This is an optimization exercise on Yosys and OpenROAD, whose aim is small area, a short achievable clock period and few clock cycles per item, not a production implementation.
Only simulation tests tie the RTL to the original design; equivalence was not proved.
Some runs may be left out. An edit can pass the tests and still lose a function that they never use.

**flow/run.sh**
```bash
#!/bin/bash
# synth_recipe.tcl (not shown) runs the flow's synth.tcl, then flattens the netlist and writes it again
# the make line also repeats each setting of config.mk as NAME=value (left out here)
make -C /OpenROAD-flow-scripts/flow DESIGN_CONFIG=/design/flow/config.mk WORK_HOME=/design/flow/orfs CLKGATE_MAP_FILE= SYNTH_SCRIPT=/design/flow/synth_recipe.tcl finish
```
**flow/config.mk**
```make
export PLATFORM = sky130hd
export DESIGN_NAME = top_level_enc
export DESIGN_NICKNAME = top_level_enc
export VERILOG_FILES = /design/flow/design.v
export SDC_FILE = /design/flow/constraint.sdc
export NUM_CORES = 4
export LEC_CHECK = 0
export ABC_CLOCK_PERIOD_IN_PS = 3000
export CAP_MARGIN = 20
export CORE_MARGIN = 2
export CORE_UTILIZATION = 45
export PLACE_DENSITY = 0.6
export SETUP_SLACK_MARGIN = 5
export SLEW_MARGIN = 20
export SYNTH_HIERARCHICAL = 1
export SYNTH_MINIMUM_KEEP_SIZE = 0
export TNS_END_PERCENT = 100
```
**flow/constraint.sdc**
```tcl
create_clock -name core_clock -period 10.0 [get_ports {clk}]
set_input_delay 2.0000 -clock core_clock [delete_from_list [all_inputs] [get_ports {clk}]]
set_output_delay 2.0000 -clock core_clock [all_outputs]
set_load 0.01 [all_outputs]
```
**flow/design.v**
```verilog
`timescale 1ns / 1ps
module top_level_enc(
	input  clk,
	input  reset,
	input  start,
	input  [127:0] message,
	input  [127:0] e_key,
	input  [127:0] n,
	output [127:0] c,
	output reg done
    );
	localparam K  = 4;
	localparam IT = 33;
	localparam RB = 132;
	reg sIDLE, sDBL, sPREP, sITER, sCONV, sFIN1, sFIN2, sONE;
	reg kSQ, kMM, kFN;
	reg  [7:0]   cnt;          
	reg  [7:0]   bitidx;       
	reg          ebq;          
	reg          found;        
	reg  [128:0] X;           
	reg  [127:0] M;            
	reg  [127:0] N;            
	reg  [133:0] nSs, nSc;    
	reg          ncin;         
	reg  [K-1:0] adig;         
	assign c = X[127:0];
	wire [128:0] B = ({129{kSQ}} & X) | ({129{kMM}} & {1'b0, M}) | {128'd0, kFN};
	wire [128:0] ppn0 = ~({129{adig[0]}} & B);
	wire [128:0] ppn1 = ~({129{adig[1]}} & B);
	wire [128:0] ppn2 = ~({129{adig[2]}} & B);
	wire [128:0] ppn3 = ~({129{adig[3]}} & B);
	wire [K-1:0] qp, qv;
	wire [K-1:0] qg = ~(nSs[K-1:0] | nSc[K-1:0]);
	wire [K:1]   qk;
	wire         qc0 = ~ncin;
	wire [K-1:0] q;
	q_carry qcarry (.g(qg), .p(qp), .ci(qc0), .k(qk));
	assign q[0] = qv[0];
	q_xor qx0 (.a(nSs[0]), .b(nSc[0]), .y(qp[0]));
	q_xor qy0 (.a(qp[0]), .b(qc0), .y(qv[0]));
	q_xor qx1 (.a(nSs[1]), .b(nSc[1]), .y(qp[1]));
	q_xor qy1 (.a(qp[1]), .b(qk[1]), .y(qv[1]));
	q_xor qx2 (.a(nSs[2]), .b(nSc[2]), .y(qp[2]));
	q_xor qy2 (.a(qp[2]), .b(qk[2]), .y(qv[2]));
	q_xor qx3 (.a(nSs[3]), .b(nSc[3]), .y(qp[3]));
	q_xor qy3 (.a(qp[3]), .b(qk[3]), .y(qv[3]));
	q_bit1 qb1 (.v(qv[1:0]), .nl(N[K-1:1]), .q(q[1]));
	q_bit2 qb2 (.v(qv[2:0]), .nl(N[K-1:1]), .q(q[2]));
	q_bit3 qb3 (.v(qv[3:0]), .nl(N[K-1:1]), .q(q[3]));
	wire [127:0] qqn0 = ~({128{q[0]}} & N);
	wire [127:0] qqn1 = ~({128{q[1]}} & N);
	wire [127:0] qqn2 = ~({128{q[2]}} & N);
	wire [127:0] qqn3 = ~({128{q[3]}} & N);
	wire nk_MM = sCONV & kSQ & ebq;
	wire nk_FN = sPREP ? bitidx[7] : (sCONV & !(kSQ & ebq) & (bitidx == 8'd0));
	wire nk_SQ = !nk_MM & !nk_FN;
	wire [137:0] nts, ntc;
  wire f0_s, f0_c;
  csa_fa uf0 (.a(nSs[4]), .b(nSc[4]), .c(ppn0[0]), .s(f0_s), .co(f0_c));
  wire f1_s, f1_c;
  csa_fa uf1 (.a(nSs[5]), .b(nSc[5]), .c(ppn0[1]), .s(f1_s), .co(f1_c));
  wire f2_s, f2_c;
  csa_fa uf2 (.a(nSs[6]), .b(nSc[6]), .c(ppn0[2]), .s(f2_s), .co(f2_c));
  wire f3_s, f3_c;
  csa_fa uf3 (.a(nSs[7]), .b(nSc[7]), .c(ppn0[3]), .s(f3_s), .co(f3_c));
  wire f4_s, f4_c;
  csa_fa uf4 (.a(nSs[8]), .b(nSc[8]), .c(ppn0[4]), .s(f4_s), .co(f4_c));
  wire f5_s, f5_c;
  csa_fa uf5 (.a(nSs[9]), .b(nSc[9]), .c(ppn0[5]), .s(f5_s), .co(f5_c));
  wire f6_s, f6_c;
  csa_fa uf6 (.a(nSs[10]), .b(nSc[10]), .c(ppn0[6]), .s(f6_s), .co(f6_c));
  wire f7_s, f7_c;
  csa_fa uf7 (.a(nSs[11]), .b(nSc[11]), .c(ppn0[7]), .s(f7_s), .co(f7_c));
  wire f8_s, f8_c;
  csa_fa uf8 (.a(nSs[12]), .b(nSc[12]), .c(ppn0[8]), .s(f8_s), .co(f8_c));
  wire f9_s, f9_c;
  csa_fa uf9 (.a(nSs[13]), .b(nSc[13]), .c(ppn0[9]), .s(f9_s), .co(f9_c));
  wire f10_s, f10_c;
  csa_fa uf10 (.a(nSs[14]), .b(nSc[14]), .c(ppn0[10]), .s(f10_s), .co(f10_c));
  wire f11_s, f11_c;
  csa_fa uf11 (.a(nSs[15]), .b(nSc[15]), .c(ppn0[11]), .s(f11_s), .co(f11_c));
  wire f12_s, f12_c;
  csa_fa uf12 (.a(nSs[16]), .b(nSc[16]), .c(ppn0[12]), .s(f12_s), .co(f12_c));
  wire f13_s, f13_c;
  csa_fa uf13 (.a(nSs[17]), .b(nSc[17]), .c(ppn0[13]), .s(f13_s), .co(f13_c));
  wire f14_s, f14_c;
  csa_fa uf14 (.a(nSs[18]), .b(nSc[18]), .c(ppn0[14]), .s(f14_s), .co(f14_c));
  wire f15_s, f15_c;
  csa_fa uf15 (.a(nSs[19]), .b(nSc[19]), .c(ppn0[15]), .s(f15_s), .co(f15_c));
  wire f16_s, f16_c;
  csa_fa uf16 (.a(nSs[20]), .b(nSc[20]), .c(ppn0[16]), .s(f16_s), .co(f16_c));
  wire f17_s, f17_c;
  csa_fa uf17 (.a(nSs[21]), .b(nSc[21]), .c(ppn0[17]), .s(f17_s), .co(f17_c));
  wire f18_s, f18_c;
  csa_fa uf18 (.a(nSs[22]), .b(nSc[22]), .c(ppn0[18]), .s(f18_s), .co(f18_c));
  wire f19_s, f19_c;
  csa_fa uf19 (.a(nSs[23]), .b(nSc[23]), .c(ppn0[19]), .s(f19_s), .co(f19_c));
  wire f20_s, f20_c;
  csa_fa uf20 (.a(nSs[24]), .b(nSc[24]), .c(ppn0[20]), .s(f20_s), .co(f20_c));
  wire f21_s, f21_c;
  csa_fa uf21 (.a(nSs[25]), .b(nSc[25]), .c(ppn0[21]), .s(f21_s), .co(f21_c));
  wire f22_s, f22_c;
  csa_fa uf22 (.a(nSs[26]), .b(nSc[26]), .c(ppn0[22]), .s(f22_s), .co(f22_c));
  wire f23_s, f23_c;
  csa_fa uf23 (.a(nSs[27]), .b(nSc[27]), .c(ppn0[23]), .s(f23_s), .co(f23_c));
  wire f24_s, f24_c;
  csa_fa uf24 (.a(nSs[28]), .b(nSc[28]), .c(ppn0[24]), .s(f24_s), .co(f24_c));
  wire f25_s, f25_c;
  csa_fa uf25 (.a(nSs[29]), .b(nSc[29]), .c(ppn0[25]), .s(f25_s), .co(f25_c));
  wire f26_s, f26_c;
  csa_fa uf26 (.a(nSs[30]), .b(nSc[30]), .c(ppn0[26]), .s(f26_s), .co(f26_c));
  wire f27_s, f27_c;
  csa_fa uf27 (.a(nSs[31]), .b(nSc[31]), .c(ppn0[27]), .s(f27_s), .co(f27_c));
  wire f28_s, f28_c;
  csa_fa uf28 (.a(nSs[32]), .b(nSc[32]), .c(ppn0[28]), .s(f28_s), .co(f28_c));
  wire f29_s, f29_c;
  csa_fa uf29 (.a(nSs[33]), .b(nSc[33]), .c(ppn0[29]), .s(f29_s), .co(f29_c));
  wire f30_s, f30_c;
  csa_fa uf30 (.a(nSs[34]), .b(nSc[34]), .c(ppn0[30]), .s(f30_s), .co(f30_c));
  wire f31_s, f31_c;
  csa_fa uf31 (.a(nSs[35]), .b(nSc[35]), .c(ppn0[31]), .s(f31_s), .co(f31_c));
  wire f32_s, f32_c;
  csa_fa uf32 (.a(nSs[36]), .b(nSc[36]), .c(ppn0[32]), .s(f32_s), .co(f32_c));
  wire f33_s, f33_c;
  csa_fa uf33 (.a(nSs[37]), .b(nSc[37]), .c(ppn0[33]), .s(f33_s), .co(f33_c));
  wire f34_s, f34_c;
  csa_fa uf34 (.a(nSs[38]), .b(nSc[38]), .c(ppn0[34]), .s(f34_s), .co(f34_c));
  wire f35_s, f35_c;
  csa_fa uf35 (.a(nSs[39]), .b(nSc[39]), .c(ppn0[35]), .s(f35_s), .co(f35_c));
  wire f36_s, f36_c;
  csa_fa uf36 (.a(nSs[40]), .b(nSc[40]), .c(ppn0[36]), .s(f36_s), .co(f36_c));
  wire f37_s, f37_c;
  csa_fa uf37 (.a(nSs[41]), .b(nSc[41]), .c(ppn0[37]), .s(f37_s), .co(f37_c));
  wire f38_s, f38_c;
  csa_fa uf38 (.a(nSs[42]), .b(nSc[42]), .c(ppn0[38]), .s(f38_s), .co(f38_c));
  wire f39_s, f39_c;
  csa_fa uf39 (.a(nSs[43]), .b(nSc[43]), .c(ppn0[39]), .s(f39_s), .co(f39_c));
  wire f40_s, f40_c;
  csa_fa uf40 (.a(nSs[44]), .b(nSc[44]), .c(ppn0[40]), .s(f40_s), .co(f40_c));
  wire f41_s, f41_c;
  csa_fa uf41 (.a(nSs[45]), .b(nSc[45]), .c(ppn0[41]), .s(f41_s), .co(f41_c));
  wire f42_s, f42_c;
  csa_fa uf42 (.a(nSs[46]), .b(nSc[46]), .c(ppn0[42]), .s(f42_s), .co(f42_c));
  wire f43_s, f43_c;
  csa_fa uf43 (.a(nSs[47]), .b(nSc[47]), .c(ppn0[43]), .s(f43_s), .co(f43_c));
  wire f44_s, f44_c;
  csa_fa uf44 (.a(nSs[48]), .b(nSc[48]), .c(ppn0[44]), .s(f44_s), .co(f44_c));
  wire f45_s, f45_c;
  csa_fa uf45 (.a(nSs[49]), .b(nSc[49]), .c(ppn0[45]), .s(f45_s), .co(f45_c));
  wire f46_s, f46_c;
  csa_fa uf46 (.a(nSs[50]), .b(nSc[50]), .c(ppn0[46]), .s(f46_s), .co(f46_c));
  wire f47_s, f47_c;
  csa_fa uf47 (.a(nSs[51]), .b(nSc[51]), .c(ppn0[47]), .s(f47_s), .co(f47_c));
  wire f48_s, f48_c;
  csa_fa uf48 (.a(nSs[52]), .b(nSc[52]), .c(ppn0[48]), .s(f48_s), .co(f48_c));
  wire f49_s, f49_c;
  csa_fa uf49 (.a(nSs[53]), .b(nSc[53]), .c(ppn0[49]), .s(f49_s), .co(f49_c));
  wire f50_s, f50_c;
  csa_fa uf50 (.a(nSs[54]), .b(nSc[54]), .c(ppn0[50]), .s(f50_s), .co(f50_c));
  wire f51_s, f51_c;
  csa_fa uf51 (.a(nSs[55]), .b(nSc[55]), .c(ppn0[51]), .s(f51_s), .co(f51_c));
  wire f52_s, f52_c;
  csa_fa uf52 (.a(nSs[56]), .b(nSc[56]), .c(ppn0[52]), .s(f52_s), .co(f52_c));
  wire f53_s, f53_c;
  csa_fa uf53 (.a(nSs[57]), .b(nSc[57]), .c(ppn0[53]), .s(f53_s), .co(f53_c));
  wire f54_s, f54_c;
  csa_fa uf54 (.a(nSs[58]), .b(nSc[58]), .c(ppn0[54]), .s(f54_s), .co(f54_c));
  wire f55_s, f55_c;
  csa_fa uf55 (.a(nSs[59]), .b(nSc[59]), .c(ppn0[55]), .s(f55_s), .co(f55_c));
  wire f56_s, f56_c;
  csa_fa uf56 (.a(nSs[60]), .b(nSc[60]), .c(ppn0[56]), .s(f56_s), .co(f56_c));
  wire f57_s, f57_c;
  csa_fa uf57 (.a(nSs[61]), .b(nSc[61]), .c(ppn0[57]), .s(f57_s), .co(f57_c));
  wire f58_s, f58_c;
  csa_fa uf58 (.a(nSs[62]), .b(nSc[62]), .c(ppn0[58]), .s(f58_s), .co(f58_c));
  wire f59_s, f59_c;
  csa_fa uf59 (.a(nSs[63]), .b(nSc[63]), .c(ppn0[59]), .s(f59_s), .co(f59_c));
  wire f60_s, f60_c;
  csa_fa uf60 (.a(nSs[64]), .b(nSc[64]), .c(ppn0[60]), .s(f60_s), .co(f60_c));
  wire f61_s, f61_c;
  csa_fa uf61 (.a(nSs[65]), .b(nSc[65]), .c(ppn0[61]), .s(f61_s), .co(f61_c));
  wire f62_s, f62_c;
  csa_fa uf62 (.a(nSs[66]), .b(nSc[66]), .c(ppn0[62]), .s(f62_s), .co(f62_c));
  wire f63_s, f63_c;
  csa_fa uf63 (.a(nSs[67]), .b(nSc[67]), .c(ppn0[63]), .s(f63_s), .co(f63_c));
  wire f64_s, f64_c;
  csa_fa uf64 (.a(nSs[68]), .b(nSc[68]), .c(ppn0[64]), .s(f64_s), .co(f64_c));
  wire f65_s, f65_c;
  csa_fa uf65 (.a(nSs[69]), .b(nSc[69]), .c(ppn0[65]), .s(f65_s), .co(f65_c));
  wire f66_s, f66_c;
  csa_fa uf66 (.a(nSs[70]), .b(nSc[70]), .c(ppn0[66]), .s(f66_s), .co(f66_c));
  wire f67_s, f67_c;
  csa_fa uf67 (.a(nSs[71]), .b(nSc[71]), .c(ppn0[67]), .s(f67_s), .co(f67_c));
  wire f68_s, f68_c;
  csa_fa uf68 (.a(nSs[72]), .b(nSc[72]), .c(ppn0[68]), .s(f68_s), .co(f68_c));
  wire f69_s, f69_c;
  csa_fa uf69 (.a(nSs[73]), .b(nSc[73]), .c(ppn0[69]), .s(f69_s), .co(f69_c));
  wire f70_s, f70_c;
  csa_fa uf70 (.a(nSs[74]), .b(nSc[74]), .c(ppn0[70]), .s(f70_s), .co(f70_c));
  wire f71_s, f71_c;
  csa_fa uf71 (.a(nSs[75]), .b(nSc[75]), .c(ppn0[71]), .s(f71_s), .co(f71_c));
  wire f72_s, f72_c;
  csa_fa uf72 (.a(nSs[76]), .b(nSc[76]), .c(ppn0[72]), .s(f72_s), .co(f72_c));
  wire f73_s, f73_c;
  csa_fa uf73 (.a(nSs[77]), .b(nSc[77]), .c(ppn0[73]), .s(f73_s), .co(f73_c));
  wire f74_s, f74_c;
  csa_fa uf74 (.a(nSs[78]), .b(nSc[78]), .c(ppn0[74]), .s(f74_s), .co(f74_c));
  wire f75_s, f75_c;
  csa_fa uf75 (.a(nSs[79]), .b(nSc[79]), .c(ppn0[75]), .s(f75_s), .co(f75_c));
  wire f76_s, f76_c;
  csa_fa uf76 (.a(nSs[80]), .b(nSc[80]), .c(ppn0[76]), .s(f76_s), .co(f76_c));
  wire f77_s, f77_c;
  csa_fa uf77 (.a(nSs[81]), .b(nSc[81]), .c(ppn0[77]), .s(f77_s), .co(f77_c));
  wire f78_s, f78_c;
  csa_fa uf78 (.a(nSs[82]), .b(nSc[82]), .c(ppn0[78]), .s(f78_s), .co(f78_c));
  wire f79_s, f79_c;
  csa_fa uf79 (.a(nSs[83]), .b(nSc[83]), .c(ppn0[79]), .s(f79_s), .co(f79_c));
  wire f80_s, f80_c;
  csa_fa uf80 (.a(nSs[84]), .b(nSc[84]), .c(ppn0[80]), .s(f80_s), .co(f80_c));
  wire f81_s, f81_c;
  csa_fa uf81 (.a(nSs[85]), .b(nSc[85]), .c(ppn0[81]), .s(f81_s), .co(f81_c));
  wire f82_s, f82_c;
  csa_fa uf82 (.a(nSs[86]), .b(nSc[86]), .c(ppn0[82]), .s(f82_s), .co(f82_c));
  wire f83_s, f83_c;
  csa_fa uf83 (.a(nSs[87]), .b(nSc[87]), .c(ppn0[83]), .s(f83_s), .co(f83_c));
  wire f84_s, f84_c;
  csa_fa uf84 (.a(nSs[88]), .b(nSc[88]), .c(ppn0[84]), .s(f84_s), .co(f84_c));
  wire f85_s, f85_c;
  csa_fa uf85 (.a(nSs[89]), .b(nSc[89]), .c(ppn0[85]), .s(f85_s), .co(f85_c));
  wire f86_s, f86_c;
  csa_fa uf86 (.a(nSs[90]), .b(nSc[90]), .c(ppn0[86]), .s(f86_s), .co(f86_c));
  wire f87_s, f87_c;
  csa_fa uf87 (.a(nSs[91]), .b(nSc[91]), .c(ppn0[87]), .s(f87_s), .co(f87_c));
  wire f88_s, f88_c;
  csa_fa uf88 (.a(nSs[92]), .b(nSc[92]), .c(ppn0[88]), .s(f88_s), .co(f88_c));
  wire f89_s, f89_c;
  csa_fa uf89 (.a(nSs[93]), .b(nSc[93]), .c(ppn0[89]), .s(f89_s), .co(f89_c));
  wire f90_s, f90_c;
  csa_fa uf90 (.a(nSs[94]), .b(nSc[94]), .c(ppn0[90]), .s(f90_s), .co(f90_c));
  wire f91_s, f91_c;
  csa_fa uf91 (.a(nSs[95]), .b(nSc[95]), .c(ppn0[91]), .s(f91_s), .co(f91_c));
  wire f92_s, f92_c;
  csa_fa uf92 (.a(nSs[96]), .b(nSc[96]), .c(ppn0[92]), .s(f92_s), .co(f92_c));
  wire f93_s, f93_c;
  csa_fa uf93 (.a(nSs[97]), .b(nSc[97]), .c(ppn0[93]), .s(f93_s), .co(f93_c));
  wire f94_s, f94_c;
  csa_fa uf94 (.a(nSs[98]), .b(nSc[98]), .c(ppn0[94]), .s(f94_s), .co(f94_c));
  wire f95_s, f95_c;
  csa_fa uf95 (.a(nSs[99]), .b(nSc[99]), .c(ppn0[95]), .s(f95_s), .co(f95_c));
  wire f96_s, f96_c;
  csa_fa uf96 (.a(nSs[100]), .b(nSc[100]), .c(ppn0[96]), .s(f96_s), .co(f96_c));
  wire f97_s, f97_c;
  csa_fa uf97 (.a(nSs[101]), .b(nSc[101]), .c(ppn0[97]), .s(f97_s), .co(f97_c));
  wire f98_s, f98_c;
  csa_fa uf98 (.a(nSs[102]), .b(nSc[102]), .c(ppn0[98]), .s(f98_s), .co(f98_c));
  wire f99_s, f99_c;
  csa_fa uf99 (.a(nSs[103]), .b(nSc[103]), .c(ppn0[99]), .s(f99_s), .co(f99_c));
  wire f100_s, f100_c;
  csa_fa uf100 (.a(nSs[104]), .b(nSc[104]), .c(ppn0[100]), .s(f100_s), .co(f100_c));
  wire f101_s, f101_c;
  csa_fa uf101 (.a(nSs[105]), .b(nSc[105]), .c(ppn0[101]), .s(f101_s), .co(f101_c));
  wire f102_s, f102_c;
  csa_fa uf102 (.a(nSs[106]), .b(nSc[106]), .c(ppn0[102]), .s(f102_s), .co(f102_c));
  wire f103_s, f103_c;
  csa_fa uf103 (.a(nSs[107]), .b(nSc[107]), .c(ppn0[103]), .s(f103_s), .co(f103_c));
  wire f104_s, f104_c;
  csa_fa uf104 (.a(nSs[108]), .b(nSc[108]), .c(ppn0[104]), .s(f104_s), .co(f104_c));
  wire f105_s, f105_c;
  csa_fa uf105 (.a(nSs[109]), .b(nSc[109]), .c(ppn0[105]), .s(f105_s), .co(f105_c));
  wire f106_s, f106_c;
  csa_fa uf106 (.a(nSs[110]), .b(nSc[110]), .c(ppn0[106]), .s(f106_s), .co(f106_c));
  wire f107_s, f107_c;
  csa_fa uf107 (.a(nSs[111]), .b(nSc[111]), .c(ppn0[107]), .s(f107_s), .co(f107_c));
  wire f108_s, f108_c;
  csa_fa uf108 (.a(nSs[112]), .b(nSc[112]), .c(ppn0[108]), .s(f108_s), .co(f108_c));
  wire f109_s, f109_c;
  csa_fa uf109 (.a(nSs[113]), .b(nSc[113]), .c(ppn0[109]), .s(f109_s), .co(f109_c));
  wire f110_s, f110_c;
  csa_fa uf110 (.a(nSs[114]), .b(nSc[114]), .c(ppn0[110]), .s(f110_s), .co(f110_c));
  wire f111_s, f111_c;
  csa_fa uf111 (.a(nSs[115]), .b(nSc[115]), .c(ppn0[111]), .s(f111_s), .co(f111_c));
  wire f112_s, f112_c;
  csa_fa uf112 (.a(nSs[116]), .b(nSc[116]), .c(ppn0[112]), .s(f112_s), .co(f112_c));
  wire f113_s, f113_c;
  csa_fa uf113 (.a(nSs[117]), .b(nSc[117]), .c(ppn0[113]), .s(f113_s), .co(f113_c));
  wire f114_s, f114_c;
  csa_fa uf114 (.a(nSs[118]), .b(nSc[118]), .c(ppn0[114]), .s(f114_s), .co(f114_c));
  wire f115_s, f115_c;
  csa_fa uf115 (.a(nSs[119]), .b(nSc[119]), .c(ppn0[115]), .s(f115_s), .co(f115_c));
  wire f116_s, f116_c;
  csa_fa uf116 (.a(nSs[120]), .b(nSc[120]), .c(ppn0[116]), .s(f116_s), .co(f116_c));
  wire f117_s, f117_c;
  csa_fa uf117 (.a(nSs[121]), .b(nSc[121]), .c(ppn0[117]), .s(f117_s), .co(f117_c));
  wire f118_s, f118_c;
  csa_fa uf118 (.a(nSs[122]), .b(nSc[122]), .c(ppn0[118]), .s(f118_s), .co(f118_c));
  wire f119_s, f119_c;
  csa_fa uf119 (.a(nSs[123]), .b(nSc[123]), .c(ppn0[119]), .s(f119_s), .co(f119_c));
  wire f120_s, f120_c;
  csa_fa uf120 (.a(nSs[124]), .b(nSc[124]), .c(ppn0[120]), .s(f120_s), .co(f120_c));
  wire f121_s, f121_c;
  csa_fa uf121 (.a(nSs[125]), .b(nSc[125]), .c(ppn0[121]), .s(f121_s), .co(f121_c));
  wire f122_s, f122_c;
  csa_fa uf122 (.a(nSs[126]), .b(nSc[126]), .c(ppn0[122]), .s(f122_s), .co(f122_c));
  wire f123_s, f123_c;
  csa_fa uf123 (.a(nSs[127]), .b(nSc[127]), .c(ppn0[123]), .s(f123_s), .co(f123_c));
  wire f124_s, f124_c;
  csa_fa uf124 (.a(nSs[128]), .b(nSc[128]), .c(ppn0[124]), .s(f124_s), .co(f124_c));
  wire f125_s, f125_c;
  csa_fa uf125 (.a(nSs[129]), .b(nSc[129]), .c(ppn0[125]), .s(f125_s), .co(f125_c));
  wire f126_s, f126_c;
  csa_fa uf126 (.a(nSs[130]), .b(nSc[130]), .c(ppn0[126]), .s(f126_s), .co(f126_c));
  wire f127_s, f127_c;
  csa_fa uf127 (.a(nSs[131]), .b(nSc[131]), .c(ppn0[127]), .s(f127_s), .co(f127_c));
  wire f128_s, f128_c;
  csa_fa uf128 (.a(nSs[132]), .b(nSc[132]), .c(ppn0[128]), .s(f128_s), .co(f128_c));
  wire h0_s = ~(nSs[133] ^ nSc[133]);
  wire h0_c = nSs[133] | nSc[133];
  wire f129_s, f129_c;
  csa_fa uf129 (.a(ppn1[2]), .b(ppn2[1]), .c(ppn3[0]), .s(f129_s), .co(f129_c));
  wire f130_s, f130_c;
  csa_fa uf130 (.a(ppn1[3]), .b(ppn2[2]), .c(ppn3[1]), .s(f130_s), .co(f130_c));
  wire f131_s, f131_c;
  csa_fa uf131 (.a(ppn1[4]), .b(ppn2[3]), .c(ppn3[2]), .s(f131_s), .co(f131_c));
  wire f132_s, f132_c;
  csa_fa uf132 (.a(ppn1[5]), .b(ppn2[4]), .c(ppn3[3]), .s(f132_s), .co(f132_c));
  wire f133_s, f133_c;
  csa_fa uf133 (.a(ppn1[6]), .b(ppn2[5]), .c(ppn3[4]), .s(f133_s), .co(f133_c));
  wire f134_s, f134_c;
  csa_fa uf134 (.a(ppn1[7]), .b(ppn2[6]), .c(ppn3[5]), .s(f134_s), .co(f134_c));
  wire f135_s, f135_c;
  csa_fa uf135 (.a(ppn1[8]), .b(ppn2[7]), .c(ppn3[6]), .s(f135_s), .co(f135_c));
  wire f136_s, f136_c;
  csa_fa uf136 (.a(ppn1[9]), .b(ppn2[8]), .c(ppn3[7]), .s(f136_s), .co(f136_c));
  wire f137_s, f137_c;
  csa_fa uf137 (.a(ppn1[10]), .b(ppn2[9]), .c(ppn3[8]), .s(f137_s), .co(f137_c));
  wire f138_s, f138_c;
  csa_fa uf138 (.a(ppn1[11]), .b(ppn2[10]), .c(ppn3[9]), .s(f138_s), .co(f138_c));
  wire f139_s, f139_c;
  csa_fa uf139 (.a(ppn1[12]), .b(ppn2[11]), .c(ppn3[10]), .s(f139_s), .co(f139_c));
  wire f140_s, f140_c;
  csa_fa uf140 (.a(ppn1[13]), .b(ppn2[12]), .c(ppn3[11]), .s(f140_s), .co(f140_c));
  wire f141_s, f141_c;
  csa_fa uf141 (.a(ppn1[14]), .b(ppn2[13]), .c(ppn3[12]), .s(f141_s), .co(f141_c));
  wire f142_s, f142_c;
  csa_fa uf142 (.a(ppn1[15]), .b(ppn2[14]), .c(ppn3[13]), .s(f142_s), .co(f142_c));
  wire f143_s, f143_c;
  csa_fa uf143 (.a(ppn1[16]), .b(ppn2[15]), .c(ppn3[14]), .s(f143_s), .co(f143_c));
  wire f144_s, f144_c;
  csa_fa uf144 (.a(ppn1[17]), .b(ppn2[16]), .c(ppn3[15]), .s(f144_s), .co(f144_c));
  wire f145_s, f145_c;
  csa_fa uf145 (.a(ppn1[18]), .b(ppn2[17]), .c(ppn3[16]), .s(f145_s), .co(f145_c));
  wire f146_s, f146_c;
  csa_fa uf146 (.a(ppn1[19]), .b(ppn2[18]), .c(ppn3[17]), .s(f146_s), .co(f146_c));
  wire f147_s, f147_c;
  csa_fa uf147 (.a(ppn1[20]), .b(ppn2[19]), .c(ppn3[18]), .s(f147_s), .co(f147_c));
  wire f148_s, f148_c;
  csa_fa uf148 (.a(ppn1[21]), .b(ppn2[20]), .c(ppn3[19]), .s(f148_s), .co(f148_c));
  wire f149_s, f149_c;
  csa_fa uf149 (.a(ppn1[22]), .b(ppn2[21]), .c(ppn3[20]), .s(f149_s), .co(f149_c));
  wire f150_s, f150_c;
  csa_fa uf150 (.a(ppn1[23]), .b(ppn2[22]), .c(ppn3[21]), .s(f150_s), .co(f150_c));
  wire f151_s, f151_c;
  csa_fa uf151 (.a(ppn1[24]), .b(ppn2[23]), .c(ppn3[22]), .s(f151_s), .co(f151_c));
  wire f152_s, f152_c;
  csa_fa uf152 (.a(ppn1[25]), .b(ppn2[24]), .c(ppn3[23]), .s(f152_s), .co(f152_c));
  wire f153_s, f153_c;
  csa_fa uf153 (.a(ppn1[26]), .b(ppn2[25]), .c(ppn3[24]), .s(f153_s), .co(f153_c));
  wire f154_s, f154_c;
  csa_fa uf154 (.a(ppn1[27]), .b(ppn2[26]), .c(ppn3[25]), .s(f154_s), .co(f154_c));
  wire f155_s, f155_c;
  csa_fa uf155 (.a(ppn1[28]), .b(ppn2[27]), .c(ppn3[26]), .s(f155_s), .co(f155_c));
  wire f156_s, f156_c;
  csa_fa uf156 (.a(ppn1[29]), .b(ppn2[28]), .c(ppn3[27]), .s(f156_s), .co(f156_c));
  wire f157_s, f157_c;
  csa_fa uf157 (.a(ppn1[30]), .b(ppn2[29]), .c(ppn3[28]), .s(f157_s), .co(f157_c));
  wire f158_s, f158_c;
  csa_fa uf158 (.a(ppn1[31]), .b(ppn2[30]), .c(ppn3[29]), .s(f158_s), .co(f158_c));
  wire f159_s, f159_c;
  csa_fa uf159 (.a(ppn1[32]), .b(ppn2[31]), .c(ppn3[30]), .s(f159_s), .co(f159_c));
  wire f160_s, f160_c;
  csa_fa uf160 (.a(ppn1[33]), .b(ppn2[32]), .c(ppn3[31]), .s(f160_s), .co(f160_c));
  wire f161_s, f161_c;
  csa_fa uf161 (.a(ppn1[34]), .b(ppn2[33]), .c(ppn3[32]), .s(f161_s), .co(f161_c));
  wire f162_s, f162_c;
  csa_fa uf162 (.a(ppn1[35]), .b(ppn2[34]), .c(ppn3[33]), .s(f162_s), .co(f162_c));
  wire f163_s, f163_c;
  csa_fa uf163 (.a(ppn1[36]), .b(ppn2[35]), .c(ppn3[34]), .s(f163_s), .co(f163_c));
  wire f164_s, f164_c;
  csa_fa uf164 (.a(ppn1[37]), .b(ppn2[36]), .c(ppn3[35]), .s(f164_s), .co(f164_c));
  wire f165_s, f165_c;
  csa_fa uf165 (.a(ppn1[38]), .b(ppn2[37]), .c(ppn3[36]), .s(f165_s), .co(f165_c));
  wire f166_s, f166_c;
  csa_fa uf166 (.a(ppn1[39]), .b(ppn2[38]), .c(ppn3[37]), .s(f166_s), .co(f166_c));
  wire f167_s, f167_c;
  csa_fa uf167 (.a(ppn1[40]), .b(ppn2[39]), .c(ppn3[38]), .s(f167_s), .co(f167_c));
  wire f168_s, f168_c;
  csa_fa uf168 (.a(ppn1[41]), .b(ppn2[40]), .c(ppn3[39]), .s(f168_s), .co(f168_c));
  wire f169_s, f169_c;
  csa_fa uf169 (.a(ppn1[42]), .b(ppn2[41]), .c(ppn3[40]), .s(f169_s), .co(f169_c));
  wire f170_s, f170_c;
  csa_fa uf170 (.a(ppn1[43]), .b(ppn2[42]), .c(ppn3[41]), .s(f170_s), .co(f170_c));
  wire f171_s, f171_c;
  csa_fa uf171 (.a(ppn1[44]), .b(ppn2[43]), .c(ppn3[42]), .s(f171_s), .co(f171_c));
  wire f172_s, f172_c;
  csa_fa uf172 (.a(ppn1[45]), .b(ppn2[44]), .c(ppn3[43]), .s(f172_s), .co(f172_c));
  wire f173_s, f173_c;
  csa_fa uf173 (.a(ppn1[46]), .b(ppn2[45]), .c(ppn3[44]), .s(f173_s), .co(f173_c));
  wire f174_s, f174_c;
  csa_fa uf174 (.a(ppn1[47]), .b(ppn2[46]), .c(ppn3[45]), .s(f174_s), .co(f174_c));
  wire f175_s, f175_c;
  csa_fa uf175 (.a(ppn1[48]), .b(ppn2[47]), .c(ppn3[46]), .s(f175_s), .co(f175_c));
  wire f176_s, f176_c;
  csa_fa uf176 (.a(ppn1[49]), .b(ppn2[48]), .c(ppn3[47]), .s(f176_s), .co(f176_c));
  wire f177_s, f177_c;
  csa_fa uf177 (.a(ppn1[50]), .b(ppn2[49]), .c(ppn3[48]), .s(f177_s), .co(f177_c));
  wire f178_s, f178_c;
  csa_fa uf178 (.a(ppn1[51]), .b(ppn2[50]), .c(ppn3[49]), .s(f178_s), .co(f178_c));
  wire f179_s, f179_c;
  csa_fa uf179 (.a(ppn1[52]), .b(ppn2[51]), .c(ppn3[50]), .s(f179_s), .co(f179_c));
  wire f180_s, f180_c;
  csa_fa uf180 (.a(ppn1[53]), .b(ppn2[52]), .c(ppn3[51]), .s(f180_s), .co(f180_c));
  wire f181_s, f181_c;
  csa_fa uf181 (.a(ppn1[54]), .b(ppn2[53]), .c(ppn3[52]), .s(f181_s), .co(f181_c));
  wire f182_s, f182_c;
  csa_fa uf182 (.a(ppn1[55]), .b(ppn2[54]), .c(ppn3[53]), .s(f182_s), .co(f182_c));
  wire f183_s, f183_c;
  csa_fa uf183 (.a(ppn1[56]), .b(ppn2[55]), .c(ppn3[54]), .s(f183_s), .co(f183_c));
  wire f184_s, f184_c;
  csa_fa uf184 (.a(ppn1[57]), .b(ppn2[56]), .c(ppn3[55]), .s(f184_s), .co(f184_c));
  wire f185_s, f185_c;
  csa_fa uf185 (.a(ppn1[58]), .b(ppn2[57]), .c(ppn3[56]), .s(f185_s), .co(f185_c));
  wire f186_s, f186_c;
  csa_fa uf186 (.a(ppn1[59]), .b(ppn2[58]), .c(ppn3[57]), .s(f186_s), .co(f186_c));
  wire f187_s, f187_c;
  csa_fa uf187 (.a(ppn1[60]), .b(ppn2[59]), .c(ppn3[58]), .s(f187_s), .co(f187_c));
  wire f188_s, f188_c;
  csa_fa uf188 (.a(ppn1[61]), .b(ppn2[60]), .c(ppn3[59]), .s(f188_s), .co(f188_c));
  wire f189_s, f189_c;
  csa_fa uf189 (.a(ppn1[62]), .b(ppn2[61]), .c(ppn3[60]), .s(f189_s), .co(f189_c));
  wire f190_s, f190_c;
  csa_fa uf190 (.a(ppn1[63]), .b(ppn2[62]), .c(ppn3[61]), .s(f190_s), .co(f190_c));
  wire f191_s, f191_c;
  csa_fa uf191 (.a(ppn1[64]), .b(ppn2[63]), .c(ppn3[62]), .s(f191_s), .co(f191_c));
  wire f192_s, f192_c;
  csa_fa uf192 (.a(ppn1[65]), .b(ppn2[64]), .c(ppn3[63]), .s(f192_s), .co(f192_c));
  wire f193_s, f193_c;
  csa_fa uf193 (.a(ppn1[66]), .b(ppn2[65]), .c(ppn3[64]), .s(f193_s), .co(f193_c));
  wire f194_s, f194_c;
  csa_fa uf194 (.a(ppn1[67]), .b(ppn2[66]), .c(ppn3[65]), .s(f194_s), .co(f194_c));
  wire f195_s, f195_c;
  csa_fa uf195 (.a(ppn1[68]), .b(ppn2[67]), .c(ppn3[66]), .s(f195_s), .co(f195_c));
  wire f196_s, f196_c;
  csa_fa uf196 (.a(ppn1[69]), .b(ppn2[68]), .c(ppn3[67]), .s(f196_s), .co(f196_c));
  wire f197_s, f197_c;
  csa_fa uf197 (.a(ppn1[70]), .b(ppn2[69]), .c(ppn3[68]), .s(f197_s), .co(f197_c));
  wire f198_s, f198_c;
  csa_fa uf198 (.a(ppn1[71]), .b(ppn2[70]), .c(ppn3[69]), .s(f198_s), .co(f198_c));
  wire f199_s, f199_c;
  csa_fa uf199 (.a(ppn1[72]), .b(ppn2[71]), .c(ppn3[70]), .s(f199_s), .co(f199_c));
  wire f200_s, f200_c;
  csa_fa uf200 (.a(ppn1[73]), .b(ppn2[72]), .c(ppn3[71]), .s(f200_s), .co(f200_c));
  wire f201_s, f201_c;
  csa_fa uf201 (.a(ppn1[74]), .b(ppn2[73]), .c(ppn3[72]), .s(f201_s), .co(f201_c));
  wire f202_s, f202_c;
  csa_fa uf202 (.a(ppn1[75]), .b(ppn2[74]), .c(ppn3[73]), .s(f202_s), .co(f202_c));
  wire f203_s, f203_c;
  csa_fa uf203 (.a(ppn1[76]), .b(ppn2[75]), .c(ppn3[74]), .s(f203_s), .co(f203_c));
  wire f204_s, f204_c;
  csa_fa uf204 (.a(ppn1[77]), .b(ppn2[76]), .c(ppn3[75]), .s(f204_s), .co(f204_c));
  wire f205_s, f205_c;
  csa_fa uf205 (.a(ppn1[78]), .b(ppn2[77]), .c(ppn3[76]), .s(f205_s), .co(f205_c));
  wire f206_s, f206_c;
  csa_fa uf206 (.a(ppn1[79]), .b(ppn2[78]), .c(ppn3[77]), .s(f206_s), .co(f206_c));
  wire f207_s, f207_c;
  csa_fa uf207 (.a(ppn1[80]), .b(ppn2[79]), .c(ppn3[78]), .s(f207_s), .co(f207_c));
  wire f208_s, f208_c;
  csa_fa uf208 (.a(ppn1[81]), .b(ppn2[80]), .c(ppn3[79]), .s(f208_s), .co(f208_c));
  wire f209_s, f209_c;
  csa_fa uf209 (.a(ppn1[82]), .b(ppn2[81]), .c(ppn3[80]), .s(f209_s), .co(f209_c));
  wire f210_s, f210_c;
  csa_fa uf210 (.a(ppn1[83]), .b(ppn2[82]), .c(ppn3[81]), .s(f210_s), .co(f210_c));
  wire f211_s, f211_c;
  csa_fa uf211 (.a(ppn1[84]), .b(ppn2[83]), .c(ppn3[82]), .s(f211_s), .co(f211_c));
  wire f212_s, f212_c;
  csa_fa uf212 (.a(ppn1[85]), .b(ppn2[84]), .c(ppn3[83]), .s(f212_s), .co(f212_c));
  wire f213_s, f213_c;
  csa_fa uf213 (.a(ppn1[86]), .b(ppn2[85]), .c(ppn3[84]), .s(f213_s), .co(f213_c));
  wire f214_s, f214_c;
  csa_fa uf214 (.a(ppn1[87]), .b(ppn2[86]), .c(ppn3[85]), .s(f214_s), .co(f214_c));
  wire f215_s, f215_c;
  csa_fa uf215 (.a(ppn1[88]), .b(ppn2[87]), .c(ppn3[86]), .s(f215_s), .co(f215_c));
  wire f216_s, f216_c;
  csa_fa uf216 (.a(ppn1[89]), .b(ppn2[88]), .c(ppn3[87]), .s(f216_s), .co(f216_c));
  wire f217_s, f217_c;
  csa_fa uf217 (.a(ppn1[90]), .b(ppn2[89]), .c(ppn3[88]), .s(f217_s), .co(f217_c));
  wire f218_s, f218_c;
  csa_fa uf218 (.a(ppn1[91]), .b(ppn2[90]), .c(ppn3[89]), .s(f218_s), .co(f218_c));
  wire f219_s, f219_c;
  csa_fa uf219 (.a(ppn1[92]), .b(ppn2[91]), .c(ppn3[90]), .s(f219_s), .co(f219_c));
  wire f220_s, f220_c;
  csa_fa uf220 (.a(ppn1[93]), .b(ppn2[92]), .c(ppn3[91]), .s(f220_s), .co(f220_c));
  wire f221_s, f221_c;
  csa_fa uf221 (.a(ppn1[94]), .b(ppn2[93]), .c(ppn3[92]), .s(f221_s), .co(f221_c));
  wire f222_s, f222_c;
  csa_fa uf222 (.a(ppn1[95]), .b(ppn2[94]), .c(ppn3[93]), .s(f222_s), .co(f222_c));
  wire f223_s, f223_c;
  csa_fa uf223 (.a(ppn1[96]), .b(ppn2[95]), .c(ppn3[94]), .s(f223_s), .co(f223_c));
  wire f224_s, f224_c;
  csa_fa uf224 (.a(ppn1[97]), .b(ppn2[96]), .c(ppn3[95]), .s(f224_s), .co(f224_c));
  wire f225_s, f225_c;
  csa_fa uf225 (.a(ppn1[98]), .b(ppn2[97]), .c(ppn3[96]), .s(f225_s), .co(f225_c));
  wire f226_s, f226_c;
  csa_fa uf226 (.a(ppn1[99]), .b(ppn2[98]), .c(ppn3[97]), .s(f226_s), .co(f226_c));
  wire f227_s, f227_c;
  csa_fa uf227 (.a(ppn1[100]), .b(ppn2[99]), .c(ppn3[98]), .s(f227_s), .co(f227_c));
  wire f228_s, f228_c;
  csa_fa uf228 (.a(ppn1[101]), .b(ppn2[100]), .c(ppn3[99]), .s(f228_s), .co(f228_c));
  wire f229_s, f229_c;
  csa_fa uf229 (.a(ppn1[102]), .b(ppn2[101]), .c(ppn3[100]), .s(f229_s), .co(f229_c));
  wire f230_s, f230_c;
  csa_fa uf230 (.a(ppn1[103]), .b(ppn2[102]), .c(ppn3[101]), .s(f230_s), .co(f230_c));
  wire f231_s, f231_c;
  csa_fa uf231 (.a(ppn1[104]), .b(ppn2[103]), .c(ppn3[102]), .s(f231_s), .co(f231_c));
  wire f232_s, f232_c;
  csa_fa uf232 (.a(ppn1[105]), .b(ppn2[104]), .c(ppn3[103]), .s(f232_s), .co(f232_c));
  wire f233_s, f233_c;
  csa_fa uf233 (.a(ppn1[106]), .b(ppn2[105]), .c(ppn3[104]), .s(f233_s), .co(f233_c));
  wire f234_s, f234_c;
  csa_fa uf234 (.a(ppn1[107]), .b(ppn2[106]), .c(ppn3[105]), .s(f234_s), .co(f234_c));
  wire f235_s, f235_c;
  csa_fa uf235 (.a(ppn1[108]), .b(ppn2[107]), .c(ppn3[106]), .s(f235_s), .co(f235_c));
  wire f236_s, f236_c;
  csa_fa uf236 (.a(ppn1[109]), .b(ppn2[108]), .c(ppn3[107]), .s(f236_s), .co(f236_c));
  wire f237_s, f237_c;
  csa_fa uf237 (.a(ppn1[110]), .b(ppn2[109]), .c(ppn3[108]), .s(f237_s), .co(f237_c));
  wire f238_s, f238_c;
  csa_fa uf238 (.a(ppn1[111]), .b(ppn2[110]), .c(ppn3[109]), .s(f238_s), .co(f238_c));
  wire f239_s, f239_c;
  csa_fa uf239 (.a(ppn1[112]), .b(ppn2[111]), .c(ppn3[110]), .s(f239_s), .co(f239_c));
  wire f240_s, f240_c;
  csa_fa uf240 (.a(ppn1[113]), .b(ppn2[112]), .c(ppn3[111]), .s(f240_s), .co(f240_c));
  wire f241_s, f241_c;
  csa_fa uf241 (.a(ppn1[114]), .b(ppn2[113]), .c(ppn3[112]), .s(f241_s), .co(f241_c));
  wire f242_s, f242_c;
  csa_fa uf242 (.a(ppn1[115]), .b(ppn2[114]), .c(ppn3[113]), .s(f242_s), .co(f242_c));
  wire f243_s, f243_c;
  csa_fa uf243 (.a(ppn1[116]), .b(ppn2[115]), .c(ppn3[114]), .s(f243_s), .co(f243_c));
  wire f244_s, f244_c;
  csa_fa uf244 (.a(ppn1[117]), .b(ppn2[116]), .c(ppn3[115]), .s(f244_s), .co(f244_c));
  wire f245_s, f245_c;
  csa_fa uf245 (.a(ppn1[118]), .b(ppn2[117]), .c(ppn3[116]), .s(f245_s), .co(f245_c));
  wire f246_s, f246_c;
  csa_fa uf246 (.a(ppn1[119]), .b(ppn2[118]), .c(ppn3[117]), .s(f246_s), .co(f246_c));
  wire f247_s, f247_c;
  csa_fa uf247 (.a(ppn1[120]), .b(ppn2[119]), .c(ppn3[118]), .s(f247_s), .co(f247_c));
  wire f248_s, f248_c;
  csa_fa uf248 (.a(ppn1[121]), .b(ppn2[120]), .c(ppn3[119]), .s(f248_s), .co(f248_c));
  wire f249_s, f249_c;
  csa_fa uf249 (.a(ppn1[122]), .b(ppn2[121]), .c(ppn3[120]), .s(f249_s), .co(f249_c));
  wire f250_s, f250_c;
  csa_fa uf250 (.a(ppn1[123]), .b(ppn2[122]), .c(ppn3[121]), .s(f250_s), .co(f250_c));
  wire f251_s, f251_c;
  csa_fa uf251 (.a(ppn1[124]), .b(ppn2[123]), .c(ppn3[122]), .s(f251_s), .co(f251_c));
  wire f252_s, f252_c;
  csa_fa uf252 (.a(ppn1[125]), .b(ppn2[124]), .c(ppn3[123]), .s(f252_s), .co(f252_c));
  wire f253_s, f253_c;
  csa_fa uf253 (.a(ppn1[126]), .b(ppn2[125]), .c(ppn3[124]), .s(f253_s), .co(f253_c));
  wire f254_s, f254_c;
  csa_fa uf254 (.a(ppn1[127]), .b(ppn2[126]), .c(ppn3[125]), .s(f254_s), .co(f254_c));
  wire f255_s, f255_c;
  csa_fa uf255 (.a(ppn1[128]), .b(ppn2[127]), .c(ppn3[126]), .s(f255_s), .co(f255_c));
  wire h1_s = ~(ppn2[128] ^ ppn3[127]);
  wire h1_c = ppn2[128] | ppn3[127];
  wire f256_s, f256_c;
  csa_fa uf256 (.a(nSc[0]), .b(ncin), .c(nSs[0]), .s(f256_s), .co(f256_c));
  wire h2_s = ~(nSc[1] ^ nSs[1]);
  wire h2_c = nSc[1] | nSs[1];
  wire h3_s = ~(nSc[2] ^ nSs[2]);
  wire h3_c = nSc[2] | nSs[2];
  wire h4_s = ~(nSc[3] ^ nSs[3]);
  wire h4_c = nSc[3] | nSs[3];
  wire f257_s, f257_c;
  csa_fa uf257 (.a(f1_c), .b(ppn2[0]), .c(f2_s), .s(f257_s), .co(f257_c));
  wire h5_s = ~(f2_c ^ f3_s);
  wire h5_c = f2_c | f3_s;
  wire f258_s, f258_c;
  csa_fa uf258 (.a(f3_c), .b(f129_c), .c(f4_s), .s(f258_s), .co(f258_c));
  wire f259_s, f259_c;
  csa_fa uf259 (.a(f4_c), .b(f130_c), .c(f5_s), .s(f259_s), .co(f259_c));
  wire f260_s, f260_c;
  csa_fa uf260 (.a(f5_c), .b(f131_c), .c(f6_s), .s(f260_s), .co(f260_c));
  wire f261_s, f261_c;
  csa_fa uf261 (.a(f6_c), .b(f132_c), .c(f7_s), .s(f261_s), .co(f261_c));
  wire f262_s, f262_c;
  csa_fa uf262 (.a(f7_c), .b(f133_c), .c(f8_s), .s(f262_s), .co(f262_c));
  wire f263_s, f263_c;
  csa_fa uf263 (.a(f8_c), .b(f134_c), .c(f9_s), .s(f263_s), .co(f263_c));
  wire f264_s, f264_c;
  csa_fa uf264 (.a(f9_c), .b(f135_c), .c(f10_s), .s(f264_s), .co(f264_c));
  wire f265_s, f265_c;
  csa_fa uf265 (.a(f10_c), .b(f136_c), .c(f11_s), .s(f265_s), .co(f265_c));
  wire f266_s, f266_c;
  csa_fa uf266 (.a(f11_c), .b(f137_c), .c(f12_s), .s(f266_s), .co(f266_c));
  wire f267_s, f267_c;
  csa_fa uf267 (.a(f12_c), .b(f138_c), .c(f13_s), .s(f267_s), .co(f267_c));
  wire f268_s, f268_c;
  csa_fa uf268 (.a(f13_c), .b(f139_c), .c(f14_s), .s(f268_s), .co(f268_c));
  wire f269_s, f269_c;
  csa_fa uf269 (.a(f14_c), .b(f140_c), .c(f15_s), .s(f269_s), .co(f269_c));
  wire f270_s, f270_c;
  csa_fa uf270 (.a(f15_c), .b(f141_c), .c(f16_s), .s(f270_s), .co(f270_c));
  wire f271_s, f271_c;
  csa_fa uf271 (.a(f16_c), .b(f142_c), .c(f17_s), .s(f271_s), .co(f271_c));
  wire f272_s, f272_c;
  csa_fa uf272 (.a(f17_c), .b(f143_c), .c(f18_s), .s(f272_s), .co(f272_c));
  wire f273_s, f273_c;
  csa_fa uf273 (.a(f18_c), .b(f144_c), .c(f19_s), .s(f273_s), .co(f273_c));
  wire f274_s, f274_c;
  csa_fa uf274 (.a(f19_c), .b(f145_c), .c(f20_s), .s(f274_s), .co(f274_c));
  wire f275_s, f275_c;
  csa_fa uf275 (.a(f20_c), .b(f146_c), .c(f21_s), .s(f275_s), .co(f275_c));
  wire f276_s, f276_c;
  csa_fa uf276 (.a(f21_c), .b(f147_c), .c(f22_s), .s(f276_s), .co(f276_c));
  wire f277_s, f277_c;
  csa_fa uf277 (.a(f22_c), .b(f148_c), .c(f23_s), .s(f277_s), .co(f277_c));
  wire f278_s, f278_c;
  csa_fa uf278 (.a(f23_c), .b(f149_c), .c(f24_s), .s(f278_s), .co(f278_c));
  wire f279_s, f279_c;
  csa_fa uf279 (.a(f24_c), .b(f150_c), .c(f25_s), .s(f279_s), .co(f279_c));
  wire f280_s, f280_c;
  csa_fa uf280 (.a(f25_c), .b(f151_c), .c(f26_s), .s(f280_s), .co(f280_c));
  wire f281_s, f281_c;
  csa_fa uf281 (.a(f26_c), .b(f152_c), .c(f27_s), .s(f281_s), .co(f281_c));
  wire f282_s, f282_c;
  csa_fa uf282 (.a(f27_c), .b(f153_c), .c(f28_s), .s(f282_s), .co(f282_c));
  wire f283_s, f283_c;
  csa_fa uf283 (.a(f28_c), .b(f154_c), .c(f29_s), .s(f283_s), .co(f283_c));
  wire f284_s, f284_c;
  csa_fa uf284 (.a(f29_c), .b(f155_c), .c(f30_s), .s(f284_s), .co(f284_c));
  wire f285_s, f285_c;
  csa_fa uf285 (.a(f30_c), .b(f156_c), .c(f31_s), .s(f285_s), .co(f285_c));
  wire f286_s, f286_c;
  csa_fa uf286 (.a(f31_c), .b(f157_c), .c(f32_s), .s(f286_s), .co(f286_c));
  wire f287_s, f287_c;
  csa_fa uf287 (.a(f32_c), .b(f158_c), .c(f33_s), .s(f287_s), .co(f287_c));
  wire f288_s, f288_c;
  csa_fa uf288 (.a(f33_c), .b(f159_c), .c(f34_s), .s(f288_s), .co(f288_c));
  wire f289_s, f289_c;
  csa_fa uf289 (.a(f34_c), .b(f160_c), .c(f35_s), .s(f289_s), .co(f289_c));
  wire f290_s, f290_c;
  csa_fa uf290 (.a(f35_c), .b(f161_c), .c(f36_s), .s(f290_s), .co(f290_c));
  wire f291_s, f291_c;
  csa_fa uf291 (.a(f36_c), .b(f162_c), .c(f37_s), .s(f291_s), .co(f291_c));
  wire f292_s, f292_c;
  csa_fa uf292 (.a(f37_c), .b(f163_c), .c(f38_s), .s(f292_s), .co(f292_c));
  wire f293_s, f293_c;
  csa_fa uf293 (.a(f38_c), .b(f164_c), .c(f39_s), .s(f293_s), .co(f293_c));
  wire f294_s, f294_c;
  csa_fa uf294 (.a(f39_c), .b(f165_c), .c(f40_s), .s(f294_s), .co(f294_c));
  wire f295_s, f295_c;
  csa_fa uf295 (.a(f40_c), .b(f166_c), .c(f41_s), .s(f295_s), .co(f295_c));
  wire f296_s, f296_c;
  csa_fa uf296 (.a(f41_c), .b(f167_c), .c(f42_s), .s(f296_s), .co(f296_c));
  wire f297_s, f297_c;
  csa_fa uf297 (.a(f42_c), .b(f168_c), .c(f43_s), .s(f297_s), .co(f297_c));
  wire f298_s, f298_c;
  csa_fa uf298 (.a(f43_c), .b(f169_c), .c(f44_s), .s(f298_s), .co(f298_c));
  wire f299_s, f299_c;
  csa_fa uf299 (.a(f44_c), .b(f170_c), .c(f45_s), .s(f299_s), .co(f299_c));
  wire f300_s, f300_c;
  csa_fa uf300 (.a(f45_c), .b(f171_c), .c(f46_s), .s(f300_s), .co(f300_c));
  wire f301_s, f301_c;
  csa_fa uf301 (.a(f46_c), .b(f172_c), .c(f47_s), .s(f301_s), .co(f301_c));
  wire f302_s, f302_c;
  csa_fa uf302 (.a(f47_c), .b(f173_c), .c(f48_s), .s(f302_s), .co(f302_c));
  wire f303_s, f303_c;
  csa_fa uf303 (.a(f48_c), .b(f174_c), .c(f49_s), .s(f303_s), .co(f303_c));
  wire f304_s, f304_c;
  csa_fa uf304 (.a(f49_c), .b(f175_c), .c(f50_s), .s(f304_s), .co(f304_c));
  wire f305_s, f305_c;
  csa_fa uf305 (.a(f50_c), .b(f176_c), .c(f51_s), .s(f305_s), .co(f305_c));
  wire f306_s, f306_c;
  csa_fa uf306 (.a(f51_c), .b(f177_c), .c(f52_s), .s(f306_s), .co(f306_c));
  wire f307_s, f307_c;
  csa_fa uf307 (.a(f52_c), .b(f178_c), .c(f53_s), .s(f307_s), .co(f307_c));
  wire f308_s, f308_c;
  csa_fa uf308 (.a(f53_c), .b(f179_c), .c(f54_s), .s(f308_s), .co(f308_c));
  wire f309_s, f309_c;
  csa_fa uf309 (.a(f54_c), .b(f180_c), .c(f55_s), .s(f309_s), .co(f309_c));
  wire f310_s, f310_c;
  csa_fa uf310 (.a(f55_c), .b(f181_c), .c(f56_s), .s(f310_s), .co(f310_c));
  wire f311_s, f311_c;
  csa_fa uf311 (.a(f56_c), .b(f182_c), .c(f57_s), .s(f311_s), .co(f311_c));
  wire f312_s, f312_c;
  csa_fa uf312 (.a(f57_c), .b(f183_c), .c(f58_s), .s(f312_s), .co(f312_c));
  wire f313_s, f313_c;
  csa_fa uf313 (.a(f58_c), .b(f184_c), .c(f59_s), .s(f313_s), .co(f313_c));
  wire f314_s, f314_c;
  csa_fa uf314 (.a(f59_c), .b(f185_c), .c(f60_s), .s(f314_s), .co(f314_c));
  wire f315_s, f315_c;
  csa_fa uf315 (.a(f60_c), .b(f186_c), .c(f61_s), .s(f315_s), .co(f315_c));
  wire f316_s, f316_c;
  csa_fa uf316 (.a(f61_c), .b(f187_c), .c(f62_s), .s(f316_s), .co(f316_c));
  wire f317_s, f317_c;
  csa_fa uf317 (.a(f62_c), .b(f188_c), .c(f63_s), .s(f317_s), .co(f317_c));
  wire f318_s, f318_c;
  csa_fa uf318 (.a(f63_c), .b(f189_c), .c(f64_s), .s(f318_s), .co(f318_c));
  wire f319_s, f319_c;
  csa_fa uf319 (.a(f64_c), .b(f190_c), .c(f65_s), .s(f319_s), .co(f319_c));
  wire f320_s, f320_c;
  csa_fa uf320 (.a(f65_c), .b(f191_c), .c(f66_s), .s(f320_s), .co(f320_c));
  wire f321_s, f321_c;
  csa_fa uf321 (.a(f66_c), .b(f192_c), .c(f67_s), .s(f321_s), .co(f321_c));
  wire f322_s, f322_c;
  csa_fa uf322 (.a(f67_c), .b(f193_c), .c(f68_s), .s(f322_s), .co(f322_c));
  wire f323_s, f323_c;
  csa_fa uf323 (.a(f68_c), .b(f194_c), .c(f69_s), .s(f323_s), .co(f323_c));
  wire f324_s, f324_c;
  csa_fa uf324 (.a(f69_c), .b(f195_c), .c(f70_s), .s(f324_s), .co(f324_c));
  wire f325_s, f325_c;
  csa_fa uf325 (.a(f70_c), .b(f196_c), .c(f71_s), .s(f325_s), .co(f325_c));
  wire f326_s, f326_c;
  csa_fa uf326 (.a(f71_c), .b(f197_c), .c(f72_s), .s(f326_s), .co(f326_c));
  wire f327_s, f327_c;
  csa_fa uf327 (.a(f72_c), .b(f198_c), .c(f73_s), .s(f327_s), .co(f327_c));
  wire f328_s, f328_c;
  csa_fa uf328 (.a(f73_c), .b(f199_c), .c(f74_s), .s(f328_s), .co(f328_c));
  wire f329_s, f329_c;
  csa_fa uf329 (.a(f74_c), .b(f200_c), .c(f75_s), .s(f329_s), .co(f329_c));
  wire f330_s, f330_c;
  csa_fa uf330 (.a(f75_c), .b(f201_c), .c(f76_s), .s(f330_s), .co(f330_c));
  wire f331_s, f331_c;
  csa_fa uf331 (.a(f76_c), .b(f202_c), .c(f77_s), .s(f331_s), .co(f331_c));
  wire f332_s, f332_c;
  csa_fa uf332 (.a(f77_c), .b(f203_c), .c(f78_s), .s(f332_s), .co(f332_c));
  wire f333_s, f333_c;
  csa_fa uf333 (.a(f78_c), .b(f204_c), .c(f79_s), .s(f333_s), .co(f333_c));
  wire f334_s, f334_c;
  csa_fa uf334 (.a(f79_c), .b(f205_c), .c(f80_s), .s(f334_s), .co(f334_c));
  wire f335_s, f335_c;
  csa_fa uf335 (.a(f80_c), .b(f206_c), .c(f81_s), .s(f335_s), .co(f335_c));
  wire f336_s, f336_c;
  csa_fa uf336 (.a(f81_c), .b(f207_c), .c(f82_s), .s(f336_s), .co(f336_c));
  wire f337_s, f337_c;
  csa_fa uf337 (.a(f82_c), .b(f208_c), .c(f83_s), .s(f337_s), .co(f337_c));
  wire f338_s, f338_c;
  csa_fa uf338 (.a(f83_c), .b(f209_c), .c(f84_s), .s(f338_s), .co(f338_c));
  wire f339_s, f339_c;
  csa_fa uf339 (.a(f84_c), .b(f210_c), .c(f85_s), .s(f339_s), .co(f339_c));
  wire f340_s, f340_c;
  csa_fa uf340 (.a(f85_c), .b(f211_c), .c(f86_s), .s(f340_s), .co(f340_c));
  wire f341_s, f341_c;
  csa_fa uf341 (.a(f86_c), .b(f212_c), .c(f87_s), .s(f341_s), .co(f341_c));
  wire f342_s, f342_c;
  csa_fa uf342 (.a(f87_c), .b(f213_c), .c(f88_s), .s(f342_s), .co(f342_c));
  wire f343_s, f343_c;
  csa_fa uf343 (.a(f88_c), .b(f214_c), .c(f89_s), .s(f343_s), .co(f343_c));
  wire f344_s, f344_c;
  csa_fa uf344 (.a(f89_c), .b(f215_c), .c(f90_s), .s(f344_s), .co(f344_c));
  wire f345_s, f345_c;
  csa_fa uf345 (.a(f90_c), .b(f216_c), .c(f91_s), .s(f345_s), .co(f345_c));
  wire f346_s, f346_c;
  csa_fa uf346 (.a(f91_c), .b(f217_c), .c(f92_s), .s(f346_s), .co(f346_c));
  wire f347_s, f347_c;
  csa_fa uf347 (.a(f92_c), .b(f218_c), .c(f93_s), .s(f347_s), .co(f347_c));
  wire f348_s, f348_c;
  csa_fa uf348 (.a(f93_c), .b(f219_c), .c(f94_s), .s(f348_s), .co(f348_c));
  wire f349_s, f349_c;
  csa_fa uf349 (.a(f94_c), .b(f220_c), .c(f95_s), .s(f349_s), .co(f349_c));
  wire f350_s, f350_c;
  csa_fa uf350 (.a(f95_c), .b(f221_c), .c(f96_s), .s(f350_s), .co(f350_c));
  wire f351_s, f351_c;
  csa_fa uf351 (.a(f96_c), .b(f222_c), .c(f97_s), .s(f351_s), .co(f351_c));
  wire f352_s, f352_c;
  csa_fa uf352 (.a(f97_c), .b(f223_c), .c(f98_s), .s(f352_s), .co(f352_c));
  wire f353_s, f353_c;
  csa_fa uf353 (.a(f98_c), .b(f224_c), .c(f99_s), .s(f353_s), .co(f353_c));
  wire f354_s, f354_c;
  csa_fa uf354 (.a(f99_c), .b(f225_c), .c(f100_s), .s(f354_s), .co(f354_c));
  wire f355_s, f355_c;
  csa_fa uf355 (.a(f100_c), .b(f226_c), .c(f101_s), .s(f355_s), .co(f355_c));
  wire f356_s, f356_c;
  csa_fa uf356 (.a(f101_c), .b(f227_c), .c(f102_s), .s(f356_s), .co(f356_c));
  wire f357_s, f357_c;
  csa_fa uf357 (.a(f102_c), .b(f228_c), .c(f103_s), .s(f357_s), .co(f357_c));
  wire f358_s, f358_c;
  csa_fa uf358 (.a(f103_c), .b(f229_c), .c(f104_s), .s(f358_s), .co(f358_c));
  wire f359_s, f359_c;
  csa_fa uf359 (.a(f104_c), .b(f230_c), .c(f105_s), .s(f359_s), .co(f359_c));
  wire f360_s, f360_c;
  csa_fa uf360 (.a(f105_c), .b(f231_c), .c(f106_s), .s(f360_s), .co(f360_c));
  wire f361_s, f361_c;
  csa_fa uf361 (.a(f106_c), .b(f232_c), .c(f107_s), .s(f361_s), .co(f361_c));
  wire f362_s, f362_c;
  csa_fa uf362 (.a(f107_c), .b(f233_c), .c(f108_s), .s(f362_s), .co(f362_c));
  wire f363_s, f363_c;
  csa_fa uf363 (.a(f108_c), .b(f234_c), .c(f109_s), .s(f363_s), .co(f363_c));
  wire f364_s, f364_c;
  csa_fa uf364 (.a(f109_c), .b(f235_c), .c(f110_s), .s(f364_s), .co(f364_c));
  wire f365_s, f365_c;
  csa_fa uf365 (.a(f110_c), .b(f236_c), .c(f111_s), .s(f365_s), .co(f365_c));
  wire f366_s, f366_c;
  csa_fa uf366 (.a(f111_c), .b(f237_c), .c(f112_s), .s(f366_s), .co(f366_c));
  wire f367_s, f367_c;
  csa_fa uf367 (.a(f112_c), .b(f238_c), .c(f113_s), .s(f367_s), .co(f367_c));
  wire f368_s, f368_c;
  csa_fa uf368 (.a(f113_c), .b(f239_c), .c(f114_s), .s(f368_s), .co(f368_c));
  wire f369_s, f369_c;
  csa_fa uf369 (.a(f114_c), .b(f240_c), .c(f115_s), .s(f369_s), .co(f369_c));
  wire f370_s, f370_c;
  csa_fa uf370 (.a(f115_c), .b(f241_c), .c(f116_s), .s(f370_s), .co(f370_c));
  wire f371_s, f371_c;
  csa_fa uf371 (.a(f116_c), .b(f242_c), .c(f117_s), .s(f371_s), .co(f371_c));
  wire f372_s, f372_c;
  csa_fa uf372 (.a(f117_c), .b(f243_c), .c(f118_s), .s(f372_s), .co(f372_c));
  wire f373_s, f373_c;
  csa_fa uf373 (.a(f118_c), .b(f244_c), .c(f119_s), .s(f373_s), .co(f373_c));
  wire f374_s, f374_c;
  csa_fa uf374 (.a(f119_c), .b(f245_c), .c(f120_s), .s(f374_s), .co(f374_c));
  wire f375_s, f375_c;
  csa_fa uf375 (.a(f120_c), .b(f246_c), .c(f121_s), .s(f375_s), .co(f375_c));
  wire f376_s, f376_c;
  csa_fa uf376 (.a(f121_c), .b(f247_c), .c(f122_s), .s(f376_s), .co(f376_c));
  wire f377_s, f377_c;
  csa_fa uf377 (.a(f122_c), .b(f248_c), .c(f123_s), .s(f377_s), .co(f377_c));
  wire f378_s, f378_c;
  csa_fa uf378 (.a(f123_c), .b(f249_c), .c(f124_s), .s(f378_s), .co(f378_c));
  wire f379_s, f379_c;
  csa_fa uf379 (.a(f124_c), .b(f250_c), .c(f125_s), .s(f379_s), .co(f379_c));
  wire f380_s, f380_c;
  csa_fa uf380 (.a(f125_c), .b(f251_c), .c(f126_s), .s(f380_s), .co(f380_c));
  wire f381_s, f381_c;
  csa_fa uf381 (.a(f126_c), .b(f252_c), .c(f127_s), .s(f381_s), .co(f381_c));
  wire f382_s, f382_c;
  csa_fa uf382 (.a(f127_c), .b(f253_c), .c(f128_s), .s(f382_s), .co(f382_c));
  wire f383_s, f383_c;
  csa_fa uf383 (.a(f128_c), .b(f254_c), .c(h0_s), .s(f383_s), .co(f383_c));
  wire h6_s = ~(h0_c ^ f255_c);
  wire h6_c = h0_c | f255_c;
  wire f384_s, f384_c;
  csa_fa uf384 (.a(ppn1[0]), .b(qqn0[5]), .c(qqn1[4]), .s(f384_s), .co(f384_c));
  wire f385_s, f385_c;
  csa_fa uf385 (.a(ppn1[1]), .b(qqn0[6]), .c(qqn1[5]), .s(f385_s), .co(f385_c));
  wire f386_s, f386_c;
  csa_fa uf386 (.a(f129_s), .b(qqn0[7]), .c(qqn1[6]), .s(f386_s), .co(f386_c));
  wire f387_s, f387_c;
  csa_fa uf387 (.a(f130_s), .b(qqn0[8]), .c(qqn1[7]), .s(f387_s), .co(f387_c));
  wire f388_s, f388_c;
  csa_fa uf388 (.a(f131_s), .b(qqn0[9]), .c(qqn1[8]), .s(f388_s), .co(f388_c));
  wire f389_s, f389_c;
  csa_fa uf389 (.a(f132_s), .b(qqn0[10]), .c(qqn1[9]), .s(f389_s), .co(f389_c));
  wire f390_s, f390_c;
  csa_fa uf390 (.a(f133_s), .b(qqn0[11]), .c(qqn1[10]), .s(f390_s), .co(f390_c));
  wire f391_s, f391_c;
  csa_fa uf391 (.a(f134_s), .b(qqn0[12]), .c(qqn1[11]), .s(f391_s), .co(f391_c));
  wire f392_s, f392_c;
  csa_fa uf392 (.a(f135_s), .b(qqn0[13]), .c(qqn1[12]), .s(f392_s), .co(f392_c));
  wire f393_s, f393_c;
  csa_fa uf393 (.a(f136_s), .b(qqn0[14]), .c(qqn1[13]), .s(f393_s), .co(f393_c));
  wire f394_s, f394_c;
  csa_fa uf394 (.a(f137_s), .b(qqn0[15]), .c(qqn1[14]), .s(f394_s), .co(f394_c));
  wire f395_s, f395_c;
  csa_fa uf395 (.a(f138_s), .b(qqn0[16]), .c(qqn1[15]), .s(f395_s), .co(f395_c));
  wire f396_s, f396_c;
  csa_fa uf396 (.a(f139_s), .b(qqn0[17]), .c(qqn1[16]), .s(f396_s), .co(f396_c));
  wire f397_s, f397_c;
  csa_fa uf397 (.a(f140_s), .b(qqn0[18]), .c(qqn1[17]), .s(f397_s), .co(f397_c));
  wire f398_s, f398_c;
  csa_fa uf398 (.a(f141_s), .b(qqn0[19]), .c(qqn1[18]), .s(f398_s), .co(f398_c));
  wire f399_s, f399_c;
  csa_fa uf399 (.a(f142_s), .b(qqn0[20]), .c(qqn1[19]), .s(f399_s), .co(f399_c));
  wire f400_s, f400_c;
  csa_fa uf400 (.a(f143_s), .b(qqn0[21]), .c(qqn1[20]), .s(f400_s), .co(f400_c));
  wire f401_s, f401_c;
  csa_fa uf401 (.a(f144_s), .b(qqn0[22]), .c(qqn1[21]), .s(f401_s), .co(f401_c));
  wire f402_s, f402_c;
  csa_fa uf402 (.a(f145_s), .b(qqn0[23]), .c(qqn1[22]), .s(f402_s), .co(f402_c));
  wire f403_s, f403_c;
  csa_fa uf403 (.a(f146_s), .b(qqn0[24]), .c(qqn1[23]), .s(f403_s), .co(f403_c));
  wire f404_s, f404_c;
  csa_fa uf404 (.a(f147_s), .b(qqn0[25]), .c(qqn1[24]), .s(f404_s), .co(f404_c));
  wire f405_s, f405_c;
  csa_fa uf405 (.a(f148_s), .b(qqn0[26]), .c(qqn1[25]), .s(f405_s), .co(f405_c));
  wire f406_s, f406_c;
  csa_fa uf406 (.a(f149_s), .b(qqn0[27]), .c(qqn1[26]), .s(f406_s), .co(f406_c));
  wire f407_s, f407_c;
  csa_fa uf407 (.a(f150_s), .b(qqn0[28]), .c(qqn1[27]), .s(f407_s), .co(f407_c));
  wire f408_s, f408_c;
  csa_fa uf408 (.a(f151_s), .b(qqn0[29]), .c(qqn1[28]), .s(f408_s), .co(f408_c));
  wire f409_s, f409_c;
  csa_fa uf409 (.a(f152_s), .b(qqn0[30]), .c(qqn1[29]), .s(f409_s), .co(f409_c));
  wire f410_s, f410_c;
  csa_fa uf410 (.a(f153_s), .b(qqn0[31]), .c(qqn1[30]), .s(f410_s), .co(f410_c));
  wire f411_s, f411_c;
  csa_fa uf411 (.a(f154_s), .b(qqn0[32]), .c(qqn1[31]), .s(f411_s), .co(f411_c));
  wire f412_s, f412_c;
  csa_fa uf412 (.a(f155_s), .b(qqn0[33]), .c(qqn1[32]), .s(f412_s), .co(f412_c));
  wire f413_s, f413_c;
  csa_fa uf413 (.a(f156_s), .b(qqn0[34]), .c(qqn1[33]), .s(f413_s), .co(f413_c));
  wire f414_s, f414_c;
  csa_fa uf414 (.a(f157_s), .b(qqn0[35]), .c(qqn1[34]), .s(f414_s), .co(f414_c));
  wire f415_s, f415_c;
  csa_fa uf415 (.a(f158_s), .b(qqn0[36]), .c(qqn1[35]), .s(f415_s), .co(f415_c));
  wire f416_s, f416_c;
  csa_fa uf416 (.a(f159_s), .b(qqn0[37]), .c(qqn1[36]), .s(f416_s), .co(f416_c));
  wire f417_s, f417_c;
  csa_fa uf417 (.a(f160_s), .b(qqn0[38]), .c(qqn1[37]), .s(f417_s), .co(f417_c));
  wire f418_s, f418_c;
  csa_fa uf418 (.a(f161_s), .b(qqn0[39]), .c(qqn1[38]), .s(f418_s), .co(f418_c));
  wire f419_s, f419_c;
  csa_fa uf419 (.a(f162_s), .b(qqn0[40]), .c(qqn1[39]), .s(f419_s), .co(f419_c));
  wire f420_s, f420_c;
  csa_fa uf420 (.a(f163_s), .b(qqn0[41]), .c(qqn1[40]), .s(f420_s), .co(f420_c));
  wire f421_s, f421_c;
  csa_fa uf421 (.a(f164_s), .b(qqn0[42]), .c(qqn1[41]), .s(f421_s), .co(f421_c));
  wire f422_s, f422_c;
  csa_fa uf422 (.a(f165_s), .b(qqn0[43]), .c(qqn1[42]), .s(f422_s), .co(f422_c));
  wire f423_s, f423_c;
  csa_fa uf423 (.a(f166_s), .b(qqn0[44]), .c(qqn1[43]), .s(f423_s), .co(f423_c));
  wire f424_s, f424_c;
  csa_fa uf424 (.a(f167_s), .b(qqn0[45]), .c(qqn1[44]), .s(f424_s), .co(f424_c));
  wire f425_s, f425_c;
  csa_fa uf425 (.a(f168_s), .b(qqn0[46]), .c(qqn1[45]), .s(f425_s), .co(f425_c));
  wire f426_s, f426_c;
  csa_fa uf426 (.a(f169_s), .b(qqn0[47]), .c(qqn1[46]), .s(f426_s), .co(f426_c));
  wire f427_s, f427_c;
  csa_fa uf427 (.a(f170_s), .b(qqn0[48]), .c(qqn1[47]), .s(f427_s), .co(f427_c));
  wire f428_s, f428_c;
  csa_fa uf428 (.a(f171_s), .b(qqn0[49]), .c(qqn1[48]), .s(f428_s), .co(f428_c));
  wire f429_s, f429_c;
  csa_fa uf429 (.a(f172_s), .b(qqn0[50]), .c(qqn1[49]), .s(f429_s), .co(f429_c));
  wire f430_s, f430_c;
  csa_fa uf430 (.a(f173_s), .b(qqn0[51]), .c(qqn1[50]), .s(f430_s), .co(f430_c));
  wire f431_s, f431_c;
  csa_fa uf431 (.a(f174_s), .b(qqn0[52]), .c(qqn1[51]), .s(f431_s), .co(f431_c));
  wire f432_s, f432_c;
  csa_fa uf432 (.a(f175_s), .b(qqn0[53]), .c(qqn1[52]), .s(f432_s), .co(f432_c));
  wire f433_s, f433_c;
  csa_fa uf433 (.a(f176_s), .b(qqn0[54]), .c(qqn1[53]), .s(f433_s), .co(f433_c));
  wire f434_s, f434_c;
  csa_fa uf434 (.a(f177_s), .b(qqn0[55]), .c(qqn1[54]), .s(f434_s), .co(f434_c));
  wire f435_s, f435_c;
  csa_fa uf435 (.a(f178_s), .b(qqn0[56]), .c(qqn1[55]), .s(f435_s), .co(f435_c));
  wire f436_s, f436_c;
  csa_fa uf436 (.a(f179_s), .b(qqn0[57]), .c(qqn1[56]), .s(f436_s), .co(f436_c));
  wire f437_s, f437_c;
  csa_fa uf437 (.a(f180_s), .b(qqn0[58]), .c(qqn1[57]), .s(f437_s), .co(f437_c));
  wire f438_s, f438_c;
  csa_fa uf438 (.a(f181_s), .b(qqn0[59]), .c(qqn1[58]), .s(f438_s), .co(f438_c));
  wire f439_s, f439_c;
  csa_fa uf439 (.a(f182_s), .b(qqn0[60]), .c(qqn1[59]), .s(f439_s), .co(f439_c));
  wire f440_s, f440_c;
  csa_fa uf440 (.a(f183_s), .b(qqn0[61]), .c(qqn1[60]), .s(f440_s), .co(f440_c));
  wire f441_s, f441_c;
  csa_fa uf441 (.a(f184_s), .b(qqn0[62]), .c(qqn1[61]), .s(f441_s), .co(f441_c));
  wire f442_s, f442_c;
  csa_fa uf442 (.a(f185_s), .b(qqn0[63]), .c(qqn1[62]), .s(f442_s), .co(f442_c));
  wire f443_s, f443_c;
  csa_fa uf443 (.a(f186_s), .b(qqn0[64]), .c(qqn1[63]), .s(f443_s), .co(f443_c));
  wire f444_s, f444_c;
  csa_fa uf444 (.a(f187_s), .b(qqn0[65]), .c(qqn1[64]), .s(f444_s), .co(f444_c));
  wire f445_s, f445_c;
  csa_fa uf445 (.a(f188_s), .b(qqn0[66]), .c(qqn1[65]), .s(f445_s), .co(f445_c));
  wire f446_s, f446_c;
  csa_fa uf446 (.a(f189_s), .b(qqn0[67]), .c(qqn1[66]), .s(f446_s), .co(f446_c));
  wire f447_s, f447_c;
  csa_fa uf447 (.a(f190_s), .b(qqn0[68]), .c(qqn1[67]), .s(f447_s), .co(f447_c));
  wire f448_s, f448_c;
  csa_fa uf448 (.a(f191_s), .b(qqn0[69]), .c(qqn1[68]), .s(f448_s), .co(f448_c));
  wire f449_s, f449_c;
  csa_fa uf449 (.a(f192_s), .b(qqn0[70]), .c(qqn1[69]), .s(f449_s), .co(f449_c));
  wire f450_s, f450_c;
  csa_fa uf450 (.a(f193_s), .b(qqn0[71]), .c(qqn1[70]), .s(f450_s), .co(f450_c));
  wire f451_s, f451_c;
  csa_fa uf451 (.a(f194_s), .b(qqn0[72]), .c(qqn1[71]), .s(f451_s), .co(f451_c));
  wire f452_s, f452_c;
  csa_fa uf452 (.a(f195_s), .b(qqn0[73]), .c(qqn1[72]), .s(f452_s), .co(f452_c));
  wire f453_s, f453_c;
  csa_fa uf453 (.a(f196_s), .b(qqn0[74]), .c(qqn1[73]), .s(f453_s), .co(f453_c));
  wire f454_s, f454_c;
  csa_fa uf454 (.a(f197_s), .b(qqn0[75]), .c(qqn1[74]), .s(f454_s), .co(f454_c));
  wire f455_s, f455_c;
  csa_fa uf455 (.a(f198_s), .b(qqn0[76]), .c(qqn1[75]), .s(f455_s), .co(f455_c));
  wire f456_s, f456_c;
  csa_fa uf456 (.a(f199_s), .b(qqn0[77]), .c(qqn1[76]), .s(f456_s), .co(f456_c));
  wire f457_s, f457_c;
  csa_fa uf457 (.a(f200_s), .b(qqn0[78]), .c(qqn1[77]), .s(f457_s), .co(f457_c));
  wire f458_s, f458_c;
  csa_fa uf458 (.a(f201_s), .b(qqn0[79]), .c(qqn1[78]), .s(f458_s), .co(f458_c));
  wire f459_s, f459_c;
  csa_fa uf459 (.a(f202_s), .b(qqn0[80]), .c(qqn1[79]), .s(f459_s), .co(f459_c));
  wire f460_s, f460_c;
  csa_fa uf460 (.a(f203_s), .b(qqn0[81]), .c(qqn1[80]), .s(f460_s), .co(f460_c));
  wire f461_s, f461_c;
  csa_fa uf461 (.a(f204_s), .b(qqn0[82]), .c(qqn1[81]), .s(f461_s), .co(f461_c));
  wire f462_s, f462_c;
  csa_fa uf462 (.a(f205_s), .b(qqn0[83]), .c(qqn1[82]), .s(f462_s), .co(f462_c));
  wire f463_s, f463_c;
  csa_fa uf463 (.a(f206_s), .b(qqn0[84]), .c(qqn1[83]), .s(f463_s), .co(f463_c));
  wire f464_s, f464_c;
  csa_fa uf464 (.a(f207_s), .b(qqn0[85]), .c(qqn1[84]), .s(f464_s), .co(f464_c));
  wire f465_s, f465_c;
  csa_fa uf465 (.a(f208_s), .b(qqn0[86]), .c(qqn1[85]), .s(f465_s), .co(f465_c));
  wire f466_s, f466_c;
  csa_fa uf466 (.a(f209_s), .b(qqn0[87]), .c(qqn1[86]), .s(f466_s), .co(f466_c));
  wire f467_s, f467_c;
  csa_fa uf467 (.a(f210_s), .b(qqn0[88]), .c(qqn1[87]), .s(f467_s), .co(f467_c));
  wire f468_s, f468_c;
  csa_fa uf468 (.a(f211_s), .b(qqn0[89]), .c(qqn1[88]), .s(f468_s), .co(f468_c));
  wire f469_s, f469_c;
  csa_fa uf469 (.a(f212_s), .b(qqn0[90]), .c(qqn1[89]), .s(f469_s), .co(f469_c));
  wire f470_s, f470_c;
  csa_fa uf470 (.a(f213_s), .b(qqn0[91]), .c(qqn1[90]), .s(f470_s), .co(f470_c));
  wire f471_s, f471_c;
  csa_fa uf471 (.a(f214_s), .b(qqn0[92]), .c(qqn1[91]), .s(f471_s), .co(f471_c));
  wire f472_s, f472_c;
  csa_fa uf472 (.a(f215_s), .b(qqn0[93]), .c(qqn1[92]), .s(f472_s), .co(f472_c));
  wire f473_s, f473_c;
  csa_fa uf473 (.a(f216_s), .b(qqn0[94]), .c(qqn1[93]), .s(f473_s), .co(f473_c));
  wire f474_s, f474_c;
  csa_fa uf474 (.a(f217_s), .b(qqn0[95]), .c(qqn1[94]), .s(f474_s), .co(f474_c));
  wire f475_s, f475_c;
  csa_fa uf475 (.a(f218_s), .b(qqn0[96]), .c(qqn1[95]), .s(f475_s), .co(f475_c));
  wire f476_s, f476_c;
  csa_fa uf476 (.a(f219_s), .b(qqn0[97]), .c(qqn1[96]), .s(f476_s), .co(f476_c));
  wire f477_s, f477_c;
  csa_fa uf477 (.a(f220_s), .b(qqn0[98]), .c(qqn1[97]), .s(f477_s), .co(f477_c));
  wire f478_s, f478_c;
  csa_fa uf478 (.a(f221_s), .b(qqn0[99]), .c(qqn1[98]), .s(f478_s), .co(f478_c));
  wire f479_s, f479_c;
  csa_fa uf479 (.a(f222_s), .b(qqn0[100]), .c(qqn1[99]), .s(f479_s), .co(f479_c));
  wire f480_s, f480_c;
  csa_fa uf480 (.a(f223_s), .b(qqn0[101]), .c(qqn1[100]), .s(f480_s), .co(f480_c));
  wire f481_s, f481_c;
  csa_fa uf481 (.a(f224_s), .b(qqn0[102]), .c(qqn1[101]), .s(f481_s), .co(f481_c));
  wire f482_s, f482_c;
  csa_fa uf482 (.a(f225_s), .b(qqn0[103]), .c(qqn1[102]), .s(f482_s), .co(f482_c));
  wire f483_s, f483_c;
  csa_fa uf483 (.a(f226_s), .b(qqn0[104]), .c(qqn1[103]), .s(f483_s), .co(f483_c));
  wire f484_s, f484_c;
  csa_fa uf484 (.a(f227_s), .b(qqn0[105]), .c(qqn1[104]), .s(f484_s), .co(f484_c));
  wire f485_s, f485_c;
  csa_fa uf485 (.a(f228_s), .b(qqn0[106]), .c(qqn1[105]), .s(f485_s), .co(f485_c));
  wire f486_s, f486_c;
  csa_fa uf486 (.a(f229_s), .b(qqn0[107]), .c(qqn1[106]), .s(f486_s), .co(f486_c));
  wire f487_s, f487_c;
  csa_fa uf487 (.a(f230_s), .b(qqn0[108]), .c(qqn1[107]), .s(f487_s), .co(f487_c));
  wire f488_s, f488_c;
  csa_fa uf488 (.a(f231_s), .b(qqn0[109]), .c(qqn1[108]), .s(f488_s), .co(f488_c));
  wire f489_s, f489_c;
  csa_fa uf489 (.a(f232_s), .b(qqn0[110]), .c(qqn1[109]), .s(f489_s), .co(f489_c));
  wire f490_s, f490_c;
  csa_fa uf490 (.a(f233_s), .b(qqn0[111]), .c(qqn1[110]), .s(f490_s), .co(f490_c));
  wire f491_s, f491_c;
  csa_fa uf491 (.a(f234_s), .b(qqn0[112]), .c(qqn1[111]), .s(f491_s), .co(f491_c));
  wire f492_s, f492_c;
  csa_fa uf492 (.a(f235_s), .b(qqn0[113]), .c(qqn1[112]), .s(f492_s), .co(f492_c));
  wire f493_s, f493_c;
  csa_fa uf493 (.a(f236_s), .b(qqn0[114]), .c(qqn1[113]), .s(f493_s), .co(f493_c));
  wire f494_s, f494_c;
  csa_fa uf494 (.a(f237_s), .b(qqn0[115]), .c(qqn1[114]), .s(f494_s), .co(f494_c));
  wire f495_s, f495_c;
  csa_fa uf495 (.a(f238_s), .b(qqn0[116]), .c(qqn1[115]), .s(f495_s), .co(f495_c));
  wire f496_s, f496_c;
  csa_fa uf496 (.a(f239_s), .b(qqn0[117]), .c(qqn1[116]), .s(f496_s), .co(f496_c));
  wire f497_s, f497_c;
  csa_fa uf497 (.a(f240_s), .b(qqn0[118]), .c(qqn1[117]), .s(f497_s), .co(f497_c));
  wire f498_s, f498_c;
  csa_fa uf498 (.a(f241_s), .b(qqn0[119]), .c(qqn1[118]), .s(f498_s), .co(f498_c));
  wire f499_s, f499_c;
  csa_fa uf499 (.a(f242_s), .b(qqn0[120]), .c(qqn1[119]), .s(f499_s), .co(f499_c));
  wire f500_s, f500_c;
  csa_fa uf500 (.a(f243_s), .b(qqn0[121]), .c(qqn1[120]), .s(f500_s), .co(f500_c));
  wire f501_s, f501_c;
  csa_fa uf501 (.a(f244_s), .b(qqn0[122]), .c(qqn1[121]), .s(f501_s), .co(f501_c));
  wire f502_s, f502_c;
  csa_fa uf502 (.a(f245_s), .b(qqn0[123]), .c(qqn1[122]), .s(f502_s), .co(f502_c));
  wire f503_s, f503_c;
  csa_fa uf503 (.a(f246_s), .b(qqn0[124]), .c(qqn1[123]), .s(f503_s), .co(f503_c));
  wire f504_s, f504_c;
  csa_fa uf504 (.a(f247_s), .b(qqn0[125]), .c(qqn1[124]), .s(f504_s), .co(f504_c));
  wire f505_s, f505_c;
  csa_fa uf505 (.a(f248_s), .b(qqn0[126]), .c(qqn1[125]), .s(f505_s), .co(f505_c));
  wire f506_s, f506_c;
  csa_fa uf506 (.a(f249_s), .b(qqn0[127]), .c(qqn1[126]), .s(f506_s), .co(f506_c));
  wire h7_s = ~(f250_s ^ qqn1[127]);
  wire h7_c = f250_s | qqn1[127];
  wire f507_s, f507_c;
  csa_fa uf507 (.a(qqn2[1]), .b(qqn3[0]), .c(h3_c), .s(f507_s), .co(f507_c));
  wire f508_s, f508_c;
  csa_fa uf508 (.a(qqn2[2]), .b(qqn3[1]), .c(h4_c), .s(f508_s), .co(f508_c));
  wire f509_s, f509_c;
  csa_fa uf509 (.a(qqn2[3]), .b(qqn3[2]), .c(f1_s), .s(f509_s), .co(f509_c));
  wire h8_s = ~(qqn2[4] ^ qqn3[3]);
  wire h8_c = qqn2[4] | qqn3[3];
  wire f510_s, f510_c;
  csa_fa uf510 (.a(qqn2[5]), .b(qqn3[4]), .c(f257_c), .s(f510_s), .co(f510_c));
  wire f511_s, f511_c;
  csa_fa uf511 (.a(qqn2[6]), .b(qqn3[5]), .c(h5_c), .s(f511_s), .co(f511_c));
  wire f512_s, f512_c;
  csa_fa uf512 (.a(qqn2[7]), .b(qqn3[6]), .c(f258_c), .s(f512_s), .co(f512_c));
  wire f513_s, f513_c;
  csa_fa uf513 (.a(qqn2[8]), .b(qqn3[7]), .c(f259_c), .s(f513_s), .co(f513_c));
  wire f514_s, f514_c;
  csa_fa uf514 (.a(qqn2[9]), .b(qqn3[8]), .c(f260_c), .s(f514_s), .co(f514_c));
  wire f515_s, f515_c;
  csa_fa uf515 (.a(qqn2[10]), .b(qqn3[9]), .c(f261_c), .s(f515_s), .co(f515_c));
  wire f516_s, f516_c;
  csa_fa uf516 (.a(qqn2[11]), .b(qqn3[10]), .c(f262_c), .s(f516_s), .co(f516_c));
  wire f517_s, f517_c;
  csa_fa uf517 (.a(qqn2[12]), .b(qqn3[11]), .c(f263_c), .s(f517_s), .co(f517_c));
  wire f518_s, f518_c;
  csa_fa uf518 (.a(qqn2[13]), .b(qqn3[12]), .c(f264_c), .s(f518_s), .co(f518_c));
  wire f519_s, f519_c;
  csa_fa uf519 (.a(qqn2[14]), .b(qqn3[13]), .c(f265_c), .s(f519_s), .co(f519_c));
  wire f520_s, f520_c;
  csa_fa uf520 (.a(qqn2[15]), .b(qqn3[14]), .c(f266_c), .s(f520_s), .co(f520_c));
  wire f521_s, f521_c;
  csa_fa uf521 (.a(qqn2[16]), .b(qqn3[15]), .c(f267_c), .s(f521_s), .co(f521_c));
  wire f522_s, f522_c;
  csa_fa uf522 (.a(qqn2[17]), .b(qqn3[16]), .c(f268_c), .s(f522_s), .co(f522_c));
  wire f523_s, f523_c;
  csa_fa uf523 (.a(qqn2[18]), .b(qqn3[17]), .c(f269_c), .s(f523_s), .co(f523_c));
  wire f524_s, f524_c;
  csa_fa uf524 (.a(qqn2[19]), .b(qqn3[18]), .c(f270_c), .s(f524_s), .co(f524_c));
  wire f525_s, f525_c;
  csa_fa uf525 (.a(qqn2[20]), .b(qqn3[19]), .c(f271_c), .s(f525_s), .co(f525_c));
  wire f526_s, f526_c;
  csa_fa uf526 (.a(qqn2[21]), .b(qqn3[20]), .c(f272_c), .s(f526_s), .co(f526_c));
  wire f527_s, f527_c;
  csa_fa uf527 (.a(qqn2[22]), .b(qqn3[21]), .c(f273_c), .s(f527_s), .co(f527_c));
  wire f528_s, f528_c;
  csa_fa uf528 (.a(qqn2[23]), .b(qqn3[22]), .c(f274_c), .s(f528_s), .co(f528_c));
  wire f529_s, f529_c;
  csa_fa uf529 (.a(qqn2[24]), .b(qqn3[23]), .c(f275_c), .s(f529_s), .co(f529_c));
  wire f530_s, f530_c;
  csa_fa uf530 (.a(qqn2[25]), .b(qqn3[24]), .c(f276_c), .s(f530_s), .co(f530_c));
  wire f531_s, f531_c;
  csa_fa uf531 (.a(qqn2[26]), .b(qqn3[25]), .c(f277_c), .s(f531_s), .co(f531_c));
  wire f532_s, f532_c;
  csa_fa uf532 (.a(qqn2[27]), .b(qqn3[26]), .c(f278_c), .s(f532_s), .co(f532_c));
  wire f533_s, f533_c;
  csa_fa uf533 (.a(qqn2[28]), .b(qqn3[27]), .c(f279_c), .s(f533_s), .co(f533_c));
  wire f534_s, f534_c;
  csa_fa uf534 (.a(qqn2[29]), .b(qqn3[28]), .c(f280_c), .s(f534_s), .co(f534_c));
  wire f535_s, f535_c;
  csa_fa uf535 (.a(qqn2[30]), .b(qqn3[29]), .c(f281_c), .s(f535_s), .co(f535_c));
  wire f536_s, f536_c;
  csa_fa uf536 (.a(qqn2[31]), .b(qqn3[30]), .c(f282_c), .s(f536_s), .co(f536_c));
  wire f537_s, f537_c;
  csa_fa uf537 (.a(qqn2[32]), .b(qqn3[31]), .c(f283_c), .s(f537_s), .co(f537_c));
  wire f538_s, f538_c;
  csa_fa uf538 (.a(qqn2[33]), .b(qqn3[32]), .c(f284_c), .s(f538_s), .co(f538_c));
  wire f539_s, f539_c;
  csa_fa uf539 (.a(qqn2[34]), .b(qqn3[33]), .c(f285_c), .s(f539_s), .co(f539_c));
  wire f540_s, f540_c;
  csa_fa uf540 (.a(qqn2[35]), .b(qqn3[34]), .c(f286_c), .s(f540_s), .co(f540_c));
  wire f541_s, f541_c;
  csa_fa uf541 (.a(qqn2[36]), .b(qqn3[35]), .c(f287_c), .s(f541_s), .co(f541_c));
  wire f542_s, f542_c;
  csa_fa uf542 (.a(qqn2[37]), .b(qqn3[36]), .c(f288_c), .s(f542_s), .co(f542_c));
  wire f543_s, f543_c;
  csa_fa uf543 (.a(qqn2[38]), .b(qqn3[37]), .c(f289_c), .s(f543_s), .co(f543_c));
  wire f544_s, f544_c;
  csa_fa uf544 (.a(qqn2[39]), .b(qqn3[38]), .c(f290_c), .s(f544_s), .co(f544_c));
  wire f545_s, f545_c;
  csa_fa uf545 (.a(qqn2[40]), .b(qqn3[39]), .c(f291_c), .s(f545_s), .co(f545_c));
  wire f546_s, f546_c;
  csa_fa uf546 (.a(qqn2[41]), .b(qqn3[40]), .c(f292_c), .s(f546_s), .co(f546_c));
  wire f547_s, f547_c;
  csa_fa uf547 (.a(qqn2[42]), .b(qqn3[41]), .c(f293_c), .s(f547_s), .co(f547_c));
  wire f548_s, f548_c;
  csa_fa uf548 (.a(qqn2[43]), .b(qqn3[42]), .c(f294_c), .s(f548_s), .co(f548_c));
  wire f549_s, f549_c;
  csa_fa uf549 (.a(qqn2[44]), .b(qqn3[43]), .c(f295_c), .s(f549_s), .co(f549_c));
  wire f550_s, f550_c;
  csa_fa uf550 (.a(qqn2[45]), .b(qqn3[44]), .c(f296_c), .s(f550_s), .co(f550_c));
  wire f551_s, f551_c;
  csa_fa uf551 (.a(qqn2[46]), .b(qqn3[45]), .c(f297_c), .s(f551_s), .co(f551_c));
  wire f552_s, f552_c;
  csa_fa uf552 (.a(qqn2[47]), .b(qqn3[46]), .c(f298_c), .s(f552_s), .co(f552_c));
  wire f553_s, f553_c;
  csa_fa uf553 (.a(qqn2[48]), .b(qqn3[47]), .c(f299_c), .s(f553_s), .co(f553_c));
  wire f554_s, f554_c;
  csa_fa uf554 (.a(qqn2[49]), .b(qqn3[48]), .c(f300_c), .s(f554_s), .co(f554_c));
  wire f555_s, f555_c;
  csa_fa uf555 (.a(qqn2[50]), .b(qqn3[49]), .c(f301_c), .s(f555_s), .co(f555_c));
  wire f556_s, f556_c;
  csa_fa uf556 (.a(qqn2[51]), .b(qqn3[50]), .c(f302_c), .s(f556_s), .co(f556_c));
  wire f557_s, f557_c;
  csa_fa uf557 (.a(qqn2[52]), .b(qqn3[51]), .c(f303_c), .s(f557_s), .co(f557_c));
  wire f558_s, f558_c;
  csa_fa uf558 (.a(qqn2[53]), .b(qqn3[52]), .c(f304_c), .s(f558_s), .co(f558_c));
  wire f559_s, f559_c;
  csa_fa uf559 (.a(qqn2[54]), .b(qqn3[53]), .c(f305_c), .s(f559_s), .co(f559_c));
  wire f560_s, f560_c;
  csa_fa uf560 (.a(qqn2[55]), .b(qqn3[54]), .c(f306_c), .s(f560_s), .co(f560_c));
  wire f561_s, f561_c;
  csa_fa uf561 (.a(qqn2[56]), .b(qqn3[55]), .c(f307_c), .s(f561_s), .co(f561_c));
  wire f562_s, f562_c;
  csa_fa uf562 (.a(qqn2[57]), .b(qqn3[56]), .c(f308_c), .s(f562_s), .co(f562_c));
  wire f563_s, f563_c;
  csa_fa uf563 (.a(qqn2[58]), .b(qqn3[57]), .c(f309_c), .s(f563_s), .co(f563_c));
  wire f564_s, f564_c;
  csa_fa uf564 (.a(qqn2[59]), .b(qqn3[58]), .c(f310_c), .s(f564_s), .co(f564_c));
  wire f565_s, f565_c;
  csa_fa uf565 (.a(qqn2[60]), .b(qqn3[59]), .c(f311_c), .s(f565_s), .co(f565_c));
  wire f566_s, f566_c;
  csa_fa uf566 (.a(qqn2[61]), .b(qqn3[60]), .c(f312_c), .s(f566_s), .co(f566_c));
  wire f567_s, f567_c;
  csa_fa uf567 (.a(qqn2[62]), .b(qqn3[61]), .c(f313_c), .s(f567_s), .co(f567_c));
  wire f568_s, f568_c;
  csa_fa uf568 (.a(qqn2[63]), .b(qqn3[62]), .c(f314_c), .s(f568_s), .co(f568_c));
  wire f569_s, f569_c;
  csa_fa uf569 (.a(qqn2[64]), .b(qqn3[63]), .c(f315_c), .s(f569_s), .co(f569_c));
  wire f570_s, f570_c;
  csa_fa uf570 (.a(qqn2[65]), .b(qqn3[64]), .c(f316_c), .s(f570_s), .co(f570_c));
  wire f571_s, f571_c;
  csa_fa uf571 (.a(qqn2[66]), .b(qqn3[65]), .c(f317_c), .s(f571_s), .co(f571_c));
  wire f572_s, f572_c;
  csa_fa uf572 (.a(qqn2[67]), .b(qqn3[66]), .c(f318_c), .s(f572_s), .co(f572_c));
  wire f573_s, f573_c;
  csa_fa uf573 (.a(qqn2[68]), .b(qqn3[67]), .c(f319_c), .s(f573_s), .co(f573_c));
  wire f574_s, f574_c;
  csa_fa uf574 (.a(qqn2[69]), .b(qqn3[68]), .c(f320_c), .s(f574_s), .co(f574_c));
  wire f575_s, f575_c;
  csa_fa uf575 (.a(qqn2[70]), .b(qqn3[69]), .c(f321_c), .s(f575_s), .co(f575_c));
  wire f576_s, f576_c;
  csa_fa uf576 (.a(qqn2[71]), .b(qqn3[70]), .c(f322_c), .s(f576_s), .co(f576_c));
  wire f577_s, f577_c;
  csa_fa uf577 (.a(qqn2[72]), .b(qqn3[71]), .c(f323_c), .s(f577_s), .co(f577_c));
  wire f578_s, f578_c;
  csa_fa uf578 (.a(qqn2[73]), .b(qqn3[72]), .c(f324_c), .s(f578_s), .co(f578_c));
  wire f579_s, f579_c;
  csa_fa uf579 (.a(qqn2[74]), .b(qqn3[73]), .c(f325_c), .s(f579_s), .co(f579_c));
  wire f580_s, f580_c;
  csa_fa uf580 (.a(qqn2[75]), .b(qqn3[74]), .c(f326_c), .s(f580_s), .co(f580_c));
  wire f581_s, f581_c;
  csa_fa uf581 (.a(qqn2[76]), .b(qqn3[75]), .c(f327_c), .s(f581_s), .co(f581_c));
  wire f582_s, f582_c;
  csa_fa uf582 (.a(qqn2[77]), .b(qqn3[76]), .c(f328_c), .s(f582_s), .co(f582_c));
  wire f583_s, f583_c;
  csa_fa uf583 (.a(qqn2[78]), .b(qqn3[77]), .c(f329_c), .s(f583_s), .co(f583_c));
  wire f584_s, f584_c;
  csa_fa uf584 (.a(qqn2[79]), .b(qqn3[78]), .c(f330_c), .s(f584_s), .co(f584_c));
  wire f585_s, f585_c;
  csa_fa uf585 (.a(qqn2[80]), .b(qqn3[79]), .c(f331_c), .s(f585_s), .co(f585_c));
  wire f586_s, f586_c;
  csa_fa uf586 (.a(qqn2[81]), .b(qqn3[80]), .c(f332_c), .s(f586_s), .co(f586_c));
  wire f587_s, f587_c;
  csa_fa uf587 (.a(qqn2[82]), .b(qqn3[81]), .c(f333_c), .s(f587_s), .co(f587_c));
  wire f588_s, f588_c;
  csa_fa uf588 (.a(qqn2[83]), .b(qqn3[82]), .c(f334_c), .s(f588_s), .co(f588_c));
  wire f589_s, f589_c;
  csa_fa uf589 (.a(qqn2[84]), .b(qqn3[83]), .c(f335_c), .s(f589_s), .co(f589_c));
  wire f590_s, f590_c;
  csa_fa uf590 (.a(qqn2[85]), .b(qqn3[84]), .c(f336_c), .s(f590_s), .co(f590_c));
  wire f591_s, f591_c;
  csa_fa uf591 (.a(qqn2[86]), .b(qqn3[85]), .c(f337_c), .s(f591_s), .co(f591_c));
  wire f592_s, f592_c;
  csa_fa uf592 (.a(qqn2[87]), .b(qqn3[86]), .c(f338_c), .s(f592_s), .co(f592_c));
  wire f593_s, f593_c;
  csa_fa uf593 (.a(qqn2[88]), .b(qqn3[87]), .c(f339_c), .s(f593_s), .co(f593_c));
  wire f594_s, f594_c;
  csa_fa uf594 (.a(qqn2[89]), .b(qqn3[88]), .c(f340_c), .s(f594_s), .co(f594_c));
  wire f595_s, f595_c;
  csa_fa uf595 (.a(qqn2[90]), .b(qqn3[89]), .c(f341_c), .s(f595_s), .co(f595_c));
  wire f596_s, f596_c;
  csa_fa uf596 (.a(qqn2[91]), .b(qqn3[90]), .c(f342_c), .s(f596_s), .co(f596_c));
  wire f597_s, f597_c;
  csa_fa uf597 (.a(qqn2[92]), .b(qqn3[91]), .c(f343_c), .s(f597_s), .co(f597_c));
  wire f598_s, f598_c;
  csa_fa uf598 (.a(qqn2[93]), .b(qqn3[92]), .c(f344_c), .s(f598_s), .co(f598_c));
  wire f599_s, f599_c;
  csa_fa uf599 (.a(qqn2[94]), .b(qqn3[93]), .c(f345_c), .s(f599_s), .co(f599_c));
  wire f600_s, f600_c;
  csa_fa uf600 (.a(qqn2[95]), .b(qqn3[94]), .c(f346_c), .s(f600_s), .co(f600_c));
  wire f601_s, f601_c;
  csa_fa uf601 (.a(qqn2[96]), .b(qqn3[95]), .c(f347_c), .s(f601_s), .co(f601_c));
  wire f602_s, f602_c;
  csa_fa uf602 (.a(qqn2[97]), .b(qqn3[96]), .c(f348_c), .s(f602_s), .co(f602_c));
  wire f603_s, f603_c;
  csa_fa uf603 (.a(qqn2[98]), .b(qqn3[97]), .c(f349_c), .s(f603_s), .co(f603_c));
  wire f604_s, f604_c;
  csa_fa uf604 (.a(qqn2[99]), .b(qqn3[98]), .c(f350_c), .s(f604_s), .co(f604_c));
  wire f605_s, f605_c;
  csa_fa uf605 (.a(qqn2[100]), .b(qqn3[99]), .c(f351_c), .s(f605_s), .co(f605_c));
  wire f606_s, f606_c;
  csa_fa uf606 (.a(qqn2[101]), .b(qqn3[100]), .c(f352_c), .s(f606_s), .co(f606_c));
  wire f607_s, f607_c;
  csa_fa uf607 (.a(qqn2[102]), .b(qqn3[101]), .c(f353_c), .s(f607_s), .co(f607_c));
  wire f608_s, f608_c;
  csa_fa uf608 (.a(qqn2[103]), .b(qqn3[102]), .c(f354_c), .s(f608_s), .co(f608_c));
  wire f609_s, f609_c;
  csa_fa uf609 (.a(qqn2[104]), .b(qqn3[103]), .c(f355_c), .s(f609_s), .co(f609_c));
  wire f610_s, f610_c;
  csa_fa uf610 (.a(qqn2[105]), .b(qqn3[104]), .c(f356_c), .s(f610_s), .co(f610_c));
  wire f611_s, f611_c;
  csa_fa uf611 (.a(qqn2[106]), .b(qqn3[105]), .c(f357_c), .s(f611_s), .co(f611_c));
  wire f612_s, f612_c;
  csa_fa uf612 (.a(qqn2[107]), .b(qqn3[106]), .c(f358_c), .s(f612_s), .co(f612_c));
  wire f613_s, f613_c;
  csa_fa uf613 (.a(qqn2[108]), .b(qqn3[107]), .c(f359_c), .s(f613_s), .co(f613_c));
  wire f614_s, f614_c;
  csa_fa uf614 (.a(qqn2[109]), .b(qqn3[108]), .c(f360_c), .s(f614_s), .co(f614_c));
  wire f615_s, f615_c;
  csa_fa uf615 (.a(qqn2[110]), .b(qqn3[109]), .c(f361_c), .s(f615_s), .co(f615_c));
  wire f616_s, f616_c;
  csa_fa uf616 (.a(qqn2[111]), .b(qqn3[110]), .c(f362_c), .s(f616_s), .co(f616_c));
  wire f617_s, f617_c;
  csa_fa uf617 (.a(qqn2[112]), .b(qqn3[111]), .c(f363_c), .s(f617_s), .co(f617_c));
  wire f618_s, f618_c;
  csa_fa uf618 (.a(qqn2[113]), .b(qqn3[112]), .c(f364_c), .s(f618_s), .co(f618_c));
  wire f619_s, f619_c;
  csa_fa uf619 (.a(qqn2[114]), .b(qqn3[113]), .c(f365_c), .s(f619_s), .co(f619_c));
  wire f620_s, f620_c;
  csa_fa uf620 (.a(qqn2[115]), .b(qqn3[114]), .c(f366_c), .s(f620_s), .co(f620_c));
  wire f621_s, f621_c;
  csa_fa uf621 (.a(qqn2[116]), .b(qqn3[115]), .c(f367_c), .s(f621_s), .co(f621_c));
  wire f622_s, f622_c;
  csa_fa uf622 (.a(qqn2[117]), .b(qqn3[116]), .c(f368_c), .s(f622_s), .co(f622_c));
  wire f623_s, f623_c;
  csa_fa uf623 (.a(qqn2[118]), .b(qqn3[117]), .c(f369_c), .s(f623_s), .co(f623_c));
  wire f624_s, f624_c;
  csa_fa uf624 (.a(qqn2[119]), .b(qqn3[118]), .c(f370_c), .s(f624_s), .co(f624_c));
  wire f625_s, f625_c;
  csa_fa uf625 (.a(qqn2[120]), .b(qqn3[119]), .c(f371_c), .s(f625_s), .co(f625_c));
  wire f626_s, f626_c;
  csa_fa uf626 (.a(qqn2[121]), .b(qqn3[120]), .c(f372_c), .s(f626_s), .co(f626_c));
  wire f627_s, f627_c;
  csa_fa uf627 (.a(qqn2[122]), .b(qqn3[121]), .c(f373_c), .s(f627_s), .co(f627_c));
  wire f628_s, f628_c;
  csa_fa uf628 (.a(qqn2[123]), .b(qqn3[122]), .c(f374_c), .s(f628_s), .co(f628_c));
  wire f629_s, f629_c;
  csa_fa uf629 (.a(qqn2[124]), .b(qqn3[123]), .c(f375_c), .s(f629_s), .co(f629_c));
  wire f630_s, f630_c;
  csa_fa uf630 (.a(qqn2[125]), .b(qqn3[124]), .c(f376_c), .s(f630_s), .co(f630_c));
  wire f631_s, f631_c;
  csa_fa uf631 (.a(qqn2[126]), .b(qqn3[125]), .c(f377_c), .s(f631_s), .co(f631_c));
  wire f632_s, f632_c;
  csa_fa uf632 (.a(qqn2[127]), .b(qqn3[126]), .c(f378_c), .s(f632_s), .co(f632_c));
  wire h9_s = ~(qqn3[127] ^ f379_c);
  wire h9_c = qqn3[127] | f379_c;
  wire f633_s, f633_c;
  csa_fa uf633 (.a(h3_s), .b(qqn1[1]), .c(h2_c), .s(f633_s), .co(f633_c));
  wire h10_s = ~(h4_s ^ qqn1[2]);
  wire h10_c = h4_s | qqn1[2];
  wire f634_s, f634_c;
  csa_fa uf634 (.a(f0_s), .b(qqn1[3]), .c(f507_c), .s(f634_s), .co(f634_c));
  wire h11_s = ~(f0_c ^ f508_c);
  wire h11_c = f0_c | f508_c;
  wire f635_s, f635_c;
  csa_fa uf635 (.a(f257_s), .b(f384_c), .c(f509_c), .s(f635_s), .co(f635_c));
  wire f636_s, f636_c;
  csa_fa uf636 (.a(h5_s), .b(f385_c), .c(h8_c), .s(f636_s), .co(f636_c));
  wire f637_s, f637_c;
  csa_fa uf637 (.a(f258_s), .b(f386_c), .c(f510_c), .s(f637_s), .co(f637_c));
  wire f638_s, f638_c;
  csa_fa uf638 (.a(f259_s), .b(f387_c), .c(f511_c), .s(f638_s), .co(f638_c));
  wire f639_s, f639_c;
  csa_fa uf639 (.a(f260_s), .b(f388_c), .c(f512_c), .s(f639_s), .co(f639_c));
  wire f640_s, f640_c;
  csa_fa uf640 (.a(f261_s), .b(f389_c), .c(f513_c), .s(f640_s), .co(f640_c));
  wire f641_s, f641_c;
  csa_fa uf641 (.a(f262_s), .b(f390_c), .c(f514_c), .s(f641_s), .co(f641_c));
  wire f642_s, f642_c;
  csa_fa uf642 (.a(f263_s), .b(f391_c), .c(f515_c), .s(f642_s), .co(f642_c));
  wire f643_s, f643_c;
  csa_fa uf643 (.a(f264_s), .b(f392_c), .c(f516_c), .s(f643_s), .co(f643_c));
  wire f644_s, f644_c;
  csa_fa uf644 (.a(f265_s), .b(f393_c), .c(f517_c), .s(f644_s), .co(f644_c));
  wire f645_s, f645_c;
  csa_fa uf645 (.a(f266_s), .b(f394_c), .c(f518_c), .s(f645_s), .co(f645_c));
  wire f646_s, f646_c;
  csa_fa uf646 (.a(f267_s), .b(f395_c), .c(f519_c), .s(f646_s), .co(f646_c));
  wire f647_s, f647_c;
  csa_fa uf647 (.a(f268_s), .b(f396_c), .c(f520_c), .s(f647_s), .co(f647_c));
  wire f648_s, f648_c;
  csa_fa uf648 (.a(f269_s), .b(f397_c), .c(f521_c), .s(f648_s), .co(f648_c));
  wire f649_s, f649_c;
  csa_fa uf649 (.a(f270_s), .b(f398_c), .c(f522_c), .s(f649_s), .co(f649_c));
  wire f650_s, f650_c;
  csa_fa uf650 (.a(f271_s), .b(f399_c), .c(f523_c), .s(f650_s), .co(f650_c));
  wire f651_s, f651_c;
  csa_fa uf651 (.a(f272_s), .b(f400_c), .c(f524_c), .s(f651_s), .co(f651_c));
  wire f652_s, f652_c;
  csa_fa uf652 (.a(f273_s), .b(f401_c), .c(f525_c), .s(f652_s), .co(f652_c));
  wire f653_s, f653_c;
  csa_fa uf653 (.a(f274_s), .b(f402_c), .c(f526_c), .s(f653_s), .co(f653_c));
  wire f654_s, f654_c;
  csa_fa uf654 (.a(f275_s), .b(f403_c), .c(f527_c), .s(f654_s), .co(f654_c));
  wire f655_s, f655_c;
  csa_fa uf655 (.a(f276_s), .b(f404_c), .c(f528_c), .s(f655_s), .co(f655_c));
  wire f656_s, f656_c;
  csa_fa uf656 (.a(f277_s), .b(f405_c), .c(f529_c), .s(f656_s), .co(f656_c));
  wire f657_s, f657_c;
  csa_fa uf657 (.a(f278_s), .b(f406_c), .c(f530_c), .s(f657_s), .co(f657_c));
  wire f658_s, f658_c;
  csa_fa uf658 (.a(f279_s), .b(f407_c), .c(f531_c), .s(f658_s), .co(f658_c));
  wire f659_s, f659_c;
  csa_fa uf659 (.a(f280_s), .b(f408_c), .c(f532_c), .s(f659_s), .co(f659_c));
  wire f660_s, f660_c;
  csa_fa uf660 (.a(f281_s), .b(f409_c), .c(f533_c), .s(f660_s), .co(f660_c));
  wire f661_s, f661_c;
  csa_fa uf661 (.a(f282_s), .b(f410_c), .c(f534_c), .s(f661_s), .co(f661_c));
  wire f662_s, f662_c;
  csa_fa uf662 (.a(f283_s), .b(f411_c), .c(f535_c), .s(f662_s), .co(f662_c));
  wire f663_s, f663_c;
  csa_fa uf663 (.a(f284_s), .b(f412_c), .c(f536_c), .s(f663_s), .co(f663_c));
  wire f664_s, f664_c;
  csa_fa uf664 (.a(f285_s), .b(f413_c), .c(f537_c), .s(f664_s), .co(f664_c));
  wire f665_s, f665_c;
  csa_fa uf665 (.a(f286_s), .b(f414_c), .c(f538_c), .s(f665_s), .co(f665_c));
  wire f666_s, f666_c;
  csa_fa uf666 (.a(f287_s), .b(f415_c), .c(f539_c), .s(f666_s), .co(f666_c));
  wire f667_s, f667_c;
  csa_fa uf667 (.a(f288_s), .b(f416_c), .c(f540_c), .s(f667_s), .co(f667_c));
  wire f668_s, f668_c;
  csa_fa uf668 (.a(f289_s), .b(f417_c), .c(f541_c), .s(f668_s), .co(f668_c));
  wire f669_s, f669_c;
  csa_fa uf669 (.a(f290_s), .b(f418_c), .c(f542_c), .s(f669_s), .co(f669_c));
  wire f670_s, f670_c;
  csa_fa uf670 (.a(f291_s), .b(f419_c), .c(f543_c), .s(f670_s), .co(f670_c));
  wire f671_s, f671_c;
  csa_fa uf671 (.a(f292_s), .b(f420_c), .c(f544_c), .s(f671_s), .co(f671_c));
  wire f672_s, f672_c;
  csa_fa uf672 (.a(f293_s), .b(f421_c), .c(f545_c), .s(f672_s), .co(f672_c));
  wire f673_s, f673_c;
  csa_fa uf673 (.a(f294_s), .b(f422_c), .c(f546_c), .s(f673_s), .co(f673_c));
  wire f674_s, f674_c;
  csa_fa uf674 (.a(f295_s), .b(f423_c), .c(f547_c), .s(f674_s), .co(f674_c));
  wire f675_s, f675_c;
  csa_fa uf675 (.a(f296_s), .b(f424_c), .c(f548_c), .s(f675_s), .co(f675_c));
  wire f676_s, f676_c;
  csa_fa uf676 (.a(f297_s), .b(f425_c), .c(f549_c), .s(f676_s), .co(f676_c));
  wire f677_s, f677_c;
  csa_fa uf677 (.a(f298_s), .b(f426_c), .c(f550_c), .s(f677_s), .co(f677_c));
  wire f678_s, f678_c;
  csa_fa uf678 (.a(f299_s), .b(f427_c), .c(f551_c), .s(f678_s), .co(f678_c));
  wire f679_s, f679_c;
  csa_fa uf679 (.a(f300_s), .b(f428_c), .c(f552_c), .s(f679_s), .co(f679_c));
  wire f680_s, f680_c;
  csa_fa uf680 (.a(f301_s), .b(f429_c), .c(f553_c), .s(f680_s), .co(f680_c));
  wire f681_s, f681_c;
  csa_fa uf681 (.a(f302_s), .b(f430_c), .c(f554_c), .s(f681_s), .co(f681_c));
  wire f682_s, f682_c;
  csa_fa uf682 (.a(f303_s), .b(f431_c), .c(f555_c), .s(f682_s), .co(f682_c));
  wire f683_s, f683_c;
  csa_fa uf683 (.a(f304_s), .b(f432_c), .c(f556_c), .s(f683_s), .co(f683_c));
  wire f684_s, f684_c;
  csa_fa uf684 (.a(f305_s), .b(f433_c), .c(f557_c), .s(f684_s), .co(f684_c));
  wire f685_s, f685_c;
  csa_fa uf685 (.a(f306_s), .b(f434_c), .c(f558_c), .s(f685_s), .co(f685_c));
  wire f686_s, f686_c;
  csa_fa uf686 (.a(f307_s), .b(f435_c), .c(f559_c), .s(f686_s), .co(f686_c));
  wire f687_s, f687_c;
  csa_fa uf687 (.a(f308_s), .b(f436_c), .c(f560_c), .s(f687_s), .co(f687_c));
  wire f688_s, f688_c;
  csa_fa uf688 (.a(f309_s), .b(f437_c), .c(f561_c), .s(f688_s), .co(f688_c));
  wire f689_s, f689_c;
  csa_fa uf689 (.a(f310_s), .b(f438_c), .c(f562_c), .s(f689_s), .co(f689_c));
  wire f690_s, f690_c;
  csa_fa uf690 (.a(f311_s), .b(f439_c), .c(f563_c), .s(f690_s), .co(f690_c));
  wire f691_s, f691_c;
  csa_fa uf691 (.a(f312_s), .b(f440_c), .c(f564_c), .s(f691_s), .co(f691_c));
  wire f692_s, f692_c;
  csa_fa uf692 (.a(f313_s), .b(f441_c), .c(f565_c), .s(f692_s), .co(f692_c));
  wire f693_s, f693_c;
  csa_fa uf693 (.a(f314_s), .b(f442_c), .c(f566_c), .s(f693_s), .co(f693_c));
  wire f694_s, f694_c;
  csa_fa uf694 (.a(f315_s), .b(f443_c), .c(f567_c), .s(f694_s), .co(f694_c));
  wire f695_s, f695_c;
  csa_fa uf695 (.a(f316_s), .b(f444_c), .c(f568_c), .s(f695_s), .co(f695_c));
  wire f696_s, f696_c;
  csa_fa uf696 (.a(f317_s), .b(f445_c), .c(f569_c), .s(f696_s), .co(f696_c));
  wire f697_s, f697_c;
  csa_fa uf697 (.a(f318_s), .b(f446_c), .c(f570_c), .s(f697_s), .co(f697_c));
  wire f698_s, f698_c;
  csa_fa uf698 (.a(f319_s), .b(f447_c), .c(f571_c), .s(f698_s), .co(f698_c));
  wire f699_s, f699_c;
  csa_fa uf699 (.a(f320_s), .b(f448_c), .c(f572_c), .s(f699_s), .co(f699_c));
  wire f700_s, f700_c;
  csa_fa uf700 (.a(f321_s), .b(f449_c), .c(f573_c), .s(f700_s), .co(f700_c));
  wire f701_s, f701_c;
  csa_fa uf701 (.a(f322_s), .b(f450_c), .c(f574_c), .s(f701_s), .co(f701_c));
  wire f702_s, f702_c;
  csa_fa uf702 (.a(f323_s), .b(f451_c), .c(f575_c), .s(f702_s), .co(f702_c));
  wire f703_s, f703_c;
  csa_fa uf703 (.a(f324_s), .b(f452_c), .c(f576_c), .s(f703_s), .co(f703_c));
  wire f704_s, f704_c;
  csa_fa uf704 (.a(f325_s), .b(f453_c), .c(f577_c), .s(f704_s), .co(f704_c));
  wire f705_s, f705_c;
  csa_fa uf705 (.a(f326_s), .b(f454_c), .c(f578_c), .s(f705_s), .co(f705_c));
  wire f706_s, f706_c;
  csa_fa uf706 (.a(f327_s), .b(f455_c), .c(f579_c), .s(f706_s), .co(f706_c));
  wire f707_s, f707_c;
  csa_fa uf707 (.a(f328_s), .b(f456_c), .c(f580_c), .s(f707_s), .co(f707_c));
  wire f708_s, f708_c;
  csa_fa uf708 (.a(f329_s), .b(f457_c), .c(f581_c), .s(f708_s), .co(f708_c));
  wire f709_s, f709_c;
  csa_fa uf709 (.a(f330_s), .b(f458_c), .c(f582_c), .s(f709_s), .co(f709_c));
  wire f710_s, f710_c;
  csa_fa uf710 (.a(f331_s), .b(f459_c), .c(f583_c), .s(f710_s), .co(f710_c));
  wire f711_s, f711_c;
  csa_fa uf711 (.a(f332_s), .b(f460_c), .c(f584_c), .s(f711_s), .co(f711_c));
  wire f712_s, f712_c;
  csa_fa uf712 (.a(f333_s), .b(f461_c), .c(f585_c), .s(f712_s), .co(f712_c));
  wire f713_s, f713_c;
  csa_fa uf713 (.a(f334_s), .b(f462_c), .c(f586_c), .s(f713_s), .co(f713_c));
  wire f714_s, f714_c;
  csa_fa uf714 (.a(f335_s), .b(f463_c), .c(f587_c), .s(f714_s), .co(f714_c));
  wire f715_s, f715_c;
  csa_fa uf715 (.a(f336_s), .b(f464_c), .c(f588_c), .s(f715_s), .co(f715_c));
  wire f716_s, f716_c;
  csa_fa uf716 (.a(f337_s), .b(f465_c), .c(f589_c), .s(f716_s), .co(f716_c));
  wire f717_s, f717_c;
  csa_fa uf717 (.a(f338_s), .b(f466_c), .c(f590_c), .s(f717_s), .co(f717_c));
  wire f718_s, f718_c;
  csa_fa uf718 (.a(f339_s), .b(f467_c), .c(f591_c), .s(f718_s), .co(f718_c));
  wire f719_s, f719_c;
  csa_fa uf719 (.a(f340_s), .b(f468_c), .c(f592_c), .s(f719_s), .co(f719_c));
  wire f720_s, f720_c;
  csa_fa uf720 (.a(f341_s), .b(f469_c), .c(f593_c), .s(f720_s), .co(f720_c));
  wire f721_s, f721_c;
  csa_fa uf721 (.a(f342_s), .b(f470_c), .c(f594_c), .s(f721_s), .co(f721_c));
  wire f722_s, f722_c;
  csa_fa uf722 (.a(f343_s), .b(f471_c), .c(f595_c), .s(f722_s), .co(f722_c));
  wire f723_s, f723_c;
  csa_fa uf723 (.a(f344_s), .b(f472_c), .c(f596_c), .s(f723_s), .co(f723_c));
  wire f724_s, f724_c;
  csa_fa uf724 (.a(f345_s), .b(f473_c), .c(f597_c), .s(f724_s), .co(f724_c));
  wire f725_s, f725_c;
  csa_fa uf725 (.a(f346_s), .b(f474_c), .c(f598_c), .s(f725_s), .co(f725_c));
  wire f726_s, f726_c;
  csa_fa uf726 (.a(f347_s), .b(f475_c), .c(f599_c), .s(f726_s), .co(f726_c));
  wire f727_s, f727_c;
  csa_fa uf727 (.a(f348_s), .b(f476_c), .c(f600_c), .s(f727_s), .co(f727_c));
  wire f728_s, f728_c;
  csa_fa uf728 (.a(f349_s), .b(f477_c), .c(f601_c), .s(f728_s), .co(f728_c));
  wire f729_s, f729_c;
  csa_fa uf729 (.a(f350_s), .b(f478_c), .c(f602_c), .s(f729_s), .co(f729_c));
  wire f730_s, f730_c;
  csa_fa uf730 (.a(f351_s), .b(f479_c), .c(f603_c), .s(f730_s), .co(f730_c));
  wire f731_s, f731_c;
  csa_fa uf731 (.a(f352_s), .b(f480_c), .c(f604_c), .s(f731_s), .co(f731_c));
  wire f732_s, f732_c;
  csa_fa uf732 (.a(f353_s), .b(f481_c), .c(f605_c), .s(f732_s), .co(f732_c));
  wire f733_s, f733_c;
  csa_fa uf733 (.a(f354_s), .b(f482_c), .c(f606_c), .s(f733_s), .co(f733_c));
  wire f734_s, f734_c;
  csa_fa uf734 (.a(f355_s), .b(f483_c), .c(f607_c), .s(f734_s), .co(f734_c));
  wire f735_s, f735_c;
  csa_fa uf735 (.a(f356_s), .b(f484_c), .c(f608_c), .s(f735_s), .co(f735_c));
  wire f736_s, f736_c;
  csa_fa uf736 (.a(f357_s), .b(f485_c), .c(f609_c), .s(f736_s), .co(f736_c));
  wire f737_s, f737_c;
  csa_fa uf737 (.a(f358_s), .b(f486_c), .c(f610_c), .s(f737_s), .co(f737_c));
  wire f738_s, f738_c;
  csa_fa uf738 (.a(f359_s), .b(f487_c), .c(f611_c), .s(f738_s), .co(f738_c));
  wire f739_s, f739_c;
  csa_fa uf739 (.a(f360_s), .b(f488_c), .c(f612_c), .s(f739_s), .co(f739_c));
  wire f740_s, f740_c;
  csa_fa uf740 (.a(f361_s), .b(f489_c), .c(f613_c), .s(f740_s), .co(f740_c));
  wire f741_s, f741_c;
  csa_fa uf741 (.a(f362_s), .b(f490_c), .c(f614_c), .s(f741_s), .co(f741_c));
  wire f742_s, f742_c;
  csa_fa uf742 (.a(f363_s), .b(f491_c), .c(f615_c), .s(f742_s), .co(f742_c));
  wire f743_s, f743_c;
  csa_fa uf743 (.a(f364_s), .b(f492_c), .c(f616_c), .s(f743_s), .co(f743_c));
  wire f744_s, f744_c;
  csa_fa uf744 (.a(f365_s), .b(f493_c), .c(f617_c), .s(f744_s), .co(f744_c));
  wire f745_s, f745_c;
  csa_fa uf745 (.a(f366_s), .b(f494_c), .c(f618_c), .s(f745_s), .co(f745_c));
  wire f746_s, f746_c;
  csa_fa uf746 (.a(f367_s), .b(f495_c), .c(f619_c), .s(f746_s), .co(f746_c));
  wire f747_s, f747_c;
  csa_fa uf747 (.a(f368_s), .b(f496_c), .c(f620_c), .s(f747_s), .co(f747_c));
  wire f748_s, f748_c;
  csa_fa uf748 (.a(f369_s), .b(f497_c), .c(f621_c), .s(f748_s), .co(f748_c));
  wire f749_s, f749_c;
  csa_fa uf749 (.a(f370_s), .b(f498_c), .c(f622_c), .s(f749_s), .co(f749_c));
  wire f750_s, f750_c;
  csa_fa uf750 (.a(f371_s), .b(f499_c), .c(f623_c), .s(f750_s), .co(f750_c));
  wire f751_s, f751_c;
  csa_fa uf751 (.a(f372_s), .b(f500_c), .c(f624_c), .s(f751_s), .co(f751_c));
  wire f752_s, f752_c;
  csa_fa uf752 (.a(f373_s), .b(f501_c), .c(f625_c), .s(f752_s), .co(f752_c));
  wire f753_s, f753_c;
  csa_fa uf753 (.a(f374_s), .b(f502_c), .c(f626_c), .s(f753_s), .co(f753_c));
  wire f754_s, f754_c;
  csa_fa uf754 (.a(f375_s), .b(f503_c), .c(f627_c), .s(f754_s), .co(f754_c));
  wire f755_s, f755_c;
  csa_fa uf755 (.a(f376_s), .b(f504_c), .c(f628_c), .s(f755_s), .co(f755_c));
  wire f756_s, f756_c;
  csa_fa uf756 (.a(f377_s), .b(f505_c), .c(f629_c), .s(f756_s), .co(f756_c));
  wire f757_s, f757_c;
  csa_fa uf757 (.a(f378_s), .b(f506_c), .c(f630_c), .s(f757_s), .co(f757_c));
  wire f758_s, f758_c;
  csa_fa uf758 (.a(f379_s), .b(h7_c), .c(f631_c), .s(f758_s), .co(f758_c));
  wire h12_s = ~(f380_s ^ f632_c);
  wire h12_c = f380_s | f632_c;
  wire h13_s = ~(f381_s ^ h9_c);
  wire h13_c = f381_s | h9_c;
  wire f759_s, f759_c;
  csa_fa uf759 (.a(qqn0[1]), .b(f256_c), .c(qqn1[0]), .s(f759_s), .co(f759_c));
  wire h14_s = ~(qqn0[2] ^ qqn2[0]);
  wire h14_c = qqn0[2] | qqn2[0];
  wire f760_s, f760_c;
  csa_fa uf760 (.a(qqn0[3]), .b(f507_s), .c(f633_c), .s(f760_s), .co(f760_c));
  wire f761_s, f761_c;
  csa_fa uf761 (.a(qqn0[4]), .b(f508_s), .c(h10_c), .s(f761_s), .co(f761_c));
  wire f762_s, f762_c;
  csa_fa uf762 (.a(f384_s), .b(f509_s), .c(f634_c), .s(f762_s), .co(f762_c));
  wire f763_s, f763_c;
  csa_fa uf763 (.a(f385_s), .b(h8_s), .c(h11_c), .s(f763_s), .co(f763_c));
  wire f764_s, f764_c;
  csa_fa uf764 (.a(f386_s), .b(f510_s), .c(f635_c), .s(f764_s), .co(f764_c));
  wire f765_s, f765_c;
  csa_fa uf765 (.a(f387_s), .b(f511_s), .c(f636_c), .s(f765_s), .co(f765_c));
  wire f766_s, f766_c;
  csa_fa uf766 (.a(f388_s), .b(f512_s), .c(f637_c), .s(f766_s), .co(f766_c));
  wire f767_s, f767_c;
  csa_fa uf767 (.a(f389_s), .b(f513_s), .c(f638_c), .s(f767_s), .co(f767_c));
  wire f768_s, f768_c;
  csa_fa uf768 (.a(f390_s), .b(f514_s), .c(f639_c), .s(f768_s), .co(f768_c));
  wire f769_s, f769_c;
  csa_fa uf769 (.a(f391_s), .b(f515_s), .c(f640_c), .s(f769_s), .co(f769_c));
  wire f770_s, f770_c;
  csa_fa uf770 (.a(f392_s), .b(f516_s), .c(f641_c), .s(f770_s), .co(f770_c));
  wire f771_s, f771_c;
  csa_fa uf771 (.a(f393_s), .b(f517_s), .c(f642_c), .s(f771_s), .co(f771_c));
  wire f772_s, f772_c;
  csa_fa uf772 (.a(f394_s), .b(f518_s), .c(f643_c), .s(f772_s), .co(f772_c));
  wire f773_s, f773_c;
  csa_fa uf773 (.a(f395_s), .b(f519_s), .c(f644_c), .s(f773_s), .co(f773_c));
  wire f774_s, f774_c;
  csa_fa uf774 (.a(f396_s), .b(f520_s), .c(f645_c), .s(f774_s), .co(f774_c));
  wire f775_s, f775_c;
  csa_fa uf775 (.a(f397_s), .b(f521_s), .c(f646_c), .s(f775_s), .co(f775_c));
  wire f776_s, f776_c;
  csa_fa uf776 (.a(f398_s), .b(f522_s), .c(f647_c), .s(f776_s), .co(f776_c));
  wire f777_s, f777_c;
  csa_fa uf777 (.a(f399_s), .b(f523_s), .c(f648_c), .s(f777_s), .co(f777_c));
  wire f778_s, f778_c;
  csa_fa uf778 (.a(f400_s), .b(f524_s), .c(f649_c), .s(f778_s), .co(f778_c));
  wire f779_s, f779_c;
  csa_fa uf779 (.a(f401_s), .b(f525_s), .c(f650_c), .s(f779_s), .co(f779_c));
  wire f780_s, f780_c;
  csa_fa uf780 (.a(f402_s), .b(f526_s), .c(f651_c), .s(f780_s), .co(f780_c));
  wire f781_s, f781_c;
  csa_fa uf781 (.a(f403_s), .b(f527_s), .c(f652_c), .s(f781_s), .co(f781_c));
  wire f782_s, f782_c;
  csa_fa uf782 (.a(f404_s), .b(f528_s), .c(f653_c), .s(f782_s), .co(f782_c));
  wire f783_s, f783_c;
  csa_fa uf783 (.a(f405_s), .b(f529_s), .c(f654_c), .s(f783_s), .co(f783_c));
  wire f784_s, f784_c;
  csa_fa uf784 (.a(f406_s), .b(f530_s), .c(f655_c), .s(f784_s), .co(f784_c));
  wire f785_s, f785_c;
  csa_fa uf785 (.a(f407_s), .b(f531_s), .c(f656_c), .s(f785_s), .co(f785_c));
  wire f786_s, f786_c;
  csa_fa uf786 (.a(f408_s), .b(f532_s), .c(f657_c), .s(f786_s), .co(f786_c));
  wire f787_s, f787_c;
  csa_fa uf787 (.a(f409_s), .b(f533_s), .c(f658_c), .s(f787_s), .co(f787_c));
  wire f788_s, f788_c;
  csa_fa uf788 (.a(f410_s), .b(f534_s), .c(f659_c), .s(f788_s), .co(f788_c));
  wire f789_s, f789_c;
  csa_fa uf789 (.a(f411_s), .b(f535_s), .c(f660_c), .s(f789_s), .co(f789_c));
  wire f790_s, f790_c;
  csa_fa uf790 (.a(f412_s), .b(f536_s), .c(f661_c), .s(f790_s), .co(f790_c));
  wire f791_s, f791_c;
  csa_fa uf791 (.a(f413_s), .b(f537_s), .c(f662_c), .s(f791_s), .co(f791_c));
  wire f792_s, f792_c;
  csa_fa uf792 (.a(f414_s), .b(f538_s), .c(f663_c), .s(f792_s), .co(f792_c));
  wire f793_s, f793_c;
  csa_fa uf793 (.a(f415_s), .b(f539_s), .c(f664_c), .s(f793_s), .co(f793_c));
  wire f794_s, f794_c;
  csa_fa uf794 (.a(f416_s), .b(f540_s), .c(f665_c), .s(f794_s), .co(f794_c));
  wire f795_s, f795_c;
  csa_fa uf795 (.a(f417_s), .b(f541_s), .c(f666_c), .s(f795_s), .co(f795_c));
  wire f796_s, f796_c;
  csa_fa uf796 (.a(f418_s), .b(f542_s), .c(f667_c), .s(f796_s), .co(f796_c));
  wire f797_s, f797_c;
  csa_fa uf797 (.a(f419_s), .b(f543_s), .c(f668_c), .s(f797_s), .co(f797_c));
  wire f798_s, f798_c;
  csa_fa uf798 (.a(f420_s), .b(f544_s), .c(f669_c), .s(f798_s), .co(f798_c));
  wire f799_s, f799_c;
  csa_fa uf799 (.a(f421_s), .b(f545_s), .c(f670_c), .s(f799_s), .co(f799_c));
  wire f800_s, f800_c;
  csa_fa uf800 (.a(f422_s), .b(f546_s), .c(f671_c), .s(f800_s), .co(f800_c));
  wire f801_s, f801_c;
  csa_fa uf801 (.a(f423_s), .b(f547_s), .c(f672_c), .s(f801_s), .co(f801_c));
  wire f802_s, f802_c;
  csa_fa uf802 (.a(f424_s), .b(f548_s), .c(f673_c), .s(f802_s), .co(f802_c));
  wire f803_s, f803_c;
  csa_fa uf803 (.a(f425_s), .b(f549_s), .c(f674_c), .s(f803_s), .co(f803_c));
  wire f804_s, f804_c;
  csa_fa uf804 (.a(f426_s), .b(f550_s), .c(f675_c), .s(f804_s), .co(f804_c));
  wire f805_s, f805_c;
  csa_fa uf805 (.a(f427_s), .b(f551_s), .c(f676_c), .s(f805_s), .co(f805_c));
  wire f806_s, f806_c;
  csa_fa uf806 (.a(f428_s), .b(f552_s), .c(f677_c), .s(f806_s), .co(f806_c));
  wire f807_s, f807_c;
  csa_fa uf807 (.a(f429_s), .b(f553_s), .c(f678_c), .s(f807_s), .co(f807_c));
  wire f808_s, f808_c;
  csa_fa uf808 (.a(f430_s), .b(f554_s), .c(f679_c), .s(f808_s), .co(f808_c));
  wire f809_s, f809_c;
  csa_fa uf809 (.a(f431_s), .b(f555_s), .c(f680_c), .s(f809_s), .co(f809_c));
  wire f810_s, f810_c;
  csa_fa uf810 (.a(f432_s), .b(f556_s), .c(f681_c), .s(f810_s), .co(f810_c));
  wire f811_s, f811_c;
  csa_fa uf811 (.a(f433_s), .b(f557_s), .c(f682_c), .s(f811_s), .co(f811_c));
  wire f812_s, f812_c;
  csa_fa uf812 (.a(f434_s), .b(f558_s), .c(f683_c), .s(f812_s), .co(f812_c));
  wire f813_s, f813_c;
  csa_fa uf813 (.a(f435_s), .b(f559_s), .c(f684_c), .s(f813_s), .co(f813_c));
  wire f814_s, f814_c;
  csa_fa uf814 (.a(f436_s), .b(f560_s), .c(f685_c), .s(f814_s), .co(f814_c));
  wire f815_s, f815_c;
  csa_fa uf815 (.a(f437_s), .b(f561_s), .c(f686_c), .s(f815_s), .co(f815_c));
  wire f816_s, f816_c;
  csa_fa uf816 (.a(f438_s), .b(f562_s), .c(f687_c), .s(f816_s), .co(f816_c));
  wire f817_s, f817_c;
  csa_fa uf817 (.a(f439_s), .b(f563_s), .c(f688_c), .s(f817_s), .co(f817_c));
  wire f818_s, f818_c;
  csa_fa uf818 (.a(f440_s), .b(f564_s), .c(f689_c), .s(f818_s), .co(f818_c));
  wire f819_s, f819_c;
  csa_fa uf819 (.a(f441_s), .b(f565_s), .c(f690_c), .s(f819_s), .co(f819_c));
  wire f820_s, f820_c;
  csa_fa uf820 (.a(f442_s), .b(f566_s), .c(f691_c), .s(f820_s), .co(f820_c));
  wire f821_s, f821_c;
  csa_fa uf821 (.a(f443_s), .b(f567_s), .c(f692_c), .s(f821_s), .co(f821_c));
  wire f822_s, f822_c;
  csa_fa uf822 (.a(f444_s), .b(f568_s), .c(f693_c), .s(f822_s), .co(f822_c));
  wire f823_s, f823_c;
  csa_fa uf823 (.a(f445_s), .b(f569_s), .c(f694_c), .s(f823_s), .co(f823_c));
  wire f824_s, f824_c;
  csa_fa uf824 (.a(f446_s), .b(f570_s), .c(f695_c), .s(f824_s), .co(f824_c));
  wire f825_s, f825_c;
  csa_fa uf825 (.a(f447_s), .b(f571_s), .c(f696_c), .s(f825_s), .co(f825_c));
  wire f826_s, f826_c;
  csa_fa uf826 (.a(f448_s), .b(f572_s), .c(f697_c), .s(f826_s), .co(f826_c));
  wire f827_s, f827_c;
  csa_fa uf827 (.a(f449_s), .b(f573_s), .c(f698_c), .s(f827_s), .co(f827_c));
  wire f828_s, f828_c;
  csa_fa uf828 (.a(f450_s), .b(f574_s), .c(f699_c), .s(f828_s), .co(f828_c));
  wire f829_s, f829_c;
  csa_fa uf829 (.a(f451_s), .b(f575_s), .c(f700_c), .s(f829_s), .co(f829_c));
  wire f830_s, f830_c;
  csa_fa uf830 (.a(f452_s), .b(f576_s), .c(f701_c), .s(f830_s), .co(f830_c));
  wire f831_s, f831_c;
  csa_fa uf831 (.a(f453_s), .b(f577_s), .c(f702_c), .s(f831_s), .co(f831_c));
  wire f832_s, f832_c;
  csa_fa uf832 (.a(f454_s), .b(f578_s), .c(f703_c), .s(f832_s), .co(f832_c));
  wire f833_s, f833_c;
  csa_fa uf833 (.a(f455_s), .b(f579_s), .c(f704_c), .s(f833_s), .co(f833_c));
  wire f834_s, f834_c;
  csa_fa uf834 (.a(f456_s), .b(f580_s), .c(f705_c), .s(f834_s), .co(f834_c));
  wire f835_s, f835_c;
  csa_fa uf835 (.a(f457_s), .b(f581_s), .c(f706_c), .s(f835_s), .co(f835_c));
  wire f836_s, f836_c;
  csa_fa uf836 (.a(f458_s), .b(f582_s), .c(f707_c), .s(f836_s), .co(f836_c));
  wire f837_s, f837_c;
  csa_fa uf837 (.a(f459_s), .b(f583_s), .c(f708_c), .s(f837_s), .co(f837_c));
  wire f838_s, f838_c;
  csa_fa uf838 (.a(f460_s), .b(f584_s), .c(f709_c), .s(f838_s), .co(f838_c));
  wire f839_s, f839_c;
  csa_fa uf839 (.a(f461_s), .b(f585_s), .c(f710_c), .s(f839_s), .co(f839_c));
  wire f840_s, f840_c;
  csa_fa uf840 (.a(f462_s), .b(f586_s), .c(f711_c), .s(f840_s), .co(f840_c));
  wire f841_s, f841_c;
  csa_fa uf841 (.a(f463_s), .b(f587_s), .c(f712_c), .s(f841_s), .co(f841_c));
  wire f842_s, f842_c;
  csa_fa uf842 (.a(f464_s), .b(f588_s), .c(f713_c), .s(f842_s), .co(f842_c));
  wire f843_s, f843_c;
  csa_fa uf843 (.a(f465_s), .b(f589_s), .c(f714_c), .s(f843_s), .co(f843_c));
  wire f844_s, f844_c;
  csa_fa uf844 (.a(f466_s), .b(f590_s), .c(f715_c), .s(f844_s), .co(f844_c));
  wire f845_s, f845_c;
  csa_fa uf845 (.a(f467_s), .b(f591_s), .c(f716_c), .s(f845_s), .co(f845_c));
  wire f846_s, f846_c;
  csa_fa uf846 (.a(f468_s), .b(f592_s), .c(f717_c), .s(f846_s), .co(f846_c));
  wire f847_s, f847_c;
  csa_fa uf847 (.a(f469_s), .b(f593_s), .c(f718_c), .s(f847_s), .co(f847_c));
  wire f848_s, f848_c;
  csa_fa uf848 (.a(f470_s), .b(f594_s), .c(f719_c), .s(f848_s), .co(f848_c));
  wire f849_s, f849_c;
  csa_fa uf849 (.a(f471_s), .b(f595_s), .c(f720_c), .s(f849_s), .co(f849_c));
  wire f850_s, f850_c;
  csa_fa uf850 (.a(f472_s), .b(f596_s), .c(f721_c), .s(f850_s), .co(f850_c));
  wire f851_s, f851_c;
  csa_fa uf851 (.a(f473_s), .b(f597_s), .c(f722_c), .s(f851_s), .co(f851_c));
  wire f852_s, f852_c;
  csa_fa uf852 (.a(f474_s), .b(f598_s), .c(f723_c), .s(f852_s), .co(f852_c));
  wire f853_s, f853_c;
  csa_fa uf853 (.a(f475_s), .b(f599_s), .c(f724_c), .s(f853_s), .co(f853_c));
  wire f854_s, f854_c;
  csa_fa uf854 (.a(f476_s), .b(f600_s), .c(f725_c), .s(f854_s), .co(f854_c));
  wire f855_s, f855_c;
  csa_fa uf855 (.a(f477_s), .b(f601_s), .c(f726_c), .s(f855_s), .co(f855_c));
  wire f856_s, f856_c;
  csa_fa uf856 (.a(f478_s), .b(f602_s), .c(f727_c), .s(f856_s), .co(f856_c));
  wire f857_s, f857_c;
  csa_fa uf857 (.a(f479_s), .b(f603_s), .c(f728_c), .s(f857_s), .co(f857_c));
  wire f858_s, f858_c;
  csa_fa uf858 (.a(f480_s), .b(f604_s), .c(f729_c), .s(f858_s), .co(f858_c));
  wire f859_s, f859_c;
  csa_fa uf859 (.a(f481_s), .b(f605_s), .c(f730_c), .s(f859_s), .co(f859_c));
  wire f860_s, f860_c;
  csa_fa uf860 (.a(f482_s), .b(f606_s), .c(f731_c), .s(f860_s), .co(f860_c));
  wire f861_s, f861_c;
  csa_fa uf861 (.a(f483_s), .b(f607_s), .c(f732_c), .s(f861_s), .co(f861_c));
  wire f862_s, f862_c;
  csa_fa uf862 (.a(f484_s), .b(f608_s), .c(f733_c), .s(f862_s), .co(f862_c));
  wire f863_s, f863_c;
  csa_fa uf863 (.a(f485_s), .b(f609_s), .c(f734_c), .s(f863_s), .co(f863_c));
  wire f864_s, f864_c;
  csa_fa uf864 (.a(f486_s), .b(f610_s), .c(f735_c), .s(f864_s), .co(f864_c));
  wire f865_s, f865_c;
  csa_fa uf865 (.a(f487_s), .b(f611_s), .c(f736_c), .s(f865_s), .co(f865_c));
  wire f866_s, f866_c;
  csa_fa uf866 (.a(f488_s), .b(f612_s), .c(f737_c), .s(f866_s), .co(f866_c));
  wire f867_s, f867_c;
  csa_fa uf867 (.a(f489_s), .b(f613_s), .c(f738_c), .s(f867_s), .co(f867_c));
  wire f868_s, f868_c;
  csa_fa uf868 (.a(f490_s), .b(f614_s), .c(f739_c), .s(f868_s), .co(f868_c));
  wire f869_s, f869_c;
  csa_fa uf869 (.a(f491_s), .b(f615_s), .c(f740_c), .s(f869_s), .co(f869_c));
  wire f870_s, f870_c;
  csa_fa uf870 (.a(f492_s), .b(f616_s), .c(f741_c), .s(f870_s), .co(f870_c));
  wire f871_s, f871_c;
  csa_fa uf871 (.a(f493_s), .b(f617_s), .c(f742_c), .s(f871_s), .co(f871_c));
  wire f872_s, f872_c;
  csa_fa uf872 (.a(f494_s), .b(f618_s), .c(f743_c), .s(f872_s), .co(f872_c));
  wire f873_s, f873_c;
  csa_fa uf873 (.a(f495_s), .b(f619_s), .c(f744_c), .s(f873_s), .co(f873_c));
  wire f874_s, f874_c;
  csa_fa uf874 (.a(f496_s), .b(f620_s), .c(f745_c), .s(f874_s), .co(f874_c));
  wire f875_s, f875_c;
  csa_fa uf875 (.a(f497_s), .b(f621_s), .c(f746_c), .s(f875_s), .co(f875_c));
  wire f876_s, f876_c;
  csa_fa uf876 (.a(f498_s), .b(f622_s), .c(f747_c), .s(f876_s), .co(f876_c));
  wire f877_s, f877_c;
  csa_fa uf877 (.a(f499_s), .b(f623_s), .c(f748_c), .s(f877_s), .co(f877_c));
  wire f878_s, f878_c;
  csa_fa uf878 (.a(f500_s), .b(f624_s), .c(f749_c), .s(f878_s), .co(f878_c));
  wire f879_s, f879_c;
  csa_fa uf879 (.a(f501_s), .b(f625_s), .c(f750_c), .s(f879_s), .co(f879_c));
  wire f880_s, f880_c;
  csa_fa uf880 (.a(f502_s), .b(f626_s), .c(f751_c), .s(f880_s), .co(f880_c));
  wire f881_s, f881_c;
  csa_fa uf881 (.a(f503_s), .b(f627_s), .c(f752_c), .s(f881_s), .co(f881_c));
  wire f882_s, f882_c;
  csa_fa uf882 (.a(f504_s), .b(f628_s), .c(f753_c), .s(f882_s), .co(f882_c));
  wire f883_s, f883_c;
  csa_fa uf883 (.a(f505_s), .b(f629_s), .c(f754_c), .s(f883_s), .co(f883_c));
  wire f884_s, f884_c;
  csa_fa uf884 (.a(f506_s), .b(f630_s), .c(f755_c), .s(f884_s), .co(f884_c));
  wire f885_s, f885_c;
  csa_fa uf885 (.a(h7_s), .b(f631_s), .c(f756_c), .s(f885_s), .co(f885_c));
  wire f886_s, f886_c;
  csa_fa uf886 (.a(f251_s), .b(f632_s), .c(f757_c), .s(f886_s), .co(f886_c));
  wire f887_s, f887_c;
  csa_fa uf887 (.a(f252_s), .b(h9_s), .c(f758_c), .s(f887_s), .co(f887_c));
  wire f888_s, f888_c;
  csa_fa uf888 (.a(f253_s), .b(f380_c), .c(h12_c), .s(f888_s), .co(f888_c));
  wire f889_s, f889_c;
  csa_fa uf889 (.a(f254_s), .b(f381_c), .c(h13_c), .s(f889_s), .co(f889_c));
  wire h15_s = ~(f255_s ^ f382_c);
  wire h15_c = f255_s | f382_c;
  wire h16_s = ~(h1_s ^ f383_c);
  wire h16_c = h1_s | f383_c;
  wire h17_s = ~(ppn3[128] ^ h6_c);
  wire h17_c = ppn3[128] | h6_c;
  wire f890_s, f890_c;
  csa_fa uf890 (.a(f633_s), .b(f759_c), .c(h14_s), .s(f890_s), .co(f890_c));
  wire f891_s, f891_c;
  csa_fa uf891 (.a(h10_s), .b(h14_c), .c(f760_s), .s(f891_s), .co(f891_c));
  wire f892_s, f892_c;
  csa_fa uf892 (.a(f634_s), .b(f760_c), .c(f761_s), .s(f892_s), .co(f892_c));
  wire f893_s, f893_c;
  csa_fa uf893 (.a(h11_s), .b(f761_c), .c(f762_s), .s(f893_s), .co(f893_c));
  wire f894_s, f894_c;
  csa_fa uf894 (.a(f635_s), .b(f762_c), .c(f763_s), .s(f894_s), .co(f894_c));
  wire f895_s, f895_c;
  csa_fa uf895 (.a(f636_s), .b(f763_c), .c(f764_s), .s(f895_s), .co(f895_c));
  wire f896_s, f896_c;
  csa_fa uf896 (.a(f637_s), .b(f764_c), .c(f765_s), .s(f896_s), .co(f896_c));
  wire f897_s, f897_c;
  csa_fa uf897 (.a(f638_s), .b(f765_c), .c(f766_s), .s(f897_s), .co(f897_c));
  wire f898_s, f898_c;
  csa_fa uf898 (.a(f639_s), .b(f766_c), .c(f767_s), .s(f898_s), .co(f898_c));
  wire f899_s, f899_c;
  csa_fa uf899 (.a(f640_s), .b(f767_c), .c(f768_s), .s(f899_s), .co(f899_c));
  wire f900_s, f900_c;
  csa_fa uf900 (.a(f641_s), .b(f768_c), .c(f769_s), .s(f900_s), .co(f900_c));
  wire f901_s, f901_c;
  csa_fa uf901 (.a(f642_s), .b(f769_c), .c(f770_s), .s(f901_s), .co(f901_c));
  wire f902_s, f902_c;
  csa_fa uf902 (.a(f643_s), .b(f770_c), .c(f771_s), .s(f902_s), .co(f902_c));
  wire f903_s, f903_c;
  csa_fa uf903 (.a(f644_s), .b(f771_c), .c(f772_s), .s(f903_s), .co(f903_c));
  wire f904_s, f904_c;
  csa_fa uf904 (.a(f645_s), .b(f772_c), .c(f773_s), .s(f904_s), .co(f904_c));
  wire f905_s, f905_c;
  csa_fa uf905 (.a(f646_s), .b(f773_c), .c(f774_s), .s(f905_s), .co(f905_c));
  wire f906_s, f906_c;
  csa_fa uf906 (.a(f647_s), .b(f774_c), .c(f775_s), .s(f906_s), .co(f906_c));
  wire f907_s, f907_c;
  csa_fa uf907 (.a(f648_s), .b(f775_c), .c(f776_s), .s(f907_s), .co(f907_c));
  wire f908_s, f908_c;
  csa_fa uf908 (.a(f649_s), .b(f776_c), .c(f777_s), .s(f908_s), .co(f908_c));
  wire f909_s, f909_c;
  csa_fa uf909 (.a(f650_s), .b(f777_c), .c(f778_s), .s(f909_s), .co(f909_c));
  wire f910_s, f910_c;
  csa_fa uf910 (.a(f651_s), .b(f778_c), .c(f779_s), .s(f910_s), .co(f910_c));
  wire f911_s, f911_c;
  csa_fa uf911 (.a(f652_s), .b(f779_c), .c(f780_s), .s(f911_s), .co(f911_c));
  wire f912_s, f912_c;
  csa_fa uf912 (.a(f653_s), .b(f780_c), .c(f781_s), .s(f912_s), .co(f912_c));
  wire f913_s, f913_c;
  csa_fa uf913 (.a(f654_s), .b(f781_c), .c(f782_s), .s(f913_s), .co(f913_c));
  wire f914_s, f914_c;
  csa_fa uf914 (.a(f655_s), .b(f782_c), .c(f783_s), .s(f914_s), .co(f914_c));
  wire f915_s, f915_c;
  csa_fa uf915 (.a(f656_s), .b(f783_c), .c(f784_s), .s(f915_s), .co(f915_c));
  wire f916_s, f916_c;
  csa_fa uf916 (.a(f657_s), .b(f784_c), .c(f785_s), .s(f916_s), .co(f916_c));
  wire f917_s, f917_c;
  csa_fa uf917 (.a(f658_s), .b(f785_c), .c(f786_s), .s(f917_s), .co(f917_c));
  wire f918_s, f918_c;
  csa_fa uf918 (.a(f659_s), .b(f786_c), .c(f787_s), .s(f918_s), .co(f918_c));
  wire f919_s, f919_c;
  csa_fa uf919 (.a(f660_s), .b(f787_c), .c(f788_s), .s(f919_s), .co(f919_c));
  wire f920_s, f920_c;
  csa_fa uf920 (.a(f661_s), .b(f788_c), .c(f789_s), .s(f920_s), .co(f920_c));
  wire f921_s, f921_c;
  csa_fa uf921 (.a(f662_s), .b(f789_c), .c(f790_s), .s(f921_s), .co(f921_c));
  wire f922_s, f922_c;
  csa_fa uf922 (.a(f663_s), .b(f790_c), .c(f791_s), .s(f922_s), .co(f922_c));
  wire f923_s, f923_c;
  csa_fa uf923 (.a(f664_s), .b(f791_c), .c(f792_s), .s(f923_s), .co(f923_c));
  wire f924_s, f924_c;
  csa_fa uf924 (.a(f665_s), .b(f792_c), .c(f793_s), .s(f924_s), .co(f924_c));
  wire f925_s, f925_c;
  csa_fa uf925 (.a(f666_s), .b(f793_c), .c(f794_s), .s(f925_s), .co(f925_c));
  wire f926_s, f926_c;
  csa_fa uf926 (.a(f667_s), .b(f794_c), .c(f795_s), .s(f926_s), .co(f926_c));
  wire f927_s, f927_c;
  csa_fa uf927 (.a(f668_s), .b(f795_c), .c(f796_s), .s(f927_s), .co(f927_c));
  wire f928_s, f928_c;
  csa_fa uf928 (.a(f669_s), .b(f796_c), .c(f797_s), .s(f928_s), .co(f928_c));
  wire f929_s, f929_c;
  csa_fa uf929 (.a(f670_s), .b(f797_c), .c(f798_s), .s(f929_s), .co(f929_c));
  wire f930_s, f930_c;
  csa_fa uf930 (.a(f671_s), .b(f798_c), .c(f799_s), .s(f930_s), .co(f930_c));
  wire f931_s, f931_c;
  csa_fa uf931 (.a(f672_s), .b(f799_c), .c(f800_s), .s(f931_s), .co(f931_c));
  wire f932_s, f932_c;
  csa_fa uf932 (.a(f673_s), .b(f800_c), .c(f801_s), .s(f932_s), .co(f932_c));
  wire f933_s, f933_c;
  csa_fa uf933 (.a(f674_s), .b(f801_c), .c(f802_s), .s(f933_s), .co(f933_c));
  wire f934_s, f934_c;
  csa_fa uf934 (.a(f675_s), .b(f802_c), .c(f803_s), .s(f934_s), .co(f934_c));
  wire f935_s, f935_c;
  csa_fa uf935 (.a(f676_s), .b(f803_c), .c(f804_s), .s(f935_s), .co(f935_c));
  wire f936_s, f936_c;
  csa_fa uf936 (.a(f677_s), .b(f804_c), .c(f805_s), .s(f936_s), .co(f936_c));
  wire f937_s, f937_c;
  csa_fa uf937 (.a(f678_s), .b(f805_c), .c(f806_s), .s(f937_s), .co(f937_c));
  wire f938_s, f938_c;
  csa_fa uf938 (.a(f679_s), .b(f806_c), .c(f807_s), .s(f938_s), .co(f938_c));
  wire f939_s, f939_c;
  csa_fa uf939 (.a(f680_s), .b(f807_c), .c(f808_s), .s(f939_s), .co(f939_c));
  wire f940_s, f940_c;
  csa_fa uf940 (.a(f681_s), .b(f808_c), .c(f809_s), .s(f940_s), .co(f940_c));
  wire f941_s, f941_c;
  csa_fa uf941 (.a(f682_s), .b(f809_c), .c(f810_s), .s(f941_s), .co(f941_c));
  wire f942_s, f942_c;
  csa_fa uf942 (.a(f683_s), .b(f810_c), .c(f811_s), .s(f942_s), .co(f942_c));
  wire f943_s, f943_c;
  csa_fa uf943 (.a(f684_s), .b(f811_c), .c(f812_s), .s(f943_s), .co(f943_c));
  wire f944_s, f944_c;
  csa_fa uf944 (.a(f685_s), .b(f812_c), .c(f813_s), .s(f944_s), .co(f944_c));
  wire f945_s, f945_c;
  csa_fa uf945 (.a(f686_s), .b(f813_c), .c(f814_s), .s(f945_s), .co(f945_c));
  wire f946_s, f946_c;
  csa_fa uf946 (.a(f687_s), .b(f814_c), .c(f815_s), .s(f946_s), .co(f946_c));
  wire f947_s, f947_c;
  csa_fa uf947 (.a(f688_s), .b(f815_c), .c(f816_s), .s(f947_s), .co(f947_c));
  wire f948_s, f948_c;
  csa_fa uf948 (.a(f689_s), .b(f816_c), .c(f817_s), .s(f948_s), .co(f948_c));
  wire f949_s, f949_c;
  csa_fa uf949 (.a(f690_s), .b(f817_c), .c(f818_s), .s(f949_s), .co(f949_c));
  wire f950_s, f950_c;
  csa_fa uf950 (.a(f691_s), .b(f818_c), .c(f819_s), .s(f950_s), .co(f950_c));
  wire f951_s, f951_c;
  csa_fa uf951 (.a(f692_s), .b(f819_c), .c(f820_s), .s(f951_s), .co(f951_c));
  wire f952_s, f952_c;
  csa_fa uf952 (.a(f693_s), .b(f820_c), .c(f821_s), .s(f952_s), .co(f952_c));
  wire f953_s, f953_c;
  csa_fa uf953 (.a(f694_s), .b(f821_c), .c(f822_s), .s(f953_s), .co(f953_c));
  wire f954_s, f954_c;
  csa_fa uf954 (.a(f695_s), .b(f822_c), .c(f823_s), .s(f954_s), .co(f954_c));
  wire f955_s, f955_c;
  csa_fa uf955 (.a(f696_s), .b(f823_c), .c(f824_s), .s(f955_s), .co(f955_c));
  wire f956_s, f956_c;
  csa_fa uf956 (.a(f697_s), .b(f824_c), .c(f825_s), .s(f956_s), .co(f956_c));
  wire f957_s, f957_c;
  csa_fa uf957 (.a(f698_s), .b(f825_c), .c(f826_s), .s(f957_s), .co(f957_c));
  wire f958_s, f958_c;
  csa_fa uf958 (.a(f699_s), .b(f826_c), .c(f827_s), .s(f958_s), .co(f958_c));
  wire f959_s, f959_c;
  csa_fa uf959 (.a(f700_s), .b(f827_c), .c(f828_s), .s(f959_s), .co(f959_c));
  wire f960_s, f960_c;
  csa_fa uf960 (.a(f701_s), .b(f828_c), .c(f829_s), .s(f960_s), .co(f960_c));
  wire f961_s, f961_c;
  csa_fa uf961 (.a(f702_s), .b(f829_c), .c(f830_s), .s(f961_s), .co(f961_c));
  wire f962_s, f962_c;
  csa_fa uf962 (.a(f703_s), .b(f830_c), .c(f831_s), .s(f962_s), .co(f962_c));
  wire f963_s, f963_c;
  csa_fa uf963 (.a(f704_s), .b(f831_c), .c(f832_s), .s(f963_s), .co(f963_c));
  wire f964_s, f964_c;
  csa_fa uf964 (.a(f705_s), .b(f832_c), .c(f833_s), .s(f964_s), .co(f964_c));
  wire f965_s, f965_c;
  csa_fa uf965 (.a(f706_s), .b(f833_c), .c(f834_s), .s(f965_s), .co(f965_c));
  wire f966_s, f966_c;
  csa_fa uf966 (.a(f707_s), .b(f834_c), .c(f835_s), .s(f966_s), .co(f966_c));
  wire f967_s, f967_c;
  csa_fa uf967 (.a(f708_s), .b(f835_c), .c(f836_s), .s(f967_s), .co(f967_c));
  wire f968_s, f968_c;
  csa_fa uf968 (.a(f709_s), .b(f836_c), .c(f837_s), .s(f968_s), .co(f968_c));
  wire f969_s, f969_c;
  csa_fa uf969 (.a(f710_s), .b(f837_c), .c(f838_s), .s(f969_s), .co(f969_c));
  wire f970_s, f970_c;
  csa_fa uf970 (.a(f711_s), .b(f838_c), .c(f839_s), .s(f970_s), .co(f970_c));
  wire f971_s, f971_c;
  csa_fa uf971 (.a(f712_s), .b(f839_c), .c(f840_s), .s(f971_s), .co(f971_c));
  wire f972_s, f972_c;
  csa_fa uf972 (.a(f713_s), .b(f840_c), .c(f841_s), .s(f972_s), .co(f972_c));
  wire f973_s, f973_c;
  csa_fa uf973 (.a(f714_s), .b(f841_c), .c(f842_s), .s(f973_s), .co(f973_c));
  wire f974_s, f974_c;
  csa_fa uf974 (.a(f715_s), .b(f842_c), .c(f843_s), .s(f974_s), .co(f974_c));
  wire f975_s, f975_c;
  csa_fa uf975 (.a(f716_s), .b(f843_c), .c(f844_s), .s(f975_s), .co(f975_c));
  wire f976_s, f976_c;
  csa_fa uf976 (.a(f717_s), .b(f844_c), .c(f845_s), .s(f976_s), .co(f976_c));
  wire f977_s, f977_c;
  csa_fa uf977 (.a(f718_s), .b(f845_c), .c(f846_s), .s(f977_s), .co(f977_c));
  wire f978_s, f978_c;
  csa_fa uf978 (.a(f719_s), .b(f846_c), .c(f847_s), .s(f978_s), .co(f978_c));
  wire f979_s, f979_c;
  csa_fa uf979 (.a(f720_s), .b(f847_c), .c(f848_s), .s(f979_s), .co(f979_c));
  wire f980_s, f980_c;
  csa_fa uf980 (.a(f721_s), .b(f848_c), .c(f849_s), .s(f980_s), .co(f980_c));
  wire f981_s, f981_c;
  csa_fa uf981 (.a(f722_s), .b(f849_c), .c(f850_s), .s(f981_s), .co(f981_c));
  wire f982_s, f982_c;
  csa_fa uf982 (.a(f723_s), .b(f850_c), .c(f851_s), .s(f982_s), .co(f982_c));
  wire f983_s, f983_c;
  csa_fa uf983 (.a(f724_s), .b(f851_c), .c(f852_s), .s(f983_s), .co(f983_c));
  wire f984_s, f984_c;
  csa_fa uf984 (.a(f725_s), .b(f852_c), .c(f853_s), .s(f984_s), .co(f984_c));
  wire f985_s, f985_c;
  csa_fa uf985 (.a(f726_s), .b(f853_c), .c(f854_s), .s(f985_s), .co(f985_c));
  wire f986_s, f986_c;
  csa_fa uf986 (.a(f727_s), .b(f854_c), .c(f855_s), .s(f986_s), .co(f986_c));
  wire f987_s, f987_c;
  csa_fa uf987 (.a(f728_s), .b(f855_c), .c(f856_s), .s(f987_s), .co(f987_c));
  wire f988_s, f988_c;
  csa_fa uf988 (.a(f729_s), .b(f856_c), .c(f857_s), .s(f988_s), .co(f988_c));
  wire f989_s, f989_c;
  csa_fa uf989 (.a(f730_s), .b(f857_c), .c(f858_s), .s(f989_s), .co(f989_c));
  wire f990_s, f990_c;
  csa_fa uf990 (.a(f731_s), .b(f858_c), .c(f859_s), .s(f990_s), .co(f990_c));
  wire f991_s, f991_c;
  csa_fa uf991 (.a(f732_s), .b(f859_c), .c(f860_s), .s(f991_s), .co(f991_c));
  wire f992_s, f992_c;
  csa_fa uf992 (.a(f733_s), .b(f860_c), .c(f861_s), .s(f992_s), .co(f992_c));
  wire f993_s, f993_c;
  csa_fa uf993 (.a(f734_s), .b(f861_c), .c(f862_s), .s(f993_s), .co(f993_c));
  wire f994_s, f994_c;
  csa_fa uf994 (.a(f735_s), .b(f862_c), .c(f863_s), .s(f994_s), .co(f994_c));
  wire f995_s, f995_c;
  csa_fa uf995 (.a(f736_s), .b(f863_c), .c(f864_s), .s(f995_s), .co(f995_c));
  wire f996_s, f996_c;
  csa_fa uf996 (.a(f737_s), .b(f864_c), .c(f865_s), .s(f996_s), .co(f996_c));
  wire f997_s, f997_c;
  csa_fa uf997 (.a(f738_s), .b(f865_c), .c(f866_s), .s(f997_s), .co(f997_c));
  wire f998_s, f998_c;
  csa_fa uf998 (.a(f739_s), .b(f866_c), .c(f867_s), .s(f998_s), .co(f998_c));
  wire f999_s, f999_c;
  csa_fa uf999 (.a(f740_s), .b(f867_c), .c(f868_s), .s(f999_s), .co(f999_c));
  wire f1000_s, f1000_c;
  csa_fa uf1000 (.a(f741_s), .b(f868_c), .c(f869_s), .s(f1000_s), .co(f1000_c));
  wire f1001_s, f1001_c;
  csa_fa uf1001 (.a(f742_s), .b(f869_c), .c(f870_s), .s(f1001_s), .co(f1001_c));
  wire f1002_s, f1002_c;
  csa_fa uf1002 (.a(f743_s), .b(f870_c), .c(f871_s), .s(f1002_s), .co(f1002_c));
  wire f1003_s, f1003_c;
  csa_fa uf1003 (.a(f744_s), .b(f871_c), .c(f872_s), .s(f1003_s), .co(f1003_c));
  wire f1004_s, f1004_c;
  csa_fa uf1004 (.a(f745_s), .b(f872_c), .c(f873_s), .s(f1004_s), .co(f1004_c));
  wire f1005_s, f1005_c;
  csa_fa uf1005 (.a(f746_s), .b(f873_c), .c(f874_s), .s(f1005_s), .co(f1005_c));
  wire f1006_s, f1006_c;
  csa_fa uf1006 (.a(f747_s), .b(f874_c), .c(f875_s), .s(f1006_s), .co(f1006_c));
  wire f1007_s, f1007_c;
  csa_fa uf1007 (.a(f748_s), .b(f875_c), .c(f876_s), .s(f1007_s), .co(f1007_c));
  wire f1008_s, f1008_c;
  csa_fa uf1008 (.a(f749_s), .b(f876_c), .c(f877_s), .s(f1008_s), .co(f1008_c));
  wire f1009_s, f1009_c;
  csa_fa uf1009 (.a(f750_s), .b(f877_c), .c(f878_s), .s(f1009_s), .co(f1009_c));
  wire f1010_s, f1010_c;
  csa_fa uf1010 (.a(f751_s), .b(f878_c), .c(f879_s), .s(f1010_s), .co(f1010_c));
  wire f1011_s, f1011_c;
  csa_fa uf1011 (.a(f752_s), .b(f879_c), .c(f880_s), .s(f1011_s), .co(f1011_c));
  wire f1012_s, f1012_c;
  csa_fa uf1012 (.a(f753_s), .b(f880_c), .c(f881_s), .s(f1012_s), .co(f1012_c));
  wire f1013_s, f1013_c;
  csa_fa uf1013 (.a(f754_s), .b(f881_c), .c(f882_s), .s(f1013_s), .co(f1013_c));
  wire f1014_s, f1014_c;
  csa_fa uf1014 (.a(f755_s), .b(f882_c), .c(f883_s), .s(f1014_s), .co(f1014_c));
  wire f1015_s, f1015_c;
  csa_fa uf1015 (.a(f756_s), .b(f883_c), .c(f884_s), .s(f1015_s), .co(f1015_c));
  wire f1016_s, f1016_c;
  csa_fa uf1016 (.a(f757_s), .b(f884_c), .c(f885_s), .s(f1016_s), .co(f1016_c));
  wire f1017_s, f1017_c;
  csa_fa uf1017 (.a(f758_s), .b(f885_c), .c(f886_s), .s(f1017_s), .co(f1017_c));
  wire f1018_s, f1018_c;
  csa_fa uf1018 (.a(h12_s), .b(f886_c), .c(f887_s), .s(f1018_s), .co(f1018_c));
  wire f1019_s, f1019_c;
  csa_fa uf1019 (.a(h13_s), .b(f887_c), .c(f888_s), .s(f1019_s), .co(f1019_c));
  wire f1020_s, f1020_c;
  csa_fa uf1020 (.a(f382_s), .b(f888_c), .c(f889_s), .s(f1020_s), .co(f1020_c));
  wire f1021_s, f1021_c;
  csa_fa uf1021 (.a(f383_s), .b(f889_c), .c(h15_s), .s(f1021_s), .co(f1021_c));
  wire f1022_s, f1022_c;
  csa_fa uf1022 (.a(h6_s), .b(h15_c), .c(h16_s), .s(f1022_s), .co(f1022_c));
  wire f1023_s, f1023_c;
  csa_fa uf1023 (.a(h1_c), .b(h16_c), .c(h17_s), .s(f1023_s), .co(f1023_c));
  assign nts[0] = f256_s;
  assign nts[1] = h2_s;
  assign nts[2] = f890_s;
  assign nts[3] = f891_s;
  assign nts[4] = f892_s;
  assign nts[5] = f893_s;
  assign nts[6] = f894_s;
  assign nts[7] = f895_s;
  assign nts[8] = f896_s;
  assign nts[9] = f897_s;
  assign nts[10] = f898_s;
  assign nts[11] = f899_s;
  assign nts[12] = f900_s;
  assign nts[13] = f901_s;
  assign nts[14] = f902_s;
  assign nts[15] = f903_s;
  assign nts[16] = f904_s;
  assign nts[17] = f905_s;
  assign nts[18] = f906_s;
  assign nts[19] = f907_s;
  assign nts[20] = f908_s;
  assign nts[21] = f909_s;
  assign nts[22] = f910_s;
  assign nts[23] = f911_s;
  assign nts[24] = f912_s;
  assign nts[25] = f913_s;
  assign nts[26] = f914_s;
  assign nts[27] = f915_s;
  assign nts[28] = f916_s;
  assign nts[29] = f917_s;
  assign nts[30] = f918_s;
  assign nts[31] = f919_s;
  assign nts[32] = f920_s;
  assign nts[33] = f921_s;
  assign nts[34] = f922_s;
  assign nts[35] = f923_s;
  assign nts[36] = f924_s;
  assign nts[37] = f925_s;
  assign nts[38] = f926_s;
  assign nts[39] = f927_s;
  assign nts[40] = f928_s;
  assign nts[41] = f929_s;
  assign nts[42] = f930_s;
  assign nts[43] = f931_s;
  assign nts[44] = f932_s;
  assign nts[45] = f933_s;
  assign nts[46] = f934_s;
  assign nts[47] = f935_s;
  assign nts[48] = f936_s;
  assign nts[49] = f937_s;
  assign nts[50] = f938_s;
  assign nts[51] = f939_s;
  assign nts[52] = f940_s;
  assign nts[53] = f941_s;
  assign nts[54] = f942_s;
  assign nts[55] = f943_s;
  assign nts[56] = f944_s;
  assign nts[57] = f945_s;
  assign nts[58] = f946_s;
  assign nts[59] = f947_s;
  assign nts[60] = f948_s;
  assign nts[61] = f949_s;
  assign nts[62] = f950_s;
  assign nts[63] = f951_s;
  assign nts[64] = f952_s;
  assign nts[65] = f953_s;
  assign nts[66] = f954_s;
  assign nts[67] = f955_s;
  assign nts[68] = f956_s;
  assign nts[69] = f957_s;
  assign nts[70] = f958_s;
  assign nts[71] = f959_s;
  assign nts[72] = f960_s;
  assign nts[73] = f961_s;
  assign nts[74] = f962_s;
  assign nts[75] = f963_s;
  assign nts[76] = f964_s;
  assign nts[77] = f965_s;
  assign nts[78] = f966_s;
  assign nts[79] = f967_s;
  assign nts[80] = f968_s;
  assign nts[81] = f969_s;
  assign nts[82] = f970_s;
  assign nts[83] = f971_s;
  assign nts[84] = f972_s;
  assign nts[85] = f973_s;
  assign nts[86] = f974_s;
  assign nts[87] = f975_s;
  assign nts[88] = f976_s;
  assign nts[89] = f977_s;
  assign nts[90] = f978_s;
  assign nts[91] = f979_s;
  assign nts[92] = f980_s;
  assign nts[93] = f981_s;
  assign nts[94] = f982_s;
  assign nts[95] = f983_s;
  assign nts[96] = f984_s;
  assign nts[97] = f985_s;
  assign nts[98] = f986_s;
  assign nts[99] = f987_s;
  assign nts[100] = f988_s;
  assign nts[101] = f989_s;
  assign nts[102] = f990_s;
  assign nts[103] = f991_s;
  assign nts[104] = f992_s;
  assign nts[105] = f993_s;
  assign nts[106] = f994_s;
  assign nts[107] = f995_s;
  assign nts[108] = f996_s;
  assign nts[109] = f997_s;
  assign nts[110] = f998_s;
  assign nts[111] = f999_s;
  assign nts[112] = f1000_s;
  assign nts[113] = f1001_s;
  assign nts[114] = f1002_s;
  assign nts[115] = f1003_s;
  assign nts[116] = f1004_s;
  assign nts[117] = f1005_s;
  assign nts[118] = f1006_s;
  assign nts[119] = f1007_s;
  assign nts[120] = f1008_s;
  assign nts[121] = f1009_s;
  assign nts[122] = f1010_s;
  assign nts[123] = f1011_s;
  assign nts[124] = f1012_s;
  assign nts[125] = f1013_s;
  assign nts[126] = f1014_s;
  assign nts[127] = f1015_s;
  assign nts[128] = f1016_s;
  assign nts[129] = f1017_s;
  assign nts[130] = f1018_s;
  assign nts[131] = f1019_s;
  assign nts[132] = f1020_s;
  assign nts[133] = f1021_s;
  assign nts[134] = f1022_s;
  assign nts[135] = f1023_s;
  assign nts[136] = h17_c;
  assign nts[137] = 1'b1;
  assign ntc[0] = qqn0[0];
  assign ntc[1] = f759_s;
  assign ntc[2] = 1'b1;
  assign ntc[3] = f890_c;
  assign ntc[4] = f891_c;
  assign ntc[5] = f892_c;
  assign ntc[6] = f893_c;
  assign ntc[7] = f894_c;
  assign ntc[8] = f895_c;
  assign ntc[9] = f896_c;
  assign ntc[10] = f897_c;
  assign ntc[11] = f898_c;
  assign ntc[12] = f899_c;
  assign ntc[13] = f900_c;
  assign ntc[14] = f901_c;
  assign ntc[15] = f902_c;
  assign ntc[16] = f903_c;
  assign ntc[17] = f904_c;
  assign ntc[18] = f905_c;
  assign ntc[19] = f906_c;
  assign ntc[20] = f907_c;
  assign ntc[21] = f908_c;
  assign ntc[22] = f909_c;
  assign ntc[23] = f910_c;
  assign ntc[24] = f911_c;
  assign ntc[25] = f912_c;
  assign ntc[26] = f913_c;
  assign ntc[27] = f914_c;
  assign ntc[28] = f915_c;
  assign ntc[29] = f916_c;
  assign ntc[30] = f917_c;
  assign ntc[31] = f918_c;
  assign ntc[32] = f919_c;
  assign ntc[33] = f920_c;
  assign ntc[34] = f921_c;
  assign ntc[35] = f922_c;
  assign ntc[36] = f923_c;
  assign ntc[37] = f924_c;
  assign ntc[38] = f925_c;
  assign ntc[39] = f926_c;
  assign ntc[40] = f927_c;
  assign ntc[41] = f928_c;
  assign ntc[42] = f929_c;
  assign ntc[43] = f930_c;
  assign ntc[44] = f931_c;
  assign ntc[45] = f932_c;
  assign ntc[46] = f933_c;
  assign ntc[47] = f934_c;
  assign ntc[48] = f935_c;
  assign ntc[49] = f936_c;
  assign ntc[50] = f937_c;
  assign ntc[51] = f938_c;
  assign ntc[52] = f939_c;
  assign ntc[53] = f940_c;
  assign ntc[54] = f941_c;
  assign ntc[55] = f942_c;
  assign ntc[56] = f943_c;
  assign ntc[57] = f944_c;
  assign ntc[58] = f945_c;
  assign ntc[59] = f946_c;
  assign ntc[60] = f947_c;
  assign ntc[61] = f948_c;
  assign ntc[62] = f949_c;
  assign ntc[63] = f950_c;
  assign ntc[64] = f951_c;
  assign ntc[65] = f952_c;
  assign ntc[66] = f953_c;
  assign ntc[67] = f954_c;
  assign ntc[68] = f955_c;
  assign ntc[69] = f956_c;
  assign ntc[70] = f957_c;
  assign ntc[71] = f958_c;
  assign ntc[72] = f959_c;
  assign ntc[73] = f960_c;
  assign ntc[74] = f961_c;
  assign ntc[75] = f962_c;
  assign ntc[76] = f963_c;
  assign ntc[77] = f964_c;
  assign ntc[78] = f965_c;
  assign ntc[79] = f966_c;
  assign ntc[80] = f967_c;
  assign ntc[81] = f968_c;
  assign ntc[82] = f969_c;
  assign ntc[83] = f970_c;
  assign ntc[84] = f971_c;
  assign ntc[85] = f972_c;
  assign ntc[86] = f973_c;
  assign ntc[87] = f974_c;
  assign ntc[88] = f975_c;
  assign ntc[89] = f976_c;
  assign ntc[90] = f977_c;
  assign ntc[91] = f978_c;
  assign ntc[92] = f979_c;
  assign ntc[93] = f980_c;
  assign ntc[94] = f981_c;
  assign ntc[95] = f982_c;
  assign ntc[96] = f983_c;
  assign ntc[97] = f984_c;
  assign ntc[98] = f985_c;
  assign ntc[99] = f986_c;
  assign ntc[100] = f987_c;
  assign ntc[101] = f988_c;
  assign ntc[102] = f989_c;
  assign ntc[103] = f990_c;
  assign ntc[104] = f991_c;
  assign ntc[105] = f992_c;
  assign ntc[106] = f993_c;
  assign ntc[107] = f994_c;
  assign ntc[108] = f995_c;
  assign ntc[109] = f996_c;
  assign ntc[110] = f997_c;
  assign ntc[111] = f998_c;
  assign ntc[112] = f999_c;
  assign ntc[113] = f1000_c;
  assign ntc[114] = f1001_c;
  assign ntc[115] = f1002_c;
  assign ntc[116] = f1003_c;
  assign ntc[117] = f1004_c;
  assign ntc[118] = f1005_c;
  assign ntc[119] = f1006_c;
  assign ntc[120] = f1007_c;
  assign ntc[121] = f1008_c;
  assign ntc[122] = f1009_c;
  assign ntc[123] = f1010_c;
  assign ntc[124] = f1011_c;
  assign ntc[125] = f1012_c;
  assign ntc[126] = f1013_c;
  assign ntc[127] = f1014_c;
  assign ntc[128] = f1015_c;
  assign ntc[129] = f1016_c;
  assign ntc[130] = f1017_c;
  assign ntc[131] = f1018_c;
  assign ntc[132] = f1019_c;
  assign ntc[133] = f1020_c;
  assign ntc[134] = f1021_c;
  assign ntc[135] = f1022_c;
  assign ntc[136] = f1023_c;
  assign ntc[137] = 1'b1;
	wire sgn = X[128];
	wire pS  = sCONV;
	wire pX2 = sDBL;
	wire pX  = !(sCONV | sDBL | sONE);
	wire qN  = sDBL | sFIN1 | ((sPREP | sFIN2) & sgn);
	wire qNi = (sDBL & !sgn) | sFIN1;
	wire [129:0] P  = ({130{pS}} & ~nSs[129:0]) | ({130{pX2}} & {X, 1'b0}) | ({130{pX}} & {{(130-129){sgn}}, X});
	wire [129:0] Qv = ({130{pS}} & ~nSc[129:0]) | ({130{qN}} & ({2'b0, N} ^ {130{qNi}}));
	wire         ci = pS ? ~ncin : (qNi | sONE);
	wire [129:0] sum = P + Qv + {129'd0, ci};
	wire [139:0] Xpad = X;
	wire [K-1:0] dig_next = Xpad[cnt*K +: K];
	always @(posedge clk) begin
		N   <= n;
		ebq <= (start || bitidx[7]) ? 1'b0 : e_key[bitidx[6:0]];
		nSs <= sITER ? nts[137:K] : {134{1'b1}};
		nSc <= sITER ? ntc[137:K] : {134{1'b1}};
		ncin <= sITER ? &nts[K-1:0] : 1'b1;
		if (start) X <= {1'b0, message};
		else X <= sum[128:0];
		if (sPREP) M <= sum[127:0];
		if (sITER) adig <= dig_next;
		else adig <= sum[K-1:0];
		if (reset) begin
			{sIDLE, sDBL, sPREP, sITER, sCONV, sFIN1, sFIN2, sONE} <= 8'b1000_0000;
			done <= 1'b0;
		end else if (start) begin
			{sIDLE, sDBL, sPREP, sITER, sCONV, sFIN1, sFIN2, sONE} <= 8'b0100_0000;
			done   <= 1'b0;
			cnt    <= 8'd0;
			bitidx <= 8'd127;
			found  <= 1'b0;
		end else begin
			done <= sFIN2 | sONE;
			if (sDBL) begin
				if (!found) begin
					if (ebq) found <= 1'b1;
					else if (!bitidx[7]) bitidx <= bitidx - 8'd1;
				end
				cnt <= cnt + 8'd1;
				if (cnt == RB - 1) begin sDBL <= 1'b0; sPREP <= 1'b1; end
			end
			if (sPREP) begin
				sPREP <= 1'b0;
				cnt   <= 8'd1;
				if (!found) sONE <= 1'b1;
				else begin
					sITER <= 1'b1;
					kSQ <= nk_SQ;
					kMM <= nk_MM;
					kFN <= nk_FN;
				end
			end
			if (sITER) begin
				cnt <= cnt + 8'd1;
				if (cnt == IT + 1) begin sITER <= 1'b0; sCONV <= 1'b1; end
			end
			if (sCONV) begin
				sCONV <= 1'b0;
				cnt   <= 8'd1;
				if (kFN) sFIN1 <= 1'b1;
				else begin
					sITER <= 1'b1;
					kSQ <= nk_SQ;
					kMM <= nk_MM;
					kFN <= nk_FN;
					if (!nk_MM) bitidx <= bitidx - 8'd1;
				end
			end
			if (sFIN1) begin sFIN1 <= 1'b0; sFIN2 <= 1'b1; end
			if (sFIN2) begin sFIN2 <= 1'b0; sIDLE <= 1'b1; end
			if (sONE)  begin sONE  <= 1'b0; sIDLE <= 1'b1; end
		end
	end
endmodule
module csa_fa(input a, input b, input c, output s, output co);
	assign s  = a ^ b ^ c;
	assign co = (a & b) | (a & c) | (b & c);
endmodule
module q_xor(input a, input b, output y);
	assign y = a ^ b;
endmodule
module q_carry(input [3:0] g, input [3:0] p, input ci, output [4:1] k);
	genvar i;
	generate
		for (i = 1; i <= 4; i = i + 1) begin : c
			wire [i:0] t;
			assign t[0] = ci;
			genvar j;
			for (j = 1; j <= i; j = j + 1) begin : l
				assign t[j] = g[j-1] | (p[j-1] & t[j-1]);
			end
			assign k[i] = t[i];
		end
	endgenerate
endmodule
module q_bit1(input [1:0] v, input [3:1] nl, output reg q);
	always @* begin
		case ({nl, v})
			5'd0: q = 1'b0;
			5'd1: q = 1'b1;
			5'd2: q = 1'b1;
			5'd3: q = 1'b0;
			5'd4: q = 1'b0;
			5'd5: q = 1'b0;
			5'd6: q = 1'b1;
			5'd7: q = 1'b1;
			5'd8: q = 1'b0;
			5'd9: q = 1'b1;
			5'd10: q = 1'b1;
			5'd11: q = 1'b0;
			5'd12: q = 1'b0;
			5'd13: q = 1'b0;
			5'd14: q = 1'b1;
			5'd15: q = 1'b1;
			5'd16: q = 1'b0;
			5'd17: q = 1'b1;
			5'd18: q = 1'b1;
			5'd19: q = 1'b0;
			5'd20: q = 1'b0;
			5'd21: q = 1'b0;
			5'd22: q = 1'b1;
			5'd23: q = 1'b1;
			5'd24: q = 1'b0;
			5'd25: q = 1'b1;
			5'd26: q = 1'b1;
			5'd27: q = 1'b0;
			5'd28: q = 1'b0;
			5'd29: q = 1'b0;
			5'd30: q = 1'b1;
			5'd31: q = 1'b1;
			default: q = 1'b0;
		endcase
	end
endmodule
module q_bit2(input [2:0] v, input [3:1] nl, output reg q);
	always @* begin
		case ({nl, v})
			6'd0: q = 1'b0;
			6'd1: q = 1'b1;
			6'd2: q = 1'b1;
			6'd3: q = 1'b1;
			6'd4: q = 1'b1;
			6'd5: q = 1'b0;
			6'd6: q = 1'b0;
			6'd7: q = 1'b0;
			6'd8: q = 1'b0;
			6'd9: q = 1'b1;
			6'd10: q = 1'b0;
			6'd11: q = 1'b1;
			6'd12: q = 1'b1;
			6'd13: q = 1'b0;
			6'd14: q = 1'b1;
			6'd15: q = 1'b0;
			6'd16: q = 1'b0;
			6'd17: q = 1'b0;
			6'd18: q = 1'b1;
			6'd19: q = 1'b0;
			6'd20: q = 1'b1;
			6'd21: q = 1'b1;
			6'd22: q = 1'b0;
			6'd23: q = 1'b1;
			6'd24: q = 1'b0;
			6'd25: q = 1'b0;
			6'd26: q = 1'b0;
			6'd27: q = 1'b0;
			6'd28: q = 1'b1;
			6'd29: q = 1'b1;
			6'd30: q = 1'b1;
			6'd31: q = 1'b1;
			6'd32: q = 1'b0;
			6'd33: q = 1'b1;
			6'd34: q = 1'b1;
			6'd35: q = 1'b1;
			6'd36: q = 1'b1;
			6'd37: q = 1'b0;
			6'd38: q = 1'b0;
			6'd39: q = 1'b0;
			6'd40: q = 1'b0;
			6'd41: q = 1'b1;
			6'd42: q = 1'b0;
			6'd43: q = 1'b1;
			6'd44: q = 1'b1;
			6'd45: q = 1'b0;
			6'd46: q = 1'b1;
			6'd47: q = 1'b0;
			6'd48: q = 1'b0;
			6'd49: q = 1'b0;
			6'd50: q = 1'b1;
			6'd51: q = 1'b0;
			6'd52: q = 1'b1;
			6'd53: q = 1'b1;
			6'd54: q = 1'b0;
			6'd55: q = 1'b1;
			6'd56: q = 1'b0;
			6'd57: q = 1'b0;
			6'd58: q = 1'b0;
			6'd59: q = 1'b0;
			6'd60: q = 1'b1;
			6'd61: q = 1'b1;
			6'd62: q = 1'b1;
			6'd63: q = 1'b1;
			default: q = 1'b0;
		endcase
	end
endmodule
module q_bit3(input [3:0] v, input [3:1] nl, output reg q);
	always @* begin
		case ({nl, v})
			7'd0: q = 1'b0;
			7'd1: q = 1'b1;
			7'd2: q = 1'b1;
			7'd3: q = 1'b1;
			7'd4: q = 1'b1;
			7'd5: q = 1'b1;
			7'd6: q = 1'b1;
			7'd7: q = 1'b1;
			7'd8: q = 1'b1;
			7'd9: q = 1'b0;
			7'd10: q = 1'b0;
			7'd11: q = 1'b0;
			7'd12: q = 1'b0;
			7'd13: q = 1'b0;
			7'd14: q = 1'b0;
			7'd15: q = 1'b0;
			7'd16: q = 1'b0;
			7'd17: q = 1'b0;
			7'd18: q = 1'b1;
			7'd19: q = 1'b1;
			7'd20: q = 1'b0;
			7'd21: q = 1'b1;
			7'd22: q = 1'b1;
			7'd23: q = 1'b0;
			7'd24: q = 1'b1;
			7'd25: q = 1'b1;
			7'd26: q = 1'b0;
			7'd27: q = 1'b0;
			7'd28: q = 1'b1;
			7'd29: q = 1'b0;
			7'd30: q = 1'b0;
			7'd31: q = 1'b1;
			7'd32: q = 1'b0;
			7'd33: q = 1'b0;
			7'd34: q = 1'b0;
			7'd35: q = 1'b1;
			7'd36: q = 1'b1;
			7'd37: q = 1'b1;
			7'd38: q = 1'b0;
			7'd39: q = 1'b0;
			7'd40: q = 1'b1;
			7'd41: q = 1'b1;
			7'd42: q = 1'b1;
			7'd43: q = 1'b0;
			7'd44: q = 1'b0;
			7'd45: q = 1'b0;
			7'd46: q = 1'b1;
			7'd47: q = 1'b1;
			7'd48: q = 1'b0;
			7'd49: q = 1'b1;
			7'd50: q = 1'b0;
			7'd51: q = 1'b1;
			7'd52: q = 1'b0;
			7'd53: q = 1'b1;
			7'd54: q = 1'b0;
			7'd55: q = 1'b1;
			7'd56: q = 1'b1;
			7'd57: q = 1'b0;
			7'd58: q = 1'b1;
			7'd59: q = 1'b0;
			7'd60: q = 1'b1;
			7'd61: q = 1'b0;
			7'd62: q = 1'b1;
			7'd63: q = 1'b0;
			7'd64: q = 1'b0;
			7'd65: q = 1'b0;
			7'd66: q = 1'b1;
			7'd67: q = 1'b0;
			7'd68: q = 1'b1;
			7'd69: q = 1'b0;
			7'd70: q = 1'b1;
			7'd71: q = 1'b0;
			7'd72: q = 1'b1;
			7'd73: q = 1'b1;
			7'd74: q = 1'b0;
			7'd75: q = 1'b1;
			7'd76: q = 1'b0;
			7'd77: q = 1'b1;
			7'd78: q = 1'b0;
			7'd79: q = 1'b1;
			7'd80: q = 1'b0;
			7'd81: q = 1'b1;
			7'd82: q = 1'b1;
			7'd83: q = 1'b0;
			7'd84: q = 1'b0;
			7'd85: q = 1'b0;
			7'd86: q = 1'b1;
			7'd87: q = 1'b1;
			7'd88: q = 1'b1;
			7'd89: q = 1'b0;
			7'd90: q = 1'b0;
			7'd91: q = 1'b1;
			7'd92: q = 1'b1;
			7'd93: q = 1'b1;
			7'd94: q = 1'b0;
			7'd95: q = 1'b0;
			7'd96: q = 1'b0;
			7'd97: q = 1'b1;
			7'd98: q = 1'b0;
			7'd99: q = 1'b0;
			7'd100: q = 1'b1;
			7'd101: q = 1'b0;
			7'd102: q = 1'b0;
			7'd103: q = 1'b1;
			7'd104: q = 1'b1;
			7'd105: q = 1'b0;
			7'd106: q = 1'b1;
			7'd107: q = 1'b1;
			7'd108: q = 1'b0;
			7'd109: q = 1'b1;
			7'd110: q = 1'b1;
			7'd111: q = 1'b0;
			7'd112: q = 1'b0;
			7'd113: q = 1'b0;
			7'd114: q = 1'b0;
			7'd115: q = 1'b0;
			7'd116: q = 1'b0;
			7'd117: q = 1'b0;
			7'd118: q = 1'b0;
			7'd119: q = 1'b0;
			7'd120: q = 1'b1;
			7'd121: q = 1'b1;
			7'd122: q = 1'b1;
			7'd123: q = 1'b1;
			7'd124: q = 1'b1;
			7'd125: q = 1'b1;
			7'd126: q = 1'b1;
			7'd127: q = 1'b1;
			default: q = 1'b0;
		endcase
	end
endmodule
```
**Run 1: signal wires by layer**

Scale: 1 px per um. Two of the layers only.
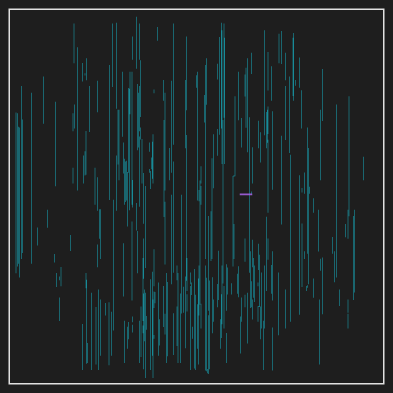
Key: M4 = cyan [wire length 14600 um]; M5 = purple [wire length 11.0 um]

**Run 1: M1 wires**

Scale: 2 px per um. Supply wires on this layer in grey.
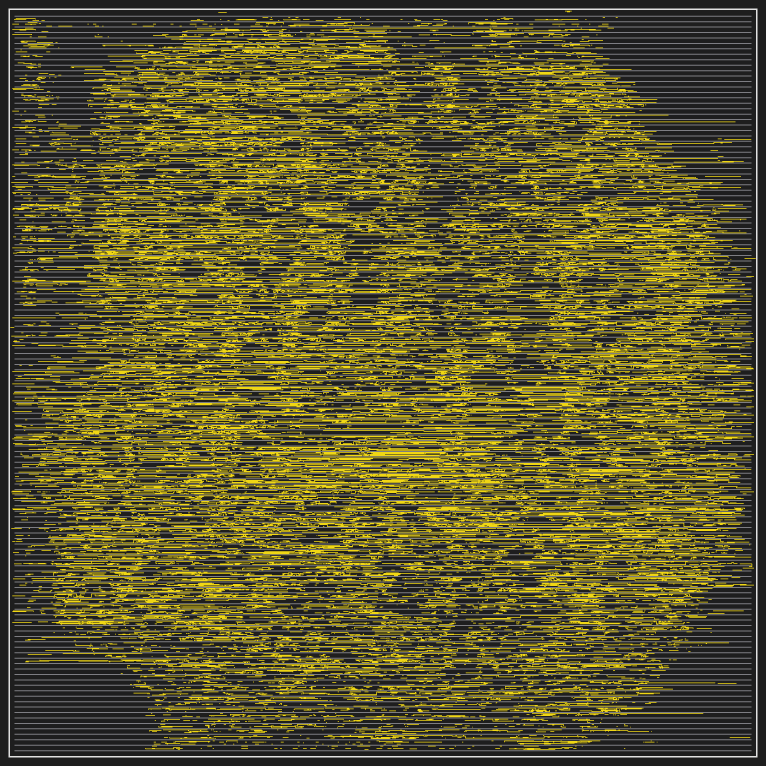
The layer carries 89.9 mm of wire. 7237 nets have wire on it. The layer holds 37% of the routed length.

**Run 1: full-chip view from the flow's report step**

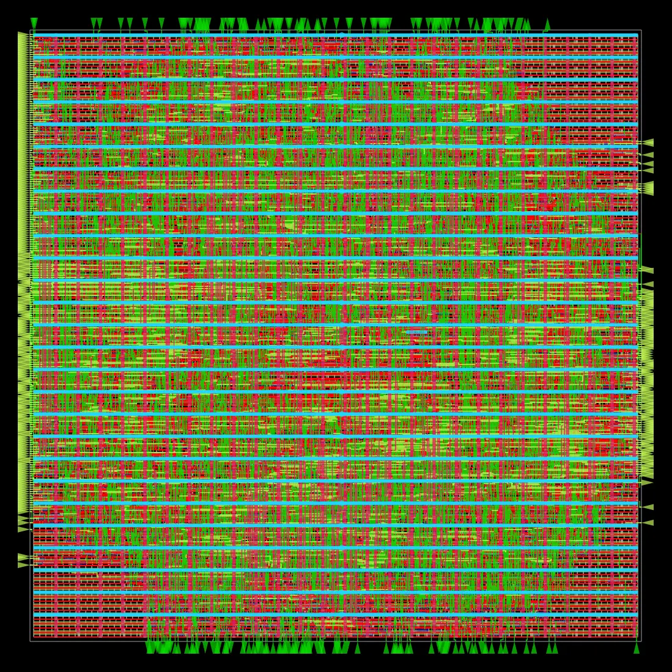
fin util: 54.5%
Layout Cells excl Fill: 8223

==> results.cfg, run 1 <==
[global_routing]
grt_start_max_net_pins = 84
antenna_found_initial = 5
grt_pass1_wl_um = 354000
grt_usage_pct = 34.2
grt.overflow.total = 0
grt_pass1_vias = 53300

[critical_path]
critPathRequiredTime_ns = 10.58
critPathCapture = nSs[92]$_SDFF_PN1_
rrSetupSlack_ns = 4.94
cp-startpoint = nSs[0]$_SDFF_PN1_
criticalPathCategory = reg2reg
r2r-end = nSs[92]$_SDFF_PN1_
worstReg2RegStart = nSs[0]$_SDFF_PN1_
start_kind = flop
cp.arrival_ns = 5.64
rr_worst_depth = 20
crit_fanout = 5
cp-end-kind = flop

[sta]
slew_viol_final = 0
setup-violations-final = 0
fmax_mhz = 197
rsz0062_at_grt = yes
holdWs_ns = 0.515
finalCritPeriodShare_pct = 50.6
max_slew_margin_pct = 20.1
fin_skew_ns = 0.0264
finalSetupTns_ns = 0
worst_slew_pin_slew_ns = 1.19
min_period_ns = 5.06
final-hold-violation-count = 0

[clock_tree]
numCtsBuffers = 88
clock_latency_ns = 0.73
clkSlewWorstSetupHoldPaths_ns = 0.06
hold_buffers = 0
cts_tree = built
cts.path.max_buffers = 3
cts-htree-levels = 3
clkSinkCount = 684
cts_root_buf = clkbuf_16

[hold_path]
holdPathEnd = sFIN2$_SDFF_PP0_
worstHoldStart = sFIN2$_SDFF_PP0_
min_path_type = reg2reg
whs_path_depth = 1

[logic_synthesis]
synth.avg_cell_area_um2 = 10.2
syn_area_um2 = 61300
syn_inst = 6004
ys_warn_count = 10

[drt]
drt_iter0_drc = 4615
vias_per_cell = 6.08
route.met2.wl_um = 116000
dr.max_layer_used = met5
drcViolationCount = 0
vias = 50000
m1WireLength_um = 89900
routed-wl-met3_um = 22400
drt-total-wl_um = 243000
antenna_left = 0
firstDrtPassIters = 8
wl_per_cell_um = 29.5

[layout]
area_delta_synth_final_pct = 20.3
n_fill_cell = 11900
multi_input_area_um2 = 45500
drive_gt1_share_pct = 12.5
final_common_cell = nand2_1
final-seq-area_um2 = 15200
nNetsFinal = 7930
layout_common_cells = 1358 x nand2_1, 814 x fa_1, 523 x dfxtp_1

[floorplanning]
core-area_um2 = 135000
io_pins = 516
dieArea_um2 = 139000
start_util_pct = 45.3
die-height_um = 373
rows = 135
die_w_um = 373

[placement]
dp_hpwl_um = 174000
place.gp.congestion = 1.02
port_buffers = 515

[outcome]
status = complete, no violations

[run]
cap_violations = 0
Testbench counts for the RTL of run 1, summed over its fixed seeds: cycles 128,255, ops 24.
run 1: per-stage QoR:
stage	setup slack [ns]	util (%)	std cells	area, um^2
2_1_floorplan	5.02	-	6005	61300
3_3_place_gp	3.49	50.0	7963	67700
3_5_place_dp	3.32	50.0	7963	67700
4_1_cts	4.95	53.4	8190	72300
5_1_grt	4.82	54.5	8218	73700
6_report	4.94	54.5	8223	73700
run 1: critical path, stage by stage (launching register included):
cell and delay (ns):
dfxtp_4 0.37, xor2_4 0.19, a21o_4 0.24, a21o_4 0.23, xor2_4 0.25, buf_4 0.18, nand2b_1 0.07, a21boi_0 0.15
a221oi_2 0.27, mux2i_2 0.13, o22ai_4 0.21, buf_8 0.19, clkbuf_16 0.21, clkbuf_16 0.17, buf_12 0.12, nand2_4 0.05
fa_2 0.39, fa_2 0.36, fa_2 0.54, fa_1 0.42, nand2b_4 0.15
run 1: cell type report:
| class | instances | share of cell area (%) |
|---|---|---|
| multi-input cells | 4820 | 61.7 |
| flip-flops and latches | 684 | 20.6 |
| clock buffers | 121 | 3.48 |
| repair inverters | 2 | 0.0271 |
| clock inverters | 42 | 0.669 |
| diodes | 5 | 0.0170 |
| well taps | 1781 | 3.02 |
| repair buffers | 648 | 9.76 |
| inverters | 120 | 0.658 |
run 1: state kept, by name, summed over array words and instances, names as in the netlist, 4 cells and up:
signal and cells:
nSc 133, nSs 132, X 129, M 128, N 128, bitidx 8, cnt 8, adig 4
run 1: per-layer routing:
layer	vias to the layer above	global-route usage, %
met3	600	7.76
met4	2	17.3
met5	-	0
met2	2734	56.5
met1	25600	42.2
li1	21100	-
run 1: repair_timing:
action	CTS	global route
pin swaps	22	117
gates resized for setup	130	319
endpoints found under the hold margin	0	0
buffers inserted	43	18
gates cloned	21	10
endpoints found under the setup margin	482	355
--- run 2: outline of the changes from run 1 ---
flow/design.v: 2759 -> 2083 lines; modules unchanged: 2
  top_level_enc: edited, 2492 -> 2004 lines
  q_h3: new, 71 lines
  removed: q_carry, q_bit1, q_bit2, q_bit3
==> module q_h3 as of run 2 <==
module q_h3(input [2:0] v, input [3:1] np, output reg h);
	always @* begin
		case ({np, v})
			6'd0: h = 1'b0;
			6'd1: h = 1'b0;
			6'd2: h = 1'b0;
			6'd3: h = 1'b0;
			6'd4: h = 1'b0;
			6'd5: h = 1'b0;
			6'd6: h = 1'b0;
			6'd7: h = 1'b0;
			6'd8: h = 1'b0;
			6'd9: h = 1'b0;
			6'd10: h = 1'b0;
			6'd11: h = 1'b1;
			6'd12: h = 1'b1;
			6'd13: h = 1'b1;
			6'd14: h = 1'b0;
			6'd15: h = 1'b0;
			6'd16: h = 1'b0;
			6'd17: h = 1'b0;
			6'd18: h = 1'b1;
			6'd19: h = 1'b1;
			6'd20: h = 1'b0;
			6'd21: h = 1'b1;
			6'd22: h = 1'b1;
			6'd23: h = 1'b0;
			6'd24: h = 1'b0;
			6'd25: h = 1'b0;
			6'd26: h = 1'b1;
			6'd27: h = 1'b0;
			6'd28: h = 1'b1;
			6'd29: h = 1'b0;
			6'd30: h = 1'b1;
			6'd31: h = 1'b0;
			6'd32: h = 1'b0;
			6'd33: h = 1'b1;
			6'd34: h = 1'b0;
			6'd35: h = 1'b1;
			6'd36: h = 1'b0;
			6'd37: h = 1'b1;
			6'd38: h = 1'b0;
			6'd39: h = 1'b1;
			6'd40: h = 1'b0;
			6'd41: h = 1'b1;
			6'd42: h = 1'b0;
			6'd43: h = 1'b0;
			6'd44: h = 1'b1;
			6'd45: h = 1'b0;
			6'd46: h = 1'b0;
			6'd47: h = 1'b1;
			6'd48: h = 1'b0;
			6'd49: h = 1'b1;
			6'd50: h = 1'b1;
			6'd51: h = 1'b0;
			6'd52: h = 1'b0;
			6'd53: h = 1'b0;
			6'd54: h = 1'b1;
			6'd55: h = 1'b1;
			6'd56: h = 1'b0;
			6'd57: h = 1'b1;
			6'd58: h = 1'b1;
			6'd59: h = 1'b1;
			6'd60: h = 1'b1;
			6'd61: h = 1'b1;
			6'd62: h = 1'b1;
			6'd63: h = 1'b1;
			default: h = 1'b0;
		endcase
	end
endmodule
**Run 2: M1 wires**

Scale: 2 px per um. Supply wires on this layer in grey.
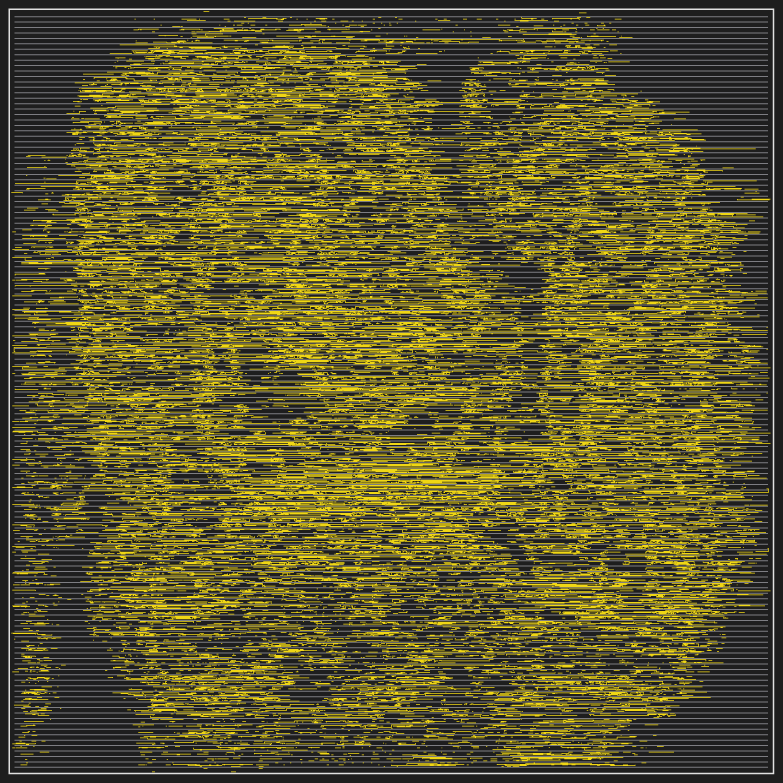
The layer holds 38% of the routed length. The wires run mostly horizontal. The longest straight run is 144 um.

==> run 2 against run 1 <==
Effect of this change: cell count is 2.7% higher; critical path type unchanged; fmax rose by 1.9%; die area up 4.5%; highest routed layer unchanged; sequential share of layout area up 4.5 points; non-clock buffer count increased by 16.
==> results.cfg, run 2 <==
[outcome]
status = complete, no violations

[clock_tree]
clock_latency_ns = 0.76
numCtsBuffers = 97
cts-htree-levels = 3
cts_root_buf = clkbuf_16
cts_tree = built
cts.path.max_buffers = 3
clkSinkCount = 818
clkSlewWorstSetupHoldPaths_ns = 0.06

[critical_path]
rr_worst_depth = 15
rrSetupSlack_ns = 5.03
critPathRequiredTime_ns = 10.42
cp.arrival_ns = 5.39
r2r-end = N3[77]$_DFFE_PP_
cp-end-kind = flop
critPathCapture = N3[77]$_DFFE_PP_
worstReg2RegStart = X[128]$_SDFF_PP0_
crit_slowest_cell = a311oi_1
cp-startpoint = X[128]$_SDFF_PP0_
crit_fanout = 6
start_kind = flop
cp_slowest_stage_delay_ns = 0.55
path_cells = clkinvlp_4 > a21oi_4 > buf_12 > buf_4 > xor2_1 > o22ai_1 > ha_1 > a21o_1 > a31o_2 > o21ai_0 > nand3_1 > a31oi_4 > o31ai_4 > a311oi_1 > xnor2_1
criticalPathCategory = reg2reg

[drt]
wl_per_cell_um = 29.4
antenna_left = 0
drt_iter0_drc = 5167
vias = 52600
vias_per_cell = 6.22
drt-total-wl_um = 248000
drcViolationCount = 0
firstDrtPassIters = 6

[hold_path]
min_path_type = reg2reg
whs_path_depth = 1
holdPathEnd = sFIN2$_SDFF_PP0_
worstHoldStart = sFIN2$_SDFF_PP0_

[placement]
dp_hpwl_um = 175000
placed_cells_incl_taps = 8163
place_ws_ns = 2.93
place.gp.congestion = 0.960
port_buffers = 515

[logic_synthesis]
yosysTopAreaCell = fa_1
ys_ff_latch = 818
synth_seq_area_share_pct = 29.9
ys_warn_count = 8
ys_top_cells_by_area = fa_1 24%, dfxtp_1 17%, edfxtp_1 13%, nand2_1 6.1%, mux2_2 5.4%
ys.flop_type = dfxtp_1
synth.avg_cell_area_um2 = 10.5
yosysUniqueCellTypes = 85
syn_area_um2 = 64100
syn_inst = 6114

[layout]
n_fill_cell = 12400
area_delta_synth_final_pct = 19.2
top_register = nSc
nNetsFinal = 7780
drive_gt1_share_pct = 13.4
layout_common_cells = 1042 x nand2_1, 757 x fa_1, 526 x dfxtp_1
stdcell_count = 8445
reg_top3 = nSc x133, nSs x132, N3 x130
final_common_cell = nand2_1
largest_reg_flops = 133

[sta]
max_slew_margin_pct = 28.1
min_period_ns = 4.97
worst_slew_pin_slew_ns = 1.08
fmax_mhz = 201
finalSetupTns_ns = 0
final-hold-violation-count = 0
finalCritPeriodShare_pct = 49.7
fin_skew_ns = 0.0532
setup_slack_ns = 5.03
setup-violations-final = 0
slew_viol_final = 0
rsz0062_at_grt = yes

[global_routing]
grt_usage_pct = 33.3
grt_start_max_net_pins = 186
grt_pass1_wl_um = 363000
antenna_found_initial = 5
grt_pass1_vias = 54900
grt.overflow.total = 0

[floorplanning]
dieArea_um2 = 145000
start_util_pct = 45.3
rows = 138
core-area_um2 = 141000

[run]
cap_violations = 0
Testbench counts for the RTL of run 2, summed over its fixed seeds: cycles 128,279, ops 24.
**Run 2: full-chip view from the flow's report step**

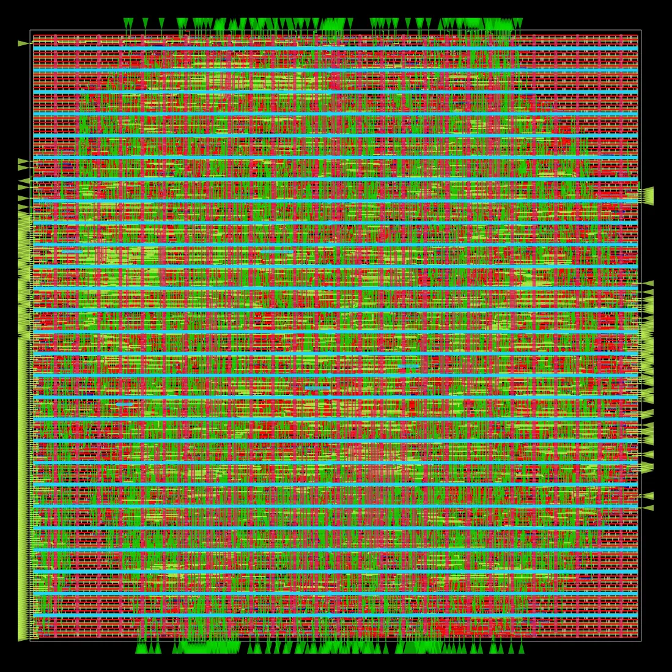
cell area after layout: 76400 um^2
chip width: 381 um
num ports: 516

## run 2: Yosys stat by module, one instance, submodules excluded
module         area [um^2]  cells inside
q_xor                 8.76             1
csa_fa                20.0             1
top_level_enc        48400          5308
q_h3                   176            23
## run 2: layer usage
layer / routed length, um / vias to the layer above / GRT usage (%)
li1: - / 22500 / -
met1: 94100 / 26500 / 41.5
met2: 115000 / 2892 / 54.0
met3: 23300 / 637 / 7.28
met4: 15100 / 10 / 18.1
met5: 62 / - / 0
## run 2: cell type report
| class | count | area, um^2 | area share [%] |
|---|---|---|---|
| Antenna cell | 1 | 2.50 | 0.00328 |
| Sequential cell | 818 | 19200 | 25.1 |
| Tap cell | 1890 | 2360 | 3.10 |
| Clock buffer | 134 | 2820 | 3.69 |
| Timing Repair inverter | 2 | 17.5 | 0.0229 |
| Clock inverter | 48 | 475 | 0.623 |
| Timing Repair Buffer | 664 | 7150 | 9.37 |
| Multi-Input combinational cell | 4791 | 43900 | 57.5 |
| Inverter | 97 | 394 | 0.516 |
## run 2: kinds of logic (layout without fill, tap and decap cells)
| logic type | Yosys count | in the layout | synth area share (%) |
|---|---|---|---|
| XOR/XNOR | 271 | 271 | 3.71 |
| AO/OA/AOI/OAI | 1416 | 1417 | 15.4 |
| flip-flops | 818 | 818 | 29.9 |
| adder cells (fa/ha/maj) | 922 | 922 | 27.1 |
| buffers and inverters | 510 | 945 | 3.00 |
| AND/OR/NAND/NOR | 1779 | 1782 | 12.5 |
| other | 1 | 3 | 0.00585 |
| multiplexers | 397 | 397 | 8.40 |
## run 2: critical path, delay by kind of cell, from the launching register on
family,cells,cell delay (ns)
buffers and inverters,3,0.44
AOI/OAI and AO/OA,8,2.37
DFF,1,0.42
xor gates and xnor gates,2,0.61
and+or+nand+nor,1,0.36
adders and majority gates,1,0.41
## run 2: stage by stage
step	utilization (%)	area, um^2	hold slack [ns]
3_3_place_gp	50.0	70700	0.436
4_1_cts	53.4	75600	0.508
3_5_place_dp	50.0	70800	0.435
5_1_grt	54.0	76400	0.534
6_report	54.0	76400	0.509
2_1_floorplan	-	64200	0.417
## run 2: repair_timing
item	CTS	global route
gates resized for setup	128	94
pin swaps	25	15
setup endpoints to repair	574	387
buffers inserted	48	22
gates cloned	17	9
hold buffers	0	0

-- afterwards: timing with drivers on the ports --
How much do the figures lean on ideal ports? The routed layouts below were timed once more, with nothing changed but the port constraints.
Step 1 (the two cells are an assumption about what drives the block):
set clk [get_ports {clk}]
set_driving_cell -lib_cell sky130_fd_sc_hd__clkbuf_16 $clk
set_driving_cell -lib_cell sky130_fd_sc_hd__buf_2 [delete_from_list [all_inputs] $clk]
Step 2, shift: input delay + t, output delay - t, t = (earliest + latest rising clock arrival at the registers) / 2. This alone moves slack from input paths to output paths.
a / b / c = ideal ports / drivers / drivers and shift; a / b = the first two.
| run | t, ns | setup slack, ns | worst data-port slew with drivers (ns) |
|---|---|---|---|
| run 1 | 0.790 | 4.935 / 4.935 / 4.932 | 0.17 |
| run 2 | 0.823 | 5.028 / 5.028 / 4.979 | 0.06 |
After both steps setup and hold are still met in every run listed. For run 2, which loses most, drivers alone change the setup slack by 0.000 ns; drivers and shift together by -0.049 ns.
